This design comes from an exercise in tuning for a short achievable clock period and few clock cycles on the open sky130 flow, not from production work. RTL that was checked went through simulation tests only; none was proved equivalent to the original. The series may have gaps, and a smaller design here may also do less where the tests do not look. No functional check of the RTL was part of run 2. Power figures rest on the tool's default switching activity, not on a simulated workload.

## flow/rom.mem

```
0011110010000000110
0000000000000000000
0000000000000000000
0011010010000001000
0011110010000001000
0110110110000001000
0000000000000000000
0000000000000000000
0000010010000100110
0000000000000000000
0000000000000000000
0000000000000000000
0000110000000001000
0110110111111001000
0000000000000000000
0000000000000000000
0000000000000000000
0000000000000000000
0000000000000000000
0000000000000000000
0000000000000000000
0000000000000000000
0000000000000000000
0000000000000000000
0001010110000000000
1011110010000010000
0000000000000000000
1010110110000010000
0011010010000001000
0000000000000000000
0000000000000000000
0000000000000000000
0011110010000000100
0000000000000000000
0000000000000000000
0000000000000000000
0011110010001001000
0110110110000001000
0000000000000000000
0000000000000000000
0000010010000100100
0000000000000000000
0000000000000000000
0000000000000000000
0000110000001001000
0110110111111001000
0000000000000000000
0000000000000000000
0000000000000000000
0000000000000000000
0000000000000000000
0000000000000000000
0000000000000000000
0000000000000000000
0000000000000000000
0000000000000000000
0001010110000000000
0000000000000000000
0000000000000000000
1010110110000010000
0000000000000000000
0000000000000000000
0000000000000000000
0000000000000000000
0011110010000000000
0000000000000000000
0000000000000000000
0000000000000000000
0011110010010001000
0110110110000001000
0000000000000000000
0000000000000000000
0000010010000100000
0000000000000000000
0000000000000000000
0000000000000000000
0000110000010001000
0110110111111001000
0000000000000000000
0000000000000000000
0000000000000000000
0000000000000000000
0000000000000000000
0000000000000000000
0000000000000000000
0000000000000000000
0000000000000000000
0000000000000000000
0000000000000000000
0000000000000000000
0000000000000000000
1010110110000010000
0000000000000000000
0000000000000000000
0000000000000000000
0000000000000000000
0000000000000000000
0000000000000000000
0000000000000000000
0000000000000000000
0011110010011001000
0110110110000001000
0000000000000000000
0000000000000000000
0000000000000000000
0000000000000000000
0000000000000000000
0000000000000000000
0000110000011001000
0110110111111001000
0000000000000000000
0000000000000000000
0000000000000000000
0000000000000000000
0000000000000000000
0000000000000000000
0000000000000000000
0000000000000000000
0000000000000000000
0000000000000000000
0000000000000000000
0000000000000000000
0000000000000000000
1010110110000010000
0000000000000000000
0000000000000000000
0000000000000000000
0000000000000000000
0011110010000000111
0000000000000000000
0000000000000000000
0000000000000000000
0011110010100001000
0110110110000001000
0000000000000000000
0000000000000000000
0000000000000000000
0000000000000000000
0000000000000000000
0000000000000000000
0000110000100001000
0110110111111001000
0000000000000000000
0000000000000000000
0000000000000000000
0000000000000000000
0000000000000000000
0000000000000000000
0000000000000000000
0000000000000000000
0000000000000000000
0000000000000000000
0001010110000000000
0000000000000000000
0000000000000000000
1010110110000010000
0000000000000000000
0000000000000000000
0000000000000000000
0000000000000000000
0011110010000000101
0000000000000000000
0000000000000000000
0000000000000000000
0011110010101001000
0110110110000001000
0000000000000000000
0000000000000000000
0000000000000000000
0000000000000000000
0000000000000000000
0000000000000000000
0000110000101001000
0110110111111001000
0000000000000000000
0000000000000000000
0000000000000000000
0000000000000000000
0000000000000000000
0000000000000000000
0000000000000000000
0000000000000000000
0000000000000000000
0000000000000000000
0001010110000000000
0000000000000000000
0000000000000000000
1010110110000010000
0000000000000000000
0000000000000000000
0000000000000000000
0000000000000000000
0000000000000000000
0000000000000000000
0000000000000000000
0000000000000000000
0011110010110001000
0110110110000001000
0000000000000000000
0000000000000000000
0000000000000000000
0000000000000000000
0000000000000000000
0000000000000000000
0000110000110001000
0110110111111001000
0000000000000000000
0000000000000000000
0000000000000000000
0000000000000000000
0000000000000000000
0000000000000000000
0000000000000000000
0000000000000000000
0000000000000000000
0000000000000000000
0001011110000000000
0000000000000000000
0000000000000000000
1010110110000010000
0000000000000000000
0000000000000000000
0000000000000000000
0000000000000000000
0000000000000000000
0000000000000000000
0000000000000000000
0000000000000000000
0011110010111001000
0110110110000001000
0000000000000000000
0000000000000000000
0000000000000000000
0000000000000000000
0000000000000000000
0000000000000000000
0000110000111001000
0110110111111001000
0000000000000000000
0000000000000000000
0000000000000000000
0000000000000000000
0000000000000000000
0000000000000000000
0000000000000000000
0000000000000000000
0000000000000000000
0000000000000000000
0001011110000000000
0000000000000000000
0000000000000000000
1010110110000010000
0000000000000000000
0000000000000000000
0000000000000000000
0000000000000000000
0011110010000000110
0000000000000000000
0000000000000000000
0011010010000001000
0011110010000001000
0110110110000001000
0000000000000000000
0000000000000000000
0000010010000100110
0000000000000000000
0000000000000000000
0000000000000000000
0000110001000001000
0110110111111001000
0000000000000000000
0000000000000000000
0000000000000000000
0000000000000000000
0000000000000000000
0000000000000000000
0000000000000000000
0000000000000000000
0000000000000000000
0000000000000000000
0001010110000000000
1011110010000010000
0000000000000000000
1010110110000010000
0011010010000001000
0000000000000000000
0000000000000000000
0000000000000000000
0011110010000000100
0000000000000000000
0000000000000000000
0000000000000000000
0000000000000000000
0110110110000001000
0000000000000000000
0000000000000000000
0000010010000100100
0000000000000000000
0000000000000000000
0000000000000000000
0000000000000000000
0110110111111001000
0000000000000000000
0000000000000000000
0000000000000000000
0000000000000000000
0000000000000000000
0000000000000000000
0000000000000000000
0000000000000000000
0000000000000000000
0000000000000000000
0001010110000000000
0000000000000000000
0000000000000000000
1010110110000010000
0000000000000000000
0000000000000000000
0000000000000000000
0000000000000000000
0011110010000000000
0000000000000000000
0000000000000000000
0000000000000000000
0011110010010001000
0110110110000001000
0000000000000000000
0000000000000000000
0000010010000100000
0000000000000000000
0000000000000000000
0000000000000000000
0000000000000000000
0110110111111001000
0000000000000000000
0000000000000000000
0000000000000000000
0000000000000000000
0000000000000000000
0000000000000000000
0000000000000000000
0000000000000000000
0000000000000000000
0000000000000000000
0000000000000000000
0000000000000000000
0000000000000000000
1010110110000010000
0000000000000000000
0000000000000000000
0000000000000000000
0000000000000000000
0000000000000000000
0000000000000000000
0000000000000000000
0000000000000000000
0011110010011001000
0110110110000001000
0000000000000000000
0000000000000000000
0000000000000000000
0000000000000000000
0000000000000000000
0000000000000000000
0000000000000000000
0110110111111001000
0000000000000000000
0000000000000000000
0000000000000000000
0000000000000000000
0000000000000000000
0000000000000000000
0000000000000000000
0000000000000000000
0000000000000000000
0000000000000000000
0000000000000000000
0000000000000000000
0000000000000000000
1010110110000010000
0000000000000000000
0000000000000000000
0000000000000000000
0000000000000000000
0011110010000000111
0000000000000000000
0000000000000000000
0000000000000000000
0011110010100001000
0110110110000001000
0000000000000000000
0000000000000000000
0000000000000000000
0000000000000000000
0000000000000000000
0000000000000000000
0000000000000000000
0110110111111001000
0000000000000000000
0000000000000000000
0000000000000000000
0000000000000000000
0000000000000000000
0000000000000000000
0000000000000000000
0000000000000000000
0000000000000000000
0000000000000000000
0001010110000000000
0000000000000000000
0000000000000000000
1010110110000010000
0000000000000000000
0000000000000000000
0000000000000000000
0000000000000000000
0011110010000000101
0000000000000000000
0000000000000000000
0000000000000000000
0011110011101001000
0110110110000001000
0000000000000000000
0000000000000000000
0000000000000000000
0000000000000000000
0000000000000000000
0000000000000000000
0000110001101001000
0110110111111001000
0000000000000000000
0000000000000000000
0000000000000000000
0000000000000000000
0000000000000000000
0000000000000000000
0000000000000000000
0000000000000000000
0000000000000000000
0000000000000000000
0001010110000000000
0000000000000000000
0000000000000000000
1010110110000010000
0000000000000000000
0000000000000000000
0000000000000000000
0000000000000000000
0000000000000000000
0000000000000000000
0000000000000000000
0000000000000000000
0011110010110001000
0110110110000001000
0000000000000000000
0000000000000000000
0000000000000000000
0000000000000000000
0000000000000000000
0000000000000000000
0000000000000000000
0110110111111001000
0000000000000000000
0000000000000000000
0000000000000000000
0000000000000000000
0000000000000000000
0000000000000000000
0000000000000000000
0000000000000000000
0000000000000000000
0000000000000000000
0001011110000000000
0000000000000000000
0000000000000000000
1010110110000010000
0000000000000000000
0000000000000000000
0000000000000000000
0000000000000000000
0000000000000000000
0000000000000000000
0000000000000000000
0000000000000000000
0011110010111001000
0110110110000001000
0000000000000000000
0000000000000000000
0000000000000000000
0000000000000000000
0000000000000000000
0000000000000000000
0000000000000000000
0110110111111001000
0000000000000000000
0000000000000000000
0000000000000000000
0000000000000000000
0000000000000000000
0000000000000000000
0000000000000000000
0000000000000000000
0000000000000000000
0000000000000000000
0001011110000000000
0000000000000000000
0000000000000000000
1010110110000010000
0000000000000000000
0000000000000000000
0000000000000000000
0000000000000000000
```

## flow/constraint.sdc

```tcl
create_clock -name core_clock -period 10.5 [get_ports {i_clk}]
set_input_delay 2.1000 -clock core_clock [delete_from_list [all_inputs] [get_ports {i_clk}]]
set_output_delay 2.1000 -clock core_clock [all_outputs]
set_load 0.01 [all_outputs]
```

## flow/run.sh

```bash
#!/bin/bash
# synth_recipe.tcl (not shown) runs the flow's synth.tcl, then flattens the netlist and writes it again
# the make line also repeats each setting of config.mk as NAME=value (left out here)
make -C /OpenROAD-flow-scripts/flow DESIGN_CONFIG=/design/flow/config.mk WORK_HOME=/design/flow/orfs CLKGATE_MAP_FILE= SYNTH_SCRIPT=/design/flow/synth_recipe.tcl finish
```

## flow/design.v

```verilog
/*verilator lint_off WIDTHEXPAND*/
/*verilator lint_off UNUSEDPARAM*/
/*verilator lint_off LATCH*/
/*verilator lint_off COMBDLY*/
/*verilator lint_off SYNCASYNCNET*/
/*verilator lint_off MULTIDRIVEN*/
/*verilator lint_off UNOPTFLAT*/
module alu (
    input wire [31:0] i_op_a,
    input wire [31:0] i_op_b,
    input wire [3:0] i_alu_op,
    output reg [31:0] o_alu_data
);
    localparam ADD = 4'b0000;
    localparam SUB = 4'b1000;
    localparam SLL = 4'b0001;
    localparam SLT = 4'b0010;
    localparam SLTU = 4'b0011;
    localparam XOR = 4'b0100;
    localparam SRL = 4'b0101;
    localparam SRA = 4'b1101;
    localparam OR = 4'b0110;
    localparam AND = 4'b0111;
    localparam LUI = 4'b1111;  
    wire[31:0] temp_i_op_b;
    assign temp_i_op_b = i_op_b^{32{i_alu_op[3]}};
    wire sign_bit_sra;
    assign sign_bit_sra = i_op_a[31]&i_alu_op[3];
    wire A_lt_B;
    wire [31:0] A_xor_B;  
    wire [31:0] not_A_and_B;  
    genvar i;
    generate
        for (i = 0; i < 32; i = i + 1) begin : bit_comparison
            assign A_xor_B[i] = i_op_a[i] ^ i_op_b[i];  
            assign not_A_and_B[i] = ~i_op_a[i] & i_op_b[i];  
        end
    endgenerate
    wire [31:0] lt_temp;
    assign lt_temp[0] = not_A_and_B[0];
    generate
        for (i = 1; i < 32; i = i + 1) begin : lt_check
            assign lt_temp[i] = not_A_and_B[i] | (lt_temp[i-1] & ~A_xor_B[i]);
        end
    endgenerate
    assign A_lt_B = lt_temp[31];
    always @(*) begin
        case (i_alu_op[2:0])
            ADD[2:0]: o_alu_data <= i_op_a + temp_i_op_b + i_alu_op[3];  
            XOR[2:0]: o_alu_data <= i_op_a ^ i_op_b;
            AND[2:0]: o_alu_data <= (i_op_a | {32{i_alu_op[3]}}) & i_op_b;
            OR[2:0]: o_alu_data <= i_op_a | i_op_b;
            SLL[2:0]: begin
                case (i_op_b[4:0])
                    1: o_alu_data <= {i_op_a[30:0], 1'd0};
                    2: o_alu_data <= {i_op_a[29:0], 2'd0};
                    3: o_alu_data <= {i_op_a[28:0], 3'd0};
                    4: o_alu_data <= {i_op_a[27:0], 4'd0};
                    5: o_alu_data <= {i_op_a[26:0], 5'd0};
                    6: o_alu_data <= {i_op_a[25:0], 6'd0};
                    7: o_alu_data <= {i_op_a[24:0], 7'd0};
                    8: o_alu_data <= {i_op_a[23:0], 8'd0};
                    9: o_alu_data <= {i_op_a[22:0], 9'd0};
                    10: o_alu_data <= {i_op_a[21:0], 10'd0};
                    11: o_alu_data <= {i_op_a[20:0], 11'd0};
                    12: o_alu_data <= {i_op_a[19:0], 12'd0};
                    13: o_alu_data <= {i_op_a[18:0], 13'd0};
                    14: o_alu_data <= {i_op_a[17:0], 14'd0};
                    15: o_alu_data <= {i_op_a[16:0], 15'd0};
                    16: o_alu_data <= {i_op_a[15:0], 16'd0};
                    17: o_alu_data <= {i_op_a[14:0], 17'd0};
                    18: o_alu_data <= {i_op_a[13:0], 18'd0};
                    19: o_alu_data <= {i_op_a[12:0], 19'd0};
                    20: o_alu_data <= {i_op_a[11:0], 20'd0};
                    21: o_alu_data <= {i_op_a[10:0], 21'd0};
                    22: o_alu_data <= {i_op_a[9:0], 22'd0};
                    23: o_alu_data <= {i_op_a[8:0], 23'd0};
                    24: o_alu_data <= {i_op_a[7:0], 24'd0};
                    25: o_alu_data <= {i_op_a[6:0], 25'd0};
                    26: o_alu_data <= {i_op_a[5:0], 26'd0};
                    27: o_alu_data <= {i_op_a[4:0], 27'd0};
                    28: o_alu_data <= {i_op_a[3:0], 28'd0};
                    29: o_alu_data <= {i_op_a[2:0], 29'd0};
                    30: o_alu_data <= {i_op_a[1:0], 30'd0};
                    31: o_alu_data <= {i_op_a[0:0], 31'd0};
                    default: o_alu_data <= i_op_a[31:0];
                endcase
            end
            SRL[2:0]: begin  
                case (i_op_b[4:0])
                    1: o_alu_data <= {{1{sign_bit_sra}}, i_op_a[31:1]};
                    2: o_alu_data <= {{2{sign_bit_sra}}, i_op_a[31:2]};
                    3: o_alu_data <= {{3{sign_bit_sra}}, i_op_a[31:3]};
                    4: o_alu_data <= {{4{sign_bit_sra}}, i_op_a[31:4]};
                    5: o_alu_data <= {{5{sign_bit_sra}}, i_op_a[31:5]};
                    6: o_alu_data <= {{6{sign_bit_sra}}, i_op_a[31:6]};
                    7: o_alu_data <= {{7{sign_bit_sra}}, i_op_a[31:7]};
                    8: o_alu_data <= {{8{sign_bit_sra}}, i_op_a[31:8]};
                    9: o_alu_data <= {{9{sign_bit_sra}}, i_op_a[31:9]};
                    10: o_alu_data <= {{10{sign_bit_sra}}, i_op_a[31:10]};
                    11: o_alu_data <= {{11{sign_bit_sra}}, i_op_a[31:11]};
                    12: o_alu_data <= {{12{sign_bit_sra}}, i_op_a[31:12]};
                    13: o_alu_data <= {{13{sign_bit_sra}}, i_op_a[31:13]};
                    14: o_alu_data <= {{14{sign_bit_sra}}, i_op_a[31:14]};
                    15: o_alu_data <= {{15{sign_bit_sra}}, i_op_a[31:15]};
                    16: o_alu_data <= {{16{sign_bit_sra}}, i_op_a[31:16]};
                    17: o_alu_data <= {{17{sign_bit_sra}}, i_op_a[31:17]};
                    18: o_alu_data <= {{18{sign_bit_sra}}, i_op_a[31:18]};
                    19: o_alu_data <= {{19{sign_bit_sra}}, i_op_a[31:19]};
                    20: o_alu_data <= {{20{sign_bit_sra}}, i_op_a[31:20]};
                    21: o_alu_data <= {{21{sign_bit_sra}}, i_op_a[31:21]};
                    22: o_alu_data <= {{22{sign_bit_sra}}, i_op_a[31:22]};
                    23: o_alu_data <= {{23{sign_bit_sra}}, i_op_a[31:23]};
                    24: o_alu_data <= {{24{sign_bit_sra}}, i_op_a[31:24]};
                    25: o_alu_data <= {{25{sign_bit_sra}}, i_op_a[31:25]};
                    26: o_alu_data <= {{26{sign_bit_sra}}, i_op_a[31:26]};
                    27: o_alu_data <= {{27{sign_bit_sra}}, i_op_a[31:27]};
                    28: o_alu_data <= {{28{sign_bit_sra}}, i_op_a[31:28]};
                    29: o_alu_data <= {{29{sign_bit_sra}}, i_op_a[31:29]};
                    30: o_alu_data <= {{30{sign_bit_sra}}, i_op_a[31:30]};
                    31: o_alu_data <= {{31{sign_bit_sra}}, i_op_a[31:31]};
                    default: o_alu_data <= i_op_a[31:0];
                endcase
            end
            SLTU[2:0]:  o_alu_data <= {31'd0, A_lt_B};
            SLT[2:0]: o_alu_data <= {31'd0, (A_lt_B ^ (~i_op_a[31] & i_op_b[31]) ^ (i_op_a[31] & ~i_op_b[31]))};
            default: ;
        endcase
    end
endmodule
/*verilator lint_off WIDTHEXPAND*/
/*verilator lint_off UNUSEDPARAM*/
/*verilator lint_off LATCH*/
/*verilator lint_off COMBDLY*/
/*verilator lint_off SYNCASYNCNET*/
/*verilator lint_off MULTIDRIVEN*/
/*verilator lint_off UNOPTFLAT*/
/*verilator lint_off DECLFILENAME*/
module brc (
    input wire [31:0] i_rs1_data,
    input wire [31:0] i_rs2_data,
    input wire i_br_un,  
    output wire o_br_less,
    output wire o_br_equal
);
wire [31:0] A_xor_B;  
wire [31:0] not_A_and_B;  
genvar i;
generate
    for (i = 0; i < 32; i = i + 1) begin : bit_comparison
        assign A_xor_B[i] = i_rs1_data[i] ^ i_rs2_data[i];  
        assign not_A_and_B[i] = ~i_rs1_data[i] & i_rs2_data[i];  
    end
endgenerate
assign o_br_equal = &(~A_xor_B);  
wire [31:0] lt_temp;
assign lt_temp[0] = not_A_and_B[0];
generate
    for (i = 1; i < 32; i = i + 1) begin : lt_check
        assign lt_temp[i] = not_A_and_B[i] | (lt_temp[i-1] & ~A_xor_B[i]);
    end
endgenerate
assign o_br_less = lt_temp[31] ^ (~i_br_un & (~i_rs1_data[31] & i_rs2_data[31])) ^ (~i_br_un & (i_rs1_data[31] & ~i_rs2_data[31]));
endmodule
module brc_control (
    input wire [31:0] i_rs1_data,
    input wire [31:0] i_rs2_data,
    input wire i_br_un,  
    input wire [2:0] i_br_type,
    output reg o_jump
);
    localparam BEQ = 3'b000;
    localparam BNE = 3'b001;
    localparam BLT = 3'b100;
    localparam BGE = 3'b101;
    localparam BLTU = 3'b110;
    localparam BGEU = 3'b111;
    wire br_less, br_equal;
    brc branchcompare(
        .i_rs1_data(i_rs1_data),
        .i_rs2_data(i_rs2_data),
        .i_br_un(i_br_un),  
        .o_br_less(br_less),
        .o_br_equal(br_equal)
    );
    always @(*) begin
        case (i_br_type)
            BEQ: o_jump <= br_equal;
            BNE: o_jump <= !br_equal;
            BLT: o_jump <= br_less; 
            BGE: o_jump <= !br_less; 
            BLTU: o_jump <= br_less; 
            BGEU: o_jump <= !br_less; 
            default: o_jump <= 0; 
        endcase
    end
endmodule
/*verilator lint_off WIDTHEXPAND*/
/*verilator lint_off UNUSEDPARAM*/
/*verilator lint_off LATCH*/
/*verilator lint_off COMBDLY*/
/*verilator lint_off SYNCASYNCNET*/
/*verilator lint_off MULTIDRIVEN*/
module control_unit (
    input wire i_clk,
    input wire i_reset,
    input wire[31:0] i_instr,
    output wire o_pc_sel,
    output wire [2:0] o_imm_sel,
    output wire o_rd_wren,
    output wire o_insn_vld,
    output wire o_br_un,
    output wire o_opa_sel,
    output wire o_opb_sel,
    output wire[3:0] o_alu_op,
    output wire o_mem_wren,
    output wire[1:0] o_wb_sel,
    output wire [1:0] o_lsu_op,  
    output wire o_ld_un  
);
    reg [18:0] crom [511:0];
    initial begin
        $readmemb("rom.mem", crom);
    end
    reg[8:0] romAddr;
    always @(*) begin
        if (i_reset) romAddr <= 9'd0;
        else romAddr <= {i_instr[30], i_instr[14:12], i_instr[6:2]};
    end
    assign o_pc_sel = crom[romAddr][18];
    assign o_imm_sel = crom[romAddr][17:15];
    assign o_rd_wren = crom[romAddr][14];
    assign o_insn_vld = crom[romAddr][13];
    assign o_br_un = crom[romAddr][12];
    assign o_opa_sel = crom[romAddr][11];
    assign o_opb_sel = crom[romAddr][10];
    assign o_alu_op = crom[romAddr][9:6];
    assign o_mem_wren = crom[romAddr][5];
    assign o_wb_sel = crom[romAddr][4:3];
    assign o_lsu_op = crom[romAddr][2:1];
    assign o_ld_un = crom[romAddr][0];
endmodule
/*verilator lint_off WIDTHEXPAND*/
/*verilator lint_off UNUSEDPARAM*/
/*verilator lint_off LATCH*/
/*verilator lint_off COMBDLY*/
/*verilator lint_off SYNCASYNCNET*/
/*verilator lint_off MULTIDRIVEN*/
module forwarding_unit(
    input  wire [4:0] ex_rs1_addr,
    input  wire [4:0] ex_rs2_addr,
    input  wire [4:0] mem_rd_addr,
    input  wire       mem_reg_write,
    input  wire [4:0] wb_rd_addr,
    input  wire       wb_reg_write,
    input  wire [4:0] temp_rd_addr,
    input  wire       temp_reg_write,
    output reg [1:0]  forward_a,
    output reg [1:0]  forward_b
);
    always @(*) begin
        if (mem_reg_write && (mem_rd_addr != 0) && (mem_rd_addr == ex_rs1_addr)) 
            forward_a = 2'b10;
        else if (wb_reg_write && (wb_rd_addr != 0) && (wb_rd_addr == ex_rs1_addr))
            forward_a = 2'b01;
        else if (temp_reg_write && (temp_rd_addr != 0) && (temp_rd_addr == ex_rs1_addr))
            forward_a = 2'b11;
        else 
            forward_a = 2'b00;
        if (mem_reg_write && (mem_rd_addr != 0) && (mem_rd_addr == ex_rs2_addr))
            forward_b = 2'b10;
        else if (wb_reg_write && (wb_rd_addr != 0) && (wb_rd_addr == ex_rs2_addr))
            forward_b = 2'b01;
        else if (temp_reg_write && (temp_rd_addr != 0) && (temp_rd_addr == ex_rs2_addr))
            forward_b = 2'b11;
        else 
            forward_b = 2'b00;
    end
endmodule
module hazard_detection (
    input  wire        i_clk,
    input  wire        i_reset,
    input  wire [4:0]  ex_rs1_addr,         
    input  wire [4:0]  ex_rs2_addr,         
    input  wire        ex_branch,      
    input  wire [4:0]  mem_rd_addr,
    input  wire        mem_is_load,
    input  wire        mem_rd_wren,
    output reg        pc_stall,       
    output reg        if_id_stall,    
    output reg        id_ex_stall,    
    output reg        if_id_flush,    
    output reg        id_ex_flush,    
    output reg        ex_mem_flush    
);
    wire load_use_hazard;
    assign load_use_hazard = (mem_rd_wren && mem_is_load && ((ex_rs1_addr == mem_rd_addr) || ((ex_rs2_addr == mem_rd_addr))) &&
                            (mem_rd_addr != 5'b0));  
    wire branch_hazard;
    assign branch_hazard = ex_branch & ~load_use_hazard;
    assign pc_stall    = load_use_hazard;
    assign if_id_stall = load_use_hazard;
    assign id_ex_stall = load_use_hazard;
    assign id_ex_flush = branch_hazard;
    assign if_id_flush = branch_hazard;
    assign ex_mem_flush = load_use_hazard;
endmodule
/*verilator lint_off WIDTHEXPAND*/
/*verilator lint_off UNUSEDPARAM*/
/*verilator lint_off LATCH*/
/*verilator lint_off COMBDLY*/
/*verilator lint_off SYNCASYNCNET*/
/*verilator lint_off MULTIDRIVEN*/
module immgen (
	      input wire[31:7] i_instr,
          input wire[2:0] i_imm_sel,  
          output reg[31:0] o_imm
);
    localparam S_type = 3'b000;
    localparam B_type = 3'b001;
    localparam I_type = 3'b011;
    localparam J_type = 3'b010;
    localparam U_type = 3'b110;
    always @(*) begin
        case (i_imm_sel)
            S_type: o_imm = {{20{i_instr[31]}}, i_instr[31:25], i_instr[11:7]};
            I_type: o_imm = {{20{i_instr[31]}}, i_instr[31:20]};
            B_type: o_imm = {{20{i_instr[31]}}, i_instr[7], i_instr[30:25], i_instr[11:8], 1'b0};
            U_type: o_imm = {i_instr[31:12], 12'd0};
            J_type: o_imm = {{12{i_instr[31]}}, i_instr[19:12], i_instr[20], i_instr[30:25], i_instr[24:21], 1'b0};
            default: o_imm = 32'd0;
        endcase
    end
endmodule
/*verilator lint_off WIDTHEXPAND*/
/*verilator lint_off UNUSEDPARAM*/
/*verilator lint_off LATCH*/
/*verilator lint_off COMBDLY*/
/*verilator lint_off SYNCASYNCNET*/
/*verilator lint_off MULTIDRIVEN*/
module lsu (
    input wire i_clk,           
    input wire i_reset,         
    input wire [31:0] i_lsu_addr,  
    input wire [31:0] i_st_data,   
    input wire i_lsu_wren,      
    output reg [31:0] o_ld_data,  
    output wire [31:0] o_io_ledr,  
    output wire [31:0] o_io_ledg,  
    output wire [6:0] o_io_hex0,   
    output wire [6:0] o_io_hex1,   
    output wire [6:0] o_io_hex2,   
    output wire [6:0] o_io_hex3,   
    output wire [6:0] o_io_hex4,   
    output wire [6:0] o_io_hex5,   
    output wire [6:0] o_io_hex6,   
    output wire [6:0] o_io_hex7,   
    output wire [31:0] o_io_lcd,   
    input wire [31:0] i_io_sw,     
    input wire [1:0] i_lsu_op,  
    input wire i_ld_un,  
    input wire flush,
    input wire stall,
    input wire[31:0] i_pc,
    output reg[31:0] o_instr,
    output wire [16-3:0] o_imem_addr,
    input wire [31:0] i_imem_rdata,
    output wire [16-3:0] o_dmem_addr,
    output wire o_dmem_we,
    output reg [3:0] o_dmem_wmask,
    output reg [31:0] o_dmem_wdata,
    input wire [31:0] i_dmem_rdata
);
    reg [31:0] sw_buffer;
    reg [31:0] io_buffer[15:0];
    assign o_io_ledr = io_buffer[0];
    assign o_io_ledg = io_buffer[1];
    assign o_io_hex0 = io_buffer[2][6:0];
    assign o_io_hex1 = io_buffer[2][14:8];
    assign o_io_hex2 = io_buffer[2][22:16];
    assign o_io_hex3 = io_buffer[2][30:24];
    assign o_io_hex4 = io_buffer[3][6:0];
    assign o_io_hex5 = io_buffer[3][14:8];
    assign o_io_hex6 = io_buffer[3][22:16];
    assign o_io_hex7 = io_buffer[3][30:24];
    assign o_io_lcd = io_buffer[4];
    assign sw_buffer = i_io_sw;
    reg [16-3:0] pc_addr;
    assign pc_addr = {i_pc[16-1:2]};
    assign o_imem_addr = pc_addr;
    always @(*) begin
        o_instr <= i_imem_rdata;
    end
    assign o_dmem_addr = i_lsu_addr[16-1:2];
    assign o_dmem_we = i_lsu_wren & (i_lsu_addr[31:16] == 16'h0000);
    always @(*) begin
        if (!i_lsu_op[1]) begin
            o_dmem_wmask = 4'b1111;
            o_dmem_wdata = i_st_data;
        end
        else if (~i_lsu_op[0]) begin
            o_dmem_wmask = i_lsu_addr[1] ? 4'b1100 : 4'b0011;
            o_dmem_wdata = {2{i_st_data[15:0]}};
        end
        else begin
            o_dmem_wmask = 4'b0001 << i_lsu_addr[1:0];
            o_dmem_wdata = {4{i_st_data[7:0]}};
        end
    end
    always @(posedge i_clk or posedge i_reset) begin
        if (i_reset) begin
            o_ld_data <= 32'b0;
            for (int k = 0; k < 16; k++) io_buffer[k] <= 32'b0;
        end 
        else begin
            if (i_lsu_wren) begin
                case (i_lsu_addr[31:16])
                    16'h1000: begin
                        if (!i_lsu_op[1]) io_buffer[i_lsu_addr[15:12]] <= i_st_data;
                        else if (i_lsu_op[1] & ~i_lsu_op[0]) begin
                            if (!i_lsu_addr[1]) io_buffer[i_lsu_addr[15:12]][15:0] <= i_st_data[15:0];
                            else io_buffer[i_lsu_addr[15:12]][31:16] <= i_st_data[15:0];
                        end
                        else if (i_lsu_op[1] & i_lsu_op[0]) begin
                            case (i_lsu_addr[1:0])
                                2'b00: io_buffer[i_lsu_addr[15:12]][7:0] <= i_st_data[7:0];
                                2'b01: io_buffer[i_lsu_addr[15:12]][15:8] <= i_st_data[7:0];
                                2'b10: io_buffer[i_lsu_addr[15:12]][23:16] <= i_st_data[7:0];
                                2'b11: io_buffer[i_lsu_addr[15:12]][31:24] <= i_st_data[7:0];
                            endcase
                        end
                    end
                    default: ;
                endcase
            end
            else begin
                case (i_lsu_addr[31:16])
                    16'h1000: begin
                        if (!i_lsu_op[1]) begin 
                            o_ld_data <= io_buffer[i_lsu_addr[15:12]];
                        end
                        else if (i_lsu_op[1] & ~i_lsu_op[0]) begin
                            if (!i_lsu_addr[1]) begin
                                o_ld_data[15:0] <= io_buffer[i_lsu_addr[15:12]][15:0];
                                o_ld_data[31:16] <= {16{io_buffer[i_lsu_addr[15:12]][15] & ~i_ld_un}};
                            end
                            else begin
                                o_ld_data[15:0] <= io_buffer[i_lsu_addr[15:12]][31:16];
                                o_ld_data[31:16] <= {16{io_buffer[i_lsu_addr[15:12]][31] & ~i_ld_un}};
                            end
                        end
                        else if (i_lsu_op[1] & i_lsu_op[0]) begin
                            case (i_lsu_addr[1:0])
                                2'b00: begin
                                    o_ld_data[7:0] <= io_buffer[i_lsu_addr[15:12]][7:0];
                                    o_ld_data[31:8] <= {24{io_buffer[i_lsu_addr[15:12]][7] & ~i_ld_un}};
                                end
                                2'b01: begin
                                    o_ld_data[7:0] <= io_buffer[i_lsu_addr[15:12]][15:8];
                                    o_ld_data[31:8] <= {24{io_buffer[i_lsu_addr[15:12]][15] & ~i_ld_un}};
                                end
                                2'b10: begin
                                    o_ld_data[7:0] <= io_buffer[i_lsu_addr[15:12]][23:16];
                                    o_ld_data[31:8] <= {24{io_buffer[i_lsu_addr[15:12]][23] & ~i_ld_un}};
                                end
                                2'b11: begin
                                    o_ld_data[7:0] <= io_buffer[i_lsu_addr[15:12]][31:24];
                                    o_ld_data[31:8] <= {24{io_buffer[i_lsu_addr[15:12]][31] & ~i_ld_un}};
                                end
                            endcase
                        end
                    end
                    16'h1001: begin
                        if (!i_lsu_op[1]) begin 
                            o_ld_data <= sw_buffer;
                        end
                        else if (i_lsu_op[1] & ~i_lsu_op[0]) begin
                            if (!i_lsu_addr[1]) begin
                                o_ld_data[15:0] <= sw_buffer[15:0];
                                o_ld_data[31:16] <= {16{sw_buffer[15] & ~i_ld_un}};
                            end
                            else begin
                                o_ld_data[15:0] <= sw_buffer[31:16];
                                o_ld_data[31:16] <= {16{sw_buffer[31] & ~i_ld_un}};
                            end
                        end
                        else if (i_lsu_op[1] & i_lsu_op[0]) begin
                            case (i_lsu_addr[1:0])
                                2'b00: begin
                                    o_ld_data[7:0] <= sw_buffer[7:0];
                                    o_ld_data[31:8] <= {24{sw_buffer[7] & ~i_ld_un}};
                                end
                                2'b01: begin
                                    o_ld_data[7:0] <= sw_buffer[15:8];
                                    o_ld_data[31:8] <= {24{sw_buffer[15] & ~i_ld_un}};
                                end
                                2'b10: begin
                                    o_ld_data[7:0] <= sw_buffer[23:16];
                                    o_ld_data[31:8] <= {24{sw_buffer[23] & ~i_ld_un}};
                                end
                                2'b11: begin
                                    o_ld_data[7:0] <= sw_buffer[31:24];
                                    o_ld_data[31:8] <= {24{sw_buffer[31] & ~i_ld_un}};
                                end
                            endcase
                        end
                    end
                    16'h0000: begin
                        if (!i_lsu_op[1]) begin
                            o_ld_data <= i_dmem_rdata;
                        end
                        else if (i_lsu_op[1] & ~i_lsu_op[0]) begin
                            if (!i_lsu_addr[1]) begin
                                o_ld_data[15:0] <= i_dmem_rdata[15:0];
                                o_ld_data[31:16] <= {16{i_dmem_rdata[15] & ~i_ld_un}};
                            end
                            else begin
                                o_ld_data[15:0] <= i_dmem_rdata[31:16];
                                o_ld_data[31:16] <= {16{i_dmem_rdata[31] & ~i_ld_un}};
                            end
                        end
                        else begin
                            case (i_lsu_addr[1:0])
                                2'b00: begin
                                    o_ld_data[7:0] <= i_dmem_rdata[7:0];
                                    o_ld_data[31:8] <= {24{i_dmem_rdata[7] & ~i_ld_un}};
                                end
                                2'b01: begin
                                    o_ld_data[7:0] <= i_dmem_rdata[15:8];
                                    o_ld_data[31:8] <= {24{i_dmem_rdata[15] & ~i_ld_un}};
                                end
                                2'b10: begin
                                    o_ld_data[7:0] <= i_dmem_rdata[23:16];
                                    o_ld_data[31:8] <= {24{i_dmem_rdata[23] & ~i_ld_un}};
                                end
                                2'b11: begin
                                    o_ld_data[7:0] <= i_dmem_rdata[31:24];
                                    o_ld_data[31:8] <= {24{i_dmem_rdata[31] & ~i_ld_un}};
                                end
                            endcase
                        end
                    end
                    default: ;
                endcase
            end
        end
    end
endmodule
/*verilator lint_off WIDTHEXPAND*/
/*verilator lint_off UNUSEDPARAM*/
/*verilator lint_off LATCH*/
/*verilator lint_off COMBDLY*/
/*verilator lint_off SYNCASYNCNET*/
/*verilator lint_off MULTIDRIVEN*/
module pipeline_register #(
    parameter DATA_WIDTH = 32,            
    parameter RESET_VALUE = 0             
) (
    input  wire                     clk,        
    input  wire                     reset,      
    input  wire                     flush,      
    input  wire                     stall,      
    input  wire [DATA_WIDTH-1:0]    data_in,    
    output reg  [DATA_WIDTH-1:0]    data_out    
);
always @(posedge clk or posedge reset) begin
    if (reset) begin
        data_out <= RESET_VALUE;
    end else begin
        if (flush) begin
            data_out <= RESET_VALUE;   
        end else if (!stall) begin
            data_out <= data_in;       
        end
    end
end
endmodule
/*verilator lint_off WIDTHEXPAND*/
/*verilator lint_off UNUSEDPARAM*/
/*verilator lint_off LATCH*/
/*verilator lint_off COMBDLY*/
/*verilator lint_off SYNCASYNCNET*/
/*verilator lint_off MULTIDRIVEN*/
module regfile (
	      input wire i_clk,
	      input wire i_reset,
	      input wire[4:0] i_rs1_addr,
          input wire[4:0] i_rs2_addr,
          output reg[31:0] o_rs1_data,
          output reg[31:0] o_rs2_data,
	      input wire[4:0] i_rd_addr,
          input wire[31:0] i_rd_data,
	      input wire i_rd_wren
);
    reg [31:0] regfile_mem[31:0];
    always @(posedge i_clk or posedge i_reset) begin
        if (i_reset) begin
        end
        else begin
            if (i_rd_wren) begin
                if (i_rd_wren && i_rd_addr != 5'd0) regfile_mem[i_rd_addr] <= i_rd_data;
            end   
        end
    end
    always @(*) begin
        o_rs1_data <= (i_rs1_addr == 5'd0) ? 32'd0 :
                      (i_rd_wren && i_rd_addr == i_rs1_addr) ? i_rd_data : regfile_mem[i_rs1_addr];
        o_rs2_data <= (i_rs2_addr == 5'd0) ? 32'd0 :
                      (i_rd_wren && i_rd_addr == i_rs2_addr) ? i_rd_data : regfile_mem[i_rs2_addr];
    end
endmodule
/*verilator lint_off WIDTHEXPAND*/
/*verilator lint_off UNUSEDPARAM*/
/*verilator lint_off LATCH*/
/*verilator lint_off COMBDLY*/
/*verilator lint_off SYNCASYNCNET*/
/*verilator lint_off MULTIDRIVEN*/
module branch_predictor_2bit #(
    parameter NUM_ENTRIES = 1024,   
    parameter PC_WIDTH = 32         
) (
    input wire clk,
    input wire reset,
    input wire [PC_WIDTH-1:0] pc,
    input wire [PC_WIDTH-1:0] ex_pc,
    output reg predict_taken,
    input wire update_en,
    input wire actual_taken
);
reg [1:0] counter [0:NUM_ENTRIES-1];
localparam INDEX_BITS = $clog2(NUM_ENTRIES);
wire [INDEX_BITS-1:0] index = pc[INDEX_BITS+1:2];   
wire [INDEX_BITS-1:0] ex_index = ex_pc[INDEX_BITS+1:2];
always @(*) begin
    predict_taken = counter[index][1];   
end
always @(posedge clk or posedge reset) begin
    if (reset) begin
        for (int k = 0; k < NUM_ENTRIES; k++) counter[k] <= 2'b01;
    end
    else if (update_en) begin
        case (counter[ex_index])
            2'b00: counter[ex_index] <= actual_taken ? 2'b01 : 2'b00;
            2'b01: counter[ex_index] <= actual_taken ? 2'b10 : 2'b00;
            2'b10: counter[ex_index] <= actual_taken ? 2'b11 : 2'b01;
            2'b11: counter[ex_index] <= actual_taken ? 2'b11 : 2'b10;
        endcase
    end
end
endmodule
module branch_control (
    input wire clk,
    input wire reset,
    input wire [31:0] i_instr,
    input wire [31:0] pc,
    input wire [31:0] ex_pc,
    output reg [31:0] branch_pc,
    output reg branch_taken,
    input wire update_en,
    input wire actual_taken
);
    wire prediction;
    branch_predictor_2bit #(
        .PC_WIDTH(32),
        .NUM_ENTRIES(64)
    ) predictor (
        .clk(clk),
        .reset(reset),
        .pc(pc),
        .ex_pc(ex_pc),
        .predict_taken(prediction),
        .update_en(update_en),
        .actual_taken(actual_taken)
    );
    always @(*) begin
        if (i_instr[6:2] == 5'b11011) begin
            branch_taken = 1;
            branch_pc = pc + {{12{i_instr[31]}}, i_instr[19:12], i_instr[20], i_instr[30:25], i_instr[24:21], 1'b0};
        end
        else if (i_instr[6:2] == 5'b11000) begin  
            branch_taken = prediction;
            branch_pc = pc + {{20{i_instr[31]}}, i_instr[7], i_instr[30:25], i_instr[11:8], 1'b0};
        end
        else begin 
            branch_taken = 0;
            branch_pc = 0;
        end
    end
endmodule
/*verilator lint_off WIDTHEXPAND*/
/*verilator lint_off UNUSEDPARAM*/
/*verilator lint_off LATCH*/
/*verilator lint_off COMBDLY*/
/*verilator lint_off SYNCASYNCNET*/
/*verilator lint_off MULTIDRIVEN*/
module pipelined (
    input wire i_clk,
    input wire i_reset,
    output reg [31:0] o_pc_debug,
    output reg o_insn_vld,
    output reg o_ctrl,
    output reg o_mispred,
    output reg [31:0] o_io_ledr,  
    output reg [31:0] o_io_ledg,  
    output reg [6:0] o_io_hex0,   
    output reg [6:0] o_io_hex1,   
    output reg [6:0] o_io_hex2,   
    output reg [6:0] o_io_hex3,   
    output reg [6:0] o_io_hex4,   
    output reg [6:0] o_io_hex5,   
    output reg [6:0] o_io_hex6,   
    output reg [6:0] o_io_hex7,   
    output reg [31:0] o_io_lcd,   
    input wire [31:0] i_io_sw,    
    output wire [13:0] o_imem_addr,
    input wire [31:0] i_imem_rdata,
    output wire [13:0] o_dmem_addr,
    output wire o_dmem_we,
    output wire [3:0] o_dmem_wmask,
    output wire [31:0] o_dmem_wdata,
    input wire [31:0] i_dmem_rdata
);
    wire pc_stall, if_id_stall, id_ex_stall;
    wire if_id_flush, id_ex_flush, ex_mem_flush;
    wire [31:0] pc_four;
    reg [31:0] pc_next;
    wire [31:0] if_pc;
    wire[31:0] if_instr;
    wire [31:0] id_pc;
    wire id_insn_vld;
    wire id_cu_insn_vld, id_valid;
    wire[31:0] id_rs1_data, id_rs2_data;
    wire[31:0] id_imm;
    wire[31:0] id_instr;  
    wire [2:0] id_imm_sel;  
    wire id_pc_sel;  
    wire id_br_un;  
    wire id_opa_sel;  
    wire id_opb_sel;  
    wire[3:0] id_alu_op;  
    wire id_branch_cmd;
    wire[2:0] id_branch_type;
    wire id_mem_wren;  
    wire[1:0] id_lsu_op;
    wire id_ld_un;
    wire id_rd_wren;  
    wire[1:0] id_wb_sel;
    wire[4:0] id_wb_addr;
    wire[31:0] operand_a, operand_b;
    wire[31:0] ex_alu_data;
    wire [31:0] ex_pc;
    wire ex_insn_vld;
    wire ex_ctrl;
    wire[31:0] ex_rs1_data, ex_rs2_data;
    wire[31:0] ex_imm;
    wire ex_pc_sel;  
    wire ex_br_un;  
    wire ex_opa_sel;  
    wire ex_opb_sel;  
    wire[3:0] ex_alu_op;  
    wire ex_branch_cmd;
    wire[2:0] ex_branch_type;
    wire[1:0] ex_forward_a, ex_forward_b;
    wire[4:0] ex_rs1_addr, ex_rs2_addr;
    wire ex_mem_wren;  
    wire[1:0] ex_lsu_op;
    wire ex_ld_un;
    wire ex_rd_wren;  
    wire[1:0] ex_wb_sel;
    wire[4:0] ex_wb_addr;
    wire ex_jmp, ex_br_jmp;
    wire ex_mem_read;
    wire [31:0] ex_pc4;
    wire[31:0] mem_alu_data;
    wire [31:0] mem_pc;
    wire mem_insn_vld;
    wire mem_ctrl, mem_mispred;
    wire[31:0] mem_rs2_data, mem_pc_four, mem_alu_pc_data;
    wire mem_mem_wren;  
    wire[1:0] mem_lsu_op;
    wire mem_ld_un;
    wire mem_rd_wren;  
    wire[1:0] mem_wb_sel;
    wire[4:0] mem_wb_addr;
    wire mem_mem_read;
    wire wb_rd_wren;  
    wire[1:0] wb_wb_sel;
    wire[4:0] wb_wb_addr;
    wire wb_mem_read;
    wire[31:0] wb_alu_pc_data, wb_ld_data, wb_wb_data;
    wire temp_rd_wren;  
    wire[4:0] temp_wb_addr;
    wire[31:0] temp_wb_data;
    wire mem_branch_taken;
    wire if_branch_taken, id_branch_taken, ex_branch_taken, ex_br_mispred;
    wire [31:0] if_branch_pc;
    branch_control brpc(
        .clk(i_clk),
        .reset(i_reset),
        .i_instr(if_instr),
        .pc(if_pc),
        .ex_pc(ex_pc),
        .branch_pc(if_branch_pc),
        .branch_taken(if_branch_taken),
        .update_en(ex_branch_cmd),
        .actual_taken(ex_br_jmp)
    );
    hazard_detection hzd(
        .i_clk(i_clk),
        .i_reset(i_reset),
        .ex_rs1_addr(ex_rs1_addr),         
        .ex_rs2_addr(ex_rs2_addr),         
        .ex_branch(ex_jmp|ex_br_mispred),      
        .mem_rd_addr(mem_wb_addr),
        .mem_is_load(mem_mem_read), 
        .mem_rd_wren(mem_rd_wren),
        .pc_stall(pc_stall),       
        .if_id_stall(if_id_stall),    
        .id_ex_stall(id_ex_stall),    
        .if_id_flush(if_id_flush),    
        .id_ex_flush(id_ex_flush),    
        .ex_mem_flush(ex_mem_flush)    
    );
    forwarding_unit fw(
        .ex_rs1_addr(ex_rs1_addr),
        .ex_rs2_addr(ex_rs2_addr),
        .mem_rd_addr(mem_wb_addr),
        .mem_reg_write(mem_rd_wren),
        .wb_rd_addr(wb_wb_addr),
        .wb_reg_write(wb_rd_wren),
        .temp_rd_addr(temp_wb_addr),
        .temp_reg_write(temp_rd_wren),
        .forward_a(ex_forward_a),
        .forward_b(ex_forward_b)
    );
    always @(*) begin
        if (ex_jmp) begin
            pc_next <= ex_alu_data;
        end
        else if (ex_br_mispred) begin
            if (ex_br_jmp) pc_next <= ex_alu_data;
            else pc_next <= ex_pc4;
        end
        else if (if_branch_taken) pc_next <= if_branch_pc;
        else pc_next <= pc_four;
    end
    assign pc_four = if_pc + 4;
    pipeline_register #(32, 0) z_if_pc_reg (
        .clk(i_clk), .reset(i_reset), .flush(1'b0),
        .stall(pc_stall), .data_in(pc_next), .data_out(if_pc)
    );
    pipeline_register #(32, 0) if_id_pc_reg (
        .clk(i_clk), .reset(i_reset), .flush(if_id_flush),
        .stall(if_id_stall), .data_in(if_pc), .data_out(id_pc)
    );
    pipeline_register #(32, 0) if_id_instr_reg (
        .clk(i_clk), .reset(i_reset), .flush(if_id_flush),
        .stall(if_id_stall), .data_in(if_instr), .data_out(id_instr)
    );
    pipeline_register #(1, 0) if_id_valid_reg (
        .clk(i_clk), .reset(i_reset), .flush(if_id_flush),
        .stall(if_id_stall), .data_in(1'b1), .data_out(id_valid)
    );
    pipeline_register #(1, 0) if_id_branch_taken_reg (
        .clk(i_clk), .reset(i_reset), .flush(if_id_flush),
        .stall(if_id_stall), .data_in(if_branch_taken), .data_out(id_branch_taken)
    );
    control_unit CU(
        .i_clk(i_clk),
        .i_reset(i_reset),
        .i_instr(id_instr),  
        .o_imm_sel(id_imm_sel),  
        .o_pc_sel(id_pc_sel),  
        .o_br_un(id_br_un),  
        .o_opa_sel(id_opa_sel),  
        .o_opb_sel(id_opb_sel),  
        .o_alu_op(id_alu_op),  
        .o_mem_wren(id_mem_wren),  
        .o_lsu_op(id_lsu_op),  
        .o_ld_un(id_ld_un),  
        .o_wb_sel(id_wb_sel),  
        .o_rd_wren(id_rd_wren),  
        .o_insn_vld(id_cu_insn_vld)  
    );
    regfile RF(
        .i_clk(i_clk),
        .i_reset(i_reset),
        .i_rs1_addr(id_instr[19:15]),
        .i_rs2_addr(id_instr[24:20]),
        .o_rs1_data(id_rs1_data),
        .o_rs2_data(id_rs2_data),
        .i_rd_addr(wb_wb_addr),
        .i_rd_data(wb_wb_data),
        .i_rd_wren(wb_rd_wren)
    );
    assign id_wb_addr = id_instr[11:7];
    assign id_insn_vld = id_cu_insn_vld & id_valid;
    immgen IG(
        .i_instr(id_instr[31:7]),
        .i_imm_sel(id_imm_sel), 
        .o_imm(id_imm)
    );
    assign id_branch_cmd = ~id_imm_sel[2] & ~id_imm_sel[1] & id_imm_sel[0];
    assign id_branch_type = id_instr[14:12];
    pipeline_register #(32, 0) id_ex_pc_reg (
        .clk(i_clk), .reset(i_reset), .flush(id_ex_flush),
        .stall(id_ex_stall), .data_in(id_pc), .data_out(ex_pc)
    );
    pipeline_register #(1, 0) id_ex_insn_vld_reg (
        .clk(i_clk), .reset(i_reset), .flush(id_ex_flush),
        .stall(id_ex_stall), .data_in(id_insn_vld), .data_out(ex_insn_vld)
    );
    pipeline_register #(1, 0) id_ex_branch_taken_reg (
        .clk(i_clk), .reset(i_reset), .flush(id_ex_flush),
        .stall(id_ex_stall), .data_in(id_branch_taken), .data_out(ex_branch_taken)
    );
    pipeline_register #(32, 3) id_ex_imm_reg (
        .clk(i_clk), .reset(i_reset), .flush(id_ex_flush),
        .stall(id_ex_stall), .data_in(id_imm), .data_out(ex_imm)
    );
    pipeline_register #(32, 0) id_ex_rs1_reg (
        .clk(i_clk), .reset(i_reset), .flush(id_ex_flush),
        .stall(id_ex_stall), .data_in(id_rs1_data), .data_out(ex_rs1_data)
    );
    pipeline_register #(32, 0) id_ex_rs2_reg (
        .clk(i_clk), .reset(i_reset), .flush(id_ex_flush),
        .stall(id_ex_stall), .data_in(id_rs2_data), .data_out(ex_rs2_data)
    );
    pipeline_register #(5, 0) id_ex_rs1_addr_reg (
        .clk(i_clk), .reset(i_reset), .flush(id_ex_flush),
        .stall(id_ex_stall), .data_in(id_instr[19:15]), .data_out(ex_rs1_addr)
    );
    pipeline_register #(5, 0) id_ex_rs2_addr_reg (
        .clk(i_clk), .reset(i_reset), .flush(id_ex_flush),
        .stall(id_ex_stall), .data_in(id_instr[24:20]), .data_out(ex_rs2_addr)
    );
    pipeline_register #(1, 0) id_ex_pc_sel_reg (
        .clk(i_clk), .reset(i_reset), .flush(id_ex_flush),
        .stall(id_ex_stall), .data_in(id_pc_sel), .data_out(ex_pc_sel)
    );
    pipeline_register #(1, 0) id_ex_br_un_reg (
        .clk(i_clk), .reset(i_reset), .flush(id_ex_flush),
        .stall(id_ex_stall), .data_in(id_br_un), .data_out(ex_br_un)
    );
    pipeline_register #(1, 0) id_ex_opa_sel_reg (
        .clk(i_clk), .reset(i_reset), .flush(id_ex_flush),
        .stall(id_ex_stall), .data_in(id_opa_sel), .data_out(ex_opa_sel)
    );
    pipeline_register #(1, 1) id_ex_opb_sel_reg (
        .clk(i_clk), .reset(i_reset), .flush(id_ex_flush),
        .stall(id_ex_stall), .data_in(id_opb_sel), .data_out(ex_opb_sel)
    );
    pipeline_register #(4, 0) id_ex_alu_op_reg (
        .clk(i_clk), .reset(i_reset), .flush(id_ex_flush),
        .stall(id_ex_stall), .data_in(id_alu_op), .data_out(ex_alu_op)
    );
    pipeline_register #(1, 0) id_ex_branch_cmd_reg (
        .clk(i_clk), .reset(i_reset), .flush(id_ex_flush),
        .stall(id_ex_stall), .data_in(id_branch_cmd), .data_out(ex_branch_cmd)
    );
    pipeline_register #(3, 0) id_ex_branch_type_reg (
        .clk(i_clk), .reset(i_reset), .flush(id_ex_flush),
        .stall(id_ex_stall), .data_in(id_branch_type), .data_out(ex_branch_type)
    );
    pipeline_register #(1, 0) id_ex_mem_wren_reg (
        .clk(i_clk), .reset(i_reset), .flush(id_ex_flush),
        .stall(id_ex_stall), .data_in(id_mem_wren), .data_out(ex_mem_wren)
    );
    pipeline_register #(2, 0) id_ex_lsu_op_reg (
        .clk(i_clk), .reset(i_reset), .flush(id_ex_flush),
        .stall(id_ex_stall), .data_in(id_lsu_op), .data_out(ex_lsu_op)
    );
    pipeline_register #(1, 0) id_ex_ld_un_reg (
        .clk(i_clk), .reset(i_reset), .flush(id_ex_flush),
        .stall(id_ex_stall), .data_in(id_ld_un), .data_out(ex_ld_un)
    );
    pipeline_register #(2, 1) id_ex_wb_sel_reg (
        .clk(i_clk), .reset(i_reset), .flush(id_ex_flush),
        .stall(id_ex_stall), .data_in(id_wb_sel), .data_out(ex_wb_sel)
    );
    pipeline_register #(1, 1) id_ex_rd_wren_reg (
        .clk(i_clk), .reset(i_reset), .flush(id_ex_flush),
        .stall(id_ex_stall), .data_in(id_rd_wren), .data_out(ex_rd_wren)
    );
    pipeline_register #(5, 0) id_ex_wb_addr_reg (
        .clk(i_clk), .reset(i_reset), .flush(id_ex_flush),
        .stall(id_ex_stall), .data_in(id_wb_addr), .data_out(ex_wb_addr)
    );
    wire [31:0] fw_a, fw_b;
    assign ex_pc4 = ex_pc+4;
    assign fw_a = (ex_forward_a[1]&ex_forward_a[0]) ? temp_wb_data : (ex_forward_a[1]&~ex_forward_a[0]) ? mem_alu_pc_data : (~ex_forward_a[1]&ex_forward_a[0]) ? wb_wb_data : ex_rs1_data;
    assign fw_b = (ex_forward_b[1]&ex_forward_b[0]) ? temp_wb_data : (ex_forward_b[1]&~ex_forward_b[0]) ? mem_alu_pc_data : (~ex_forward_b[1]&ex_forward_b[0]) ? wb_wb_data : ex_rs2_data;
    assign operand_a = (ex_opa_sel) ? ex_pc : fw_a;
    assign operand_b = (ex_opb_sel) ? ex_imm : fw_b;
    alu AL(
        .i_op_a(operand_a),
        .i_op_b(operand_b),
        .i_alu_op(ex_alu_op),
        .o_alu_data(ex_alu_data)
    );
    brc_control BRC(
        .i_rs1_data(fw_a),
        .i_rs2_data(fw_b),
        .i_br_un(ex_br_un),  
        .i_br_type(ex_branch_type),
        .o_jump(ex_br_jmp)
    );
    assign ex_jmp = (~ex_branch_taken & ex_pc_sel);
    assign ex_br_mispred = ex_branch_cmd & (ex_branch_taken ^ ex_br_jmp);
    assign ex_ctrl = ex_pc_sel | ex_branch_cmd;
    assign ex_mem_read = (~ex_wb_sel[1]) & (~ex_wb_sel[0]);
    pipeline_register #(32, 0) ex_mem_pc_reg (
        .clk(i_clk), .reset(i_reset), .flush(ex_mem_flush),
        .stall(1'b0), .data_in(ex_pc), .data_out(mem_pc)
    );
    pipeline_register #(1, 0) ex_mem_insn_vld_reg (
        .clk(i_clk), .reset(i_reset), .flush(ex_mem_flush),
        .stall(1'b0), .data_in(ex_insn_vld), .data_out(mem_insn_vld)
    );
    pipeline_register #(1, 0) ex_mem_ctrl_reg (
        .clk(i_clk), .reset(i_reset), .flush(ex_mem_flush),
        .stall(1'b0), .data_in(ex_ctrl), .data_out(mem_ctrl)
    );
    pipeline_register #(1, 0) ex_mem_mispred_reg (
        .clk(i_clk), .reset(i_reset), .flush(ex_mem_flush),
        .stall(1'b0), .data_in(ex_br_mispred|ex_jmp), .data_out(mem_mispred)
    );
    pipeline_register #(32, 0) ex_mem_pc_four_reg (
        .clk(i_clk), .reset(i_reset), .flush(ex_mem_flush),
        .stall(1'b0), .data_in(ex_pc4), .data_out(mem_pc_four)
    );
    pipeline_register #(32, 0) ex_mem_alu_data_reg (
        .clk(i_clk), .reset(i_reset), .flush(ex_mem_flush),
        .stall(1'b0), .data_in(ex_alu_data), .data_out(mem_alu_data)
    );
    pipeline_register #(32, 0) ex_mem_rs2_reg (
        .clk(i_clk), .reset(i_reset), .flush(ex_mem_flush),
        .stall(1'b0), .data_in(fw_b), .data_out(mem_rs2_data)
    );
    pipeline_register #(1, 0) ex_mem_mem_wren_reg (
        .clk(i_clk), .reset(i_reset), .flush(ex_mem_flush),
        .stall(1'b0), .data_in(ex_mem_wren), .data_out(mem_mem_wren)
    );
    pipeline_register #(2, 0) ex_mem_lsu_op_reg (
        .clk(i_clk), .reset(i_reset), .flush(ex_mem_flush),
        .stall(1'b0), .data_in(ex_lsu_op), .data_out(mem_lsu_op)
    );
    pipeline_register #(1, 0) ex_mem_ld_un_reg (
        .clk(i_clk), .reset(i_reset), .flush(ex_mem_flush),
        .stall(1'b0), .data_in(ex_ld_un), .data_out(mem_ld_un)
    );
    pipeline_register #(1, 0) ex_mem_branch_taken_reg (
        .clk(i_clk), .reset(i_reset), .flush(ex_mem_flush),
        .stall(1'b0), .data_in(ex_br_jmp), .data_out(mem_branch_taken)
    );
    pipeline_register #(1, 0) ex_mem_is_read_reg (
        .clk(i_clk), .reset(i_reset), .flush(ex_mem_flush),
        .stall(1'b0), .data_in(ex_mem_read), .data_out(mem_mem_read)
    );
    pipeline_register #(2, 1) ex_mem_wb_sel_reg (
        .clk(i_clk), .reset(i_reset), .flush(ex_mem_flush),
        .stall(1'b0), .data_in(ex_wb_sel), .data_out(mem_wb_sel)
    );
    pipeline_register #(1, 0) ex_mem_rd_wren_reg (
        .clk(i_clk), .reset(i_reset), .flush(ex_mem_flush),
        .stall(1'b0), .data_in(ex_rd_wren), .data_out(mem_rd_wren)
    );
    pipeline_register #(5, 0) ex_mem_wb_addr_reg (
        .clk(i_clk), .reset(i_reset), .flush(ex_mem_flush),
        .stall(1'b0), .data_in(ex_wb_addr), .data_out(mem_wb_addr)
    );
    lsu LS(
        .i_clk(i_clk),
        .i_reset(i_reset),
        .i_lsu_addr(mem_alu_data),  
        .i_st_data(mem_rs2_data),   
        .i_lsu_wren(mem_mem_wren),      
        .o_ld_data(wb_ld_data),  
        .o_io_ledr(o_io_ledr),  
        .o_io_ledg(o_io_ledg),  
        .o_io_hex0(o_io_hex0),   
        .o_io_hex1(o_io_hex1),   
        .o_io_hex2(o_io_hex2),   
        .o_io_hex3(o_io_hex3),   
        .o_io_hex4(o_io_hex4),   
        .o_io_hex5(o_io_hex5),   
        .o_io_hex6(o_io_hex6),   
        .o_io_hex7(o_io_hex7),   
        .o_io_lcd(o_io_lcd),   
        .i_io_sw(i_io_sw),    
        .i_lsu_op(mem_lsu_op),  
        .i_ld_un(mem_ld_un),  
        .stall(if_id_stall),
        .flush(if_id_flush),
        .i_pc(if_pc),  
        .o_instr(if_instr),  
        .o_imem_addr(o_imem_addr),
        .i_imem_rdata(i_imem_rdata),
        .o_dmem_addr(o_dmem_addr),
        .o_dmem_we(o_dmem_we),
        .o_dmem_wmask(o_dmem_wmask),
        .o_dmem_wdata(o_dmem_wdata),
        .i_dmem_rdata(i_dmem_rdata)
    );
    assign mem_alu_pc_data = (mem_wb_sel[1]) ?  mem_pc_four : mem_alu_data;  
    pipeline_register #(32, 0) mem_wb_pc_reg (
        .clk(i_clk), .reset(i_reset), .flush(1'b0),
        .stall(1'b0), .data_in(mem_pc), .data_out(o_pc_debug)
    );
    pipeline_register #(1, 0) mem_wb_insn_vld_reg (
        .clk(i_clk), .reset(i_reset), .flush(1'b0),
        .stall(1'b0), .data_in(mem_insn_vld), .data_out(o_insn_vld)
    );
    pipeline_register #(1, 0) mem_wb_ctrl_reg (
        .clk(i_clk), .reset(i_reset), .flush(1'b0),
        .stall(1'b0), .data_in(mem_ctrl), .data_out(o_ctrl)
    );
    pipeline_register #(1, 0) mem_wb_mispred_reg (
        .clk(i_clk), .reset(i_reset), .flush(1'b0),
        .stall(1'b0), .data_in(mem_mispred), .data_out(o_mispred)
    );
    pipeline_register #(1, 0) mem_wb_mem_read_reg (
        .clk(i_clk), .reset(i_reset), .flush(1'b0),
        .stall(1'b0), .data_in(mem_mem_read), .data_out(wb_mem_read)
    );
    pipeline_register #(32, 0) mem_wb_alu_pc_reg (
        .clk(i_clk), .reset(i_reset), .flush(1'b0),
        .stall(1'b0), .data_in(mem_alu_pc_data), .data_out(wb_alu_pc_data)
    );
    pipeline_register #(2, 1) mem_wb_wb_sel_reg (
        .clk(i_clk), .reset(i_reset), .flush(1'b0),
        .stall(1'b0), .data_in(mem_wb_sel), .data_out(wb_wb_sel)
    );
    pipeline_register #(1, 0) mem_wb_rd_wren_reg (
        .clk(i_clk), .reset(i_reset), .flush(1'b0),
        .stall(1'b0), .data_in(mem_rd_wren), .data_out(wb_rd_wren)
    );
    pipeline_register #(5, 0) mem_wb_wb_addr_reg (
        .clk(i_clk), .reset(i_reset), .flush(1'b0),
        .stall(1'b0), .data_in(mem_wb_addr), .data_out(wb_wb_addr)
    );
    assign wb_wb_data = (wb_wb_sel[1] | wb_wb_sel[0]) ? wb_alu_pc_data : wb_ld_data;  
    pipeline_register #(1, 0) wb_temp_rd_wren_reg (
        .clk(i_clk), .reset(i_reset), .flush(1'b0),
        .stall(1'b0), .data_in(wb_rd_wren), .data_out(temp_rd_wren)
    );
    pipeline_register #(5, 0) wb_temp_wb_addr_reg (
        .clk(i_clk), .reset(i_reset), .flush(1'b0),
        .stall(1'b0), .data_in(wb_wb_addr), .data_out(temp_wb_addr)
    );
    pipeline_register #(32, 0) wb_temp_wb_data_reg (
        .clk(i_clk), .reset(i_reset), .flush(1'b0),
        .stall(1'b0), .data_in(wb_wb_data), .data_out(temp_wb_data)
    );
endmodule
```

## flow/config.mk

```make
export PLATFORM = sky130hd
export DESIGN_NAME = pipelined
export DESIGN_NICKNAME = pipelined
export VERILOG_FILES = /design/flow/design.v
export SDC_FILE = /design/flow/constraint.sdc
export NUM_CORES = 4
export LEC_CHECK = 0
export CAP_MARGIN = 20
export CORE_MARGIN = 2
export CORE_UTILIZATION = 40
export SLEW_MARGIN = 20
export SYNTH_MEMORY_MAX_BITS = 20000
```

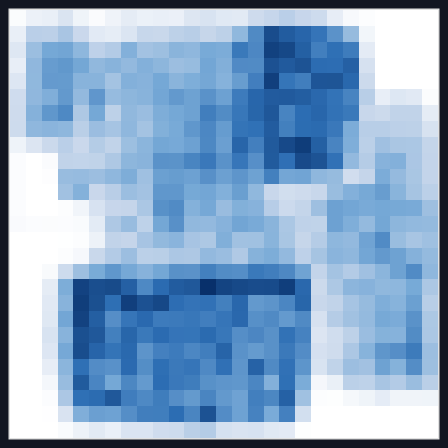
*Wire density map, run 1*
The die is cut into 27 by 27 equal tiles; white is low, dark blue is high, scaled to the fullest tile. Values are wire area over tile area, all layers added.
The fullest tile reaches 0.90. 40% of the tiles are over half the peak. The densest ninth of the die: south. The mean over all tiles is 0.38. 12% of the tiles are nearly empty.
wire length per cell after detailed routing: 39.8 µm
number of vias after detailed routing: 108000
global router's overall resource usage: 39.8%
total wire length after detailed routing: 593000 µm

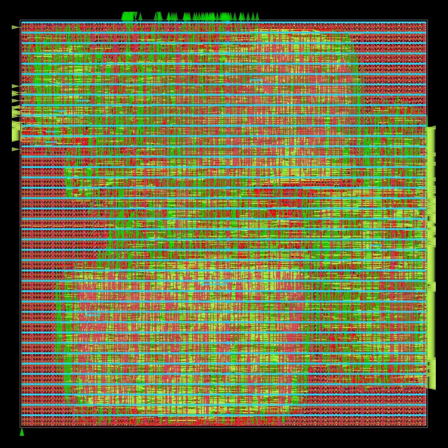
*Full-chip view from the flow's report step, run 1*
cell row count: 195
width of the die: 536 µm
post-route cell area: 0.130 mm²

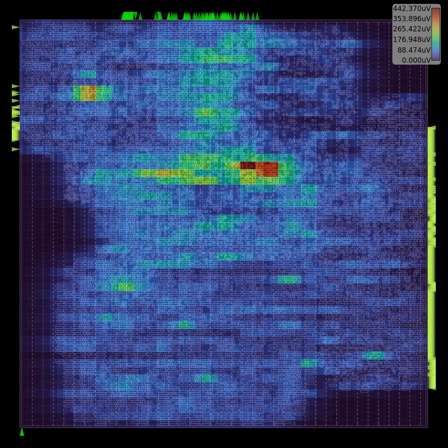
*IR drop over the die, run 1*
power dissipated by switching net loads: 25.7 mW
Pint: 23.3 mW
overall power consumption: 49.0 mW

run 1: layout by cell type, fill, tap and decap left out, types with 66 or more instances in the layout:
cell and n:
sky130_fd_sc_hd__a211oi_1 69, sky130_fd_sc_hd__a21oi_1 523, sky130_fd_sc_hd__a221oi_1 286, sky130_fd_sc_hd__a222oi_1 88, sky130_fd_sc_hd__a22o_1 334, sky130_fd_sc_hd__a22oi_1 745, sky130_fd_sc_hd__and2_1 76, sky130_fd_sc_hd__buf_4 422
sky130_fd_sc_hd__clkbuf_16 235, sky130_fd_sc_hd__clkdlybuf4s50_1 347, sky130_fd_sc_hd__dfrtp_1 1103, sky130_fd_sc_hd__dfstp_2 71, sky130_fd_sc_hd__edfxtp_1 992, sky130_fd_sc_hd__ha_1 182, sky130_fd_sc_hd__inv_1 180, sky130_fd_sc_hd__mux2_2 330
sky130_fd_sc_hd__mux2i_1 102, sky130_fd_sc_hd__nand2_1 991, sky130_fd_sc_hd__nand3_1 280, sky130_fd_sc_hd__nand4_1 254, sky130_fd_sc_hd__nor2_1 593, sky130_fd_sc_hd__nor2_4 106, sky130_fd_sc_hd__nor3_1 259, sky130_fd_sc_hd__o21ai_0 825
sky130_fd_sc_hd__o221ai_1 66, sky130_fd_sc_hd__o22ai_1 256, sky130_fd_sc_hd__xnor2_1 121
run 1: Yosys cell counts, drive strengths merged, types with 182 or more instances:
cell / number
a21oi: 532
a221oi: 289
a22o: 334
a22oi: 745
buf: 259
clkbuf: 756
dfrtp: 1115
edfxtp: 992
ha: 182
inv: 190
mux2: 330
nand2: 994
nand3: 280
nand4: 254
nor2: 707
nor3: 276
o21ai: 850
o22ai: 256
run 1: layout make-up:
cell class | count | area [µm²] | area share (%)
multi-input cells | 7536 | 49900 | 38.5
clock buffers | 308 | 6390 | 4.93
well taps | 3743 | 4680 | 3.61
flip-flops and latches | 2178 | 59600 | 46.0
repair buffers | 780 | 6790 | 5.24
diodes | 21 | 52.6 | 0.0405
inverters | 203 | 769 | 0.594
clock inverters | 121 | 1470 | 1.13
run 1: cell families after synthesis:
logic type / after synthesis / share of synthesized area (%)
AOI/OAI and AO/OA: 3824 / 23.5
xor gates and xnor gates: 178 / 1.38
adders and majority gates: 186 / 2.07
buffers and inverters: 1218 / 4.46
DFF: 2178 / 52.6
muxes: 441 / 4.27
and+or+nand+nor: 2907 / 11.8
run 1: critical path: stages, from the launching register on:
cell	delay [ns]
sky130_fd_sc_hd__dfrtp_1	0.69
sky130_fd_sc_hd__xnor2_1	0.20
sky130_fd_sc_hd__nand4_1	0.39
sky130_fd_sc_hd__nor2_4	0.66
sky130_fd_sc_hd__nor2_2	0.18
sky130_fd_sc_hd__buf_4	0.28
sky130_fd_sc_hd__o21ai_0	0.46
sky130_fd_sc_hd__o21ai_0	0.26
sky130_fd_sc_hd__ha_1	0.37
sky130_fd_sc_hd__nand3_1	0.12
sky130_fd_sc_hd__o22ai_1	0.20
sky130_fd_sc_hd__o221ai_1	0.17
sky130_fd_sc_hd__a31o_2	0.28
sky130_fd_sc_hd__a211oi_1	0.30
sky130_fd_sc_hd__xor2_1	0.18
sky130_fd_sc_hd__or4_1	0.46
sky130_fd_sc_hd__and3_1	0.18
sky130_fd_sc_hd__buf_4	0.22
sky130_fd_sc_hd__a211o_1	0.65
sky130_fd_sc_hd__nor2_4	0.89
sky130_fd_sc_hd__o21ai_4	0.43
sky130_fd_sc_hd__o21ai_0	0.28
run 1: worst min path at each step:
stage                                               startpoint                                   end  slack (ns)  cells past startpoint
final                      ex_mem_pc_reg.data_out[3]$_DFF_PP0_   mem_wb_pc_reg.data_out[3]$_DFF_PP0_        0.35                      0
after CTS                 ex_mem_pc_reg.data_out[12]$_DFF_PP0_  mem_wb_pc_reg.data_out[12]$_DFF_PP0_        0.35                      0
after detailed placement  ex_mem_pc_reg.data_out[12]$_DFF_PP0_  mem_wb_pc_reg.data_out[12]$_DFF_PP0_        0.33                      0
after global placement    ex_mem_pc_reg.data_out[23]$_DFF_PP0_  mem_wb_pc_reg.data_out[23]$_DFF_PP0_        0.33                      0
after global routing      ex_mem_pc_reg.data_out[12]$_DFF_PP0_  mem_wb_pc_reg.data_out[12]$_DFF_PP0_        0.35                      0
after floorplan             ex_mem_ctrl_reg.data_out$_DFF_PP0_    mem_wb_ctrl_reg.data_out$_DFF_PP0_        0.33                      0
==> qor.log, run 1 <==
qor: clock_tree.h-tree-depth 4
qor: clock_tree.worst_skew_pair.late_latency 0.99 ns
qor: logic_synthesis.dominantRegCellSynth sky130_fd_sc_hd__dfrtp_1
qor: logic_synthesis.synth-warning-count 30
qor: route.drt_iter0_drc 19800
qor: grt.grt_max_degree 151
qor: finish.final_net_count 11200
qor: floorplanning.start_util 40.2%
qor: grt.gr-usage-met1 50.9%
qor: critical_path.timing.rr.start mem_wb_wb_addr_reg.data_out[1]$_DFF_PP0_
qor: pwr.power_frac_comb 56.9%
qor: sta.final-hold-violation-count 0
qor: worst_hold_path.worst_hold_path_type reg -> reg
qor: critical_path.timing.critical_path.arrival 8.85 ns
qor: clock_tree.post_cts_resized 0
qor: logic_synthesis.synth_largest_type_area_fraction 26.3%
qor: floorplanning.die-area 0.288 mm²
qor: logic_synthesis.synth.largest_area_cell sky130_fd_sc_hd__edfxtp_1
qor: critical_path.crit-reg2reg-capture id_ex_rs1_reg.data_out[30]$_DFFE_PP0P_
qor: placement.dpl.hpwl 373000 µm
qor: route.routed.top_layer met5
qor: grt.groute.layer.met2.usage 56.0%
qor: sta.max_clock_freq 0.124 GHz
qor: critical_path.timing.critical_path.to id_ex_rs1_reg.data_out[30]$_DFFE_PP0P_
qor: pwr.maxPowerGroup combinational cells
qor: logic_synthesis.instance_count_of_the_mapped_netlist 10900
qor: placement.detailed_place.area 0.122 mm²
qor: logic_synthesis.ys_top_cells_by_area sky130_fd_sc_hd__edfxtp_1 (26%), sky130_fd_sc_hd__dfrtp_1 (25%), sky130_fd_sc_hd__a22oi_1 (4.9%)
qor: outcome.status no timing/DRC/antenna violations
qor: logic_synthesis.async_flop_share 54.5%
qor: clock_tree.postCtsHoldBufs 0
qor: clock_tree.clockRootBuffer sky130_fd_sc_hd__clkbuf_16
qor: critical_path.r2r_cells 21
Testbench counts for the RTL of run 1, summed over its fixed seeds: cycles 102,988.
### Clock network drawn from the DEF, run 1

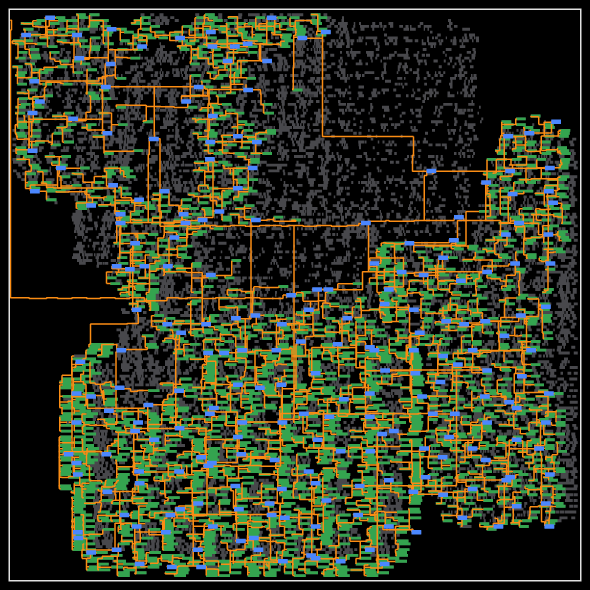

==> run 2: a larger rewrite; changed files in full <==
removed: flow/rom.mem
removed: flow/run.sh
==> flow/design.v <==
module pipelined (
    input wire i_clk,
    input wire i_reset,
    output reg [31:0] o_pc_debug,
    output reg o_insn_vld,
    output reg o_ctrl,
    output reg o_mispred,
    output reg [31:0] o_io_ledr,
    output reg [31:0] o_io_ledg,
    output reg [6:0] o_io_hex0,
    output reg [6:0] o_io_hex1,
    output reg [6:0] o_io_hex2,
    output reg [6:0] o_io_hex3,
    output reg [6:0] o_io_hex4,
    output reg [6:0] o_io_hex5,
    output reg [6:0] o_io_hex6,
    output reg [6:0] o_io_hex7,
    output reg [31:0] o_io_lcd,
    input wire [31:0] i_io_sw,
    output wire [13:0] o_imem_addr,
    input wire [31:0] i_imem_rdata,
    output wire [13:0] o_dmem_addr,
    output wire o_dmem_we,
    output wire [3:0] o_dmem_wmask,
    output wire [31:0] o_dmem_wdata,
    input wire [31:0] i_dmem_rdata
);
    localparam BI = 5;               
    localparam BN = 1 << BI;         
    localparam RI = 2;               
    localparam RN = 1 << RI;
    reg [31:0] pc_f;
    reg [BN-1:0]    btb_v;
    reg [15:BI+2]   btb_tag [0:BN-1];
    reg [15:2]      btb_tgt [0:BN-1];
    reg [1:0]       btb_typ [0:BN-1];    
    reg [1:0]       btb_ctr [0:BN-1];
    reg [15:2]      ras [0:RN-1];
    reg [RI-1:0]    ras_p;
    reg        valid_d;
    reg [31:0] ins_d;
    reg [31:0] pc_d;
    reg [31:0] pnpc_d;       
    reg        ptk_d;        
    reg        hit_d;
    reg [1:0]  ctr_d;
    reg        valid_e;
    reg [31:0] pc_e, pc4_e, tgt_e, pnpc_e;
    reg [31:0] a_e, b_e, s_e, pv_e;
    reg        fa_m, fa_w, fa_r, fb_m, fb_w, fb_r, fs_m, fs_w, fs_r;
    reg        sub_e, uns_e, sra_e;
    reg        r_add, r_xor, r_or, r_and, r_sll, r_sr, r_slt, r_pass;
    reg        br_e, jal_e, jalr_e, ld_e, st_e, wen_e, ctrl_e, rpt_e;
    reg [2:0]  f3_e;
    reg [4:0]  rd_e;
    reg        hit_e, ret_e;
    reg [1:0]  ctr_e;
    reg        valid_m;
    reg [31:0] pc_m, res_m, addr_m, pnpc_m, tgt_m, pc4_m;
    reg        neqt_m, neqn_m;
    reg        we_m;
    reg [3:0]  wmask_m;
    reg [31:0] wdata_m;
    reg        ld_m, st_m, wen_m, jalr_m, br_m, jal_m, ret_m, hit_m, tkn_m, ctrl_m, mis_m, vrpt_m;
    reg [2:0]  f3_m;
    reg [4:0]  rd_m;
    reg [1:0]  ctr_m;
    reg        wen_w;
    reg [4:0]  rd_w;
    reg [31:0] res_w;
    reg [31:0] rf [1:31];
    reg [31:0] io [0:15];
    wire        red_m, red_e, red_d, stall;
    wire [31:0] tgt_red_m, tgt_red_e, tgt_red_d;
    assign o_imem_addr = pc_f[15:2];
    wire [BI-1:0] fi = pc_f[BI+1:2];
    wire        f_hit = btb_v[fi] && (btb_tag[fi] == pc_f[15:BI+2]);
    wire [1:0]  f_typ = btb_typ[fi];
    wire [1:0]  f_ctr = btb_ctr[fi];
    wire        f_ptk = f_hit && (f_typ != 2'd0 || f_ctr[1]);
    wire [31:0] f_pc4 = pc_f + 32'd4;
    wire [15:2] f_ptgt = (f_typ == 2'd2) ? ras[ras_p] : btb_tgt[fi];
    wire [31:0] f_pnpc = f_ptk ? {16'd0, f_ptgt, 2'b00} : f_pc4;
    wire [31:0] pc_n = red_m ? tgt_red_m :
                       red_e ? tgt_red_e :
                       stall ? pc_f :
                       red_d ? tgt_red_d : f_pnpc;
    always @(posedge i_clk or posedge i_reset) begin
        if (i_reset) pc_f <= 32'd0;
        else pc_f <= pc_n;
    end
    always @(posedge i_clk or posedge i_reset) begin
        if (i_reset) valid_d <= 1'b0;
        else valid_d <= ~(red_m | red_e) & (stall ? valid_d : ~red_d);
    end
    always @(posedge i_clk) begin
        if (!stall) begin
            ins_d  <= i_imem_rdata;
            pc_d   <= pc_f;
            pnpc_d <= f_pnpc;
            ptk_d  <= f_ptk;
            hit_d  <= f_hit;
            ctr_d  <= f_ctr;
        end
    end
    wire [4:0] d_op  = ins_d[6:2];
    wire [2:0] d_f3  = ins_d[14:12];
    wire       d_b30 = ins_d[30];
    wire [4:0] d_rs1 = ins_d[19:15];
    wire [4:0] d_rs2 = ins_d[24:20];
    wire [4:0] d_rd  = ins_d[11:7];
    wire d_lui   = d_op == 5'b01101;
    wire d_auipc = d_op == 5'b00101;
    wire d_jal   = d_op == 5'b11011;
    wire d_jalr  = (d_op == 5'b11001) && d_f3 == 3'd0;
    wire d_br    = (d_op == 5'b11000) && d_f3 != 3'd2 && d_f3 != 3'd3;
    wire d_ld    = (d_op == 5'b00000) && d_f3 != 3'd3 && d_f3[2:1] != 2'b11;
    wire d_st    = (d_op == 5'b01000) && d_f3[2:1] != 2'b11 && !d_f3[2];
    wire d_opi   = (d_op == 5'b00100) && !(d_b30 && d_f3 == 3'd1);
    wire d_opr   = (d_op == 5'b01100) && !(d_b30 && d_f3 != 3'd0 && d_f3 != 3'd5);
    wire d_nop   = (d_op == 5'b00011 || d_op == 5'b11100) && d_f3 == 3'd0;
    wire d_rpt   = d_lui | d_auipc | d_jal | d_jalr | d_br | d_ld | d_st | d_opi | d_opr | d_nop;
    wire d_wen   = (d_lui | d_auipc | d_jal | d_jalr | d_ld | d_opi | d_opr) && d_rd != 5'd0;
    wire d_use1  = d_jalr | d_br | d_ld | d_st | d_opi | d_opr;
    wire d_use2  = d_br | d_st | d_opr;
    wire [31:0] immI = {{20{ins_d[31]}}, ins_d[31:20]};
    wire [31:0] immS = {{20{ins_d[31]}}, ins_d[31:25], ins_d[11:7]};
    wire [31:0] immB = {{20{ins_d[31]}}, ins_d[7], ins_d[30:25], ins_d[11:8], 1'b0};
    wire [31:0] immU = {ins_d[31:12], 12'd0};
    wire [31:0] immJ = {{12{ins_d[31]}}, ins_d[19:12], ins_d[20], ins_d[30:21], 1'b0};
    wire [31:0] d_pc4 = pc_d + 32'd4;
    wire [31:0] d_toff = d_jal ? immJ : d_br ? immB : immU;
    wire [31:0] d_tgt = pc_d + d_toff;
    wire [31:0] d_pv  = d_lui ? immU : d_auipc ? d_tgt : d_pc4;
    wire [31:0] d_r1 = (d_rs1 == 5'd0) ? 32'd0 : (wen_w && rd_w == d_rs1) ? res_w : rf[d_rs1];
    wire [31:0] d_r2 = (d_rs2 == 5'd0) ? 32'd0 : (wen_w && rd_w == d_rs2) ? res_w : rf[d_rs2];
    wire        d_bimm = d_opi | d_ld | d_jalr | d_st;
    wire [31:0] d_b = d_st ? immS : d_bimm ? immI : d_r2;
    wire e_pw = valid_e & wen_e;
    wire m_pw = valid_m & wen_m;
    wire d1_m = e_pw && rd_e == d_rs1;
    wire d1_w = !d1_m && m_pw && rd_m == d_rs1;
    wire d2_m = e_pw && rd_e == d_rs2;
    wire d2_w = !d2_m && m_pw && rd_m == d_rs2;
    wire lu = valid_d && valid_e && ld_e && wen_e &&
              ((d_use1 && rd_e == d_rs1) || (d_use2 && rd_e == d_rs2));
    assign stall = lu;
    assign red_d = valid_d & d_jal & ~ptk_d;
    assign tgt_red_d = d_tgt;
    wire d_alu = d_opi | d_opr;
    wire d_add = (d_alu && d_f3 == 3'd0);
    always @(posedge i_clk or posedge i_reset) begin
        if (i_reset) valid_e <= 1'b0;
        else valid_e <= ~(red_m | red_e) & ~stall & valid_d;
    end
    always @(posedge i_clk) begin
        pc_e   <= pc_d;
        pc4_e  <= d_pc4;
        tgt_e  <= d_tgt;
        pnpc_e <= red_d ? d_tgt : pnpc_d;
        a_e    <= d_r1;
        b_e    <= d_b;
        s_e    <= d_r2;
        pv_e   <= d_pv;
        fa_m   <= d1_m;
        fa_w   <= d1_w;
        fa_r   <= !d1_m && !d1_w;
        fb_m   <= d2_m & !d_bimm;
        fb_w   <= d2_w & !d_bimm;
        fb_r   <= d_bimm | (!d2_m && !d2_w);
        fs_m   <= d2_m;
        fs_w   <= d2_w;
        fs_r   <= !d2_m && !d2_w;
        sub_e  <= d_opr && d_b30 && d_f3 == 3'd0;
        uns_e  <= d_br ? d_f3[1] : d_f3[0];
        sra_e  <= d_b30;
        r_add  <= d_add;
        r_xor  <= d_alu && d_f3 == 3'd4;
        r_or   <= d_alu && d_f3 == 3'd6;
        r_and  <= d_alu && d_f3 == 3'd7;
        r_sll  <= d_alu && d_f3 == 3'd1;
        r_sr   <= d_alu && d_f3 == 3'd5;
        r_slt  <= d_alu && d_f3[2:1] == 2'b01;
        r_pass <= d_lui | d_auipc | d_jal | d_jalr;
        br_e   <= d_br;
        jal_e  <= d_jal;
        jalr_e <= d_jalr;
        ld_e   <= d_ld;
        st_e   <= d_st;
        wen_e  <= d_wen;
        ctrl_e <= d_br | d_jal | d_jalr;
        rpt_e  <= d_rpt;
        f3_e   <= d_f3;
        rd_e   <= d_rd;
        hit_e  <= hit_d;
        ctr_e  <= ctr_d;
        ret_e  <= d_jalr && d_rs1 == 5'd1 && d_rd == 5'd0;
    end
    wire d_go = valid_d & ~stall;
    wire d_call = (d_jal | d_jalr) && d_rd == 5'd1;
    wire d_ret = d_jalr && d_rs1 == 5'd1 && d_rd == 5'd0;
    integer k;
    always @(posedge i_clk or posedge i_reset) begin
        if (i_reset) begin
            ras_p <= {RI{1'b0}};
            for (k = 0; k < RN; k = k + 1) ras[k] <= 14'd0;
        end else if (d_go && d_call) begin
            ras_p <= ras_p + 1'b1;
            ras[ras_p + 1'b1] <= d_pc4[15:2];
        end else if (d_go && d_ret) begin
            ras_p <= ras_p - 1'b1;
        end
    end
    wire [31:0] ea = ({32{fa_m}} & res_m) | ({32{fa_w}} & res_w) | ({32{fa_r}} & a_e);
    wire [31:0] eb = ({32{fb_m}} & res_m) | ({32{fb_w}} & res_w) | ({32{fb_r}} & b_e);
    wire [31:0] es = ({32{fs_m}} & res_m) | ({32{fs_w}} & res_w) | ({32{fs_r}} & s_e);
    wire [31:0] e_sum = ea + (eb ^ {32{sub_e}}) + {31'd0, sub_e};
    wire        e_eq  = ea == eb;
    wire        e_ltu31 = ea[30:0] < eb[30:0];
    wire        e_lt  = (ea[31] ^ eb[31]) ? (uns_e ? eb[31] : ea[31]) : e_ltu31;
    wire [31:0] e_sll = ea << eb[4:0];
    wire [31:0] e_fill = {32{sra_e & ea[31]}};
    wire [31:0] e_sr = (ea >> eb[4:0]) | (e_fill & ~(32'hFFFFFFFF >> eb[4:0]));
    wire [31:0] e_res = ({32{r_add}} & e_sum) |
                        ({32{r_xor}} & (ea ^ eb)) |
                        ({32{r_or}}  & (ea | eb)) |
                        ({32{r_and}} & (ea & eb)) |
                        ({32{r_sll}} & e_sll) |
                        ({32{r_sr}}  & e_sr) |
                        ({31'd0, r_slt & e_lt}) |
                        ({32{r_pass}} & pv_e);
    wire e_cond = f3_e[2] ? (e_lt ^ f3_e[0]) : (e_eq ^ f3_e[0]);
    wire e_tkn  = br_e ? e_cond : jal_e;
    wire e_neq_t = tgt_e[31:1] != pnpc_e[31:1];
    wire e_neq_n = pc4_e[31:1] != pnpc_e[31:1];
    assign red_e = 1'b0;
    assign tgt_red_e = 32'd0;
    reg [3:0]  e_wmask;
    reg [31:0] e_wdata;
    always @(*) begin
        case (f3_e[1:0])
            2'd0: begin e_wmask = 4'b0001 << e_sum[1:0]; e_wdata = {4{es[7:0]}}; end
            2'd1: begin e_wmask = e_sum[1] ? 4'b1100 : 4'b0011; e_wdata = {2{es[15:0]}}; end
            default: begin e_wmask = 4'b1111; e_wdata = es; end
        endcase
    end
    always @(posedge i_clk or posedge i_reset) begin
        if (i_reset) begin
            valid_m <= 1'b0;
            vrpt_m <= 1'b0;
            mis_m <= 1'b0;
            we_m <= 1'b0;
        end else begin
            valid_m <= valid_e & ~red_m;
            vrpt_m <= valid_e & ~red_m & rpt_e;
            mis_m <= valid_e & ~red_m & ctrl_e & ~jalr_e & (e_tkn ? e_neq_t : e_neq_n);
            we_m <= valid_e & ~red_m & st_e & (e_sum[31:16] == 16'h0000);
        end
    end
    always @(posedge i_clk) begin
        pc_m    <= pc_e;
        res_m   <= e_res;
        addr_m  <= e_sum;
        pnpc_m  <= pnpc_e;
        tgt_m   <= tgt_e;
        pc4_m   <= pc4_e;
        neqt_m  <= e_neq_t;
        neqn_m  <= e_neq_n;
        wmask_m <= e_wmask;
        wdata_m <= e_wdata;
        ld_m    <= ld_e;
        st_m    <= st_e;
        wen_m   <= wen_e;
        jalr_m  <= jalr_e;
        br_m    <= br_e;
        jal_m   <= jal_e;
        ret_m   <= ret_e;
        hit_m   <= hit_e;
        ctr_m   <= ctr_e;
        tkn_m   <= e_tkn;
        ctrl_m  <= ctrl_e;
        f3_m    <= f3_e;
        rd_m    <= rd_e;
    end
    assign o_dmem_addr  = addr_m[15:2];
    assign o_dmem_we    = we_m;
    assign o_dmem_wmask = wmask_m;
    assign o_dmem_wdata = wdata_m;
    wire m_jmis = addr_m[31:1] != pnpc_m[31:1];
    assign red_m = valid_m & (jalr_m ? m_jmis : tkn_m ? neqt_m : neqn_m);
    assign tgt_red_m = jalr_m ? {addr_m[31:1], 1'b0} : tkn_m ? tgt_m : pc4_m;
    wire m_io = addr_m[31:16] == 16'h1000;
    wire m_sw = addr_m[31:16] == 16'h1001;
    wire io_we = valid_m & st_m & m_io;
    integer j;
    always @(posedge i_clk or posedge i_reset) begin
        if (i_reset) begin
            for (j = 0; j < 16; j = j + 1) io[j] <= 32'd0;
        end else if (io_we) begin
            if (wmask_m[0]) io[addr_m[15:12]][7:0]   <= wdata_m[7:0];
            if (wmask_m[1]) io[addr_m[15:12]][15:8]  <= wdata_m[15:8];
            if (wmask_m[2]) io[addr_m[15:12]][23:16] <= wdata_m[23:16];
            if (wmask_m[3]) io[addr_m[15:12]][31:24] <= wdata_m[31:24];
        end
    end
    always @(*) begin
        o_io_ledr = io[0];
        o_io_ledg = io[1];
        o_io_hex0 = io[2][6:0];
        o_io_hex1 = io[2][14:8];
        o_io_hex2 = io[2][22:16];
        o_io_hex3 = io[2][30:24];
        o_io_hex4 = io[3][6:0];
        o_io_hex5 = io[3][14:8];
        o_io_hex6 = io[3][22:16];
        o_io_hex7 = io[3][30:24];
        o_io_lcd  = io[4];
    end
    wire [31:0] m_raw = m_io ? io[addr_m[15:12]] : m_sw ? i_io_sw : i_dmem_rdata;
    wire [7:0]  m_byte = addr_m[1] ? (addr_m[0] ? m_raw[31:24] : m_raw[23:16])
                                   : (addr_m[0] ? m_raw[15:8]  : m_raw[7:0]);
    wire [15:0] m_half = addr_m[1] ? m_raw[31:16] : m_raw[15:0];
    wire [31:0] m_ld = (f3_m[1:0] == 2'd0) ? {{24{~f3_m[2] & m_byte[7]}}, m_byte} :
                       (f3_m[1:0] == 2'd1) ? {{16{~f3_m[2] & m_half[15]}}, m_half} : m_raw;
    always @(posedge i_clk or posedge i_reset) begin
        if (i_reset) wen_w <= 1'b0;
        else wen_w <= valid_m & wen_m;
    end
    always @(posedge i_clk) begin
        rd_w  <= rd_m;
        res_w <= ld_m ? m_ld : res_m;
    end
    always @(*) begin
        o_insn_vld = vrpt_m;
        o_pc_debug = pc_m;
        o_ctrl     = ctrl_m;
        o_mispred  = mis_m;
    end
    wire [BI-1:0] mi = pc_m[BI+1:2];
    wire m_upd = valid_m & (jal_m | jalr_m | (br_m & (hit_m | tkn_m)));
    reg [1:0] m_ctr;
    always @(*) begin
        if (!hit_m) m_ctr = 2'b10;
        else if (tkn_m) m_ctr = (ctr_m == 2'b11) ? 2'b11 : ctr_m + 2'b01;
        else m_ctr = (ctr_m == 2'b00) ? 2'b00 : ctr_m - 2'b01;
    end
    always @(posedge i_clk or posedge i_reset) begin
        if (i_reset) btb_v <= {BN{1'b0}};
        else if (m_upd) btb_v[mi] <= 1'b1;
    end
    always @(posedge i_clk) begin
        if (m_upd) begin
            btb_tag[mi] <= pc_m[15:BI+2];
            btb_tgt[mi] <= jalr_m ? addr_m[15:2] : tgt_m[15:2];
            btb_typ[mi] <= br_m ? 2'd0 : ret_m ? 2'd2 : 2'd1;
            btb_ctr[mi] <= m_ctr;
        end
    end
    always @(posedge i_clk) begin
        if (wen_w) rf[rd_w] <= res_w;
    end
endmodule
==> flow/flow/run.sh <==
#!/bin/bash
# Layout flow: the standard ORFS flow, with the timing repair steps aiming at a
# setup slack margin of MARGIN ns instead of at least 0, so that they keep improving
# the design's own critical paths while the design's constraints are met with room.
set -euo pipefail
MARGIN=7.0
bash standard.sh SETUP_SLACK_MARGIN=$MARGIN finish > flow_standard.log 2>&1
==> flow/standard.sh <==
#!/bin/bash
# synth_recipe.tcl (not shown) runs the flow's synth.tcl, then flattens the netlist and writes it again
# the make line also repeats each setting of config.mk as NAME=value (left out here)
make -C /OpenROAD-flow-scripts/flow DESIGN_CONFIG=/design/flow/config.mk WORK_HOME=/design/flow/orfs CLKGATE_MAP_FILE= SYNTH_SCRIPT=/design/flow/synth_recipe.tcl "${@:-finish}"
==> flow/config.mk <==
export PLATFORM = sky130hd
export DESIGN_NAME = pipelined
export DESIGN_NICKNAME = pipelined
export VERILOG_FILES = /design/flow/design.v
export SDC_FILE = /design/flow/constraint.sdc
export NUM_CORES = 4
export LEC_CHECK = 0
export ABC_CLOCK_PERIOD_IN_PS = 3000
export CAP_MARGIN = 20
export CORE_MARGIN = 2
export CORE_UTILIZATION = 40
export SLEW_MARGIN = 20
export SYNTH_MEMORY_MAX_BITS = 20000
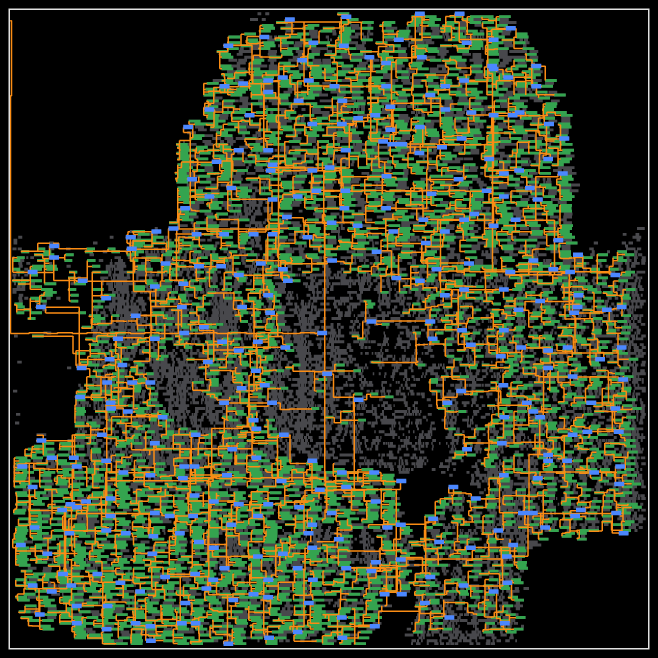
*Clock network drawn from the DEF, run 2*
Key: blue = clock drivers [count 344]; orange = clock wires [length 39.2 mm]; green = flip-flops [count 3174]
Position of the flops: all over the die. There are 345 routed clock nets.
Clock Power: 12.2 mW
Worst Skew: 0.126 ns
worst skew pair latency: 1.02 ns
clock power share: 30.1%

==> qor.log, run 2 <==
qor: outcome.status no timing/DRC/antenna violations
qor: pwr.power_frac_comb 30.9% [-26 points]
qor: finish.final_net_count 10900 [-2.7%]
qor: grt.global_router_s_overall_resource_usage 29.3% [-10 points]
qor: finish.most_frequent_standard_cell_in_the_layout_excluding_fill_and_tap_cells sky130_fd_sc_hd__edfxtp_1
qor: clock_tree.postCtsHoldBufs 0 [unchanged]
qor: logic_synthesis.most_frequently_used_cell_type_in_the_post_synthesis_netlist sky130_fd_sc_hd__edfxtp_1
qor: logic_synthesis.synth-warning-count 3 [-90%]
qor: route.dr_total_vias 98600 [-8.4%]
qor: floorplanning.start_util 40.1% [-0.089 points]
qor: clock_tree.clockRootBuffer sky130_fd_sc_hd__clkbuf_16
qor: logic_synthesis.synth_largest_type_area_fraction 41.6% [+15 points]
qor: clock_tree.h-tree-depth 5 [+1]
qor: critical_path.timing.critical_path.arrival 5.12 ns [-3.73 ns]
qor: pwr.p_int 27.0 mW [+16%]
qor: route.drt_iter0_drc 13100 [-34%]
qor: sta.max_clock_freq 0.233 GHz [+88%]
qor: worst_hold_path.timing.hold.worst.start tgt_e[26]$_DFF_P_
qor: finish.fin_area 0.176 mm² [+36%]
qor: finish.final_cell_mix sky130_fd_sc_hd__edfxtp_1 (1953), sky130_fd_sc_hd__mux4_2 (810), sky130_fd_sc_hd__buf_4 (766)
qor: grt.grt_max_degree 133 [-12%]
qor: route.routedWlPerCell 34.9 µm [-12%]
qor: logic_synthesis.ys_top_cells_by_area sky130_fd_sc_hd__edfxtp_1 (42%), sky130_fd_sc_hd__mux4_2 (13%), sky130_fd_sc_hd__dfrtp_1 (11%)
qor: floorplanning.fp.dieW 598 µm [+11%]
qor: placement.detailed_place.area 0.151 mm² [+24%]
qor: placement.dpl.hpwl 317000 µm [-15%]
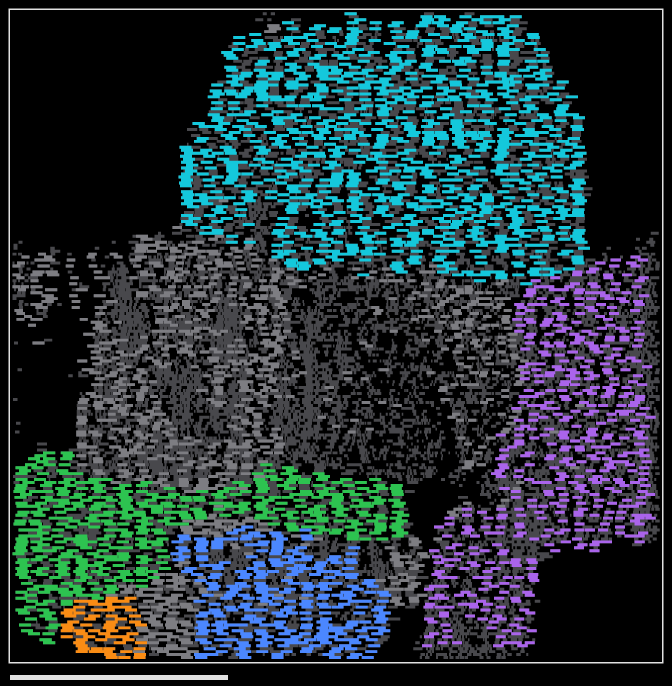
*Register map, names as in the netlist, run 2*
Scale bar: 200 µm.
Key: cyan = `rf` [placed flops 992]; green = `btb_tgt` [placed flops 448]; orange = `btb_ctr` [placed flops 64, where south-west]; purple = `io` [placed flops 512]; blue = `btb_tag` [placed flops 288, where south]
flip-flop and latch power: 15.8 mW
Seq area share: 49.2%
area used by sequential logic in the layout: 0.0867 mm²

[run 2: cell types whose count changed in the layout (fill, tap and decap cells not counted), moves of 490 or more]
cell and delta:
sky130_fd_sc_hd__mux4_2 +809, sky130_fd_sc_hd__o21ai_0 -645, sky130_fd_sc_hd__dfrtp_1 -513, sky130_fd_sc_hd__nand2_1 -490
sky130_fd_sc_hd__edfxtp_1 +961, sky130_fd_sc_hd__a22oi_1 -608
[run 2: through the flow]
stage / std cells / hold WS (ns)
final: 15600 / 0.313
after global routing: 15600 / 0.323
after CTS: 15400 / 0.315
after detailed placement: 14100 / 0.313
after global placement: 14100 / 0.312
after floorplan: 9537 / 0.310
[run 2: final cells by class]
type	count	share of cell area, %
timing repair buffer	1461	8.85
clock inverter	159	0.916
sequential	3174	49.2
clock buffer	468	5.49
antenna	14	0.0199
multi-input combinational	5463	31.8
timing repair inverter	2	0.00852
inverter	201	0.472
tap	4620	3.28
[run 2: kinds of logic (layout without fill, tap and decap cells)]
logic type / after synthesis / in the layout / share of synthesized area [%]
flip-flops: 3174 / 3174 / 61.2
other: 0 / 14 / 0
AND/OR/NAND/NOR: 1675 / 1681 / 5.28
adder cells (fa/ha/maj): 169 / 169 / 1.51
XOR/XNOR: 273 / 273 / 1.70
buffers and inverters: 906 / 2291 / 2.72
AO/OA/AOI/OAI: 1657 / 1657 / 7.98
multiplexers: 1683 / 1683 / 19.6
[run 2: critical path, cell delays in order (launching register included)]
cell and delay [ns]:
sky130_fd_sc_hd__edfxtp_1 0.38, sky130_fd_sc_hd__buf_6 0.16, sky130_fd_sc_hd__nor2b_4 0.17, sky130_fd_sc_hd__nand4_1 0.25, sky130_fd_sc_hd__inv_4 0.19, sky130_fd_sc_hd__nor2_4 0.05
sky130_fd_sc_hd__buf_6 0.13, sky130_fd_sc_hd__buf_6 0.12, sky130_fd_sc_hd__a21o_1 0.20, sky130_fd_sc_hd__ha_4 0.32, sky130_fd_sc_hd__nand4_1 0.20, sky130_fd_sc_hd__or3_4 0.46
sky130_fd_sc_hd__a211oi_4 0.17, sky130_fd_sc_hd__buf_6 0.17, sky130_fd_sc_hd__nor3_4 0.05, sky130_fd_sc_hd__o31ai_2 0.28, sky130_fd_sc_hd__a21oi_2 0.11, sky130_fd_sc_hd__a21oi_2 0.15
sky130_fd_sc_hd__buf_6 0.15, sky130_fd_sc_hd__mux2_4 0.31, sky130_fd_sc_hd__nor2_4 0.10
[run 2: per-layer routing]
metal  track usage, %  up-vias  share of wire, %
met4             14.3        8               5.9
met1             40.2    51300                39
li1                 -    39500                 -
met5                0        -             0.010
met3             6.80     1275                11
met2             44.0     6562                44
[run 2: power by group through the flow]
stage          logic (mW)  clock network, mW  registers [mW]
2_1_floorplan        5.43                  0            15.6
3_3_place_gp         8.50                  0            16.3
3_5_place_dp         8.56                  0            16.3
4_1_cts              11.4               12.3            15.8
5_1_grt              13.0               12.8            15.9
6_report             12.5               12.2            15.8
[run 2: path summary, 6_finish.rpt]
kind,endpoint,slack [ns],cells past startpoint
max,pv_e[31]$_DFF_P_,6.21,20
min,tgt_m[26]$_DFF_P_,0.31,0
max reg2reg,pv_e[31]$_DFF_P_,6.21,20
min reg2reg,tgt_m[26]$_DFF_P_,0.31,0
max in group asynchronous,pc_f[22]$_DFFE_PP0P_,7.23,4
min in group asynchronous,io[8][0]$_DFFE_PP0P_,1.63,2
[run 2: what timing repair did]
action,CTS,global route
setup endpoints to repair,2076,759
buffers inserted,582,181
hold endpoints to repair,0,0
gates cloned,62,10
pin swaps,233,177
gates resized for setup,2294,506
### IR drop over the die, run 2

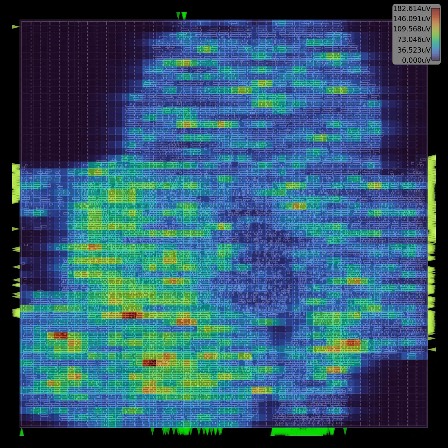

--- run 3 (diff from run 2) ---
--- a/flow/design.v
+++ b/flow/design.v
@@ -31,11 +31,11 @@
     localparam RN = 1 << RI;
     reg [31:0] pc_f;
     reg [BN-1:0]    btb_v;
-    reg [15:BI+2]   btb_tag [0:BN-1];
-    reg [15:2]      btb_tgt [0:BN-1];
+    reg [31:BI+2]   btb_tag [0:BN-1];
+    reg [31:2]      btb_tgt [0:BN-1];
     reg [1:0]       btb_typ [0:BN-1];    
     reg [1:0]       btb_ctr [0:BN-1];
-    reg [15:2]      ras [0:RN-1];
+    reg [31:2]      ras [0:RN-1];
     reg [RI-1:0]    ras_p;
     reg        valid_d;
     reg [31:0] ins_d;
@@ -56,8 +56,7 @@
     reg        hit_e, ret_e;
     reg [1:0]  ctr_e;
     reg        valid_m;
-    reg [31:0] pc_m, res_m, addr_m, pnpc_m, tgt_m, pc4_m;
-    reg        neqt_m, neqn_m;
+    reg [31:0] pc_m, res_m, addr_m, pnpc_m, tgt_m;
     reg        we_m;
     reg [3:0]  wmask_m;
     reg [31:0] wdata_m;
@@ -74,13 +73,13 @@
     wire [31:0] tgt_red_m, tgt_red_e, tgt_red_d;
     assign o_imem_addr = pc_f[15:2];
     wire [BI-1:0] fi = pc_f[BI+1:2];
-    wire        f_hit = btb_v[fi] && (btb_tag[fi] == pc_f[15:BI+2]);
+    wire        f_hit = btb_v[fi] && (btb_tag[fi] == pc_f[31:BI+2]);
     wire [1:0]  f_typ = btb_typ[fi];
     wire [1:0]  f_ctr = btb_ctr[fi];
     wire        f_ptk = f_hit && (f_typ != 2'd0 || f_ctr[1]);
     wire [31:0] f_pc4 = pc_f + 32'd4;
-    wire [15:2] f_ptgt = (f_typ == 2'd2) ? ras[ras_p] : btb_tgt[fi];
-    wire [31:0] f_pnpc = f_ptk ? {16'd0, f_ptgt, 2'b00} : f_pc4;
+    wire [31:2] f_ptgt = (f_typ == 2'd2) ? ras[ras_p] : btb_tgt[fi];
+    wire [31:0] f_pnpc = f_ptk ? {f_ptgt, 2'b00} : f_pc4;
     wire [31:0] pc_n = red_m ? tgt_red_m :
                        red_e ? tgt_red_e :
                        stall ? pc_f :
@@ -203,10 +202,10 @@
     always @(posedge i_clk or posedge i_reset) begin
         if (i_reset) begin
             ras_p <= {RI{1'b0}};
-            for (k = 0; k < RN; k = k + 1) ras[k] <= 14'd0;
+            for (k = 0; k < RN; k = k + 1) ras[k] <= 30'd0;
         end else if (d_go && d_call) begin
             ras_p <= ras_p + 1'b1;
-            ras[ras_p + 1'b1] <= d_pc4[15:2];
+            ras[ras_p + 1'b1] <= d_pc4[31:2];
         end else if (d_go && d_ret) begin
             ras_p <= ras_p - 1'b1;
         end
@@ -233,8 +232,8 @@
     wire e_tkn  = br_e ? e_cond : jal_e;
     wire e_neq_t = tgt_e[31:1] != pnpc_e[31:1];
     wire e_neq_n = pc4_e[31:1] != pnpc_e[31:1];
-    assign red_e = 1'b0;
-    assign tgt_red_e = 32'd0;
+    assign red_e = valid_e & ~jalr_e & (e_tkn ? e_neq_t : e_neq_n);
+    assign tgt_red_e = e_tkn ? tgt_e : pc4_e;
     reg [3:0]  e_wmask;
     reg [31:0] e_wdata;
     always @(*) begin
@@ -253,7 +252,7 @@
         end else begin
             valid_m <= valid_e & ~red_m;
             vrpt_m <= valid_e & ~red_m & rpt_e;
-            mis_m <= valid_e & ~red_m & ctrl_e & ~jalr_e & (e_tkn ? e_neq_t : e_neq_n);
+            mis_m <= red_e & ctrl_e & ~red_m;
             we_m <= valid_e & ~red_m & st_e & (e_sum[31:16] == 16'h0000);
         end
     end
@@ -263,9 +262,6 @@
         addr_m  <= e_sum;
         pnpc_m  <= pnpc_e;
         tgt_m   <= tgt_e;
-        pc4_m   <= pc4_e;
-        neqt_m  <= e_neq_t;
-        neqn_m  <= e_neq_n;
         wmask_m <= e_wmask;
         wdata_m <= e_wdata;
         ld_m    <= ld_e;
@@ -286,9 +282,8 @@
     assign o_dmem_we    = we_m;
     assign o_dmem_wmask = wmask_m;
     assign o_dmem_wdata = wdata_m;
-    wire m_jmis = addr_m[31:1] != pnpc_m[31:1];
-    assign red_m = valid_m & (jalr_m ? m_jmis : tkn_m ? neqt_m : neqn_m);
-    assign tgt_red_m = jalr_m ? {addr_m[31:1], 1'b0} : tkn_m ? tgt_m : pc4_m;
+    assign red_m = valid_m & jalr_m & (addr_m[31:1] != pnpc_m[31:1]);
+    assign tgt_red_m = {addr_m[31:1], 1'b0};
     wire m_io = addr_m[31:16] == 16'h1000;
     wire m_sw = addr_m[31:16] == 16'h1001;
     wire io_we = valid_m & st_m & m_io;
@@ -350,8 +345,8 @@
     end
     always @(posedge i_clk) begin
         if (m_upd) begin
-            btb_tag[mi] <= pc_m[15:BI+2];
-            btb_tgt[mi] <= jalr_m ? addr_m[15:2] : tgt_m[15:2];
+            btb_tag[mi] <= pc_m[31:BI+2];
+            btb_tgt[mi] <= jalr_m ? addr_m[31:2] : tgt_m[31:2];
             btb_typ[mi] <= br_m ? 2'd0 : ret_m ? 2'd2 : 2'd1;
             btb_ctr[mi] <= m_ctr;
         end
==> flow/run.sh (new file) <==
#!/bin/bash
# synth_recipe.tcl (not shown) runs the flow's synth.tcl, then flattens the netlist and writes it again
# the make line also repeats each setting of config.mk as NAME=value (left out here)
make -C /OpenROAD-flow-scripts/flow DESIGN_CONFIG=/design/flow/config.mk WORK_HOME=/design/flow/orfs CLKGATE_MAP_FILE= SYNTH_SCRIPT=/design/flow/synth_recipe.tcl finish
--- a/flow/config.mk
+++ b/flow/config.mk
@@ -9,5 +9,6 @@
 export CAP_MARGIN = 20
 export CORE_MARGIN = 2
 export CORE_UTILIZATION = 40
+export SETUP_SLACK_MARGIN = 5
 export SLEW_MARGIN = 20
 export SYNTH_MEMORY_MAX_BITS = 20000
removed: flow/flow/run.sh
removed: flow/standard.sh
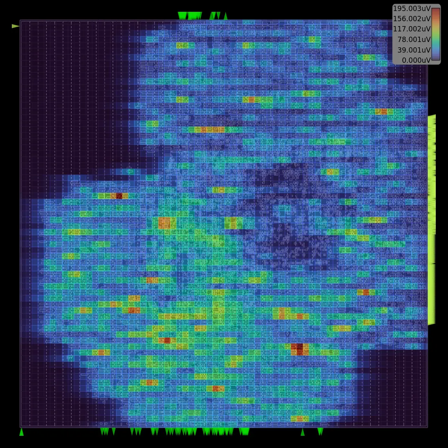
*IR drop over the die, run 3*
Pint: 33.1 mW
power density of the placed cells: 235 mW/mm²
overall power consumption: 48.9 mW
power dissipated by switching net loads: 15.8 mW

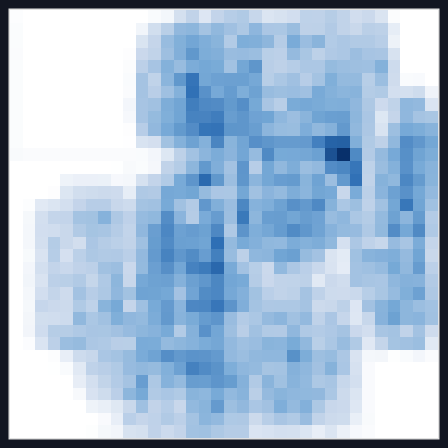
*Wire density map, run 3*
The die is cut into 34 by 34 equal tiles; white is low, dark blue is high, scaled to the fullest tile. Values are wire area over tile area, all layers added.
18% of the tiles are over half the peak. The fullest tile reaches 0.73. The emptiest ninth of the die: north-west. 18% of the tiles are nearly empty. The mean over all tiles is 0.22.
total wire length after detailed routing: 610000 µm
wire length per cell after detailed routing: 33.8 µm
global router's overall resource usage: 25.9%
number of vias after detailed routing: 111000

==> qor.log, run 3 <==
qor: outcome.status no timing/DRC/antenna violations
qor: clock_tree.postCtsHoldBufs 0 [unchanged]
qor: logic_synthesis.synth_largest_type_area_fraction 49.3% [+7.8 points]
qor: route.drt_iter0_drc 15000 [+14%]
qor: finish.most_frequent_standard_cell_in_the_layout_excluding_fill_and_tap_cells sky130_fd_sc_hd__edfxtp_1
qor: placement.detailed_place.area 0.192 mm² [+28%]
qor: floorplanning.die_height 677 µm
qor: critical_path.crit_chain buf_12 > a222oi_1 > inv_1 > ha_4 > or4_4 > or4_4 > or4_4 > a221oi_4 > nand3_4 > buf_12 > mux2i_1 > a22o_1 > nor4_4 > buf_4 > a211oi_4 > buf_6 > a21oi_1 > o221a_1
qor: logic_synthesis.synth-warning-count 3 [unchanged]
qor: clock_tree.h-tree-depth 5 [unchanged]
qor: placement.dpl.hpwl 386000 µm [+22%]
qor: pwr.power_frac_comb 25.3% [-5.6 points]
qor: critical_path.timing.critical_path.arrival 6.72 ns [+1.60 ns]
qor: finish.synthToLayoutAreaGrowth 14.8%
qor: floorplanning.start_util 40.1% [about the same]
qor: pwr.clock_power_share 31.1% [+1.0 points]
qor: logic_synthesis.yosysUniqueCellTypes 91
qor: clock_tree.cts_inserted_buffers 435
qor: logic_synthesis.ys_top_cells_by_area sky130_fd_sc_hd__edfxtp_1 (49%), sky130_fd_sc_hd__mux4_2 (14%), sky130_fd_sc_hd__dfrtp_1 (9.7%)
qor: finish.final_cell_mix sky130_fd_sc_hd__edfxtp_1 (2977), sky130_fd_sc_hd__mux4_2 (1102), sky130_fd_sc_hd__dfrtp_1 (701)
qor: grt.antenna_found_initial 28
qor: clock_tree.worst_skew_pair.late_latency 1.04 ns [+0.02 ns]
qor: critical_path.critical-path-top-cell-by-count sky130_fd_sc_hd__or4_4
qor: critical_path.critical_path.endpoint_type flop
qor: critical_path.cpMaxStageDelayCell sky130_fd_sc_hd__a222oi_1
qor: floorplanning.fp.dieW 677 µm [+13%]
qor: logic_synthesis.synth-edff-count 2977
qor: floorplanning.core.rowCount 247
qor: critical_path.timing.critical_path.slowest_cell_delay 0.80 ns [+0.34 ns]
qor: critical_path.critical_path_class reg -> reg
qor: logic_synthesis.instance_count_of_the_mapped_netlist 11300
qor: grt.grt_max_degree 161 [+21%]
qor: logic_synthesis.most_frequently_used_cell_type_in_the_post_synthesis_netlist sky130_fd_sc_hd__edfxtp_1
qor: sta.max_clock_freq 0.171 GHz [-26%]
qor: clock_tree.clockRootBuffer sky130_fd_sc_hd__clkbuf_16
qor: logic_synthesis.synthesis.area_per_instance 16.1 µm²
qor: finish.fin_area 0.208 mm² [+18%]
qor: sta.finClkSkew 0.0956 ns [-0.0300 ns]
qor: finish.final_net_count 12000 [+9.6%]
Testbench counts for the RTL of run 3, summed over its fixed seeds: cycles 98,159.
## run 3: logic make-up after synthesis
kind of cell | share of synthesized area [%]
multiplexers | 19.1
AND/OR/NAND/NOR | 4.32
adder cells (fa/ha/maj) | 1.18
XOR/XNOR | 1.25
buffers and inverters | 2.33
AO/OA/AOI/OAI | 6.69
flip-flops | 65.1
## run 3: through the flow
step                cells  hold WS (ns)
finish              18100         0.319
global route        18000         0.323
CTS                 18000         0.323
detailed placement  17100         0.312
global placement    17100         0.315
floorplan           11300         0.310
## run 3: worst paths after layout
check                                      start                endpoint  slack, ns  cells past startpoint
worst max-delay path                fb_m$_DFF_P_    pc_f[22]$_DFFE_PP0P_       4.67                     18
worst min-delay path            ctr_e[1]$_DFF_P_        ctr_m[1]$_DFF_P_       0.32                      0
worst max register to register      fb_m$_DFF_P_    pc_f[22]$_DFFE_PP0P_       4.67                     18
worst min register to register  ctr_e[1]$_DFF_P_        ctr_m[1]$_DFF_P_       0.32                      0
max in group asynchronous                i_reset  io[12][29]$_DFFE_PP0P_       6.54                      4
min in group asynchronous                i_reset   btb_v[12]$_DFFE_PP0P_       1.73                      2
## run 3: power by group through the flow
stage	logic [mW]	registers, mW	clock network (mW)
final	12.3	21.3	15.2
after global routing	13.0	21.3	16.1
after CTS	12.2	21.2	15.4
after detailed placement	11.9	21.6	0
after global placement	11.8	21.6	0
after floorplan	7.31	20.9	0
## run 3: layout make-up
type	count	area, µm²
antenna	10	25.0
tap	5976	7480
clock buffer	615	12200
inverter	216	832
multi-input combinational	6016	60200
timing repair buffer	795	7410
fill	38600	244000
clock inverter	196	1770
sequential	4229	118000
## run 3: repair_timing
| action | in CTS | in global routing |
|---|---|---|
| endpoints found under the setup margin | 78 | 111 |
| setup buffers | 62 | 20 |
| resized for setup | 91 | 56 |
| gates cloned | 7 | 6 |
| pin swaps | 48 | 34 |
| endpoints found under the hold margin | 0 | 0 |
## run 3: critical path: cells and delay by family, from the launching register on
family / cells / cell delay, ns
simple gates: 5 / 1.82
mux: 1 / 0.26
flops: 1 / 0.36
fa+ha+maj: 1 / 0.27
buf+inv: 5 / 0.93
compound gates: 6 / 2.06
## run 3: routing by layer
layer	up-vias	wire, µm	GRT usage (%)
met4	14	33900	12.0
met2	5867	282000	40.7
met1	58800	243000	35.3
li1	45400	-	-
met3	1158	51100	4.41
met5	-	94	0
### Register map, names as in the netlist, run 3

Scale bar: 200 µm.
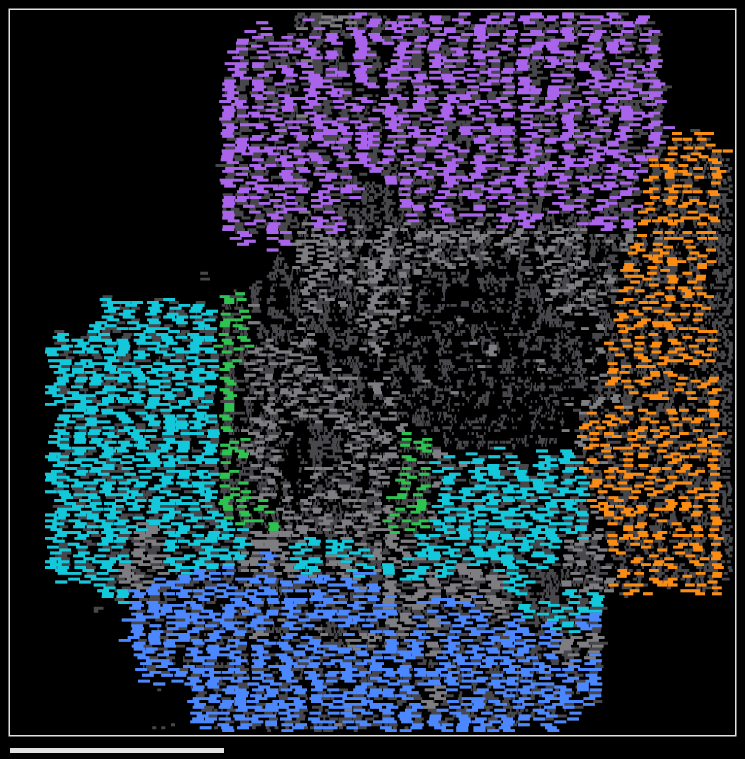

==> run 4: a larger rewrite; changed files in full <==
removed: flow/run.sh
==> flow/design.v <==
module pipelined (
    input wire i_clk,
    input wire i_reset,
    output reg [31:0] o_pc_debug,
    output reg o_insn_vld,
    output reg o_ctrl,
    output reg o_mispred,
    output reg [31:0] o_io_ledr,
    output reg [31:0] o_io_ledg,
    output reg [6:0] o_io_hex0,
    output reg [6:0] o_io_hex1,
    output reg [6:0] o_io_hex2,
    output reg [6:0] o_io_hex3,
    output reg [6:0] o_io_hex4,
    output reg [6:0] o_io_hex5,
    output reg [6:0] o_io_hex6,
    output reg [6:0] o_io_hex7,
    output reg [31:0] o_io_lcd,
    input wire [31:0] i_io_sw,
    output wire [13:0] o_imem_addr,
    input wire [31:0] i_imem_rdata,
    output wire [13:0] o_dmem_addr,
    output wire o_dmem_we,
    output wire [3:0] o_dmem_wmask,
    output wire [31:0] o_dmem_wdata,
    input wire [31:0] i_dmem_rdata
);
    localparam BI = 5;               
    localparam BN = 1 << BI;         
    localparam TB = 5;               
    localparam RI = 2;               
    localparam RN = 1 << RI;
    reg [31:0] pc_f;
    reg [BN-1:0]    btb_v;
    reg [TB-1:0]    btb_tag [0:BN-1];
    reg [15:2]      btb_tgt [0:BN-1];
    reg [1:0]       btb_typ [0:BN-1];    
    reg [1:0]       btb_ctr [0:BN-1];
    reg [BN-1:0]    btb_tv;              
    reg [4:0]       btb_trip [0:BN-1];   
    reg [BI-1:0]    lp_idx, lpc_idx;
    reg [4:0]       lp_cnt, lpc_cnt;
    reg [15:2]      ras [0:RN-1];
    reg [RI-1:0]    ras_p;
    reg        valid_d;
    reg [31:0] ins_d;
    reg [31:0] pc_d;
    reg [31:0] pnpc_d;       
    reg        ptk_d;        
    reg        hit_d;
    reg [1:0]  ctr_d;
    reg        pd_lui, pd_auipc, pd_jal, pd_jalr, pd_br, pd_ld, pd_st, pd_opi, pd_opr, pd_rpt;
    reg        pd_wen, pd_use1, pd_use2, pd_bimm, pd_call, pd_ret;
    reg        valid_e;
    reg [31:0] pc_e, pc4_e, tgt_e, pnpc_e;
    reg [31:0] a_e, b_e, s_e, pv_e;
    reg        fa_m, fa_r, fb_m, fb_r, fs_m, fs_r;
    reg        sub_e, uns_e, sra_e;
    reg        r_add, r_xor, r_or, r_and, r_sll, r_sr, r_slt, r_pass;
    reg        br_e, jal_e, jalr_e, ld_e, st_e, wen_e, ctrl_e, rpt_e;
    reg [2:0]  f3_e;
    reg [4:0]  rd_e;
    reg        hit_e, ret_e, bwd_e;
    reg [1:0]  ctr_e;
    reg        valid_m;
    reg [31:0] pc_m, res_m, addr_m, pnpc_m, tgt_m, pc4_m;
    reg        neqt_m, neqn_m;
    reg        we_m;
    reg [3:0]  wmask_m;
    reg [31:0] wdata_m;
    reg        bwd_m;
    reg        ld_m, st_m, wen_m, jalr_m, br_m, jal_m, ret_m, hit_m, tkn_m, ctrl_m, mis_m, vrpt_m;
    reg [2:0]  f3_m;
    reg [4:0]  rd_m;
    reg [1:0]  ctr_m;
    reg        wen_w;
    reg [4:0]  rd_w;
    reg [31:0] res_w;
    reg [31:0] rf [1:31];
    reg [31:0] io [0:15];
    wire        red_m, red_e, red_d, stall;
    wire [31:0] m_wb;                    
    wire [31:0] tgt_red_m, tgt_red_e, tgt_red_d;
    assign o_imem_addr = pc_f[15:2];
    reg  [BI+TB+1:2] pcb;
    wire [BI-1:0] fi = pcb[BI+1:2];
    reg  [BN-1:0] b_tk;              
    reg  [BN-1:0] b_tm;              
    reg  [15:2]   b_tx [0:BN-1];     
    wire [15:2]   ras_top = ras[ras_p];
    integer bi;
    always @(*) begin
        for (bi = 0; bi < BN; bi = bi + 1) begin
            b_tk[bi] = btb_v[bi] && (btb_typ[bi] != 2'd0 ||
                       (btb_tv[bi] ? (((lp_idx == bi) ? lp_cnt : 5'd0) != btb_trip[bi])
                                   : btb_ctr[bi][1]));
            b_tm[bi] = btb_tag[bi] == pcb[BI+TB+1:BI+2];
            b_tx[bi] = (btb_typ[bi] == 2'd2) ? ras_top : btb_tgt[bi];
        end
    end
    wire        f_hit = btb_v[fi] && b_tm[fi];
    wire [1:0]  f_ctr = btb_ctr[fi];
    wire        f_ptk = b_tk[fi] && b_tm[fi];
    wire [31:0] f_pc4 = pc_f + 32'd4;
    wire [15:2] f_ptgt = b_tx[fi];
    wire [31:0] f_pnpc = f_ptk ? {16'd0, f_ptgt, 2'b00} : f_pc4;
    wire        pc_keep = red_m | stall | red_d;
    wire [31:0] pc_alt = red_m ? tgt_red_m : stall ? pc_f : tgt_red_d;
    wire [31:0] pc_n = (!pc_keep && f_ptk) ? {16'd0, f_ptgt, 2'b00} :
                       pc_keep ? pc_alt : f_pc4;
    always @(posedge i_clk or posedge i_reset) begin
        if (i_reset) pc_f <= 32'd0;
        else pc_f <= pc_n;
    end
    always @(posedge i_clk) pcb <= pc_n[BI+TB+1:2];
    always @(posedge i_clk or posedge i_reset) begin
        if (i_reset) valid_d <= 1'b0;
        else valid_d <= ~(red_m | red_e) & (stall ? valid_d : ~red_d);
    end
    wire [31:0] fw = i_imem_rdata;
    wire [4:0]  f_op  = fw[6:2];
    wire [2:0]  f_f3  = fw[14:12];
    wire f_lui   = f_op == 5'b01101;
    wire f_auipc = f_op == 5'b00101;
    wire f_jal   = f_op == 5'b11011;
    wire f_jalr  = (f_op == 5'b11001) && f_f3 == 3'd0;
    wire f_br    = (f_op == 5'b11000) && f_f3 != 3'd2 && f_f3 != 3'd3;
    wire f_ld    = (f_op == 5'b00000) && f_f3 != 3'd3 && f_f3[2:1] != 2'b11;
    wire f_st    = (f_op == 5'b01000) && f_f3[2:1] != 2'b11 && !f_f3[2];
    wire f_opi   = (f_op == 5'b00100) && !(fw[30] && f_f3 == 3'd1);
    wire f_opr   = (f_op == 5'b01100) && !(fw[30] && f_f3 != 3'd0 && f_f3 != 3'd5);
    wire f_nop   = (f_op == 5'b00011 || f_op == 5'b11100) && f_f3 == 3'd0;
    always @(posedge i_clk) begin
        if (!stall) begin
            pd_lui   <= f_lui;
            pd_auipc <= f_auipc;
            pd_jal   <= f_jal;
            pd_jalr  <= f_jalr;
            pd_br    <= f_br;
            pd_ld    <= f_ld;
            pd_st    <= f_st;
            pd_opi   <= f_opi;
            pd_opr   <= f_opr;
            pd_rpt   <= f_lui | f_auipc | f_jal | f_jalr | f_br | f_ld | f_st | f_opi | f_opr | f_nop;
            pd_wen   <= (f_lui | f_auipc | f_jal | f_jalr | f_ld | f_opi | f_opr) && fw[11:7] != 5'd0;
            pd_use1  <= f_jalr | f_br | f_ld | f_st | f_opi | f_opr;
            pd_use2  <= f_br | f_st | f_opr;
            pd_bimm  <= f_opi | f_ld | f_jalr | f_st;
            pd_call  <= (f_jal | f_jalr) && fw[11:7] == 5'd1;
            pd_ret   <= f_jalr && fw[19:15] == 5'd1 && fw[11:7] == 5'd0;
            ins_d  <= i_imem_rdata;
            pc_d   <= pc_f;
            pnpc_d <= f_pnpc;
            ptk_d  <= f_ptk;
            hit_d  <= f_hit;
            ctr_d  <= f_ctr;
        end
    end
    wire [4:0] d_op  = ins_d[6:2];
    wire [2:0] d_f3  = ins_d[14:12];
    wire       d_b30 = ins_d[30];
    wire [4:0] d_rs1 = ins_d[19:15];
    wire [4:0] d_rs2 = ins_d[24:20];
    wire [4:0] d_rd  = ins_d[11:7];
    wire d_lui   = pd_lui;
    wire d_auipc = pd_auipc;
    wire d_jal   = pd_jal;
    wire d_jalr  = pd_jalr;
    wire d_br    = pd_br;
    wire d_ld    = pd_ld;
    wire d_st    = pd_st;
    wire d_opi   = pd_opi;
    wire d_opr   = pd_opr;
    wire d_rpt   = pd_rpt;
    wire d_wen   = pd_wen;
    wire d_use1  = pd_use1;
    wire d_use2  = pd_use2;
    wire [31:0] immI = {{20{ins_d[31]}}, ins_d[31:20]};
    wire [31:0] immS = {{20{ins_d[31]}}, ins_d[31:25], ins_d[11:7]};
    wire [31:0] immB = {{20{ins_d[31]}}, ins_d[7], ins_d[30:25], ins_d[11:8], 1'b0};
    wire [31:0] immU = {ins_d[31:12], 12'd0};
    wire [31:0] immJ = {{12{ins_d[31]}}, ins_d[19:12], ins_d[20], ins_d[30:21], 1'b0};
    wire [31:0] pd_immt = pd_jal ? immJ : pd_br ? immB : immU;
    wire [31:0] pd_immb = pd_st ? immS : immI;
    wire [31:0] d_pc4 = pc_d + 32'd4;
    wire [31:0] d_tgt = pc_d + pd_immt;
    wire [31:0] d_pv  = d_lui ? pd_immt : d_auipc ? d_tgt : d_pc4;
    wire [31:0] d_r1 = (d_rs1 == 5'd0) ? 32'd0 : (wen_w && rd_w == d_rs1) ? res_w : rf[d_rs1];
    wire [31:0] d_r2 = (d_rs2 == 5'd0) ? 32'd0 : (wen_w && rd_w == d_rs2) ? res_w : rf[d_rs2];
    wire        d_bimm = pd_bimm;
    wire [31:0] d_b = d_bimm ? pd_immb : d_r2;
    wire e_pw = valid_e & wen_e;
    wire m_pw = valid_m & wen_m;
    wire d1_m = e_pw && rd_e == d_rs1;
    wire d1_w = !d1_m && m_pw && rd_m == d_rs1;
    wire d2_m = e_pw && rd_e == d_rs2;
    wire d2_w = !d2_m && m_pw && rd_m == d_rs2;
    wire lu = valid_d && valid_e && ld_e && wen_e &&
              ((d_use1 && rd_e == d_rs1) || (d_use2 && rd_e == d_rs2));
    assign stall = lu;
    assign red_d = valid_d & ~ptk_d & (d_jal | (d_br & ins_d[31] & ~hit_d) | pd_ret);
    assign tgt_red_d = pd_ret ? {16'd0, ras_top, 2'b00} : d_tgt;
    wire d_alu = d_opi | d_opr;
    wire d_add = (d_alu && d_f3 == 3'd0);
    always @(posedge i_clk or posedge i_reset) begin
        if (i_reset) valid_e <= 1'b0;
        else valid_e <= ~(red_m | red_e) & ~stall & valid_d;
    end
    always @(posedge i_clk) begin
        pc_e   <= pc_d;
        pc4_e  <= d_pc4;
        tgt_e  <= d_tgt;
        pnpc_e <= red_d ? tgt_red_d : pnpc_d;
        a_e    <= d1_w ? m_wb : d_r1;
        b_e    <= (d2_w && !d_bimm) ? m_wb : d_b;
        s_e    <= d2_w ? m_wb : d_r2;
        pv_e   <= d_pv;
        fa_m   <= d1_m;
        fa_r   <= !d1_m;
        fb_m   <= d2_m & !d_bimm;
        fb_r   <= d_bimm | !d2_m;
        fs_m   <= d2_m;
        fs_r   <= !d2_m;
        sub_e  <= (d_opr && d_b30 && d_f3 == 3'd0) || d_br || (d_alu && d_f3[2:1] == 2'b01);
        uns_e  <= d_br ? d_f3[1] : d_f3[0];
        sra_e  <= d_b30;
        r_add  <= d_add;
        r_xor  <= d_alu && d_f3 == 3'd4;
        r_or   <= d_alu && d_f3 == 3'd6;
        r_and  <= d_alu && d_f3 == 3'd7;
        r_sll  <= d_alu && d_f3 == 3'd1;
        r_sr   <= d_alu && d_f3 == 3'd5;
        r_slt  <= d_alu && d_f3[2:1] == 2'b01;
        r_pass <= d_lui | d_auipc | d_jal | d_jalr;
        br_e   <= d_br;
        jal_e  <= d_jal;
        jalr_e <= d_jalr;
        ld_e   <= d_ld;
        st_e   <= d_st;
        wen_e  <= d_wen;
        ctrl_e <= d_br | d_jal | d_jalr;
        rpt_e  <= d_rpt;
        f3_e   <= d_f3;
        rd_e   <= d_rd;
        hit_e  <= hit_d;
        ctr_e  <= ctr_d;
        ret_e  <= pd_ret;
        bwd_e  <= ins_d[31];
    end
    wire d_go = valid_d & ~stall;
    wire d_call = pd_call;
    wire d_ret = pd_ret;
    integer k;
    always @(posedge i_clk or posedge i_reset) begin
        if (i_reset) begin
            ras_p <= {RI{1'b0}};
            for (k = 0; k < RN; k = k + 1) ras[k] <= 14'd0;
        end else if (d_go && d_call) begin
            ras_p <= ras_p + 1'b1;
            ras[ras_p + 1'b1] <= d_pc4[15:2];
        end else if (d_go && d_ret) begin
            ras_p <= ras_p - 1'b1;
        end
    end
    wire d_bb_go = valid_d & ~stall & d_br & ins_d[31];
    wire d_pt = ptk_d | red_d;
    wire [BI-1:0] d_idx = pc_d[BI+1:2];
    wire [BI-1:0] m_idx = pc_m[BI+1:2];
    wire m_bb = valid_m & br_m & bwd_m;
    reg  [BI-1:0] lpc_idx_n;
    reg  [4:0]    lpc_cnt_n;
    always @(*) begin
        lpc_idx_n = lpc_idx;
        lpc_cnt_n = lpc_cnt;
        if (m_bb) begin
            lpc_idx_n = m_idx;
            if (!tkn_m) lpc_cnt_n = 5'd0;
            else if (lpc_idx != m_idx) lpc_cnt_n = 5'd1;
            else if (lpc_cnt != 5'd31) lpc_cnt_n = lpc_cnt + 5'd1;
        end
    end
    always @(posedge i_clk or posedge i_reset) begin
        if (i_reset) begin
            lpc_idx <= {BI{1'b0}};
            lpc_cnt <= 5'd0;
            lp_idx <= {BI{1'b0}};
            lp_cnt <= 5'd0;
        end else begin
            lpc_idx <= lpc_idx_n;
            lpc_cnt <= lpc_cnt_n;
            if (red_m) begin
                lp_idx <= lpc_idx_n;
                lp_cnt <= lpc_cnt_n;
            end else if (d_bb_go) begin
                lp_idx <= d_idx;
                if (!d_pt) lp_cnt <= 5'd0;
                else if (lp_idx != d_idx) lp_cnt <= 5'd1;
                else if (lp_cnt != 5'd31) lp_cnt <= lp_cnt + 5'd1;
            end
        end
    end
    wire [31:0] ea = ({32{fa_m}} & res_m) | ({32{fa_r}} & a_e);
    wire [31:0] eb = ({32{fb_m}} & res_m) | ({32{fb_r}} & b_e);
    wire [31:0] es = ({32{fs_m}} & res_m) | ({32{fs_r}} & s_e);
    wire [32:0] e_sum33 = {1'b0, ea} + {1'b0, eb ^ {32{sub_e}}} + {32'd0, sub_e};
    wire [31:0] e_sum = e_sum33[31:0];
    wire        e_eq  = ea == eb;
    wire        e_ltu = ~e_sum33[32];
    wire        e_lt  = (ea[31] ^ eb[31]) ? (uns_e ? eb[31] : ea[31]) : e_ltu;
    wire [16:0] e_lo_c = {1'b0, ea[15:0]} + {1'b0, eb[15:0] ^ {16{sub_e}}} + {16'd0, sub_e};
    wire        e_c16 = e_lo_c[16];
    wire [31:16] e_bx = eb[31:16] ^ {16{sub_e}};
    wire [31:16] e_hx = ea[31:16] ^ e_bx;
    wire [31:17] e_ho = ea[30:16] | e_bx[30:16];
    wire        e_hi0 = (e_hx[31:17] == e_ho[31:17]) && (e_hx[16] == e_c16);
    wire [31:0] e_sll = ea << eb[4:0];
    wire [31:0] e_fill = {32{sra_e & ea[31]}};
    wire [31:0] e_sr = (ea >> eb[4:0]) | (e_fill & ~(32'hFFFFFFFF >> eb[4:0]));
    wire [31:0] e_res = ({32{r_add}} & e_sum) |
                        ({32{r_xor}} & (ea ^ eb)) |
                        ({32{r_or}}  & (ea | eb)) |
                        ({32{r_and}} & (ea & eb)) |
                        ({32{r_sll}} & e_sll) |
                        ({32{r_sr}}  & e_sr) |
                        ({31'd0, r_slt & e_lt}) |
                        ({32{r_pass}} & pv_e);
    wire e_cond = f3_e[2] ? (e_lt ^ f3_e[0]) : (e_eq ^ f3_e[0]);
    wire e_tkn  = br_e ? e_cond : jal_e;
    wire e_neq_t = tgt_e[31:1] != pnpc_e[31:1];
    wire e_neq_n = pc4_e[31:1] != pnpc_e[31:1];
    assign red_e = 1'b0;
    assign tgt_red_e = 32'd0;
    reg [3:0]  e_wmask;
    reg [31:0] e_wdata;
    always @(*) begin
        case (f3_e[1:0])
            2'd0: begin e_wmask = 4'b0001 << e_sum[1:0]; e_wdata = {4{es[7:0]}}; end
            2'd1: begin e_wmask = e_sum[1] ? 4'b1100 : 4'b0011; e_wdata = {2{es[15:0]}}; end
            default: begin e_wmask = 4'b1111; e_wdata = es; end
        endcase
    end
    always @(posedge i_clk or posedge i_reset) begin
        if (i_reset) begin
            valid_m <= 1'b0;
            vrpt_m <= 1'b0;
            mis_m <= 1'b0;
            we_m <= 1'b0;
        end else begin
            valid_m <= valid_e & ~red_m;
            vrpt_m <= valid_e & ~red_m & rpt_e;
            mis_m <= valid_e & ~red_m & ctrl_e & ~jalr_e & (e_tkn ? e_neq_t : e_neq_n);
            we_m <= valid_e & ~red_m & st_e & e_hi0;
        end
    end
    always @(posedge i_clk) begin
        pc_m    <= pc_e;
        res_m   <= e_res;
        addr_m  <= e_sum;
        pnpc_m  <= pnpc_e;
        tgt_m   <= tgt_e;
        pc4_m   <= pc4_e;
        neqt_m  <= e_neq_t;
        neqn_m  <= e_neq_n;
        wmask_m <= e_wmask;
        wdata_m <= e_wdata;
        ld_m    <= ld_e;
        st_m    <= st_e;
        wen_m   <= wen_e;
        jalr_m  <= jalr_e;
        br_m    <= br_e;
        jal_m   <= jal_e;
        ret_m   <= ret_e;
        bwd_m   <= bwd_e;
        hit_m   <= hit_e;
        ctr_m   <= ctr_e;
        tkn_m   <= e_tkn;
        ctrl_m  <= ctrl_e;
        f3_m    <= f3_e;
        rd_m    <= rd_e;
    end
    assign o_dmem_addr  = addr_m[15:2];
    assign o_dmem_we    = we_m;
    assign o_dmem_wmask = wmask_m;
    assign o_dmem_wdata = wdata_m;
    wire m_jmis = addr_m[31:1] != pnpc_m[31:1];
    assign red_m = valid_m & (jalr_m ? m_jmis : tkn_m ? neqt_m : neqn_m);
    assign tgt_red_m = jalr_m ? {addr_m[31:1], 1'b0} : tkn_m ? tgt_m : pc4_m;
    wire m_io = addr_m[31:16] == 16'h1000;
    wire m_sw = addr_m[31:16] == 16'h1001;
    wire io_we = valid_m & st_m & m_io;
    integer j;
    always @(posedge i_clk or posedge i_reset) begin
        if (i_reset) begin
            for (j = 0; j < 16; j = j + 1) io[j] <= 32'd0;
        end else if (io_we) begin
            if (wmask_m[0]) io[addr_m[15:12]][7:0]   <= wdata_m[7:0];
            if (wmask_m[1]) io[addr_m[15:12]][15:8]  <= wdata_m[15:8];
            if (wmask_m[2]) io[addr_m[15:12]][23:16] <= wdata_m[23:16];
            if (wmask_m[3]) io[addr_m[15:12]][31:24] <= wdata_m[31:24];
        end
    end
    always @(*) begin
        o_io_ledr = io[0];
        o_io_ledg = io[1];
        o_io_hex0 = io[2][6:0];
        o_io_hex1 = io[2][14:8];
        o_io_hex2 = io[2][22:16];
        o_io_hex3 = io[2][30:24];
        o_io_hex4 = io[3][6:0];
        o_io_hex5 = io[3][14:8];
        o_io_hex6 = io[3][22:16];
        o_io_hex7 = io[3][30:24];
        o_io_lcd  = io[4];
    end
    wire [31:0] m_raw = m_io ? io[addr_m[15:12]] : m_sw ? i_io_sw : i_dmem_rdata;
    wire [7:0]  m_byte = addr_m[1] ? (addr_m[0] ? m_raw[31:24] : m_raw[23:16])
                                   : (addr_m[0] ? m_raw[15:8]  : m_raw[7:0]);
    wire [15:0] m_half = addr_m[1] ? m_raw[31:16] : m_raw[15:0];
    assign m_wb = ld_m ? m_ld : res_m;
    wire [31:0] m_ld = (f3_m[1:0] == 2'd0) ? {{24{~f3_m[2] & m_byte[7]}}, m_byte} :
                       (f3_m[1:0] == 2'd1) ? {{16{~f3_m[2] & m_half[15]}}, m_half} : m_raw;
    always @(posedge i_clk or posedge i_reset) begin
        if (i_reset) wen_w <= 1'b0;
        else wen_w <= valid_m & wen_m;
    end
    always @(posedge i_clk) begin
        rd_w  <= rd_m;
        res_w <= m_wb;
    end
    always @(*) begin
        o_insn_vld = vrpt_m;
        o_pc_debug = pc_m;
        o_ctrl     = ctrl_m;
        o_mispred  = mis_m;
    end
    wire [BI-1:0] mi = pc_m[BI+1:2];
    wire m_upd = valid_m & (jal_m | jalr_m | (br_m & (hit_m | tkn_m)));
    reg [1:0] m_ctr;
    always @(*) begin
        if (!hit_m) m_ctr = 2'b10;
        else if (tkn_m) m_ctr = (ctr_m == 2'b11) ? 2'b11 : ctr_m + 2'b01;
        else m_ctr = (ctr_m == 2'b00) ? 2'b00 : ctr_m - 2'b01;
    end
    wire m_trip_we = m_bb & ~tkn_m & hit_m;
    always @(posedge i_clk or posedge i_reset) begin
        if (i_reset) begin
            btb_v <= {BN{1'b0}};
            btb_tv <= {BN{1'b0}};
        end else begin
            if (m_upd) btb_v[mi] <= 1'b1;
            if (m_trip_we) btb_tv[mi] <= (lpc_idx != m_idx) || (lpc_cnt != 5'd31);
            else if (m_upd && !hit_m) btb_tv[mi] <= 1'b0;
        end
    end
    always @(posedge i_clk) begin
        if (m_trip_we) btb_trip[mi] <= (lpc_idx == m_idx) ? lpc_cnt : 5'd0;
    end
    always @(posedge i_clk) begin
        if (m_upd) begin
            btb_tag[mi] <= pc_m[BI+TB+1:BI+2];
            btb_tgt[mi] <= jalr_m ? addr_m[15:2] : tgt_m[15:2];
            btb_typ[mi] <= br_m ? 2'd0 : ret_m ? 2'd2 : 2'd1;
            btb_ctr[mi] <= m_ctr;
        end
    end
    always @(posedge i_clk) begin
        if (wen_w) rf[rd_w] <= res_w;
    end
endmodule
==> flow/flow/run.sh <==
#!/bin/bash
# Layout flow: the standard ORFS flow (standard.sh) with two changes:
#  - the timing repair steps aim at a setup slack margin of MARGIN ns instead of 0,
#    so they keep working on the design's own critical paths while the design's
#    constraints are met with room to spare;
#  - the port buffers that the flow puts on every input and output are buf_4 cells.
# The make output goes to flow_standard.log; ORFS writes each step's log under orfs/logs.
set -euo pipefail
MARGIN=7.0
bash standard.sh SETUP_SLACK_MARGIN=$MARGIN "BUFFER_PORTS_ARGS=-buffer_cell sky130_fd_sc_hd__buf_4" finish > flow_standard.log 2>&1
==> flow/standard.sh <==
#!/bin/bash
# synth_recipe.tcl (not shown) runs the flow's synth.tcl, then flattens the netlist and writes it again
# the make line also repeats each setting of config.mk as NAME=value (left out here)
make -C /OpenROAD-flow-scripts/flow DESIGN_CONFIG=/design/flow/config.mk WORK_HOME=/design/flow/orfs CLKGATE_MAP_FILE= SYNTH_SCRIPT=/design/flow/synth_recipe.tcl "${@:-finish}"
==> flow/config.mk <==
export PLATFORM = sky130hd
export DESIGN_NAME = pipelined
export DESIGN_NICKNAME = pipelined
export VERILOG_FILES = /design/flow/design.v
export SDC_FILE = /design/flow/constraint.sdc
export NUM_CORES = 4
export LEC_CHECK = 0
export CAP_MARGIN = 35
export CORE_MARGIN = 2
export CORE_UTILIZATION = 40
export SLEW_MARGIN = 30
export SYNTH_MEMORY_MAX_BITS = 20000
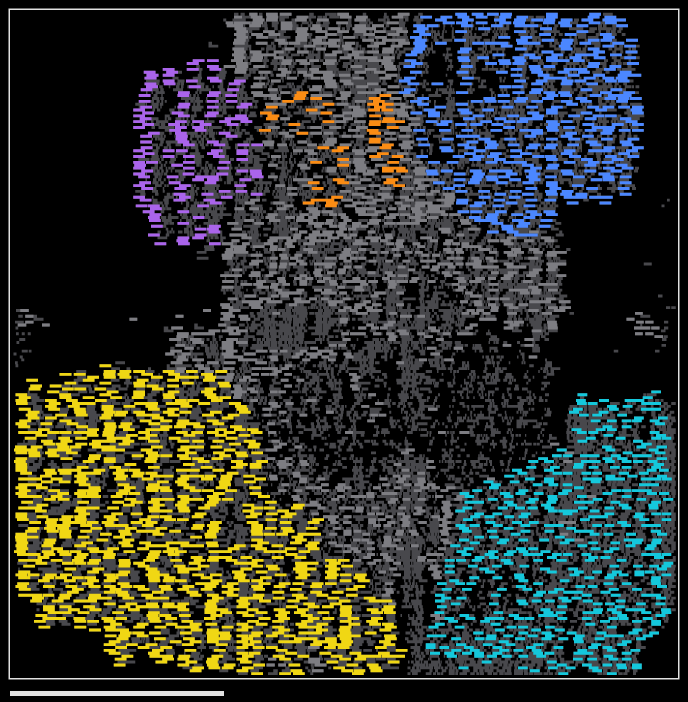
*Register map, names as in the netlist, run 4*
Scale bar: 200 µm.
Key: blue = `btb_tgt` [placed flops 448, where north-east]; yellow = `rf` [placed flops 992]; orange = `btb_ctr` [placed flops 64, where north]; cyan = `io` [placed flops 512, where south-east]; purple = `btb_trip` [placed flops 160, where north-west]
Another 1107 sequential cells are not colored.
core utilization of the finished layout: 50.2%
flip-flop and latch power: 16.6 mW
Seq area share: 46.3%
area used by sequential logic in the layout: 0.0896 mm²

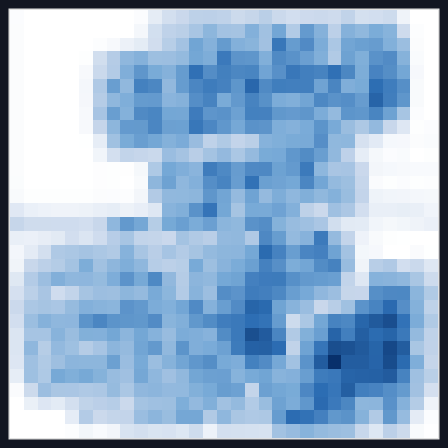
*Wire density map, run 4*
The die is cut into 31 by 31 equal tiles; white is low, dark blue is high, scaled to the fullest tile. Values are wire area over tile area, all layers added.
The fullest tile reaches 0.77. 14% of the tiles are nearly empty. The densest ninth of the die: south-east.
number of vias after detailed routing: 117000
wire length per cell after detailed routing: 35.0 µm
global router's overall resource usage: 31.3%

==> qor.log, run 4 <==
qor: floorplanning.fp.dieW 625 µm [-7.6%]
qor: critical_path.critical_path_class reg -> reg
qor: critical_path.worstSetupStartpoint pd_jal$_DFFE_PN_
qor: grt.antenna_found_initial 46 [+64%]
qor: logic_synthesis.instance_count_of_the_mapped_netlist 11700 [+4.3%]
qor: sta.max_clock_freq 0.247 GHz [+44%]
qor: critical_path.r2r_cells 16 [-2]
qor: worst_hold_path.timing.hold.worst.start pc_e[3]$_DFF_P_
qor: critical_path.timing.critical_path.arrival 4.87 ns [-1.85 ns]
qor: critical_path.crit_chain buf_6 > nor2b_4 > buf_4 > a22o_4 > ha_4 > a21o_1 > a21o_1 > a21oi_4 > and3_4 > a21o_4 > a2111oi_4 > buf_4 > or2_4 > a21o_1 > xor2_4 > o311a_1
qor: finish.final_net_count 13100 [+9.2%]
qor: critical_path.cpMaxStageDelayCell sky130_fd_sc_hd__edfxtp_1
qor: finish.most_frequent_standard_cell_in_the_layout_excluding_fill_and_tap_cells sky130_fd_sc_hd__edfxtp_1
qor: clock_tree.worst_skew_pair.late_latency 1.00 ns [-0.04 ns]
qor: outcome.status no timing/DRC/antenna violations
qor: placement.dpl.hpwl 396000 µm [+2.4%]
qor: finish.synthToLayoutAreaGrowth 25.2%
qor: critical_path.critical_path.endpoint_type flop
qor: critical_path.crit_cells 16 [-2]
qor: pwr.net-switching-power 16.8 mW [+6.7%]
qor: clock_tree.cts_inserted_buffers 366 [-16%]
qor: clock_tree.clockRootBuffer sky130_fd_sc_hd__clkbuf_16
qor: clock_tree.postCtsHoldBufs 0 [unchanged]
qor: finish.layoutNonFillerInstCount 18200 [+0.88%]
qor: finish.final_cell_mix sky130_fd_sc_hd__edfxtp_1 (1996), sky130_fd_sc_hd__buf_4 (924), sky130_fd_sc_hd__nand2_1 (812)
qor: logic_synthesis.yosysUniqueCellTypes 114 [+25%]
qor: route.routed_wl 638000 µm [+4.6%]
qor: floorplanning.core.rowCount 228 [-7.7%]
qor: finish.fillCellCount 32300 [-16%]
qor: logic_synthesis.synth-warning-count 4 [+1]
qor: logic_synthesis.ys_top_cells_by_area sky130_fd_sc_hd__edfxtp_1 (39%), sky130_fd_sc_hd__dfrtp_1 (11%), sky130_fd_sc_hd__mux4_2 (8.4%)
qor: pwr.power_frac_comb 35.4% [+10 points]
qor: worst_hold_path.min_path_cells 0 [unchanged]
qor: critical_path.crit_buf_inv 3 [-2]
qor: critical_path.critical-path-top-cell-by-count sky130_fd_sc_hd__a21o_1
qor: critical_path.timing.critical_path.slowest_cell_delay 0.50 ns [-0.30 ns]
Testbench counts for the RTL of run 4, summed over its fixed seeds: cycles 95,520.
run 4: per-stage QoR:
step	utilization, %	setup slack, ns	hold slack [ns]	TNS (ns)
finish	50.2	6.45	0.324	0
global route	50.2	6.38	0.325	0
CTS	49.1	6.52	0.325	0
detailed placement	42.5	5.14	0.313	0
global placement	42.4	5.10	0.312	0
floorplan	-	-1.08	0.310	-751.26
run 4: metal layers:
| layer | wire [µm] | global-route usage [%] | vias to the layer above | share of wire, % |
|---|---|---|---|---|
| met1 | 250000 | 43.6 | 60200 | 39 |
| li1 | - | - | 47400 | - |
| met4 | 34700 | 13.7 | 28 | 5.4 |
| met2 | 275000 | 46.4 | 7702 | 43 |
| met3 | 77900 | 7.95 | 1527 | 12 |
| met5 | 170 | 0 | - | 0.027 |
run 4: kinds of logic after synthesis:
logic type / synth area share, %
fa+ha+maj: 1.29
buf+inv: 3.14
mux: 16.6
xor+xnor: 3.04
compound gates: 10.4
flops: 57.7
simple gates: 7.77
run 4: layout make-up:
cell class                 instances  area (µm²)  share of cell area, %
sequential                      3283       89600                   46.3
clock inverter                   189        2120                   1.10
inverter                         224         938                  0.485
tap                             5060        6330                   3.27
clock buffer                     492       10200                   5.29
antenna                           30        75.1                 0.0388
multi-input combinational       7339       66800                   34.5
timing repair buffer            1588       17200                   8.90
timing repair inverter             6        75.1                 0.0388
run 4: power groups by stage:
stage	Clock [mW]	Sequential, mW	Combinational [mW]
finish	13.3	16.6	16.4
global route	13.9	16.6	16.7
CTS	13.4	16.5	14.6
detailed placement	0	16.8	10.6
global placement	0	16.8	10.5
floorplan	0	16.1	6.23
run 4: final timing paths:
kind                            slack [ns]                      to
worst max-delay path                  6.45    pc_f[30]$_DFFE_PP0P_
worst max register to register        6.45    pc_f[30]$_DFFE_PP0P_
worst min register to register        0.32         pc_m[3]$_DFF_P_
min in group asynchronous             1.09  ras[2][10]$_DFFE_PP0P_
worst min-delay path                  0.32         pc_m[3]$_DFF_P_
max in group asynchronous             7.37   io[2][15]$_DFFE_PP0P_
run 4: timing repair:
item | CTS | global route
setup buffers | 593 | 179
pin swaps | 322 | 360
gates cloned | 54 | 21
gates resized for setup | 1627 | 473
endpoints found under the setup margin | 1299 | 937
### IR drop over the die, run 4

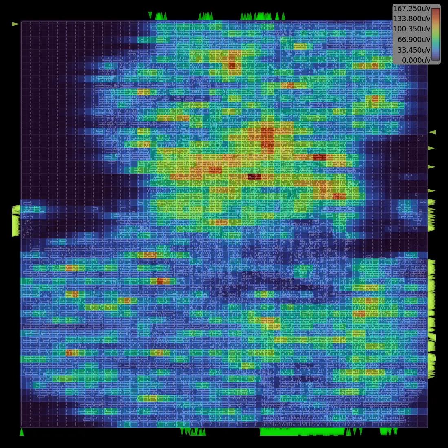

--- run 5 (diff from run 4) ---
--- a/flow/design.v
+++ b/flow/design.v
@@ -52,13 +52,15 @@
     reg        pd_lui, pd_auipc, pd_jal, pd_jalr, pd_br, pd_ld, pd_st, pd_opi, pd_opr, pd_rpt;
     reg        pd_wen, pd_use1, pd_use2, pd_bimm, pd_call, pd_ret;
     reg        valid_e;
-    reg [31:0] pc_e, pc4_e, tgt_e, pnpc_e;
+    reg [31:0] pc_e, pc4_e, tgt_e, pnpc_e, alt_e;
+    reg        pdir_e;
     reg [31:0] a_e, b_e, s_e, pv_e;
     reg        fa_m, fa_r, fb_m, fb_r, fs_m, fs_r;
     reg        sub_e, uns_e, sra_e;
     reg        r_add, r_xor, r_or, r_and, r_sll, r_sr, r_slt, r_pass;
     reg        br_e, jal_e, jalr_e, ld_e, st_e, wen_e, ctrl_e, rpt_e;
     reg [2:0]  f3_e;
+    reg        c_eq, c_ne, c_lt, c_ge;
     reg [4:0]  rd_e;
     reg        hit_e, ret_e, bwd_e;
     reg [1:0]  ctr_e;
@@ -68,8 +70,12 @@
     reg        we_m;
     reg [3:0]  wmask_m;
     reg [31:0] wdata_m;
-    reg        bwd_m;
-    reg        ld_m, st_m, wen_m, jalr_m, br_m, jal_m, ret_m, hit_m, tkn_m, ctrl_m, mis_m, vrpt_m;
+    reg        bwd_m, pdir_m;
+    reg        ld_m, st_m, wen_m, jalr_m, br_m, jal_m, ret_m, hit_m, tkn_m, ctrl_m, vrpt_m;
+    reg [31:2] alt_m;
+    reg [15:2] dm_addr;      
+    reg        vrpt_w, ctrl_w, mis_w;
+    reg [31:0] pc_w;
     reg [2:0]  f3_m;
     reg [4:0]  rd_m;
     reg [1:0]  ctr_m;
@@ -79,6 +85,9 @@
     reg [31:0] rf [1:31];
     reg [31:0] io [0:15];
     wire        red_m, red_e, red_d, stall;
+    wire        red_fast;
+    wire        d_pt;                    
+    wire [31:0] tgt_fast, tgt_fast4;
     wire [31:0] m_wb;                    
     wire [31:0] tgt_red_m, tgt_red_e, tgt_red_d;
     assign o_imem_addr = pc_f[15:2];
@@ -105,7 +114,7 @@
     wire [15:2] f_ptgt = b_tx[fi];
     wire [31:0] f_pnpc = f_ptk ? {16'd0, f_ptgt, 2'b00} : f_pc4;
     wire        pc_keep = red_m | stall | red_d;
-    wire [31:0] pc_alt = red_m ? tgt_red_m : stall ? pc_f : tgt_red_d;
+    wire [31:0] pc_alt = red_m ? (red_fast ? tgt_fast4 : tgt_red_m) : stall ? pc_f : tgt_red_d;
     wire [31:0] pc_n = (!pc_keep && f_ptk) ? {16'd0, f_ptgt, 2'b00} :
                        pc_keep ? pc_alt : f_pc4;
     always @(posedge i_clk or posedge i_reset) begin
@@ -115,9 +124,9 @@
     always @(posedge i_clk) pcb <= pc_n[BI+TB+1:2];
     always @(posedge i_clk or posedge i_reset) begin
         if (i_reset) valid_d <= 1'b0;
-        else valid_d <= ~(red_m | red_e) & (stall ? valid_d : ~red_d);
+        else valid_d <= red_fast | (~(red_m | red_e) & (stall ? valid_d : ~red_d));
     end
-    wire [31:0] fw = i_imem_rdata;
+    wire [31:0] fw = red_fast ? i_dmem_rdata : i_imem_rdata;
     wire [4:0]  f_op  = fw[6:2];
     wire [2:0]  f_f3  = fw[14:12];
     wire f_lui   = f_op == 5'b01101;
@@ -131,7 +140,7 @@
     wire f_opr   = (f_op == 5'b01100) && !(fw[30] && f_f3 != 3'd0 && f_f3 != 3'd5);
     wire f_nop   = (f_op == 5'b00011 || f_op == 5'b11100) && f_f3 == 3'd0;
     always @(posedge i_clk) begin
-        if (!stall) begin
+        if (!stall || red_m) begin
             pd_lui   <= f_lui;
             pd_auipc <= f_auipc;
             pd_jal   <= f_jal;
@@ -148,11 +157,11 @@
             pd_bimm  <= f_opi | f_ld | f_jalr | f_st;
             pd_call  <= (f_jal | f_jalr) && fw[11:7] == 5'd1;
             pd_ret   <= f_jalr && fw[19:15] == 5'd1 && fw[11:7] == 5'd0;
-            ins_d  <= i_imem_rdata;
-            pc_d   <= pc_f;
-            pnpc_d <= f_pnpc;
-            ptk_d  <= f_ptk;
-            hit_d  <= f_hit;
+            ins_d  <= fw;
+            pc_d   <= red_fast ? tgt_fast : pc_f;
+            pnpc_d <= red_fast ? tgt_fast4 : f_pnpc;
+            ptk_d  <= f_ptk & ~red_fast;
+            hit_d  <= f_hit & ~red_fast;
             ctr_d  <= f_ctr;
         end
     end
@@ -210,6 +219,8 @@
         pc_e   <= pc_d;
         pc4_e  <= d_pc4;
         tgt_e  <= d_tgt;
+        pdir_e <= d_pt;
+        alt_e  <= d_pt ? d_pc4 : d_tgt;
         pnpc_e <= red_d ? tgt_red_d : pnpc_d;
         a_e    <= d1_w ? m_wb : d_r1;
         b_e    <= (d2_w && !d_bimm) ? m_wb : d_b;
@@ -241,6 +252,10 @@
         ctrl_e <= d_br | d_jal | d_jalr;
         rpt_e  <= d_rpt;
         f3_e   <= d_f3;
+        c_eq   <= d_br && d_f3[2] == 1'b0 && d_f3[0] == 1'b0;
+        c_ne   <= d_br && d_f3[2] == 1'b0 && d_f3[0] == 1'b1;
+        c_lt   <= d_br && d_f3[2] == 1'b1 && d_f3[0] == 1'b0;
+        c_ge   <= d_br && d_f3[2] == 1'b1 && d_f3[0] == 1'b1;
         rd_e   <= d_rd;
         hit_e  <= hit_d;
         ctr_e  <= ctr_d;
@@ -263,7 +278,7 @@
         end
     end
     wire d_bb_go = valid_d & ~stall & d_br & ins_d[31];
-    wire d_pt = ptk_d | red_d;
+    assign d_pt = ptk_d | red_d;
     wire [BI-1:0] d_idx = pc_d[BI+1:2];
     wire [BI-1:0] m_idx = pc_m[BI+1:2];
     wire m_bb = valid_m & br_m & bwd_m;
@@ -324,8 +339,7 @@
                         ({32{r_sr}}  & e_sr) |
                         ({31'd0, r_slt & e_lt}) |
                         ({32{r_pass}} & pv_e);
-    wire e_cond = f3_e[2] ? (e_lt ^ f3_e[0]) : (e_eq ^ f3_e[0]);
-    wire e_tkn  = br_e ? e_cond : jal_e;
+    wire e_tkn  = (c_eq & e_eq) | (c_ne & ~e_eq) | (c_lt & e_lt) | (c_ge & ~e_lt) | jal_e;
     wire e_neq_t = tgt_e[31:1] != pnpc_e[31:1];
     wire e_neq_n = pc4_e[31:1] != pnpc_e[31:1];
     assign red_e = 1'b0;
@@ -343,12 +357,10 @@
         if (i_reset) begin
             valid_m <= 1'b0;
             vrpt_m <= 1'b0;
-            mis_m <= 1'b0;
             we_m <= 1'b0;
         end else begin
             valid_m <= valid_e & ~red_m;
             vrpt_m <= valid_e & ~red_m & rpt_e;
-            mis_m <= valid_e & ~red_m & ctrl_e & ~jalr_e & (e_tkn ? e_neq_t : e_neq_n);
             we_m <= valid_e & ~red_m & st_e & e_hi0;
         end
     end
@@ -356,6 +368,9 @@
         pc_m    <= pc_e;
         res_m   <= e_res;
         addr_m  <= e_sum;
+        alt_m   <= alt_e[31:2];
+        dm_addr <= br_e ? alt_e[15:2] : e_sum[15:2];
+        pdir_m  <= pdir_e;
         pnpc_m  <= pnpc_e;
         tgt_m   <= tgt_e;
         pc4_m   <= pc4_e;
@@ -378,13 +393,16 @@
         f3_m    <= f3_e;
         rd_m    <= rd_e;
     end
-    assign o_dmem_addr  = addr_m[15:2];
+    assign o_dmem_addr  = dm_addr;
     assign o_dmem_we    = we_m;
     assign o_dmem_wmask = wmask_m;
     assign o_dmem_wdata = wdata_m;
     wire m_jmis = addr_m[31:1] != pnpc_m[31:1];
     assign red_m = valid_m & (jalr_m ? m_jmis : tkn_m ? neqt_m : neqn_m);
     assign tgt_red_m = jalr_m ? {addr_m[31:1], 1'b0} : tkn_m ? tgt_m : pc4_m;
+    assign red_fast = red_m & (jalr_m | (br_m & (tkn_m != pdir_m)));
+    assign tgt_fast = br_m ? {alt_m, 2'b00} : {addr_m[31:1], 1'b0};
+    assign tgt_fast4 = tgt_fast + 32'd4;
     wire m_io = addr_m[31:16] == 16'h1000;
     wire m_sw = addr_m[31:16] == 16'h1001;
     wire io_we = valid_m & st_m & m_io;
@@ -412,26 +430,57 @@
         o_io_hex7 = io[3][30:24];
         o_io_lcd  = io[4];
     end
-    wire [31:0] m_raw = m_io ? io[addr_m[15:12]] : m_sw ? i_io_sw : i_dmem_rdata;
-    wire [7:0]  m_byte = addr_m[1] ? (addr_m[0] ? m_raw[31:24] : m_raw[23:16])
-                                   : (addr_m[0] ? m_raw[15:8]  : m_raw[7:0]);
-    wire [15:0] m_half = addr_m[1] ? m_raw[31:16] : m_raw[15:0];
-    assign m_wb = ld_m ? m_ld : res_m;
-    wire [31:0] m_ld = (f3_m[1:0] == 2'd0) ? {{24{~f3_m[2] & m_byte[7]}}, m_byte} :
-                       (f3_m[1:0] == 2'd1) ? {{16{~f3_m[2] & m_half[15]}}, m_half} : m_raw;
+    wire        m_lb = ld_m && f3_m[1:0] == 2'd0;
+    wire        m_lh = ld_m && f3_m[1:0] == 2'd1;
+    wire        m_lw = ld_m && f3_m[1] == 1'b1;
+    wire        m_sx = ~f3_m[2];
+    wire [31:0] m_ior = io[addr_m[15:12]];
+    wire        s_mm = !m_io && !m_sw;
+    wire [31:0] m_raw = ({32{s_mm}} & i_dmem_rdata) | ({32{m_sw}} & i_io_sw) | ({32{m_io}} & m_ior);
+    wire sb0 = m_lw | (m_lh & !addr_m[1]) | (m_lb && addr_m[1:0] == 2'd0);
+    wire sb1 = m_lb && addr_m[1:0] == 2'd1;
+    wire sb2 = (m_lh & addr_m[1]) | (m_lb && addr_m[1:0] == 2'd2);
+    wire sb3 = m_lb && addr_m[1:0] == 2'd3;
+    wire sh0 = m_lw | (m_lh & !addr_m[1]);
+    wire sh1 = m_lh & addr_m[1];
+    wire sx7  = m_sx && m_lb && addr_m[1:0] == 2'd0;
+    wire sx15 = m_sx && ((m_lb && addr_m[1:0] == 2'd1) || (m_lh && !addr_m[1]));
+    wire sx23 = m_sx && m_lb && addr_m[1:0] == 2'd2;
+    wire sx31 = m_sx && ((m_lb && addr_m[1:0] == 2'd3) || (m_lh && addr_m[1]));
+    wire m_ext = (sx7 & m_raw[7]) | (sx15 & m_raw[15]) | (sx23 & m_raw[23]) | (sx31 & m_raw[31]);
+    wire s_r = !ld_m;
+    wire s_x16 = m_lb | m_lh;
+    assign m_wb[7:0] = ({8{sb0}} & m_raw[7:0]) | ({8{sb1}} & m_raw[15:8]) |
+                       ({8{sb2}} & m_raw[23:16]) | ({8{sb3}} & m_raw[31:24]) |
+                       ({8{s_r}} & res_m[7:0]);
+    assign m_wb[15:8] = ({8{sh0}} & m_raw[15:8]) | ({8{sh1}} & m_raw[31:24]) |
+                        ({8{m_lb}} & {8{m_ext}}) | ({8{s_r}} & res_m[15:8]);
+    assign m_wb[31:16] = ({16{m_lw}} & m_raw[31:16]) | ({16{s_x16}} & {16{m_ext}}) |
+                         ({16{s_r}} & res_m[31:16]);
     always @(posedge i_clk or posedge i_reset) begin
-        if (i_reset) wen_w <= 1'b0;
-        else wen_w <= valid_m & wen_m;
+        if (i_reset) begin
+            wen_w  <= 1'b0;
+            vrpt_w <= 1'b0;
+            mis_w  <= 1'b0;
+        end else begin
+            wen_w  <= valid_m & wen_m;
+            vrpt_w <= vrpt_m;
+            mis_w  <= vrpt_m & ctrl_m & red_m;
+        end
+    end
+    always @(posedge i_clk) begin
+        pc_w   <= pc_m;
+        ctrl_w <= ctrl_m;
     end
     always @(posedge i_clk) begin
         rd_w  <= rd_m;
         res_w <= m_wb;
     end
     always @(*) begin
-        o_insn_vld = vrpt_m;
-        o_pc_debug = pc_m;
-        o_ctrl     = ctrl_m;
-        o_mispred  = mis_m;
+        o_insn_vld = vrpt_w;
+        o_pc_debug = pc_w;
+        o_ctrl     = ctrl_w;
+        o_mispred  = mis_w;
     end
     wire [BI-1:0] mi = pc_m[BI+1:2];
     wire m_upd = valid_m & (jal_m | jalr_m | (br_m & (hit_m | tkn_m)));
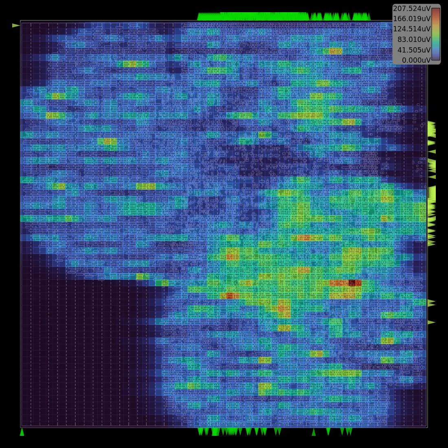
*IR drop over the die, run 5*
Pint: 29.0 mW
overall power consumption: 45.2 mW

==> qor.log, run 5 <==
qor: critical_path.cpMaxStageDelayCell sky130_fd_sc_hd__dfxtp_1
qor: critical_path.crit_chain a22oi_2 > buf_4 > xnor2_1 > ha_2 > o21ai_0 > or4_4 > o21ai_4 > buf_6 > buf_6 > buf_6 > nand2b_4 > a221o_1 > a21oi_2 > o21bai_1 > a21oi_2 > xnor2_2 > a221o_1
qor: logic_synthesis.yosysUniqueCellTypes 115 [+0.88%]
qor: outcome.status no timing/DRC/antenna violations
qor: critical_path.worst-path-max-fanout 5
qor: placement.dpl.hpwl 416000 µm [+5.1%]
qor: floorplanning.fp.dieW 633 µm [+1.1%]
qor: critical_path.timing.critical_path.slowest_cell_delay 0.62 ns [+0.12 ns]
qor: finish.synthToLayoutAreaGrowth 24.1%
qor: sta.final.setup.tns 0 ns [unchanged]
qor: finish.final_cell_mix sky130_fd_sc_hd__edfxtp_1 (1996), sky130_fd_sc_hd__buf_4 (891), sky130_fd_sc_hd__nand2_1 (720)
qor: logic_synthesis.synth-edff-count 1996
qor: finish.final_net_count 13200 [+1.0%]
qor: route.routedWlPerCell 35.7 µm [+1.8%]
qor: clock_tree.cts_inserted_buffers 374 [+2.2%]
qor: pwr.net-switching-power 16.2 mW [-3.6%]
qor: logic_synthesis.ys_top_cells_by_area sky130_fd_sc_hd__edfxtp_1 (38%), sky130_fd_sc_hd__dfrtp_1 (11%), sky130_fd_sc_hd__dfxtp_1 (9.0%)
qor: grt.antenna_found_initial 35 [-24%]
qor: grt.global_router_s_overall_resource_usage 31.7% [+0.32 points]
qor: critical_path.critical_path.endpoint_type flop
qor: critical_path.crit-reg2reg-capture res_m[18]$_DFF_P_
qor: sta.max_clock_freq 0.248 GHz [+0.21%]
qor: finish.most_frequent_standard_cell_in_the_layout_excluding_fill_and_tap_cells sky130_fd_sc_hd__edfxtp_1
qor: floorplanning.core.rowCount 230 [+0.88%]
qor: worst_hold_path.min_path_cells 0 [unchanged]
qor: worst_hold_path.timing.hold.worst.start pc_e[6]$_DFF_P_
qor: clock_tree.clockRootBuffer sky130_fd_sc_hd__clkbuf_16
qor: critical_path.timing.critical_path.arrival 4.90 ns [+0.03 ns]
qor: route.dr_total_vias 120000 [+2.3%]
qor: critical_path.critical-path-top-cell-by-count sky130_fd_sc_hd__buf_6
qor: route.routed_wl 660000 µm [+3.5%]
qor: critical_path.reg2reg_setup_slack 6.46 ns [about the same]
qor: logic_synthesis.instance_count_of_the_mapped_netlist 12000 [+2.0%]
Testbench counts for the RTL of run 5, summed over its fixed seeds: cycles 94,358.
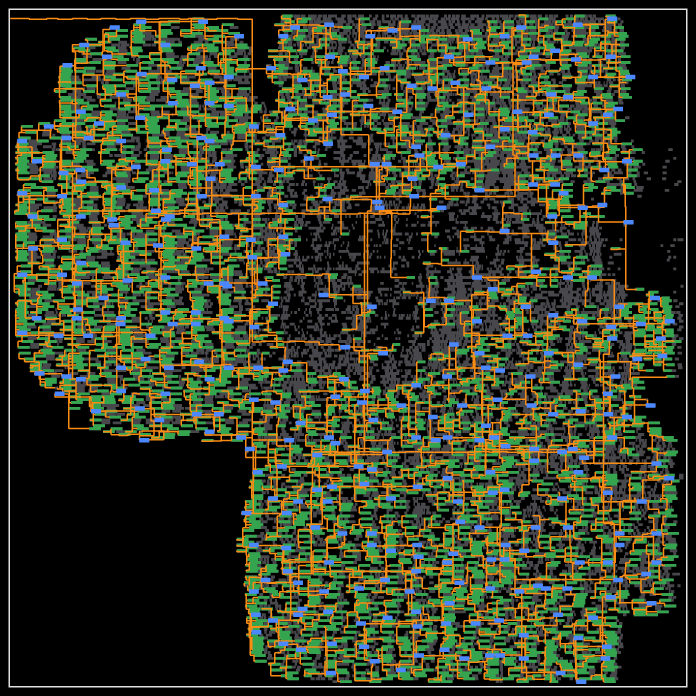
*Clock network drawn from the DEF, run 5*
Key: orange = clock wires [length 43.8 mm]; blue = clock drivers [count 374]; green = flip-flops [count 3397]
Position of the flops: all over the die. There are 375 routed clock nets.
Clock Power: 13.3 mW
clock power share: 29.4%
Worst Skew: 0.0638 ns
worst skew pair latency: 1.00 ns

-- run 5: repair_timing --
| item | 4_1_cts | 5_1_grt |
|---|---|---|
| setup buffers | 493 | 207 |
| hold endpoints to repair | 0 | 0 |
| pin swaps | 208 | 291 |
| hold buffers | 0 | 0 |
| endpoints found under the setup margin | 2052 | 669 |
| gates resized for setup | 1424 | 523 |
| cloned | 45 | 15 |
-- run 5: how the worst max path moves through the flow --
stage / endpoint / from / depth (start not counted)
4_1_cts: res_m[28]$_DFF_P_ / fb_m$_DFF_P_ / 18
2_1_floorplan: asynchronous set/reset pin / i_reset / 1
3_5_place_dp: res_m[0]$_DFF_P_ / fb_m$_DFF_P_ / 17
3_3_place_gp: res_m[0]$_DFF_P_ / fb_m$_DFF_P_ / 17
5_1_grt: pc_f[31]$_DFFE_PP0P_ / pd_jal$_DFFE_PN_ / 18
6_report: res_m[18]$_DFF_P_ / res_m[5]$_DFF_P_ / 17
-- run 5: area by class of cell --
class | count | area [µm²]
fillers | 33300 | 197000
diodes | 25 | 62.6
inverters | 224 | 943
repair buffers | 1510 | 16000
flip-flops and latches | 3397 | 91900
well taps | 5220 | 6530
clock buffers | 512 | 10400
multi-input cells | 7434 | 68400
clock inverters | 180 | 1850
-- run 5: cell families after synthesis --
kind of cell | count (synthesis) | synth area share, %
XOR/XNOR | 573 | 3.18
flip-flops | 3397 | 57.9
AO/OA/AOI/OAI | 2333 | 9.98
buffers and inverters | 1151 | 3.06
adder cells (fa/ha/maj) | 159 | 1.27
multiplexers | 1911 | 17.1
AND/OR/NAND/NOR | 2454 | 7.54
-- run 5: metal layers --
metal / GRT usage [%] / vias up / wire, µm / share of wire, %
li1: - / 48000 / - / -
met1: 43.3 / 61600 / 258000 / 39
met2: 46.4 / 8167 / 282000 / 43
met3: 8.25 / 1718 / 78800 / 12
met4: 16.0 / 17 / 41400 / 6.3
met5: 0.338 / - / 482 / 0.073
-- run 5: power groups by stage --
stage,clock [mW],combinational [mW],sequential (mW)
2_1_floorplan,0,5.79,16.8
3_3_place_gp,0,9.97,17.5
3_5_place_dp,0,10.1,17.5
4_1_cts,13.4,12.9,17.3
5_1_grt,13.9,14.9,17.4
6_report,13.3,14.6,17.4
-- run 5: critical path, delay by kind of cell (launching register included) --
family | cells | cell delay (ns)
AO/OA/AOI/OAI | 8 | 1.52
XOR/XNOR | 2 | 0.31
adder cells (fa/ha/maj) | 1 | 0.42
buffers and inverters | 4 | 0.51
flip-flops | 1 | 0.62
AND/OR/NAND/NOR | 2 | 0.55
-- run 5: per-stage QoR --
stage / instances / setup slack (ns) / hold WS (ns) / utilization (%) / total power, mW
6_report: 18500 / 6.46 / 0.317 / 49.9 / 45.2
5_1_grt: 18500 / 6.27 / 0.327 / 49.9 / 46.2
4_1_cts: 18200 / 6.54 / 0.318 / 48.8 / 43.5
3_5_place_dp: 17000 / 4.52 / 0.312 / 42.8 / 27.7
3_3_place_gp: 17000 / 4.58 / 0.311 / 42.6 / 27.5
2_1_floorplan: 12000 / -1.10 / 0.310 / - / 22.6
### Wire density map, run 5

The die is cut into 32 by 32 equal tiles; white is low, dark blue is high, scaled to the fullest tile. Values are wire area over tile area, all layers added.
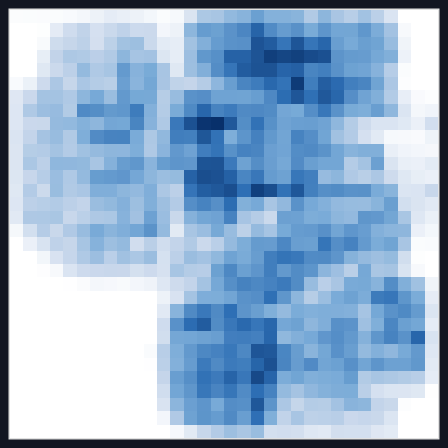

--- run 6 (diff from run 5) ---
--- a/flow/design.v
+++ b/flow/design.v
@@ -51,11 +51,11 @@
     reg [1:0]  ctr_d;
     reg        pd_lui, pd_auipc, pd_jal, pd_jalr, pd_br, pd_ld, pd_st, pd_opi, pd_opr, pd_rpt;
     reg        pd_wen, pd_use1, pd_use2, pd_bimm, pd_call, pd_ret;
+    reg [31:0] pd_immt, pd_immb;     
     reg        valid_e;
     reg [31:0] pc_e, pc4_e, tgt_e, pnpc_e, alt_e;
     reg        pdir_e;
     reg [31:0] a_e, b_e, s_e, pv_e;
-    reg        fa_m, fa_r, fb_m, fb_r, fs_m, fs_r;
     reg        sub_e, uns_e, sra_e;
     reg        r_add, r_xor, r_or, r_and, r_sll, r_sr, r_slt, r_pass;
     reg        br_e, jal_e, jalr_e, ld_e, st_e, wen_e, ctrl_e, rpt_e;
@@ -84,19 +84,20 @@
     reg [31:0] res_w;
     reg [31:0] rf [1:31];
     reg [31:0] io [0:15];
-    wire        red_m, red_e, red_d, stall;
+    wire        red_m, red_d, stall;
     wire        red_fast;
     wire        d_pt;                    
     wire [31:0] tgt_fast, tgt_fast4;
     wire [31:0] m_wb;                    
-    wire [31:0] tgt_red_m, tgt_red_e, tgt_red_d;
+    wire [31:0] e_res;                   
+    wire [31:0] tgt_red_m, tgt_red_d;
     assign o_imem_addr = pc_f[15:2];
     reg  [BI+TB+1:2] pcb;
     wire [BI-1:0] fi = pcb[BI+1:2];
     reg  [BN-1:0] b_tk;              
     reg  [BN-1:0] b_tm;              
     reg  [15:2]   b_tx [0:BN-1];     
-    wire [15:2]   ras_top = ras[ras_p];
+    reg  [15:2]   ras_top;           
     integer bi;
     always @(*) begin
         for (bi = 0; bi < BN; bi = bi + 1) begin
@@ -124,40 +125,52 @@
     always @(posedge i_clk) pcb <= pc_n[BI+TB+1:2];
     always @(posedge i_clk or posedge i_reset) begin
         if (i_reset) valid_d <= 1'b0;
-        else valid_d <= red_fast | (~(red_m | red_e) & (stall ? valid_d : ~red_d));
+        else valid_d <= red_fast | (~red_m & (stall ? valid_d : ~red_d));
     end
-    wire [31:0] fw = red_fast ? i_dmem_rdata : i_imem_rdata;
-    wire [4:0]  f_op  = fw[6:2];
-    wire [2:0]  f_f3  = fw[14:12];
-    wire f_lui   = f_op == 5'b01101;
-    wire f_auipc = f_op == 5'b00101;
-    wire f_jal   = f_op == 5'b11011;
-    wire f_jalr  = (f_op == 5'b11001) && f_f3 == 3'd0;
-    wire f_br    = (f_op == 5'b11000) && f_f3 != 3'd2 && f_f3 != 3'd3;
-    wire f_ld    = (f_op == 5'b00000) && f_f3 != 3'd3 && f_f3[2:1] != 2'b11;
-    wire f_st    = (f_op == 5'b01000) && f_f3[2:1] != 2'b11 && !f_f3[2];
-    wire f_opi   = (f_op == 5'b00100) && !(fw[30] && f_f3 == 3'd1);
-    wire f_opr   = (f_op == 5'b01100) && !(fw[30] && f_f3 != 3'd0 && f_f3 != 3'd5);
-    wire f_nop   = (f_op == 5'b00011 || f_op == 5'b11100) && f_f3 == 3'd0;
+    localparam PDW = 16 + 32 + 32 + 32;
+    function automatic [PDW-1:0] predec(input [31:0] w);
+        reg [4:0] op;
+        reg [2:0] f3;
+        reg lui, auipc, jal, jalr, br, ld, st, opi, opr, nop;
+        reg [31:0] iI, iS, iB, iU, iJ;
+        begin
+            op = w[6:2];
+            f3 = w[14:12];
+            lui   = op == 5'b01101;
+            auipc = op == 5'b00101;
+            jal   = op == 5'b11011;
+            jalr  = (op == 5'b11001) && f3 == 3'd0;
+            br    = (op == 5'b11000) && f3 != 3'd2 && f3 != 3'd3;
+            ld    = (op == 5'b00000) && f3 != 3'd3 && f3[2:1] != 2'b11;
+            st    = (op == 5'b01000) && f3[2:1] != 2'b11 && !f3[2];
+            opi   = (op == 5'b00100) && !(w[30] && f3 == 3'd1);
+            opr   = (op == 5'b01100) && !(w[30] && f3 != 3'd0 && f3 != 3'd5);
+            nop   = (op == 5'b00011 || op == 5'b11100) && f3 == 3'd0;
+            iI = {{20{w[31]}}, w[31:20]};
+            iS = {{20{w[31]}}, w[31:25], w[11:7]};
+            iB = {{20{w[31]}}, w[7], w[30:25], w[11:8], 1'b0};
+            iU = {w[31:12], 12'd0};
+            iJ = {{12{w[31]}}, w[19:12], w[20], w[30:21], 1'b0};
+            predec = {lui | auipc | jal | jalr | br | ld | st | opi | opr | nop,
+                      lui, auipc, jal, jalr, br, ld, st, opi, opr,
+                      (lui | auipc | jal | jalr | ld | opi | opr) && w[11:7] != 5'd0,
+                      jalr | br | ld | st | opi | opr,
+                      br | st | opr,
+                      opi | ld | jalr | st,
+                      (jal | jalr) && w[11:7] == 5'd1,
+                      jalr && w[19:15] == 5'd1 && w[11:7] == 5'd0,
+                      jal ? iJ : br ? iB : iU,
+                      st ? iS : iI,
+                      w};
+        end
+    endfunction
+    wire [PDW-1:0] pdv_i = predec(i_imem_rdata);
+    wire [PDW-1:0] pdv_m = predec(i_dmem_rdata);
+    wire [PDW-1:0] pdv = red_fast ? pdv_m : pdv_i;
     always @(posedge i_clk) begin
         if (!stall || red_m) begin
-            pd_lui   <= f_lui;
-            pd_auipc <= f_auipc;
-            pd_jal   <= f_jal;
-            pd_jalr  <= f_jalr;
-            pd_br    <= f_br;
-            pd_ld    <= f_ld;
-            pd_st    <= f_st;
-            pd_opi   <= f_opi;
-            pd_opr   <= f_opr;
-            pd_rpt   <= f_lui | f_auipc | f_jal | f_jalr | f_br | f_ld | f_st | f_opi | f_opr | f_nop;
-            pd_wen   <= (f_lui | f_auipc | f_jal | f_jalr | f_ld | f_opi | f_opr) && fw[11:7] != 5'd0;
-            pd_use1  <= f_jalr | f_br | f_ld | f_st | f_opi | f_opr;
-            pd_use2  <= f_br | f_st | f_opr;
-            pd_bimm  <= f_opi | f_ld | f_jalr | f_st;
-            pd_call  <= (f_jal | f_jalr) && fw[11:7] == 5'd1;
-            pd_ret   <= f_jalr && fw[19:15] == 5'd1 && fw[11:7] == 5'd0;
-            ins_d  <= fw;
+            {pd_rpt, pd_lui, pd_auipc, pd_jal, pd_jalr, pd_br, pd_ld, pd_st, pd_opi, pd_opr,
+             pd_wen, pd_use1, pd_use2, pd_bimm, pd_call, pd_ret, pd_immt, pd_immb, ins_d} <= pdv;
             pc_d   <= red_fast ? tgt_fast : pc_f;
             pnpc_d <= red_fast ? tgt_fast4 : f_pnpc;
             ptk_d  <= f_ptk & ~red_fast;
@@ -184,13 +197,6 @@
     wire d_wen   = pd_wen;
     wire d_use1  = pd_use1;
     wire d_use2  = pd_use2;
-    wire [31:0] immI = {{20{ins_d[31]}}, ins_d[31:20]};
-    wire [31:0] immS = {{20{ins_d[31]}}, ins_d[31:25], ins_d[11:7]};
-    wire [31:0] immB = {{20{ins_d[31]}}, ins_d[7], ins_d[30:25], ins_d[11:8], 1'b0};
-    wire [31:0] immU = {ins_d[31:12], 12'd0};
-    wire [31:0] immJ = {{12{ins_d[31]}}, ins_d[19:12], ins_d[20], ins_d[30:21], 1'b0};
-    wire [31:0] pd_immt = pd_jal ? immJ : pd_br ? immB : immU;
-    wire [31:0] pd_immb = pd_st ? immS : immI;
     wire [31:0] d_pc4 = pc_d + 32'd4;
     wire [31:0] d_tgt = pc_d + pd_immt;
     wire [31:0] d_pv  = d_lui ? pd_immt : d_auipc ? d_tgt : d_pc4;
@@ -213,7 +219,7 @@
     wire d_add = (d_alu && d_f3 == 3'd0);
     always @(posedge i_clk or posedge i_reset) begin
         if (i_reset) valid_e <= 1'b0;
-        else valid_e <= ~(red_m | red_e) & ~stall & valid_d;
+        else valid_e <= ~red_m & ~stall & valid_d;
     end
     always @(posedge i_clk) begin
         pc_e   <= pc_d;
@@ -222,16 +228,10 @@
         pdir_e <= d_pt;
         alt_e  <= d_pt ? d_pc4 : d_tgt;
         pnpc_e <= red_d ? tgt_red_d : pnpc_d;
-        a_e    <= d1_w ? m_wb : d_r1;
-        b_e    <= (d2_w && !d_bimm) ? m_wb : d_b;
-        s_e    <= d2_w ? m_wb : d_r2;
+        a_e    <= d1_m ? e_res : d1_w ? m_wb : d_r1;
+        b_e    <= (d2_m && !d_bimm) ? e_res : (d2_w && !d_bimm) ? m_wb : d_b;
+        s_e    <= d2_m ? e_res : d2_w ? m_wb : d_r2;
         pv_e   <= d_pv;
-        fa_m   <= d1_m;
-        fa_r   <= !d1_m;
-        fb_m   <= d2_m & !d_bimm;
-        fb_r   <= d_bimm | !d2_m;
-        fs_m   <= d2_m;
-        fs_r   <= !d2_m;
         sub_e  <= (d_opr && d_b30 && d_f3 == 3'd0) || d_br || (d_alu && d_f3[2:1] == 2'b01);
         uns_e  <= d_br ? d_f3[1] : d_f3[0];
         sra_e  <= d_b30;
@@ -269,12 +269,15 @@
     always @(posedge i_clk or posedge i_reset) begin
         if (i_reset) begin
             ras_p <= {RI{1'b0}};
+            ras_top <= 14'd0;
             for (k = 0; k < RN; k = k + 1) ras[k] <= 14'd0;
         end else if (d_go && d_call) begin
             ras_p <= ras_p + 1'b1;
             ras[ras_p + 1'b1] <= d_pc4[15:2];
+            ras_top <= d_pc4[15:2];
         end else if (d_go && d_ret) begin
             ras_p <= ras_p - 1'b1;
+            ras_top <= ras[ras_p - 1'b1];
         end
     end
     wire d_bb_go = valid_d & ~stall & d_br & ins_d[31];
@@ -314,9 +317,9 @@
             end
         end
     end
-    wire [31:0] ea = ({32{fa_m}} & res_m) | ({32{fa_r}} & a_e);
-    wire [31:0] eb = ({32{fb_m}} & res_m) | ({32{fb_r}} & b_e);
-    wire [31:0] es = ({32{fs_m}} & res_m) | ({32{fs_r}} & s_e);
+    wire [31:0] ea = a_e;
+    wire [31:0] eb = b_e;
+    wire [31:0] es = s_e;
     wire [32:0] e_sum33 = {1'b0, ea} + {1'b0, eb ^ {32{sub_e}}} + {32'd0, sub_e};
     wire [31:0] e_sum = e_sum33[31:0];
     wire        e_eq  = ea == eb;
@@ -331,7 +334,7 @@
     wire [31:0] e_sll = ea << eb[4:0];
     wire [31:0] e_fill = {32{sra_e & ea[31]}};
     wire [31:0] e_sr = (ea >> eb[4:0]) | (e_fill & ~(32'hFFFFFFFF >> eb[4:0]));
-    wire [31:0] e_res = ({32{r_add}} & e_sum) |
+    assign e_res = ({32{r_add}} & e_sum) |
                         ({32{r_xor}} & (ea ^ eb)) |
                         ({32{r_or}}  & (ea | eb)) |
                         ({32{r_and}} & (ea & eb)) |
@@ -342,8 +345,6 @@
     wire e_tkn  = (c_eq & e_eq) | (c_ne & ~e_eq) | (c_lt & e_lt) | (c_ge & ~e_lt) | jal_e;
     wire e_neq_t = tgt_e[31:1] != pnpc_e[31:1];
     wire e_neq_n = pc4_e[31:1] != pnpc_e[31:1];
-    assign red_e = 1'b0;
-    assign tgt_red_e = 32'd0;
     reg [3:0]  e_wmask;
     reg [31:0] e_wdata;
     always @(*) begin
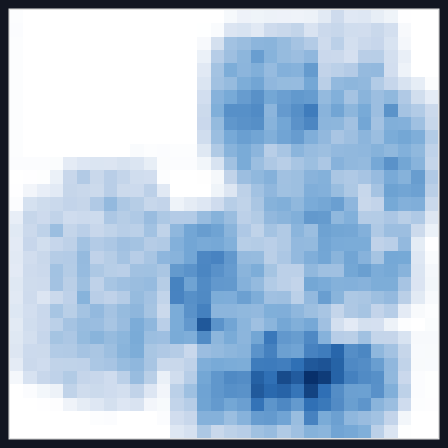
*Wire density map, run 6*
The die is cut into 32 by 32 equal tiles; white is low, dark blue is high, scaled to the fullest tile. Values are wire area over tile area, all layers added.
The densest ninth of the die: south. 23% of the tiles are nearly empty. The mean over all tiles is 0.28. 16% of the tiles are over half the peak. The emptiest ninth of the die: north-west.
global router's overall resource usage: 30.7%
total wire length after detailed routing: 647000 µm
number of vias after detailed routing: 120000

==> qor.log, run 6 <==
qor: critical_path.critical_path.endpoint_type flop
qor: placement.dpl.hpwl 409000 µm [-1.6%]
qor: critical_path.crit_cells 16 [-1]
qor: pwr.irDropWorstVdd 0.000173 V
qor: finish.finish.utilization 49.2% [-0.67 points]
qor: sta.setup_viol_count_final 0
qor: placement.detailedPlace.worstSlack 4.86 ns [+0.346 ns]
qor: sta.max_clock_freq 0.240 GHz [-3.1%]
qor: grt.grt_first_pass_wirelength 891000 µm
qor: sta.slew-limit-headroom 29.6%
qor: grt.globalRoute.totalOverflow 0
qor: finish.most_frequent_standard_cell_in_the_layout_excluding_fill_and_tap_cells sky130_fd_sc_hd__edfxtp_1
qor: sta.final.setup.tns 0 ns [unchanged]
qor: critical_path.timing.critical_path.arrival 5.04 ns [+0.14 ns]
qor: critical_path.worst-path-max-fanout 7 [+2]
qor: sta.setup_slack 6.33 ns [-0.131 ns]
qor: critical_path.critPathTopFamily compound AO/OA/AOI/OAI gates
qor: critical_path.worstSetupStartpoint addr_m[13]$_DFF_P_
qor: worst_hold_path.min_path_cells 0 [unchanged]
qor: floorplanning.coreArea 0.402 mm²
qor: finish.largest_register_ffs 992
qor: worst_hold_path.worst_hold_path_type reg -> reg
qor: floorplanning.fp.dieW 639 µm [+0.99%]
qor: logic_synthesis.ys_top_cells_by_area sky130_fd_sc_hd__edfxtp_1 (38%), sky130_fd_sc_hd__dfrtp_1 (11%), sky130_fd_sc_hd__mux4_2 (8.8%)
qor: sta.maxSlewViolCount 0
qor: critical_path.cpMaxStageDelayCell sky130_fd_sc_hd__a222oi_1
qor: grt.antenna_found_initial 85 [+140%]
qor: critical_path.r2r_cells 16
qor: run.max_cap_violations 0
qor: floorplanning.core.rowCount 233 [+1.3%]
qor: finish.final_net_count 13400 [+1.3%]
qor: critical_path.critical-path-top-cell-by-count sky130_fd_sc_hd__buf_6
qor: critical_path.timing.critical_path.to b_e[1]$_DFF_P_
qor: finish.regMostFlops rf
qor: critical_path.crit-reg2reg-capture b_e[1]$_DFF_P_
qor: critical_path.crit_buf_inv 7 [+3]
qor: finish.layout-drive-gt1-share 32.2%
qor: pwr.power_switching_share 36.1%
qor: pwr.net-switching-power 16.8 mW [+3.5%]
qor: logic_synthesis.post_synthesis_sequential_area_ratio 57.5%
qor: critical_path.crit_chain buf_12 > buf_16 > buf_8 > buf_6 > buf_6 > nor4bb_4 > buf_6 > a222oi_1 > o2111ai_1 > o311ai_2 > buf_4 > nand2_8 > a222oi_1 > o211a_1 > o21ai_4 > mux2_2
qor: logic_synthesis.postSynthNetCount 12400
qor: logic_synthesis.yosysUniqueCellTypes 112 [-2.6%]
qor: finish.final_cell_mix sky130_fd_sc_hd__edfxtp_1 (2031), sky130_fd_sc_hd__buf_4 (916), sky130_fd_sc_hd__mux2i_1 (726)
qor: route.routedWlPerCell 34.4 µm [-3.5%]
qor: pwr.p_int 29.7 mW [+2.5%]
qor: clock_tree.clockRootBuffer sky130_fd_sc_hd__clkbuf_16
qor: critical_path.timing.critical_path.slowest_cell_delay 0.83 ns [+0.21 ns]
qor: clock_tree.worst_skew_pair.late_latency 1.00 ns [about the same]
qor: critical_path.reg2reg_setup_slack 6.33 ns [-0.13 ns]
qor: sta.final-hold-violation-count 0
qor: logic_synthesis.synth-edff-count 2031 [+1.8%]
qor: finish.synthToLayoutAreaGrowth 22.8%
qor: outcome.status no timing/DRC/antenna violations
qor: clock_tree.cts_inserted_buffers 374 [unchanged]
qor: logic_synthesis.instance_count_of_the_mapped_netlist 12100 [+1.3%]
Testbench counts for the RTL of run 6, summed over its fixed seeds: cycles 94,358.
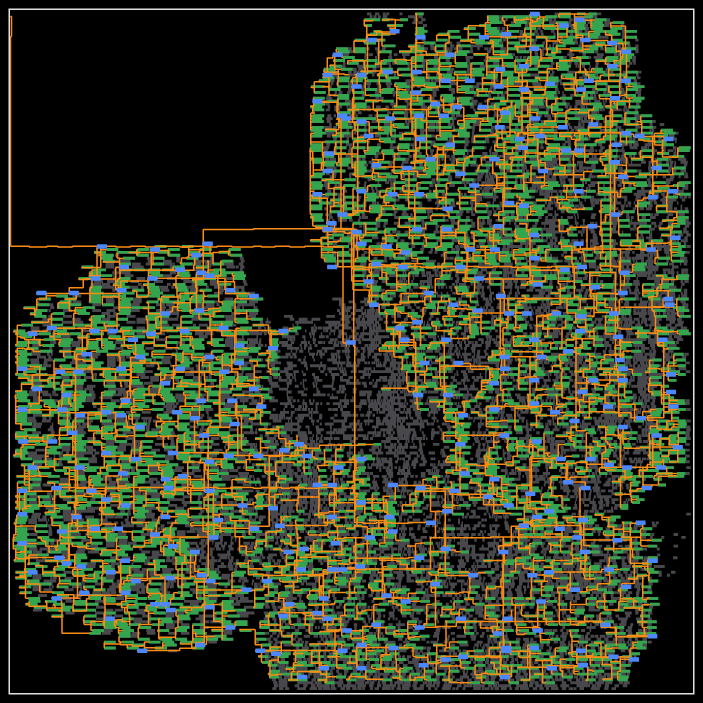
*Clock network drawn from the DEF, run 6*
clock power share: 28.8%
Worst Skew: 0.107 ns
Clock Power: 13.4 mW

==> run 6: cell types whose count changed after synthesis, moves of 46 or more <==
cell	change
sky130_fd_sc_hd__nand2_1	-94
sky130_fd_sc_hd__nor2_1	+135
sky130_fd_sc_hd__mux4_2	+62
sky130_fd_sc_hd__a21oi_1	-66
sky130_fd_sc_hd__o21ai_0	+46
sky130_fd_sc_hd__a22o_1	-71
sky130_fd_sc_hd__nand3_1	-48
==> run 6: metrics by stage <==
step / total power [mW] / instances / instance area, µm² / hold slack (ns)
2_1_floorplan: 23.5 / 12100 / 162000 / 0.310
3_3_place_gp: 28.9 / 17200 / 171000 / 0.310
3_5_place_dp: 29.0 / 17300 / 172000 / 0.312
4_1_cts: 45.3 / 18600 / 195000 / 0.307
5_1_grt: 47.5 / 18800 / 198000 / 0.329
6_report: 46.5 / 18800 / 198000 / 0.319
==> run 6: repair_timing <==
action                                   CTS  global route
pin swaps                                233           164
hold buffers                               0             0
endpoints found under the setup margin  1577           701
setup buffers                            520           147
gates resized for setup                 1350           283
cloned                                    46             5
==> run 6: metal layers <==
layer | share of wire (%) | routed length (µm) | track usage (%) | vias to the layer above
met4 | 6.9 | 44900 | 18.0 | 22
met2 | 43 | 280000 | 44.9 | 7985
li1 | - | - | - | 48800
met5 | 0.033 | 214 | 0.118 | -
met3 | 11 | 73700 | 7.31 | 1748
met1 | 38 | 248000 | 41.6 | 61400
==> run 6: logic make-up (layout without fill, tap and decap cells) <==
logic type	after synthesis	after routing	share of synthesized area (%)
mux	2028	2028	18.0
other cells	0	84	0
buf+inv	1160	2451	3.02
flops	3440	3440	57.5
fa+ha+maj	159	159	1.24
compound gates	2271	2272	9.59
simple gates	2502	2503	7.47
xor+xnor	576	576	3.13
==> run 6: worst min-delay path by stage <==
stage	end	slack, ns	from
6_report	pc_w[31]$_DFF_P_	0.32	pc_m[31]$_DFF_P_
5_1_grt	pc_w[31]$_DFF_P_	0.33	pc_m[31]$_DFF_P_
4_1_cts	ctrl_m$_DFF_P_	0.31	ctrl_e$_DFF_P_
3_5_place_dp	alt_m[23]$_DFF_P_	0.31	alt_e[23]$_DFF_P_
3_3_place_gp	jalr_m$_DFF_P_	0.31	jalr_e$_DFF_P_
2_1_floorplan	alt_m[16]$_DFF_P_	0.31	alt_e[16]$_DFF_P_
==> run 6: area by class of cell <==
type	count	area [µm²]
multi-input combinational	7538	68600
timing repair buffer	1524	16100
tap	5287	6620
clock inverter	156	1480
clock buffer	531	10900
sequential	3440	93100
inverter	240	937
fill	34400	204000
antenna	84	210
==> run 6: power groups by stage <==
stage	combinational, mW	sequential, mW	clock, mW
after global routing	15.6	17.8	14.0
after floorplan	6.37	17.1	0
after CTS	14.2	17.7	13.4
after global placement	10.9	18.0	0
final	15.3	17.8	13.4
after detailed placement	11.0	18.0	0
### Full-chip view from the flow's report step, run 6

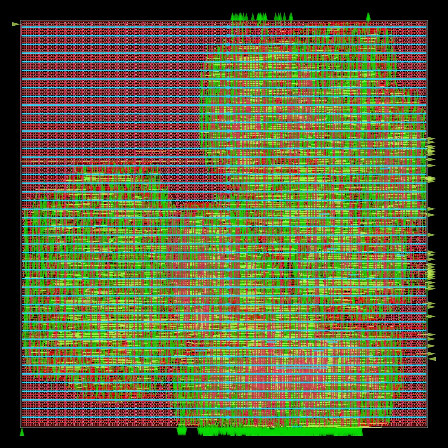

--- run 7 (diff from run 6) ---
--- a/flow/config.mk
+++ b/flow/config.mk
@@ -7,6 +7,7 @@
 export LEC_CHECK = 0
 export CAP_MARGIN = 35
 export CORE_MARGIN = 2
-export CORE_UTILIZATION = 40
+export CORE_UTILIZATION = 50
+export PLACE_DENSITY = 0.68
 export SLEW_MARGIN = 30
 export SYNTH_MEMORY_MAX_BITS = 20000
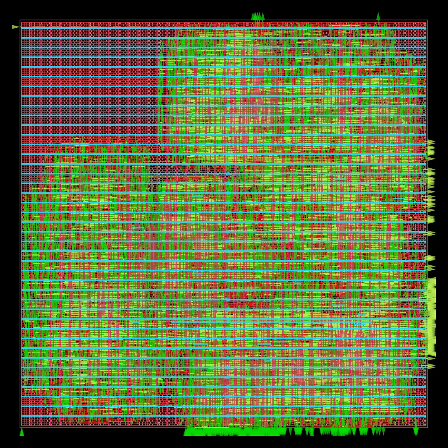
*Full-chip view from the flow's report step, run 7*
width of the die: 572 µm
total wire length after detailed routing: 638000 µm

==> qor.log, run 7 <==
qor: finish.regMostFlops rf
qor: sta.maxSlewViolCount 0 [unchanged]
qor: sta.layout_min_cycle_time 4.01 ns
qor: worst_hold_path.worst_hold_path_type reg -> reg
qor: logic_synthesis.instance_count_of_the_mapped_netlist 12100 [unchanged]
qor: sta.max_clock_freq 0.249 GHz [+4.0%]
qor: grt.globalRoute.totalOverflow 0 [unchanged]
qor: critical_path.critical_path.endpoint_type flop
qor: critical_path.worst-path-max-fanout 14 [+7]
qor: grt.antenna_found_initial 63 [-26%]
qor: sta.rsz0062_at_grt true
qor: critical_path.required 11.23 ns
qor: floorplanning.core.rowCount 208 [-11%]
qor: run.max_cap_violations 0 [unchanged]
qor: grt.first_global_vias 116000
qor: logic_synthesis.synth_seq_cells 3440
qor: critical_path.crit_chain buf_4 > inv_1 > nor3_2 > nand2_1 > buf_4 > o22ai_1 > nor4_1 > nand4_1 > o21ai_2 > inv_1 > mux2i_1 > o21ai_1
qor: sta.slew-limit-headroom 27.2% [-2.4 points]
qor: finish.final_net_count 13300 [-0.36%]
qor: critical_path.timing.critical_path.arrival 4.74 ns [-0.30 ns]
qor: finish.largest_register_ffs 992 [unchanged]
qor: sta.finClkSkew 0.113 ns [+0.00541 ns]
qor: finish.finish.utilization 61.0% [+12 points]
qor: clock_tree.worst_skew_pair.late_latency 0.99 ns [about the same]
qor: logic_synthesis.yosysUniqueCellTypes 112 [unchanged]
qor: sta.setup_viol_count_final 0 [unchanged]
qor: pwr.irDropWorstVdd 0.000240 V [+39%]
qor: floorplanning.coreArea 0.321 mm² [-20%]
qor: critical_path.critPathTopFamily simple AND/OR/NAND/NOR gates
qor: clock_tree.clockRootBuffer sky130_fd_sc_hd__clkbuf_16
qor: logic_synthesis.synth-edff-count 2031 [unchanged]
qor: logic_synthesis.postSynthNetCount 12400 [unchanged]
qor: clock_tree.cts_inserted_buffers 362 [-3.2%]
qor: sta.hold_slack 0.323 ns [+0.00404 ns]
qor: logic_synthesis.post_synthesis_sequential_area_ratio 57.5% [unchanged]
qor: sta.setup_slack 6.49 ns [+0.160 ns]
qor: route.routedWlPerCell 36.0 µm [+4.5%]
qor: critical_path.cpMaxStageDelayCell sky130_fd_sc_hd__nand4_1
qor: logic_synthesis.ys_top_cells_by_area sky130_fd_sc_hd__edfxtp_1 (38%), sky130_fd_sc_hd__dfrtp_1 (11%), sky130_fd_sc_hd__mux4_2 (8.8%)
qor: finish.synthToLayoutAreaGrowth 21.4%
qor: outcome.status no timing/DRC/antenna violations
qor: placement.detailedPlace.worstSlack 5.08 ns [+0.223 ns]
qor: finish.final_cell_mix sky130_fd_sc_hd__edfxtp_1 (2031), sky130_fd_sc_hd__buf_4 (913), sky130_fd_sc_hd__mux2i_1 (728)
qor: placement.dpl.hpwl 399000 µm [-2.5%]
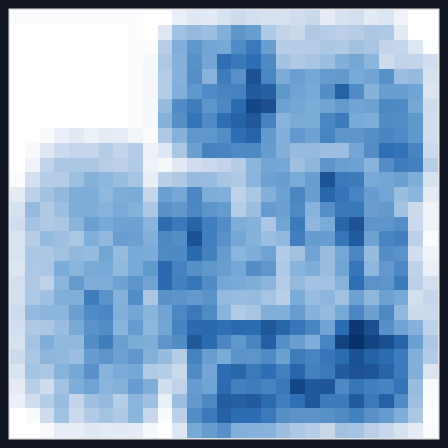
*Wire density map, run 7*
The die is cut into 29 by 29 equal tiles; white is low, dark blue is high, scaled to the fullest tile. Values are wire area over tile area, all layers added.
The fullest tile reaches 0.83. 11% of the tiles are nearly empty. The emptiest ninth of the die: north-west. The mean over all tiles is 0.35.
global router's overall resource usage: 37.7%
number of vias after detailed routing: 122000

## run 7: worst reg2reg max path: cells and delay by family, from the launching register on
family,cells,cell delay (ns)
AO/OA/AOI/OAI,3,0.69
buffers and inverters,4,1.21
flip-flops,1,0.30
multiplexers,1,0.19
AND/OR/NAND/NOR,4,1.39
## run 7: repair_timing
| item | in CTS | in global routing |
|---|---|---|
| pin swaps | 198 | 210 |
| gates cloned | 39 | 9 |
| resized for setup | 1263 | 375 |
| setup buffers | 458 | 209 |
| setup endpoints to repair | 1302 | 565 |
## run 7: routing by layer
metal / GRT usage [%] / part of all wire, % / vias to the layer above
met4: 20.3 / 6.7 / 32
met1: 50.8 / 37 / 61600
met3: 11.8 / 14 / 2136
met2: 54.5 / 42 / 9542
met5: 0.588 / 0.073 / -
li1: - / - / 48600
## run 7: power breakdown
group / internal (mW) / total [mW] / switching (mW)
clock: 7.50 / 13.2 / 5.69
sequential: 16.2 / 17.7 / 1.55
combinational: 5.69 / 15.2 / 9.56
## run 7: stage by stage
stage	std cells	instance area [µm²]	setup TNS (ns)	power (mW)
after CTS	17500	192000	0	44.4
after floorplan	12100	162000	-916.07	23.5
after global routing	17700	196000	0	47.0
final	17700	196000	0	46.2
after detailed placement	16300	170000	0	28.9
after global placement	16200	169000	0	28.7
## run 7: kinds of logic (layout without fill, tap and decap cells)
kind of cell,after synthesis,count (layout),synth area share [%]
AOI/OAI and AO/OA,2271,2272,9.59
xor gates and xnor gates,576,576,3.13
adders and majority gates,159,159,1.24
buffers and inverters,1160,2403,3.02
DFF,3440,3440,57.5
muxes,2028,2028,18.0
other,0,41,0
and+or+nand+nor,2502,2502,7.47
## run 7: area by class of cell
class / count / area [µm²]
Timing Repair inverter: 1 / 11.3
Fill cell: 24100 / 125000
Antenna cell: 41 / 103
Clock buffer: 499 / 10200
Clock inverter: 175 / 1910
Multi-Input combinational cell: 7537 / 68600
Tap cell: 4305 / 5390
Inverter: 240 / 958
Timing Repair Buffer: 1488 / 15400
Sequential cell: 3440 / 93100
## run 7: worst paths after layout
check / to / depth (start not counted) / startpoint / slack (ns)
hold reg to reg: pc_w[23]$_DFF_P_ / 0 / pc_m[23]$_DFF_P_ / 0.32
max in group asynchronous: io[3][12]$_DFFE_PP0P_ / 5 / i_reset / 7.51
min in group asynchronous: io[0][16]$_DFFE_PP0P_ / 2 / i_reset / 1.12
hold / removal: pc_w[23]$_DFF_P_ / 0 / pc_m[23]$_DFF_P_ / 0.32
setup / recovery: pnpc_d[3]$_DFFE_PN_ / 12 / pcb[4]$_DFF_P_ / 6.49
setup reg to reg: pnpc_d[3]$_DFFE_PN_ / 12 / pcb[4]$_DFF_P_ / 6.49
### Register map, names as in the netlist, run 7

Scale bar: 200 µm.
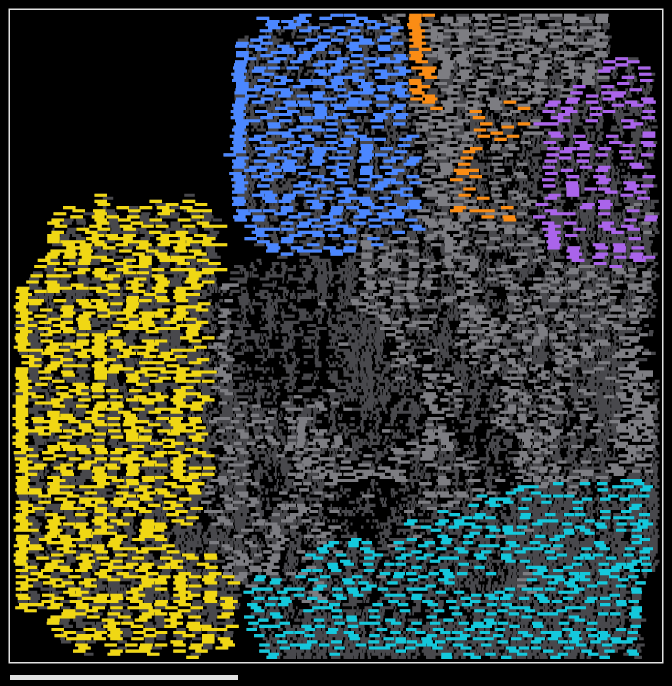

--- run 8 (diff from run 7) ---
--- a/flow/design.v
+++ b/flow/design.v
@@ -73,7 +73,8 @@
     reg        bwd_m, pdir_m;
     reg        ld_m, st_m, wen_m, jalr_m, br_m, jal_m, ret_m, hit_m, tkn_m, ctrl_m, vrpt_m;
     reg [31:2] alt_m;
-    reg [15:2] dm_addr;      
+    reg [15:2] dm_addr;
+    reg [15:0] io_sel_m;     
     reg        vrpt_w, ctrl_w, mis_w;
     reg [31:0] pc_w;
     reg [2:0]  f3_m;
@@ -228,9 +229,10 @@
         pdir_e <= d_pt;
         alt_e  <= d_pt ? d_pc4 : d_tgt;
         pnpc_e <= red_d ? tgt_red_d : pnpc_d;
-        a_e    <= d1_m ? e_res : d1_w ? m_wb : d_r1;
-        b_e    <= (d2_m && !d_bimm) ? e_res : (d2_w && !d_bimm) ? m_wb : d_b;
-        s_e    <= d2_m ? e_res : d2_w ? m_wb : d_r2;
+        a_e    <= ({32{d1_m}} & e_res) | ({32{d1_w}} & m_wb) | ({32{!d1_m && !d1_w}} & d_r1);
+        b_e    <= ({32{d2_m && !d_bimm}} & e_res) | ({32{d2_w && !d_bimm}} & m_wb) |
+                  ({32{d_bimm || (!d2_m && !d2_w)}} & d_b);
+        s_e    <= ({32{d2_m}} & e_res) | ({32{d2_w}} & m_wb) | ({32{!d2_m && !d2_w}} & d_r2);
         pv_e   <= d_pv;
         sub_e  <= (d_opr && d_b30 && d_f3 == 3'd0) || d_br || (d_alu && d_f3[2:1] == 2'b01);
         uns_e  <= d_br ? d_f3[1] : d_f3[0];
@@ -371,6 +373,7 @@
         addr_m  <= e_sum;
         alt_m   <= alt_e[31:2];
         dm_addr <= br_e ? alt_e[15:2] : e_sum[15:2];
+        io_sel_m <= 16'd1 << e_sum[15:12];
         pdir_m  <= pdir_e;
         pnpc_m  <= pnpc_e;
         tgt_m   <= tgt_e;
@@ -435,7 +438,12 @@
     wire        m_lh = ld_m && f3_m[1:0] == 2'd1;
     wire        m_lw = ld_m && f3_m[1] == 1'b1;
     wire        m_sx = ~f3_m[2];
-    wire [31:0] m_ior = io[addr_m[15:12]];
+    reg  [31:0] m_ior;
+    integer ii;
+    always @(*) begin
+        m_ior = 32'd0;
+        for (ii = 0; ii < 16; ii = ii + 1) m_ior = m_ior | ({32{io_sel_m[ii]}} & io[ii]);
+    end
     wire        s_mm = !m_io && !m_sw;
     wire [31:0] m_raw = ({32{s_mm}} & i_dmem_rdata) | ({32{m_sw}} & i_io_sw) | ({32{m_io}} & m_ior);
     wire sb0 = m_lw | (m_lh & !addr_m[1]) | (m_lb && addr_m[1:0] == 2'd0);
--- a/flow/config.mk
+++ b/flow/config.mk
@@ -7,7 +7,6 @@
 export LEC_CHECK = 0
 export CAP_MARGIN = 35
 export CORE_MARGIN = 2
-export CORE_UTILIZATION = 50
-export PLACE_DENSITY = 0.68
+export CORE_UTILIZATION = 40
 export SLEW_MARGIN = 30
 export SYNTH_MEMORY_MAX_BITS = 20000
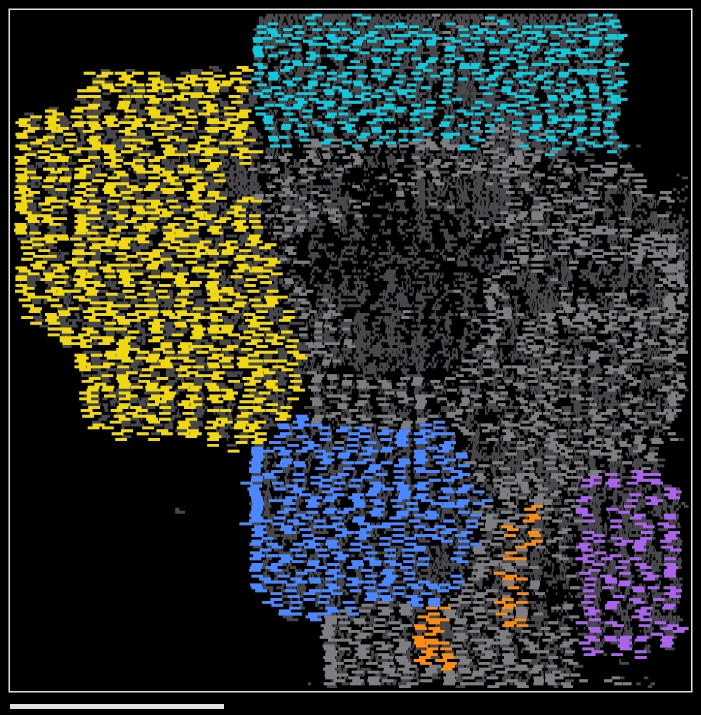
*Register map, names as in the netlist, run 8*
Scale bar: 200 µm.
Key: orange = `btb_ctr` [placed flops 64]; yellow = `rf` [placed flops 992]; blue = `btb_tgt` [placed flops 448, where south]; cyan = `io` [placed flops 512]; purple = `btb_trip` [placed flops 160, where south-east]
Another 1280 sequential cells are not colored.
flip-flop and latch power: 17.8 mW
core utilization of the finished layout: 48.9%

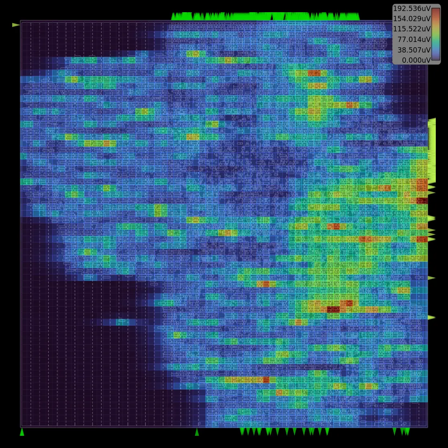
*IR drop over the die, run 8*
overall power consumption: 44.6 mW
power dissipated by switching net loads: 15.9 mW
Pint: 28.7 mW
power density of the placed cells: 229 mW/mm²

==> qor.log, run 8 <==
qor: outcome.status no timing/DRC/antenna violations
qor: critical_path.crit_chain buf_12 > xor2_2 > ha_1 > nor2b_2 > o21ai_2 > a21boi_2 > o21a_2 > or2_4 > a31oi_4 > xnor2_4 > a221o_2 > a221o_2 > mux2_2
qor: finish.biggestRegsByFlops rf: 992 flops, io: 512 flops, btb_tgt: 448 flops
qor: critical_path.critical_path.endpoint_type flop
qor: route.routedWlPerCell 34.7 µm [-3.5%]
qor: critical_path.worstSetupStartpoint sub_e$_DFF_P_
qor: route.routed_wl 643000 µm [+0.86%]
qor: grt.antenna_found_initial 58 [-7.9%]
qor: floorplanning.core.rowCount 232 [+12%]
qor: sta.hold_slack 0.302 ns [-0.0204 ns]
qor: pwr.power_frac_comb 30.4% [-2.6 points]
qor: finish.multiInputGateArea 0.0673 mm² [-1.9%]
qor: logic_synthesis.postSynthNetCount 12300 [-0.79%]
qor: clock_tree.clockRootBuffer sky130_fd_sc_hd__clkbuf_16
qor: sta.slew-limit-headroom 6.21% [-21 points]
qor: floorplanning.coreArea 0.399 mm² [+24%]
qor: finish.layoutNonFillerInstCount 18500 [+4.5%]
qor: grt.first_global_vias 114000 [-1.7%]
qor: sta.max_clock_freq 0.265 GHz [+6.3%]
qor: critical_path.r2r_cells 13 [+1]
qor: worst_hold_path.min_path_cells 0 [unchanged]
qor: pwr.seqPwrFrac 39.8% [+1.4 points]
qor: critical_path.worst-path-max-fanout 5 [-9]
qor: critical_path.cpMaxStageDelayCell sky130_fd_sc_hd__a221o_2
qor: route.dr_total_vias 119000 [-2.6%]
qor: logic_synthesis.synth_seq_cells 3456 [+0.47%]
qor: pwr.irDropWorstVdd 0.000199 V [-17%]
qor: finish.sequential_cell_area 0.0935 mm² [+0.40%]
qor: critical_path.timing.rr.start sub_e$_DFF_P_
qor: critical_path.crit-reg2reg-capture b_e[8]$_DFF_P_
qor: finish.fillCellCount 34000 [+41%]
qor: critical_path.reg2reg_setup_slack 6.73 ns [+0.24 ns]
qor: sta.finClkSkew 0.116 ns [+0.00369 ns]
qor: sta.maxSlewViolCount 0 [unchanged]
qor: finish.largest_register_ffs 992 [unchanged]
qor: worst_hold_path.worst_hold_path_type reg -> reg
qor: clock_tree.worst_skew_pair.late_latency 1.02 ns [+0.03 ns]
qor: floorplanning.fp.dieW 637 µm [+11%]
qor: clock_tree.cts_inserted_buffers 374 [+3.3%]
qor: worst_hold_path.timing.hold.worst_endpoint alt_m[23]$_DFF_P_
qor: placement.post-place-cells 17100 [+5.2%]
qor: critical_path.timing.critical_path.arrival 4.65 ns [-0.09 ns]
qor: finish.regMostFlops rf
qor: sta.layout_min_cycle_time 3.77 ns [-0.237 ns]
qor: sta.setup_viol_count_final 0 [unchanged]
qor: logic_synthesis.instance_count_of_the_mapped_netlist 12000 [-0.80%]
qor: logic_synthesis.post_synthesis_sequential_area_ratio 58.0% [+0.49 points]
qor: critical_path.required 11.38 ns [+0.15 ns]
qor: logic_synthesis.yosysUniqueCellTypes 111 [-0.89%]
qor: placement.dpl.hpwl 403000 µm [+1.1%]
qor: pwr.power_switching_share 35.6% [-0.76 points]
qor: grt.globalRoute.totalOverflow 0 [unchanged]
qor: grt.global_router_s_overall_resource_usage 30.4% [-7.4 points]
qor: sta.rsz0062_at_grt true
qor: logic_synthesis.synth-edff-count 2031 [unchanged]
qor: sta.final.setup.tns 0 ns [unchanged]
qor: pwr.clock_power_share 29.8% [+1.2 points]
Testbench counts for the RTL of run 8, summed over its fixed seeds: cycles 94,358.
[run 8: cell types whose count changed in the layout (fill, tap and decap cells not counted), sizes merged, moves of 22 or more]
cell	change
a211oi	+53
a221oi	+35
a22o	+22
a22oi	+32
buf	-125
clkinv	+39
mux2i	-48
nand2	+31
nor2	-81
nor3	+43
nor4b	-26
o21ai	-32
xnor2	-30
xor2	+24
[run 8: per-layer routing]
metal	vias to the layer above	part of all wire (%)	track usage, %
li1	48100	-	-
met1	61300	39	41.7
met2	7833	43	44.5
met3	1559	12	8.76
met4	24	5.5	13.9
met5	-	0.046	0
[run 8: area by class of cell]
class,instances,area share [%]
flip-flops and latches,3456,47.9
diodes,52,0.0667
clock buffers,504,5.40
repair inverters,1,0.00449
multi-input cells,7442,34.5
inverters,249,0.509
repair buffers,1366,7.31
well taps,5265,3.38
clock inverters,185,0.896
[run 8: power by group through the flow]
stage	Sequential (mW)	Clock (mW)	Combinational, mW
after detailed placement	17.9	0	10.2
after global routing	17.8	13.9	13.9
after global placement	17.9	0	10.1
after floorplan	17.2	0	5.79
after CTS	17.7	13.4	12.2
final	17.8	13.3	13.5
[run 8: logic make-up after synthesis]
| logic type | Yosys count | share of synthesized area, % |
|---|---|---|
| and+or+nand+nor | 2447 | 7.23 |
| AOI/OAI and AO/OA | 2300 | 9.83 |
| buffers and inverters | 1146 | 2.97 |
| DFF | 3456 | 58.0 |
| xor gates and xnor gates | 570 | 3.11 |
| muxes | 1962 | 17.6 |
| adders and majority gates | 158 | 1.24 |
[run 8: metrics by stage]
step	worst slack (ns)	instance area (µm²)	total power [mW]
final	6.73	195000	44.6
after global routing	6.69	195000	45.6
after CTS	6.75	191000	43.3
after detailed placement	5.30	170000	28.2
after global placement	5.34	169000	28.0
after floorplan	-1.29	161000	23.0
[run 8: worst max-delay path, delay by kind of cell (launching register included)]
| family | cells | cell delay [ns] |
|---|---|---|
| fa+ha+maj | 1 | 0.34 |
| xor+xnor | 2 | 0.26 |
| simple gates | 2 | 0.45 |
| buf+inv | 1 | 0.16 |
| compound gates | 6 | 1.77 |
| flops | 1 | 0.36 |
| mux | 1 | 0.29 |
[run 8: worst max-delay path by stage]
stage | end | cells past startpoint
after floorplan | asynchronous set/reset pin | 1
after global placement | b_e[9]$_DFF_P_ | 9
after detailed placement | b_e[8]$_DFF_P_ | 8
after CTS | o_imem_addr[10] | 1
after global routing | b_e[31]$_DFF_P_ | 15
final | b_e[8]$_DFF_P_ | 13
[run 8: what timing repair did]
| action | CTS | global route |
|---|---|---|
| resized for setup | 1149 | 392 |
| gates cloned | 41 | 13 |
| endpoints found under the setup margin | 2303 | 641 |
| pin swaps | 146 | 181 |
| setup buffers | 419 | 163 |
### Full-chip view from the flow's report step, run 8

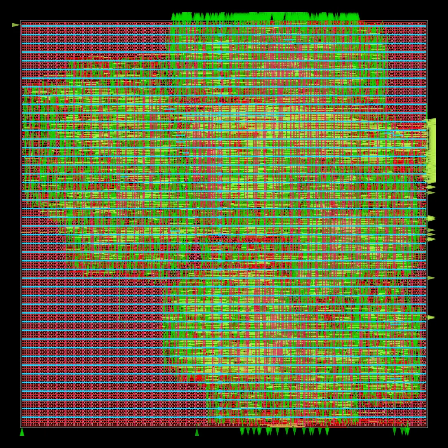

--- run 9 (diff from run 8) ---
--- a/flow/config.mk
+++ b/flow/config.mk
@@ -7,6 +7,7 @@
 export LEC_CHECK = 0
 export CAP_MARGIN = 35
 export CORE_MARGIN = 2
-export CORE_UTILIZATION = 40
+export CORE_UTILIZATION = 50
+export PLACE_DENSITY = 0.68
 export SLEW_MARGIN = 30
 export SYNTH_MEMORY_MAX_BITS = 20000
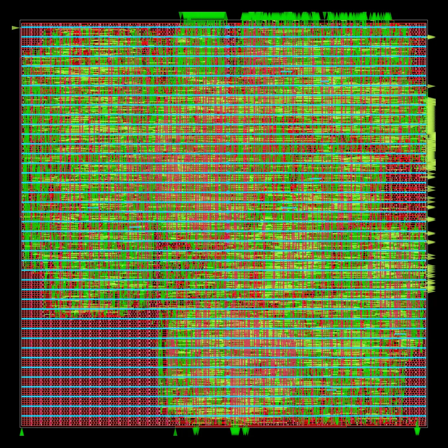
*Full-chip view from the flow's report step, run 9*
post-route cell area: 0.192 mm²
Die Outline Area: 0.325 mm²

==> qor.log, run 9 <==
qor: sta.slew-limit-headroom 30.1% [+24 points]
qor: sta.layout_min_cycle_time 3.85 ns [+0.0732 ns]
qor: critical_path.critPathTopFamily compound AO/OA/AOI/OAI gates
qor: logic_synthesis.synth_simple_gate_area_share 7.23% [unchanged]
qor: finish.sequential_cell_area 0.0935 mm² [about the same]
qor: pwr.power_density 228 mW/mm² [-0.51%]
qor: critical_path.critical_path.endpoint_type flop
qor: finish.largest_register_ffs 992 [unchanged]
qor: sta.maxSlewViolCount 0 [unchanged]
qor: critical_path.required 11.33 ns [-0.05 ns]
qor: worst_hold_path.worst_hold_path_type reg -> reg
qor: placement.dpl.hpwl 384000 µm [-4.7%]
qor: logic_synthesis.synth-adder-area-share 1.24% [unchanged]
qor: critical_path.crit_buf_inv 7 [+6]
qor: critical_path.cpMaxStageDelayCell sky130_fd_sc_hd__a221o_2
qor: grt.gr-usage-met1 48.6% [+7.0 points]
qor: grt.routing_layer_with_the_top_usage_in_global_route met2
qor: logic_synthesis.instance_count_of_the_mapped_netlist 12000 [unchanged]
qor: floorplanning.coreArea 0.319 mm² [-20%]
qor: route.dr_total_vias 118000 [-0.70%]
qor: finish.finish.utilization 60.3% [+11 points]
qor: critical_path.worst-path-max-fanout 6 [+1]
qor: finish.multiInputGateArea 0.0670 mm² [-0.42%]
qor: clock_tree.cts_inserted_buffers 365 [-2.4%]
qor: clock_tree.worst_skew_pair.late_latency 1.00 ns [-0.02 ns]
qor: logic_synthesis.synth_top_family_by_area multiplexers
qor: floorplanning.fp.dieW 570 µm [-10%]
qor: logic_synthesis.synth_mux_area_share 17.6% [unchanged]
qor: sta.setup_viol_count_final 0 [unchanged]
qor: critical_path.crit_cells 17 [+4]
qor: critical_path.timing.critical_path.arrival 4.67 ns [+0.02 ns]
qor: grt.antenna_found_initial 33 [-43%]
qor: logic_synthesis.synth_seq_cells 3456 [unchanged]
qor: sta.hold_slack 0.279 ns [-0.0236 ns]
qor: logic_synthesis.postSynthNetCount 12300 [unchanged]
qor: sta.max_clock_freq 0.260 GHz [-1.9%]
qor: finish.biggestRegsByFlops rf: 992 flops, io: 512 flops, btb_tgt: 448 flops
qor: grt.first_global_vias 114000 [-0.38%]
qor: floorplanning.core.rowCount 207 [-11%]
qor: logic_synthesis.post_synthesis_sequential_area_ratio 58.0% [unchanged]
qor: outcome.status no timing/DRC/antenna violations
qor: pwr.irDropWorstVdd 0.000159 V [-20%]
qor: placement.place.port_buffers 347
qor: logic_synthesis.synth_xor_xnor_area_share 3.11% [unchanged]
qor: grt.grt_util_met3 9.10% [+0.34 points]
qor: worst_hold_path.min_path_cells 0 [unchanged]
qor: finish.fillCellCount 23800 [-30%]
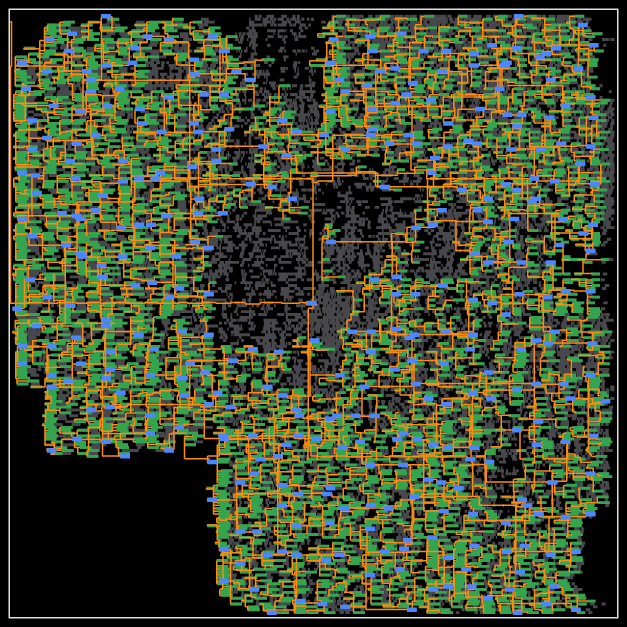
*Clock network drawn from the DEF, run 9*
Key: orange = clock wires [length 41.0 mm]; green = flip-flops [count 3456]; blue = clock drivers [count 365]
Position of the flops: all over the die.
Worst Skew: 0.117 ns
clock power share: 30.3%
Clock Power: 13.3 mW

-- run 9: cell counts after synthesis --
No cell type changed its count.
-- run 9: cell families (layout without fill, tap and decap cells) --
logic type               after synthesis  in the layout
AND/OR/NAND/NOR                     2447           2451
multiplexers                        1962           1962
adder cells (fa/ha/maj)              158            158
flip-flops                          3456           3456
XOR/XNOR                             570            570
AO/OA/AOI/OAI                       2300           2301
buffers and inverters               1146           2224
other                                  0             12
-- run 9: layer usage --
metal  up-vias  wire length (µm)  part of all wire [%]
met2      8369            271000                    44
met4        16             40100                   6.6
met5         -               109                 0.018
met3      1775             75200                    12
li1      47800                 -                     -
met1     59900            225000                    37
-- run 9: cell type report --
class                      count  share of cell area [%]
clock inverter               163                   0.963
inverter                     249                   0.510
multi-input combinational   7442                    34.9
clock buffer                 514                    5.42
sequential                  3456                    48.7
antenna                       12                  0.0156
tap                         4180                    2.72
timing repair buffer        1298                    6.85
-- run 9: final timing paths --
| path | slack (ns) | to | start |
|---|---|---|---|
| setup / recovery | 6.65 | b_e[17]$_DFF_P_ | sub_e$_DFF_P_ |
| hold / removal | 0.28 | alt_m[10]$_DFF_P_ | alt_e[10]$_DFF_P_ |
| setup reg to reg | 6.65 | b_e[17]$_DFF_P_ | sub_e$_DFF_P_ |
| hold reg to reg | 0.28 | alt_m[10]$_DFF_P_ | alt_e[10]$_DFF_P_ |
| max in group asynchronous | 7.26 | io[3][19]$_DFFE_PP0P_ | i_reset |
| min in group asynchronous | 1.21 | btb_v[11]$_DFFE_PP0P_ | i_reset |
-- run 9: power by group --
part           total [mW]  switching [mW]  internal, mW
logic                12.6            8.03          4.61
registers            17.8            1.60          16.2
clock network        13.3            5.58          7.69
-- run 9: what timing repair did --
action / in CTS / in global routing
buffers inserted: 415 / 134
cloned: 29 / 13
pin swaps: 153 / 124
gates resized for setup: 1118 / 292
hold endpoints to repair: 0 / 0
endpoints found under the setup margin: 1804 / 956
-- run 9: stage by stage --
step | cell area, µm² | power, mW | setup TNS, ns | instances | setup WS [ns]
CTS | 189000 | 42.6 | 0 | 17100 | 6.75
floorplan | 161000 | 23.0 | -916.07 | 12000 | -1.29
global route | 192000 | 44.7 | 0 | 17300 | 6.64
detailed placement | 168000 | 27.8 | 0 | 16000 | 5.30
finish | 192000 | 43.7 | 0 | 17300 | 6.65
global placement | 168000 | 27.6 | 0 | 16000 | 5.10
### IR drop over the die, run 9

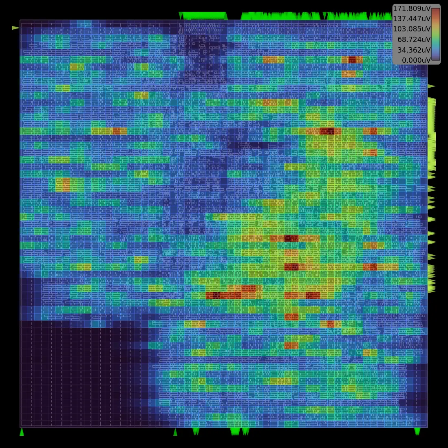

--- run 10 (diff from run 9) ---
--- a/flow/design.v
+++ b/flow/design.v
@@ -90,6 +90,7 @@
     wire        d_pt;                    
     wire [31:0] tgt_fast, tgt_fast4;
     wire [31:0] m_wb;                    
+    wire [31:0] m_fw;                    
     wire [31:0] e_res;                   
     wire [31:0] tgt_red_m, tgt_red_d;
     assign o_imem_addr = pc_f[15:2];
@@ -213,7 +214,9 @@
     wire d2_w = !d2_m && m_pw && rd_m == d_rs2;
     wire lu = valid_d && valid_e && ld_e && wen_e &&
               ((d_use1 && rd_e == d_rs1) || (d_use2 && rd_e == d_rs2));
-    assign stall = lu;
+    wire lu2 = valid_d && valid_m && ld_m && wen_m && !f3_m[2] && !f3_m[1] &&
+               ((d_use1 && rd_m == d_rs1) || (d_use2 && rd_m == d_rs2));
+    assign stall = lu | lu2;
     assign red_d = valid_d & ~ptk_d & (d_jal | (d_br & ins_d[31] & ~hit_d) | pd_ret);
     assign tgt_red_d = pd_ret ? {16'd0, ras_top, 2'b00} : d_tgt;
     wire d_alu = d_opi | d_opr;
@@ -229,10 +232,10 @@
         pdir_e <= d_pt;
         alt_e  <= d_pt ? d_pc4 : d_tgt;
         pnpc_e <= red_d ? tgt_red_d : pnpc_d;
-        a_e    <= ({32{d1_m}} & e_res) | ({32{d1_w}} & m_wb) | ({32{!d1_m && !d1_w}} & d_r1);
-        b_e    <= ({32{d2_m && !d_bimm}} & e_res) | ({32{d2_w && !d_bimm}} & m_wb) |
+        a_e    <= ({32{d1_m}} & e_res) | ({32{d1_w}} & m_fw) | ({32{!d1_m && !d1_w}} & d_r1);
+        b_e    <= ({32{d2_m && !d_bimm}} & e_res) | ({32{d2_w && !d_bimm}} & m_fw) |
                   ({32{d_bimm || (!d2_m && !d2_w)}} & d_b);
-        s_e    <= ({32{d2_m}} & e_res) | ({32{d2_w}} & m_wb) | ({32{!d2_m && !d2_w}} & d_r2);
+        s_e    <= ({32{d2_m}} & e_res) | ({32{d2_w}} & m_fw) | ({32{!d2_m && !d2_w}} & d_r2);
         pv_e   <= d_pv;
         sub_e  <= (d_opr && d_b30 && d_f3 == 3'd0) || d_br || (d_alu && d_f3[2:1] == 2'b01);
         uns_e  <= d_br ? d_f3[1] : d_f3[0];
@@ -466,6 +469,9 @@
                         ({8{m_lb}} & {8{m_ext}}) | ({8{s_r}} & res_m[15:8]);
     assign m_wb[31:16] = ({16{m_lw}} & m_raw[31:16]) | ({16{s_x16}} & {16{m_ext}}) |
                          ({16{s_r}} & res_m[31:16]);
+    assign m_fw[7:0] = m_wb[7:0];
+    assign m_fw[15:8] = ({8{sh0}} & m_raw[15:8]) | ({8{sh1}} & m_raw[31:24]) | ({8{s_r}} & res_m[15:8]);
+    assign m_fw[31:16] = ({16{m_lw}} & m_raw[31:16]) | ({16{s_r}} & res_m[31:16]);
     always @(posedge i_clk or posedge i_reset) begin
         if (i_reset) begin
             wen_w  <= 1'b0;
--- a/flow/config.mk
+++ b/flow/config.mk
@@ -7,7 +7,6 @@
 export LEC_CHECK = 0
 export CAP_MARGIN = 35
 export CORE_MARGIN = 2
-export CORE_UTILIZATION = 50
-export PLACE_DENSITY = 0.68
+export CORE_UTILIZATION = 40
 export SLEW_MARGIN = 30
 export SYNTH_MEMORY_MAX_BITS = 20000
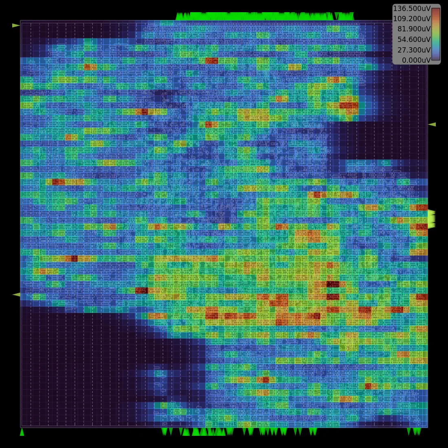
*IR drop over the die, run 10*
overall power consumption: 44.1 mW
Pint: 28.7 mW
power density of the placed cells: 228 mW/mm²
power dissipated by switching net loads: 15.5 mW

==> qor.log, run 10 <==
qor: finish.multiInputGateArea 0.0668 mm² [-0.28%]
qor: outcome.status no timing/DRC/antenna violations
qor: critical_path.required 11.26 ns [-0.07 ns]
qor: route.routed_wl 641000 µm
qor: sta.slew-limit-headroom 30.3% [+0.25 points]
qor: grt.antenna_found_initial 71 [+120%]
qor: critical_path.worstSetupStartpoint pcb[4]$_DFF_P_
qor: floorplanning.coreArea 0.400 mm² [+25%]
qor: finish.biggestRegsByFlops rf: 992 flops, io: 512 flops, btb_tgt: 448 flops
qor: clock_tree.worst_skew_pair.late_latency 1.02 ns [+0.02 ns]
qor: logic_synthesis.postSynthNetCount 12300 [+0.35%]
qor: critical_path.cpMaxStageDelayCell sky130_fd_sc_hd__nor4_1
qor: critical_path.timing.critical_path.to pnpc_d[8]$_DFFE_PN_
qor: floorplanning.core.rowCount 232 [+12%]
qor: critical_path.r2r_cells 11
qor: logic_synthesis.yosysUniqueCellTypes 108
qor: logic_synthesis.instance_count_of_the_mapped_netlist 12100 [+0.36%]
qor: placement.place.port_buffers 347 [unchanged]
qor: grt.grt_first_pass_wirelength 881000 µm
qor: critical_path.critical_path.endpoint_type flop
qor: sta.setup_viol_count_final 0 [unchanged]
qor: critical_path.timing.rr.start pcb[4]$_DFF_P_
qor: critical_path.worst-path-max-fanout 15 [+9]
qor: floorplanning.die-area 0.407 mm² [+25%]
qor: sta.maxSlewViolCount 0 [unchanged]
qor: critical_path.crit-reg2reg-capture pnpc_d[8]$_DFFE_PN_
qor: sta.rsz0062_at_grt true
qor: logic_synthesis.dominantRegCellSynth sky130_fd_sc_hd__edfxtp_1
qor: pwr.irDropWorstVdd 0.000194 V [+22%]
qor: sta.max_clock_freq 0.253 GHz [-2.6%]
qor: grt.first_global_vias 113000 [-0.44%]
qor: route.dr_total_vias 117000 [-0.57%]
qor: worst_hold_path.min_path_cells 0 [unchanged]
qor: logic_synthesis.post_synthesis_sequential_area_ratio 57.9% [-0.15 points]
qor: finish.fillCellCount 34200 [+44%]
qor: finish.largest_register_ffs 992 [unchanged]
qor: clock_tree.cts_inserted_buffers 372 [+1.9%]
qor: sta.finClkSkew 0.104 ns [-0.0122 ns]
qor: logic_synthesis.async_flop_share 20.5%
qor: sta.layout_min_cycle_time 3.95 ns [+0.104 ns]
qor: worst_hold_path.worst_hold_path_type reg -> reg
qor: floorplanning.start_util 40.2%
qor: logic_synthesis.synthesis.area_per_instance 13.3 µm²
qor: logic_synthesis.yosys-top-cells-count sky130_fd_sc_hd__edfxtp_1 (2031), sky130_fd_sc_hd__nand2_1 (783), sky130_fd_sc_hd__dfxtp_1 (717), sky130_fd_sc_hd__mux2i_1 (711), sky130_fd_sc_hd__dfrtp_1 (708)
qor: placement.globalplace.congestion 1.01
qor: logic_synthesis.synth_seq_cells 3456 [unchanged]
qor: critical_path.timing.critical_path.arrival 4.71 ns [+0.04 ns]
qor: critical_path.reg2reg_setup_slack 6.55 ns [-0.10 ns]
qor: placement.dpl.hpwl 409000 µm [+6.6%]
qor: finish.synthToLayoutAreaGrowth 20.2%
qor: finish.sequential_cell_area 0.0935 mm² [about the same]
Testbench counts for the RTL of run 10, summed over its fixed seeds: cycles 95,054.
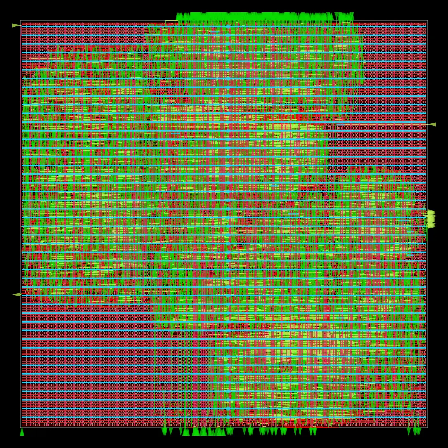
*Full-chip view from the flow's report step, run 10*
Boundary Pins: 350
width of the die: 638 µm
core utilization of the finished layout: 48.3%
post-route cell area: 0.193 mm²

-- run 10: logic make-up (layout without fill, tap and decap cells) --
family                     after synthesis  count (layout)  synth area share (%)
AOI/OAI and AO/OA                     2237            2237                  9.35
other                                    0              38                     0
and+or+nand+nor                       2509            2510                  7.47
muxes                                 2016            2016                  18.1
xor gates and xnor gates               556             556                  3.03
adders and majority gates              158             158                  1.24
DFF                                   3456            3456                  57.9
buffers and inverters                 1150            2210                  2.97
-- run 10: power by group --
group	internal, mW	leakage, nW	switching (mW)
clock network	7.59	6.01	5.70
logic	4.85	33.0	8.26
registers	16.2	34.4	1.51
total	28.7	73.3	15.5
-- run 10: timing repair --
action / in CTS / in global routing
resized for setup: 1122 / 290
setup buffers: 379 / 149
gates cloned: 35 / 4
endpoints found under the setup margin: 1652 / 708
pin swaps: 113 / 117
-- run 10: area by class of cell --
cell class                 instances  share of cell area (%)
sequential                      3456                    48.4
multi-input combinational       7477                    34.6
timing repair buffer            1275                    6.77
clock buffer                     507                    5.42
tap                             5265                    3.41
clock inverter                   181                   0.912
inverter                         247                   0.501
antenna                           38                  0.0492
-- run 10: routing by layer --
layer | wire length (µm) | global-route usage [%] | up-vias
met1 | 240000 | 39.4 | 60400
met4 | 46100 | 18.7 | 18
met5 | 97 | 0 | -
met2 | 290000 | 46.9 | 7245
met3 | 64300 | 6.17 | 1676
li1 | - | - | 47900
-- run 10: worst min-delay path by stage --
| stage | from | to | slack, ns |
|---|---|---|---|
| 5_1_grt | pc_e[22]$_DFF_P_ | pc_m[22]$_DFF_P_ | 0.28 |
| 2_1_floorplan | alt_e[16]$_DFF_P_ | alt_m[16]$_DFF_P_ | 0.31 |
| 3_5_place_dp | pc_e[15]$_DFF_P_ | pc_m[15]$_DFF_P_ | 0.31 |
| 6_report | pc_e[22]$_DFF_P_ | pc_m[22]$_DFF_P_ | 0.27 |
| 3_3_place_gp | ctr_e[1]$_DFF_P_ | ctr_m[1]$_DFF_P_ | 0.31 |
| 4_1_cts | pc_e[22]$_DFF_P_ | pc_m[22]$_DFF_P_ | 0.29 |
-- run 10: critical path: cells and delay by family, from the launching register on --
family | cells | cell delay [ns]
flops | 1 | 0.36
mux | 1 | 0.26
buf+inv | 3 | 0.83
simple gates | 4 | 1.68
compound gates | 3 | 0.53
-- run 10: per-stage QoR --
step                      worst slack, ns  hold slack [ns]  cell area, µm²  instances  TNS, ns
after CTS                            6.67            0.291          190000      18200        0
final                                6.55            0.270          193000      18400        0
after global placement               5.16            0.309          169000      17100        0
after floorplan                     -1.29            0.310          161000      12100  -916.07
after global routing                 6.57            0.282          193000      18400        0
after detailed placement             5.13            0.312          170000      17100        0

==> screenshots <==
Wire density map.
panel A
The die is cut into 29 by 29 equal tiles; white is low, dark blue is high, scaled to the fullest tile. Values are wire area over tile area, all layers added.
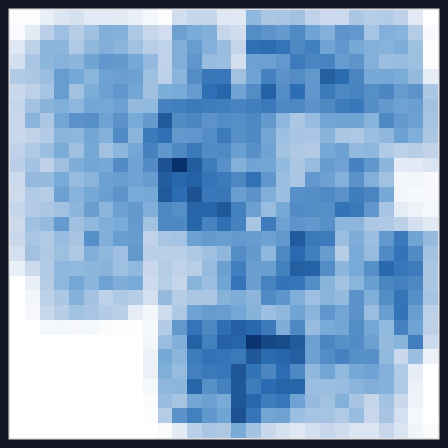
panel B
The die is cut into 32 by 32 equal tiles; white is low, dark blue is high, scaled to the fullest tile. Values are wire area over tile area, all layers added.
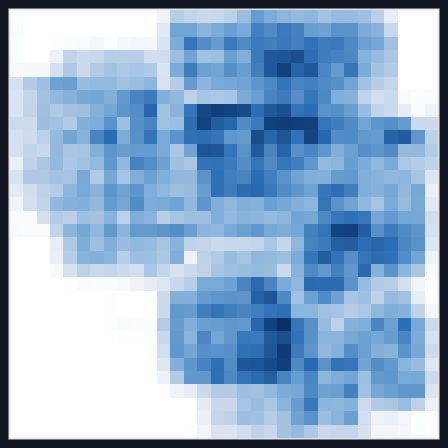
panel C
The die is cut into 32 by 32 equal tiles; white is low, dark blue is high, scaled to the fullest tile. Values are wire area over tile area, all layers added.
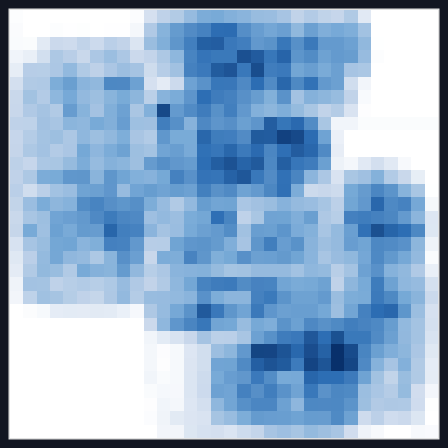
panel D
The die is cut into 30 by 30 equal tiles; white is low, dark blue is high, scaled to the fullest tile. Values are wire area over tile area, all layers added.
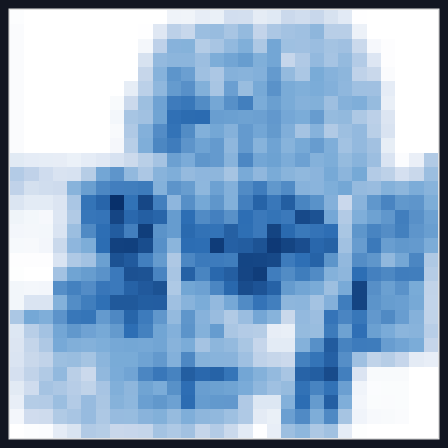
| picture | from |
|---|---|
| panel A | run 9 |
| panel D | run 2 |
| panel B | run 8 |
| panel C | run 10 |


==> screenshots <==
Register map, names as in the netlist.
Scale bar: 200 µm.
image #1
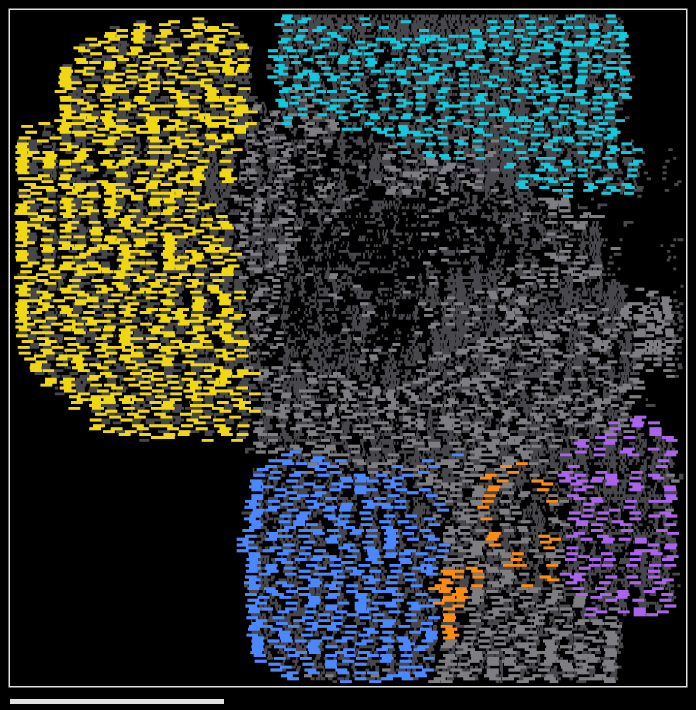
image #2
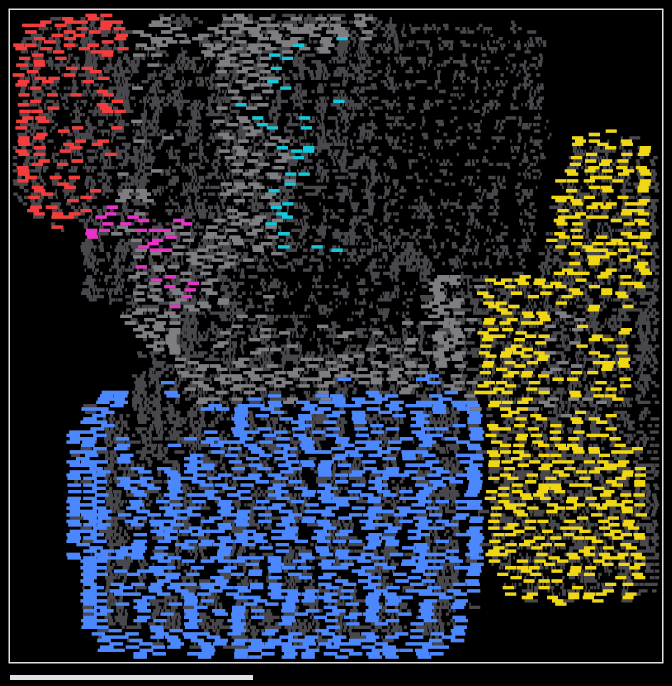
image #3
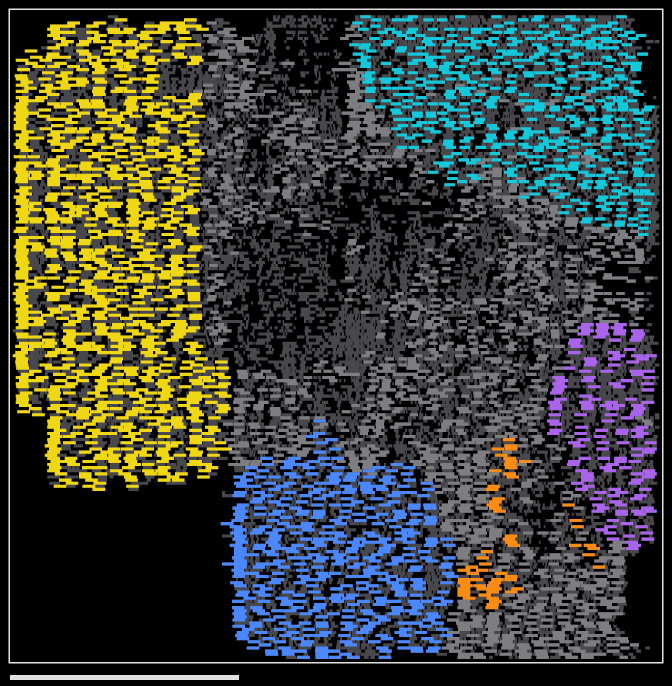
image #4
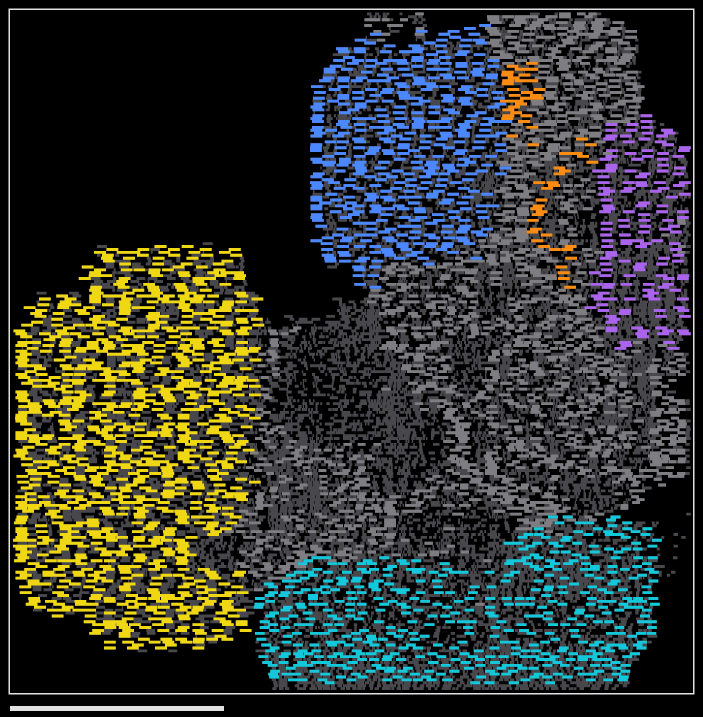
image #5
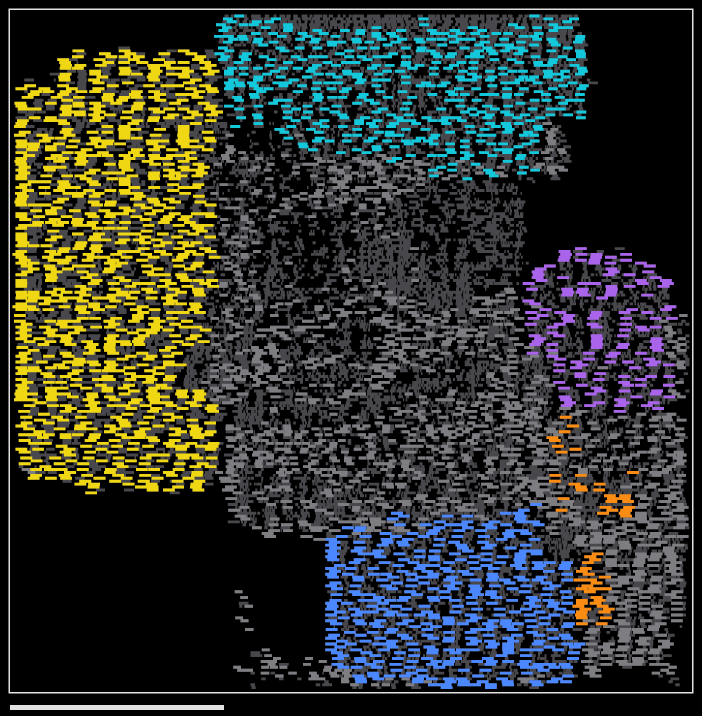
- run 10 = image #5
- run 5 = image #1
- run 6 = image #4
- run 9 = image #3
- run 1 = image #2

[afterwards: timing with drivers on the ports]
How much do the figures lean on ideal ports? The routed layouts below were timed once more, with nothing changed but the port constraints. Step 1 sets driving cells, clkbuf_16 on the clock port and buf_2 on the other inputs (assumed; they add their load-dependent delay and slew). Step 2, shift: input delay + t, output delay - t, t = (earliest + latest rising clock arrival at the registers) / 2. This alone moves slack from input paths to output paths. a / b / c = no drivers / after step 1 / after step 2; a / b = the first two.
| run | t (ns) | setup WS [ns] | hold slack, ns |
|---|---|---|---|
| run 1 | 1.013 | 2.423 / 2.423 / 2.423 | 0.347 / 0.347 / 0.347 |
| run 2 | 1.063 | 6.214 / 6.214 / 6.066 | 0.313 / 0.313 / 0.313 |
| run 3 | 1.103 | 4.669 / 4.669 / 4.669 | 0.319 / 0.319 / 0.319 |
| run 4 | 1.075 | 6.452 / 6.452 / 5.837 | 0.324 / 0.324 / 0.324 |
| run 5 | 1.081 | 6.461 / 6.461 / 6.217 | 0.317 / 0.317 / 0.317 |
| run 6 | 1.046 | 6.330 / 6.330 / 5.775 | 0.319 / 0.319 / 0.319 |
| run 7 | 1.036 | 6.490 / 6.490 / 5.845 | 0.323 / 0.323 / 0.323 |
| run 8 | 1.071 | 6.728 / 6.677 / 5.780 | 0.302 / 0.302 / 0.302 |
| run 9 | 1.048 | 6.654 / 6.654 / 5.786 | 0.279 / 0.279 / 0.279 |
| run 10 | 1.084 | 6.550 / 6.550 / 5.876 | 0.270 / 0.270 / 0.270 |
After both steps every run listed still meets setup and hold. The setup slack of run 8, which loses most, moves by -0.051 ns with the drivers and by -0.948 ns with both steps.
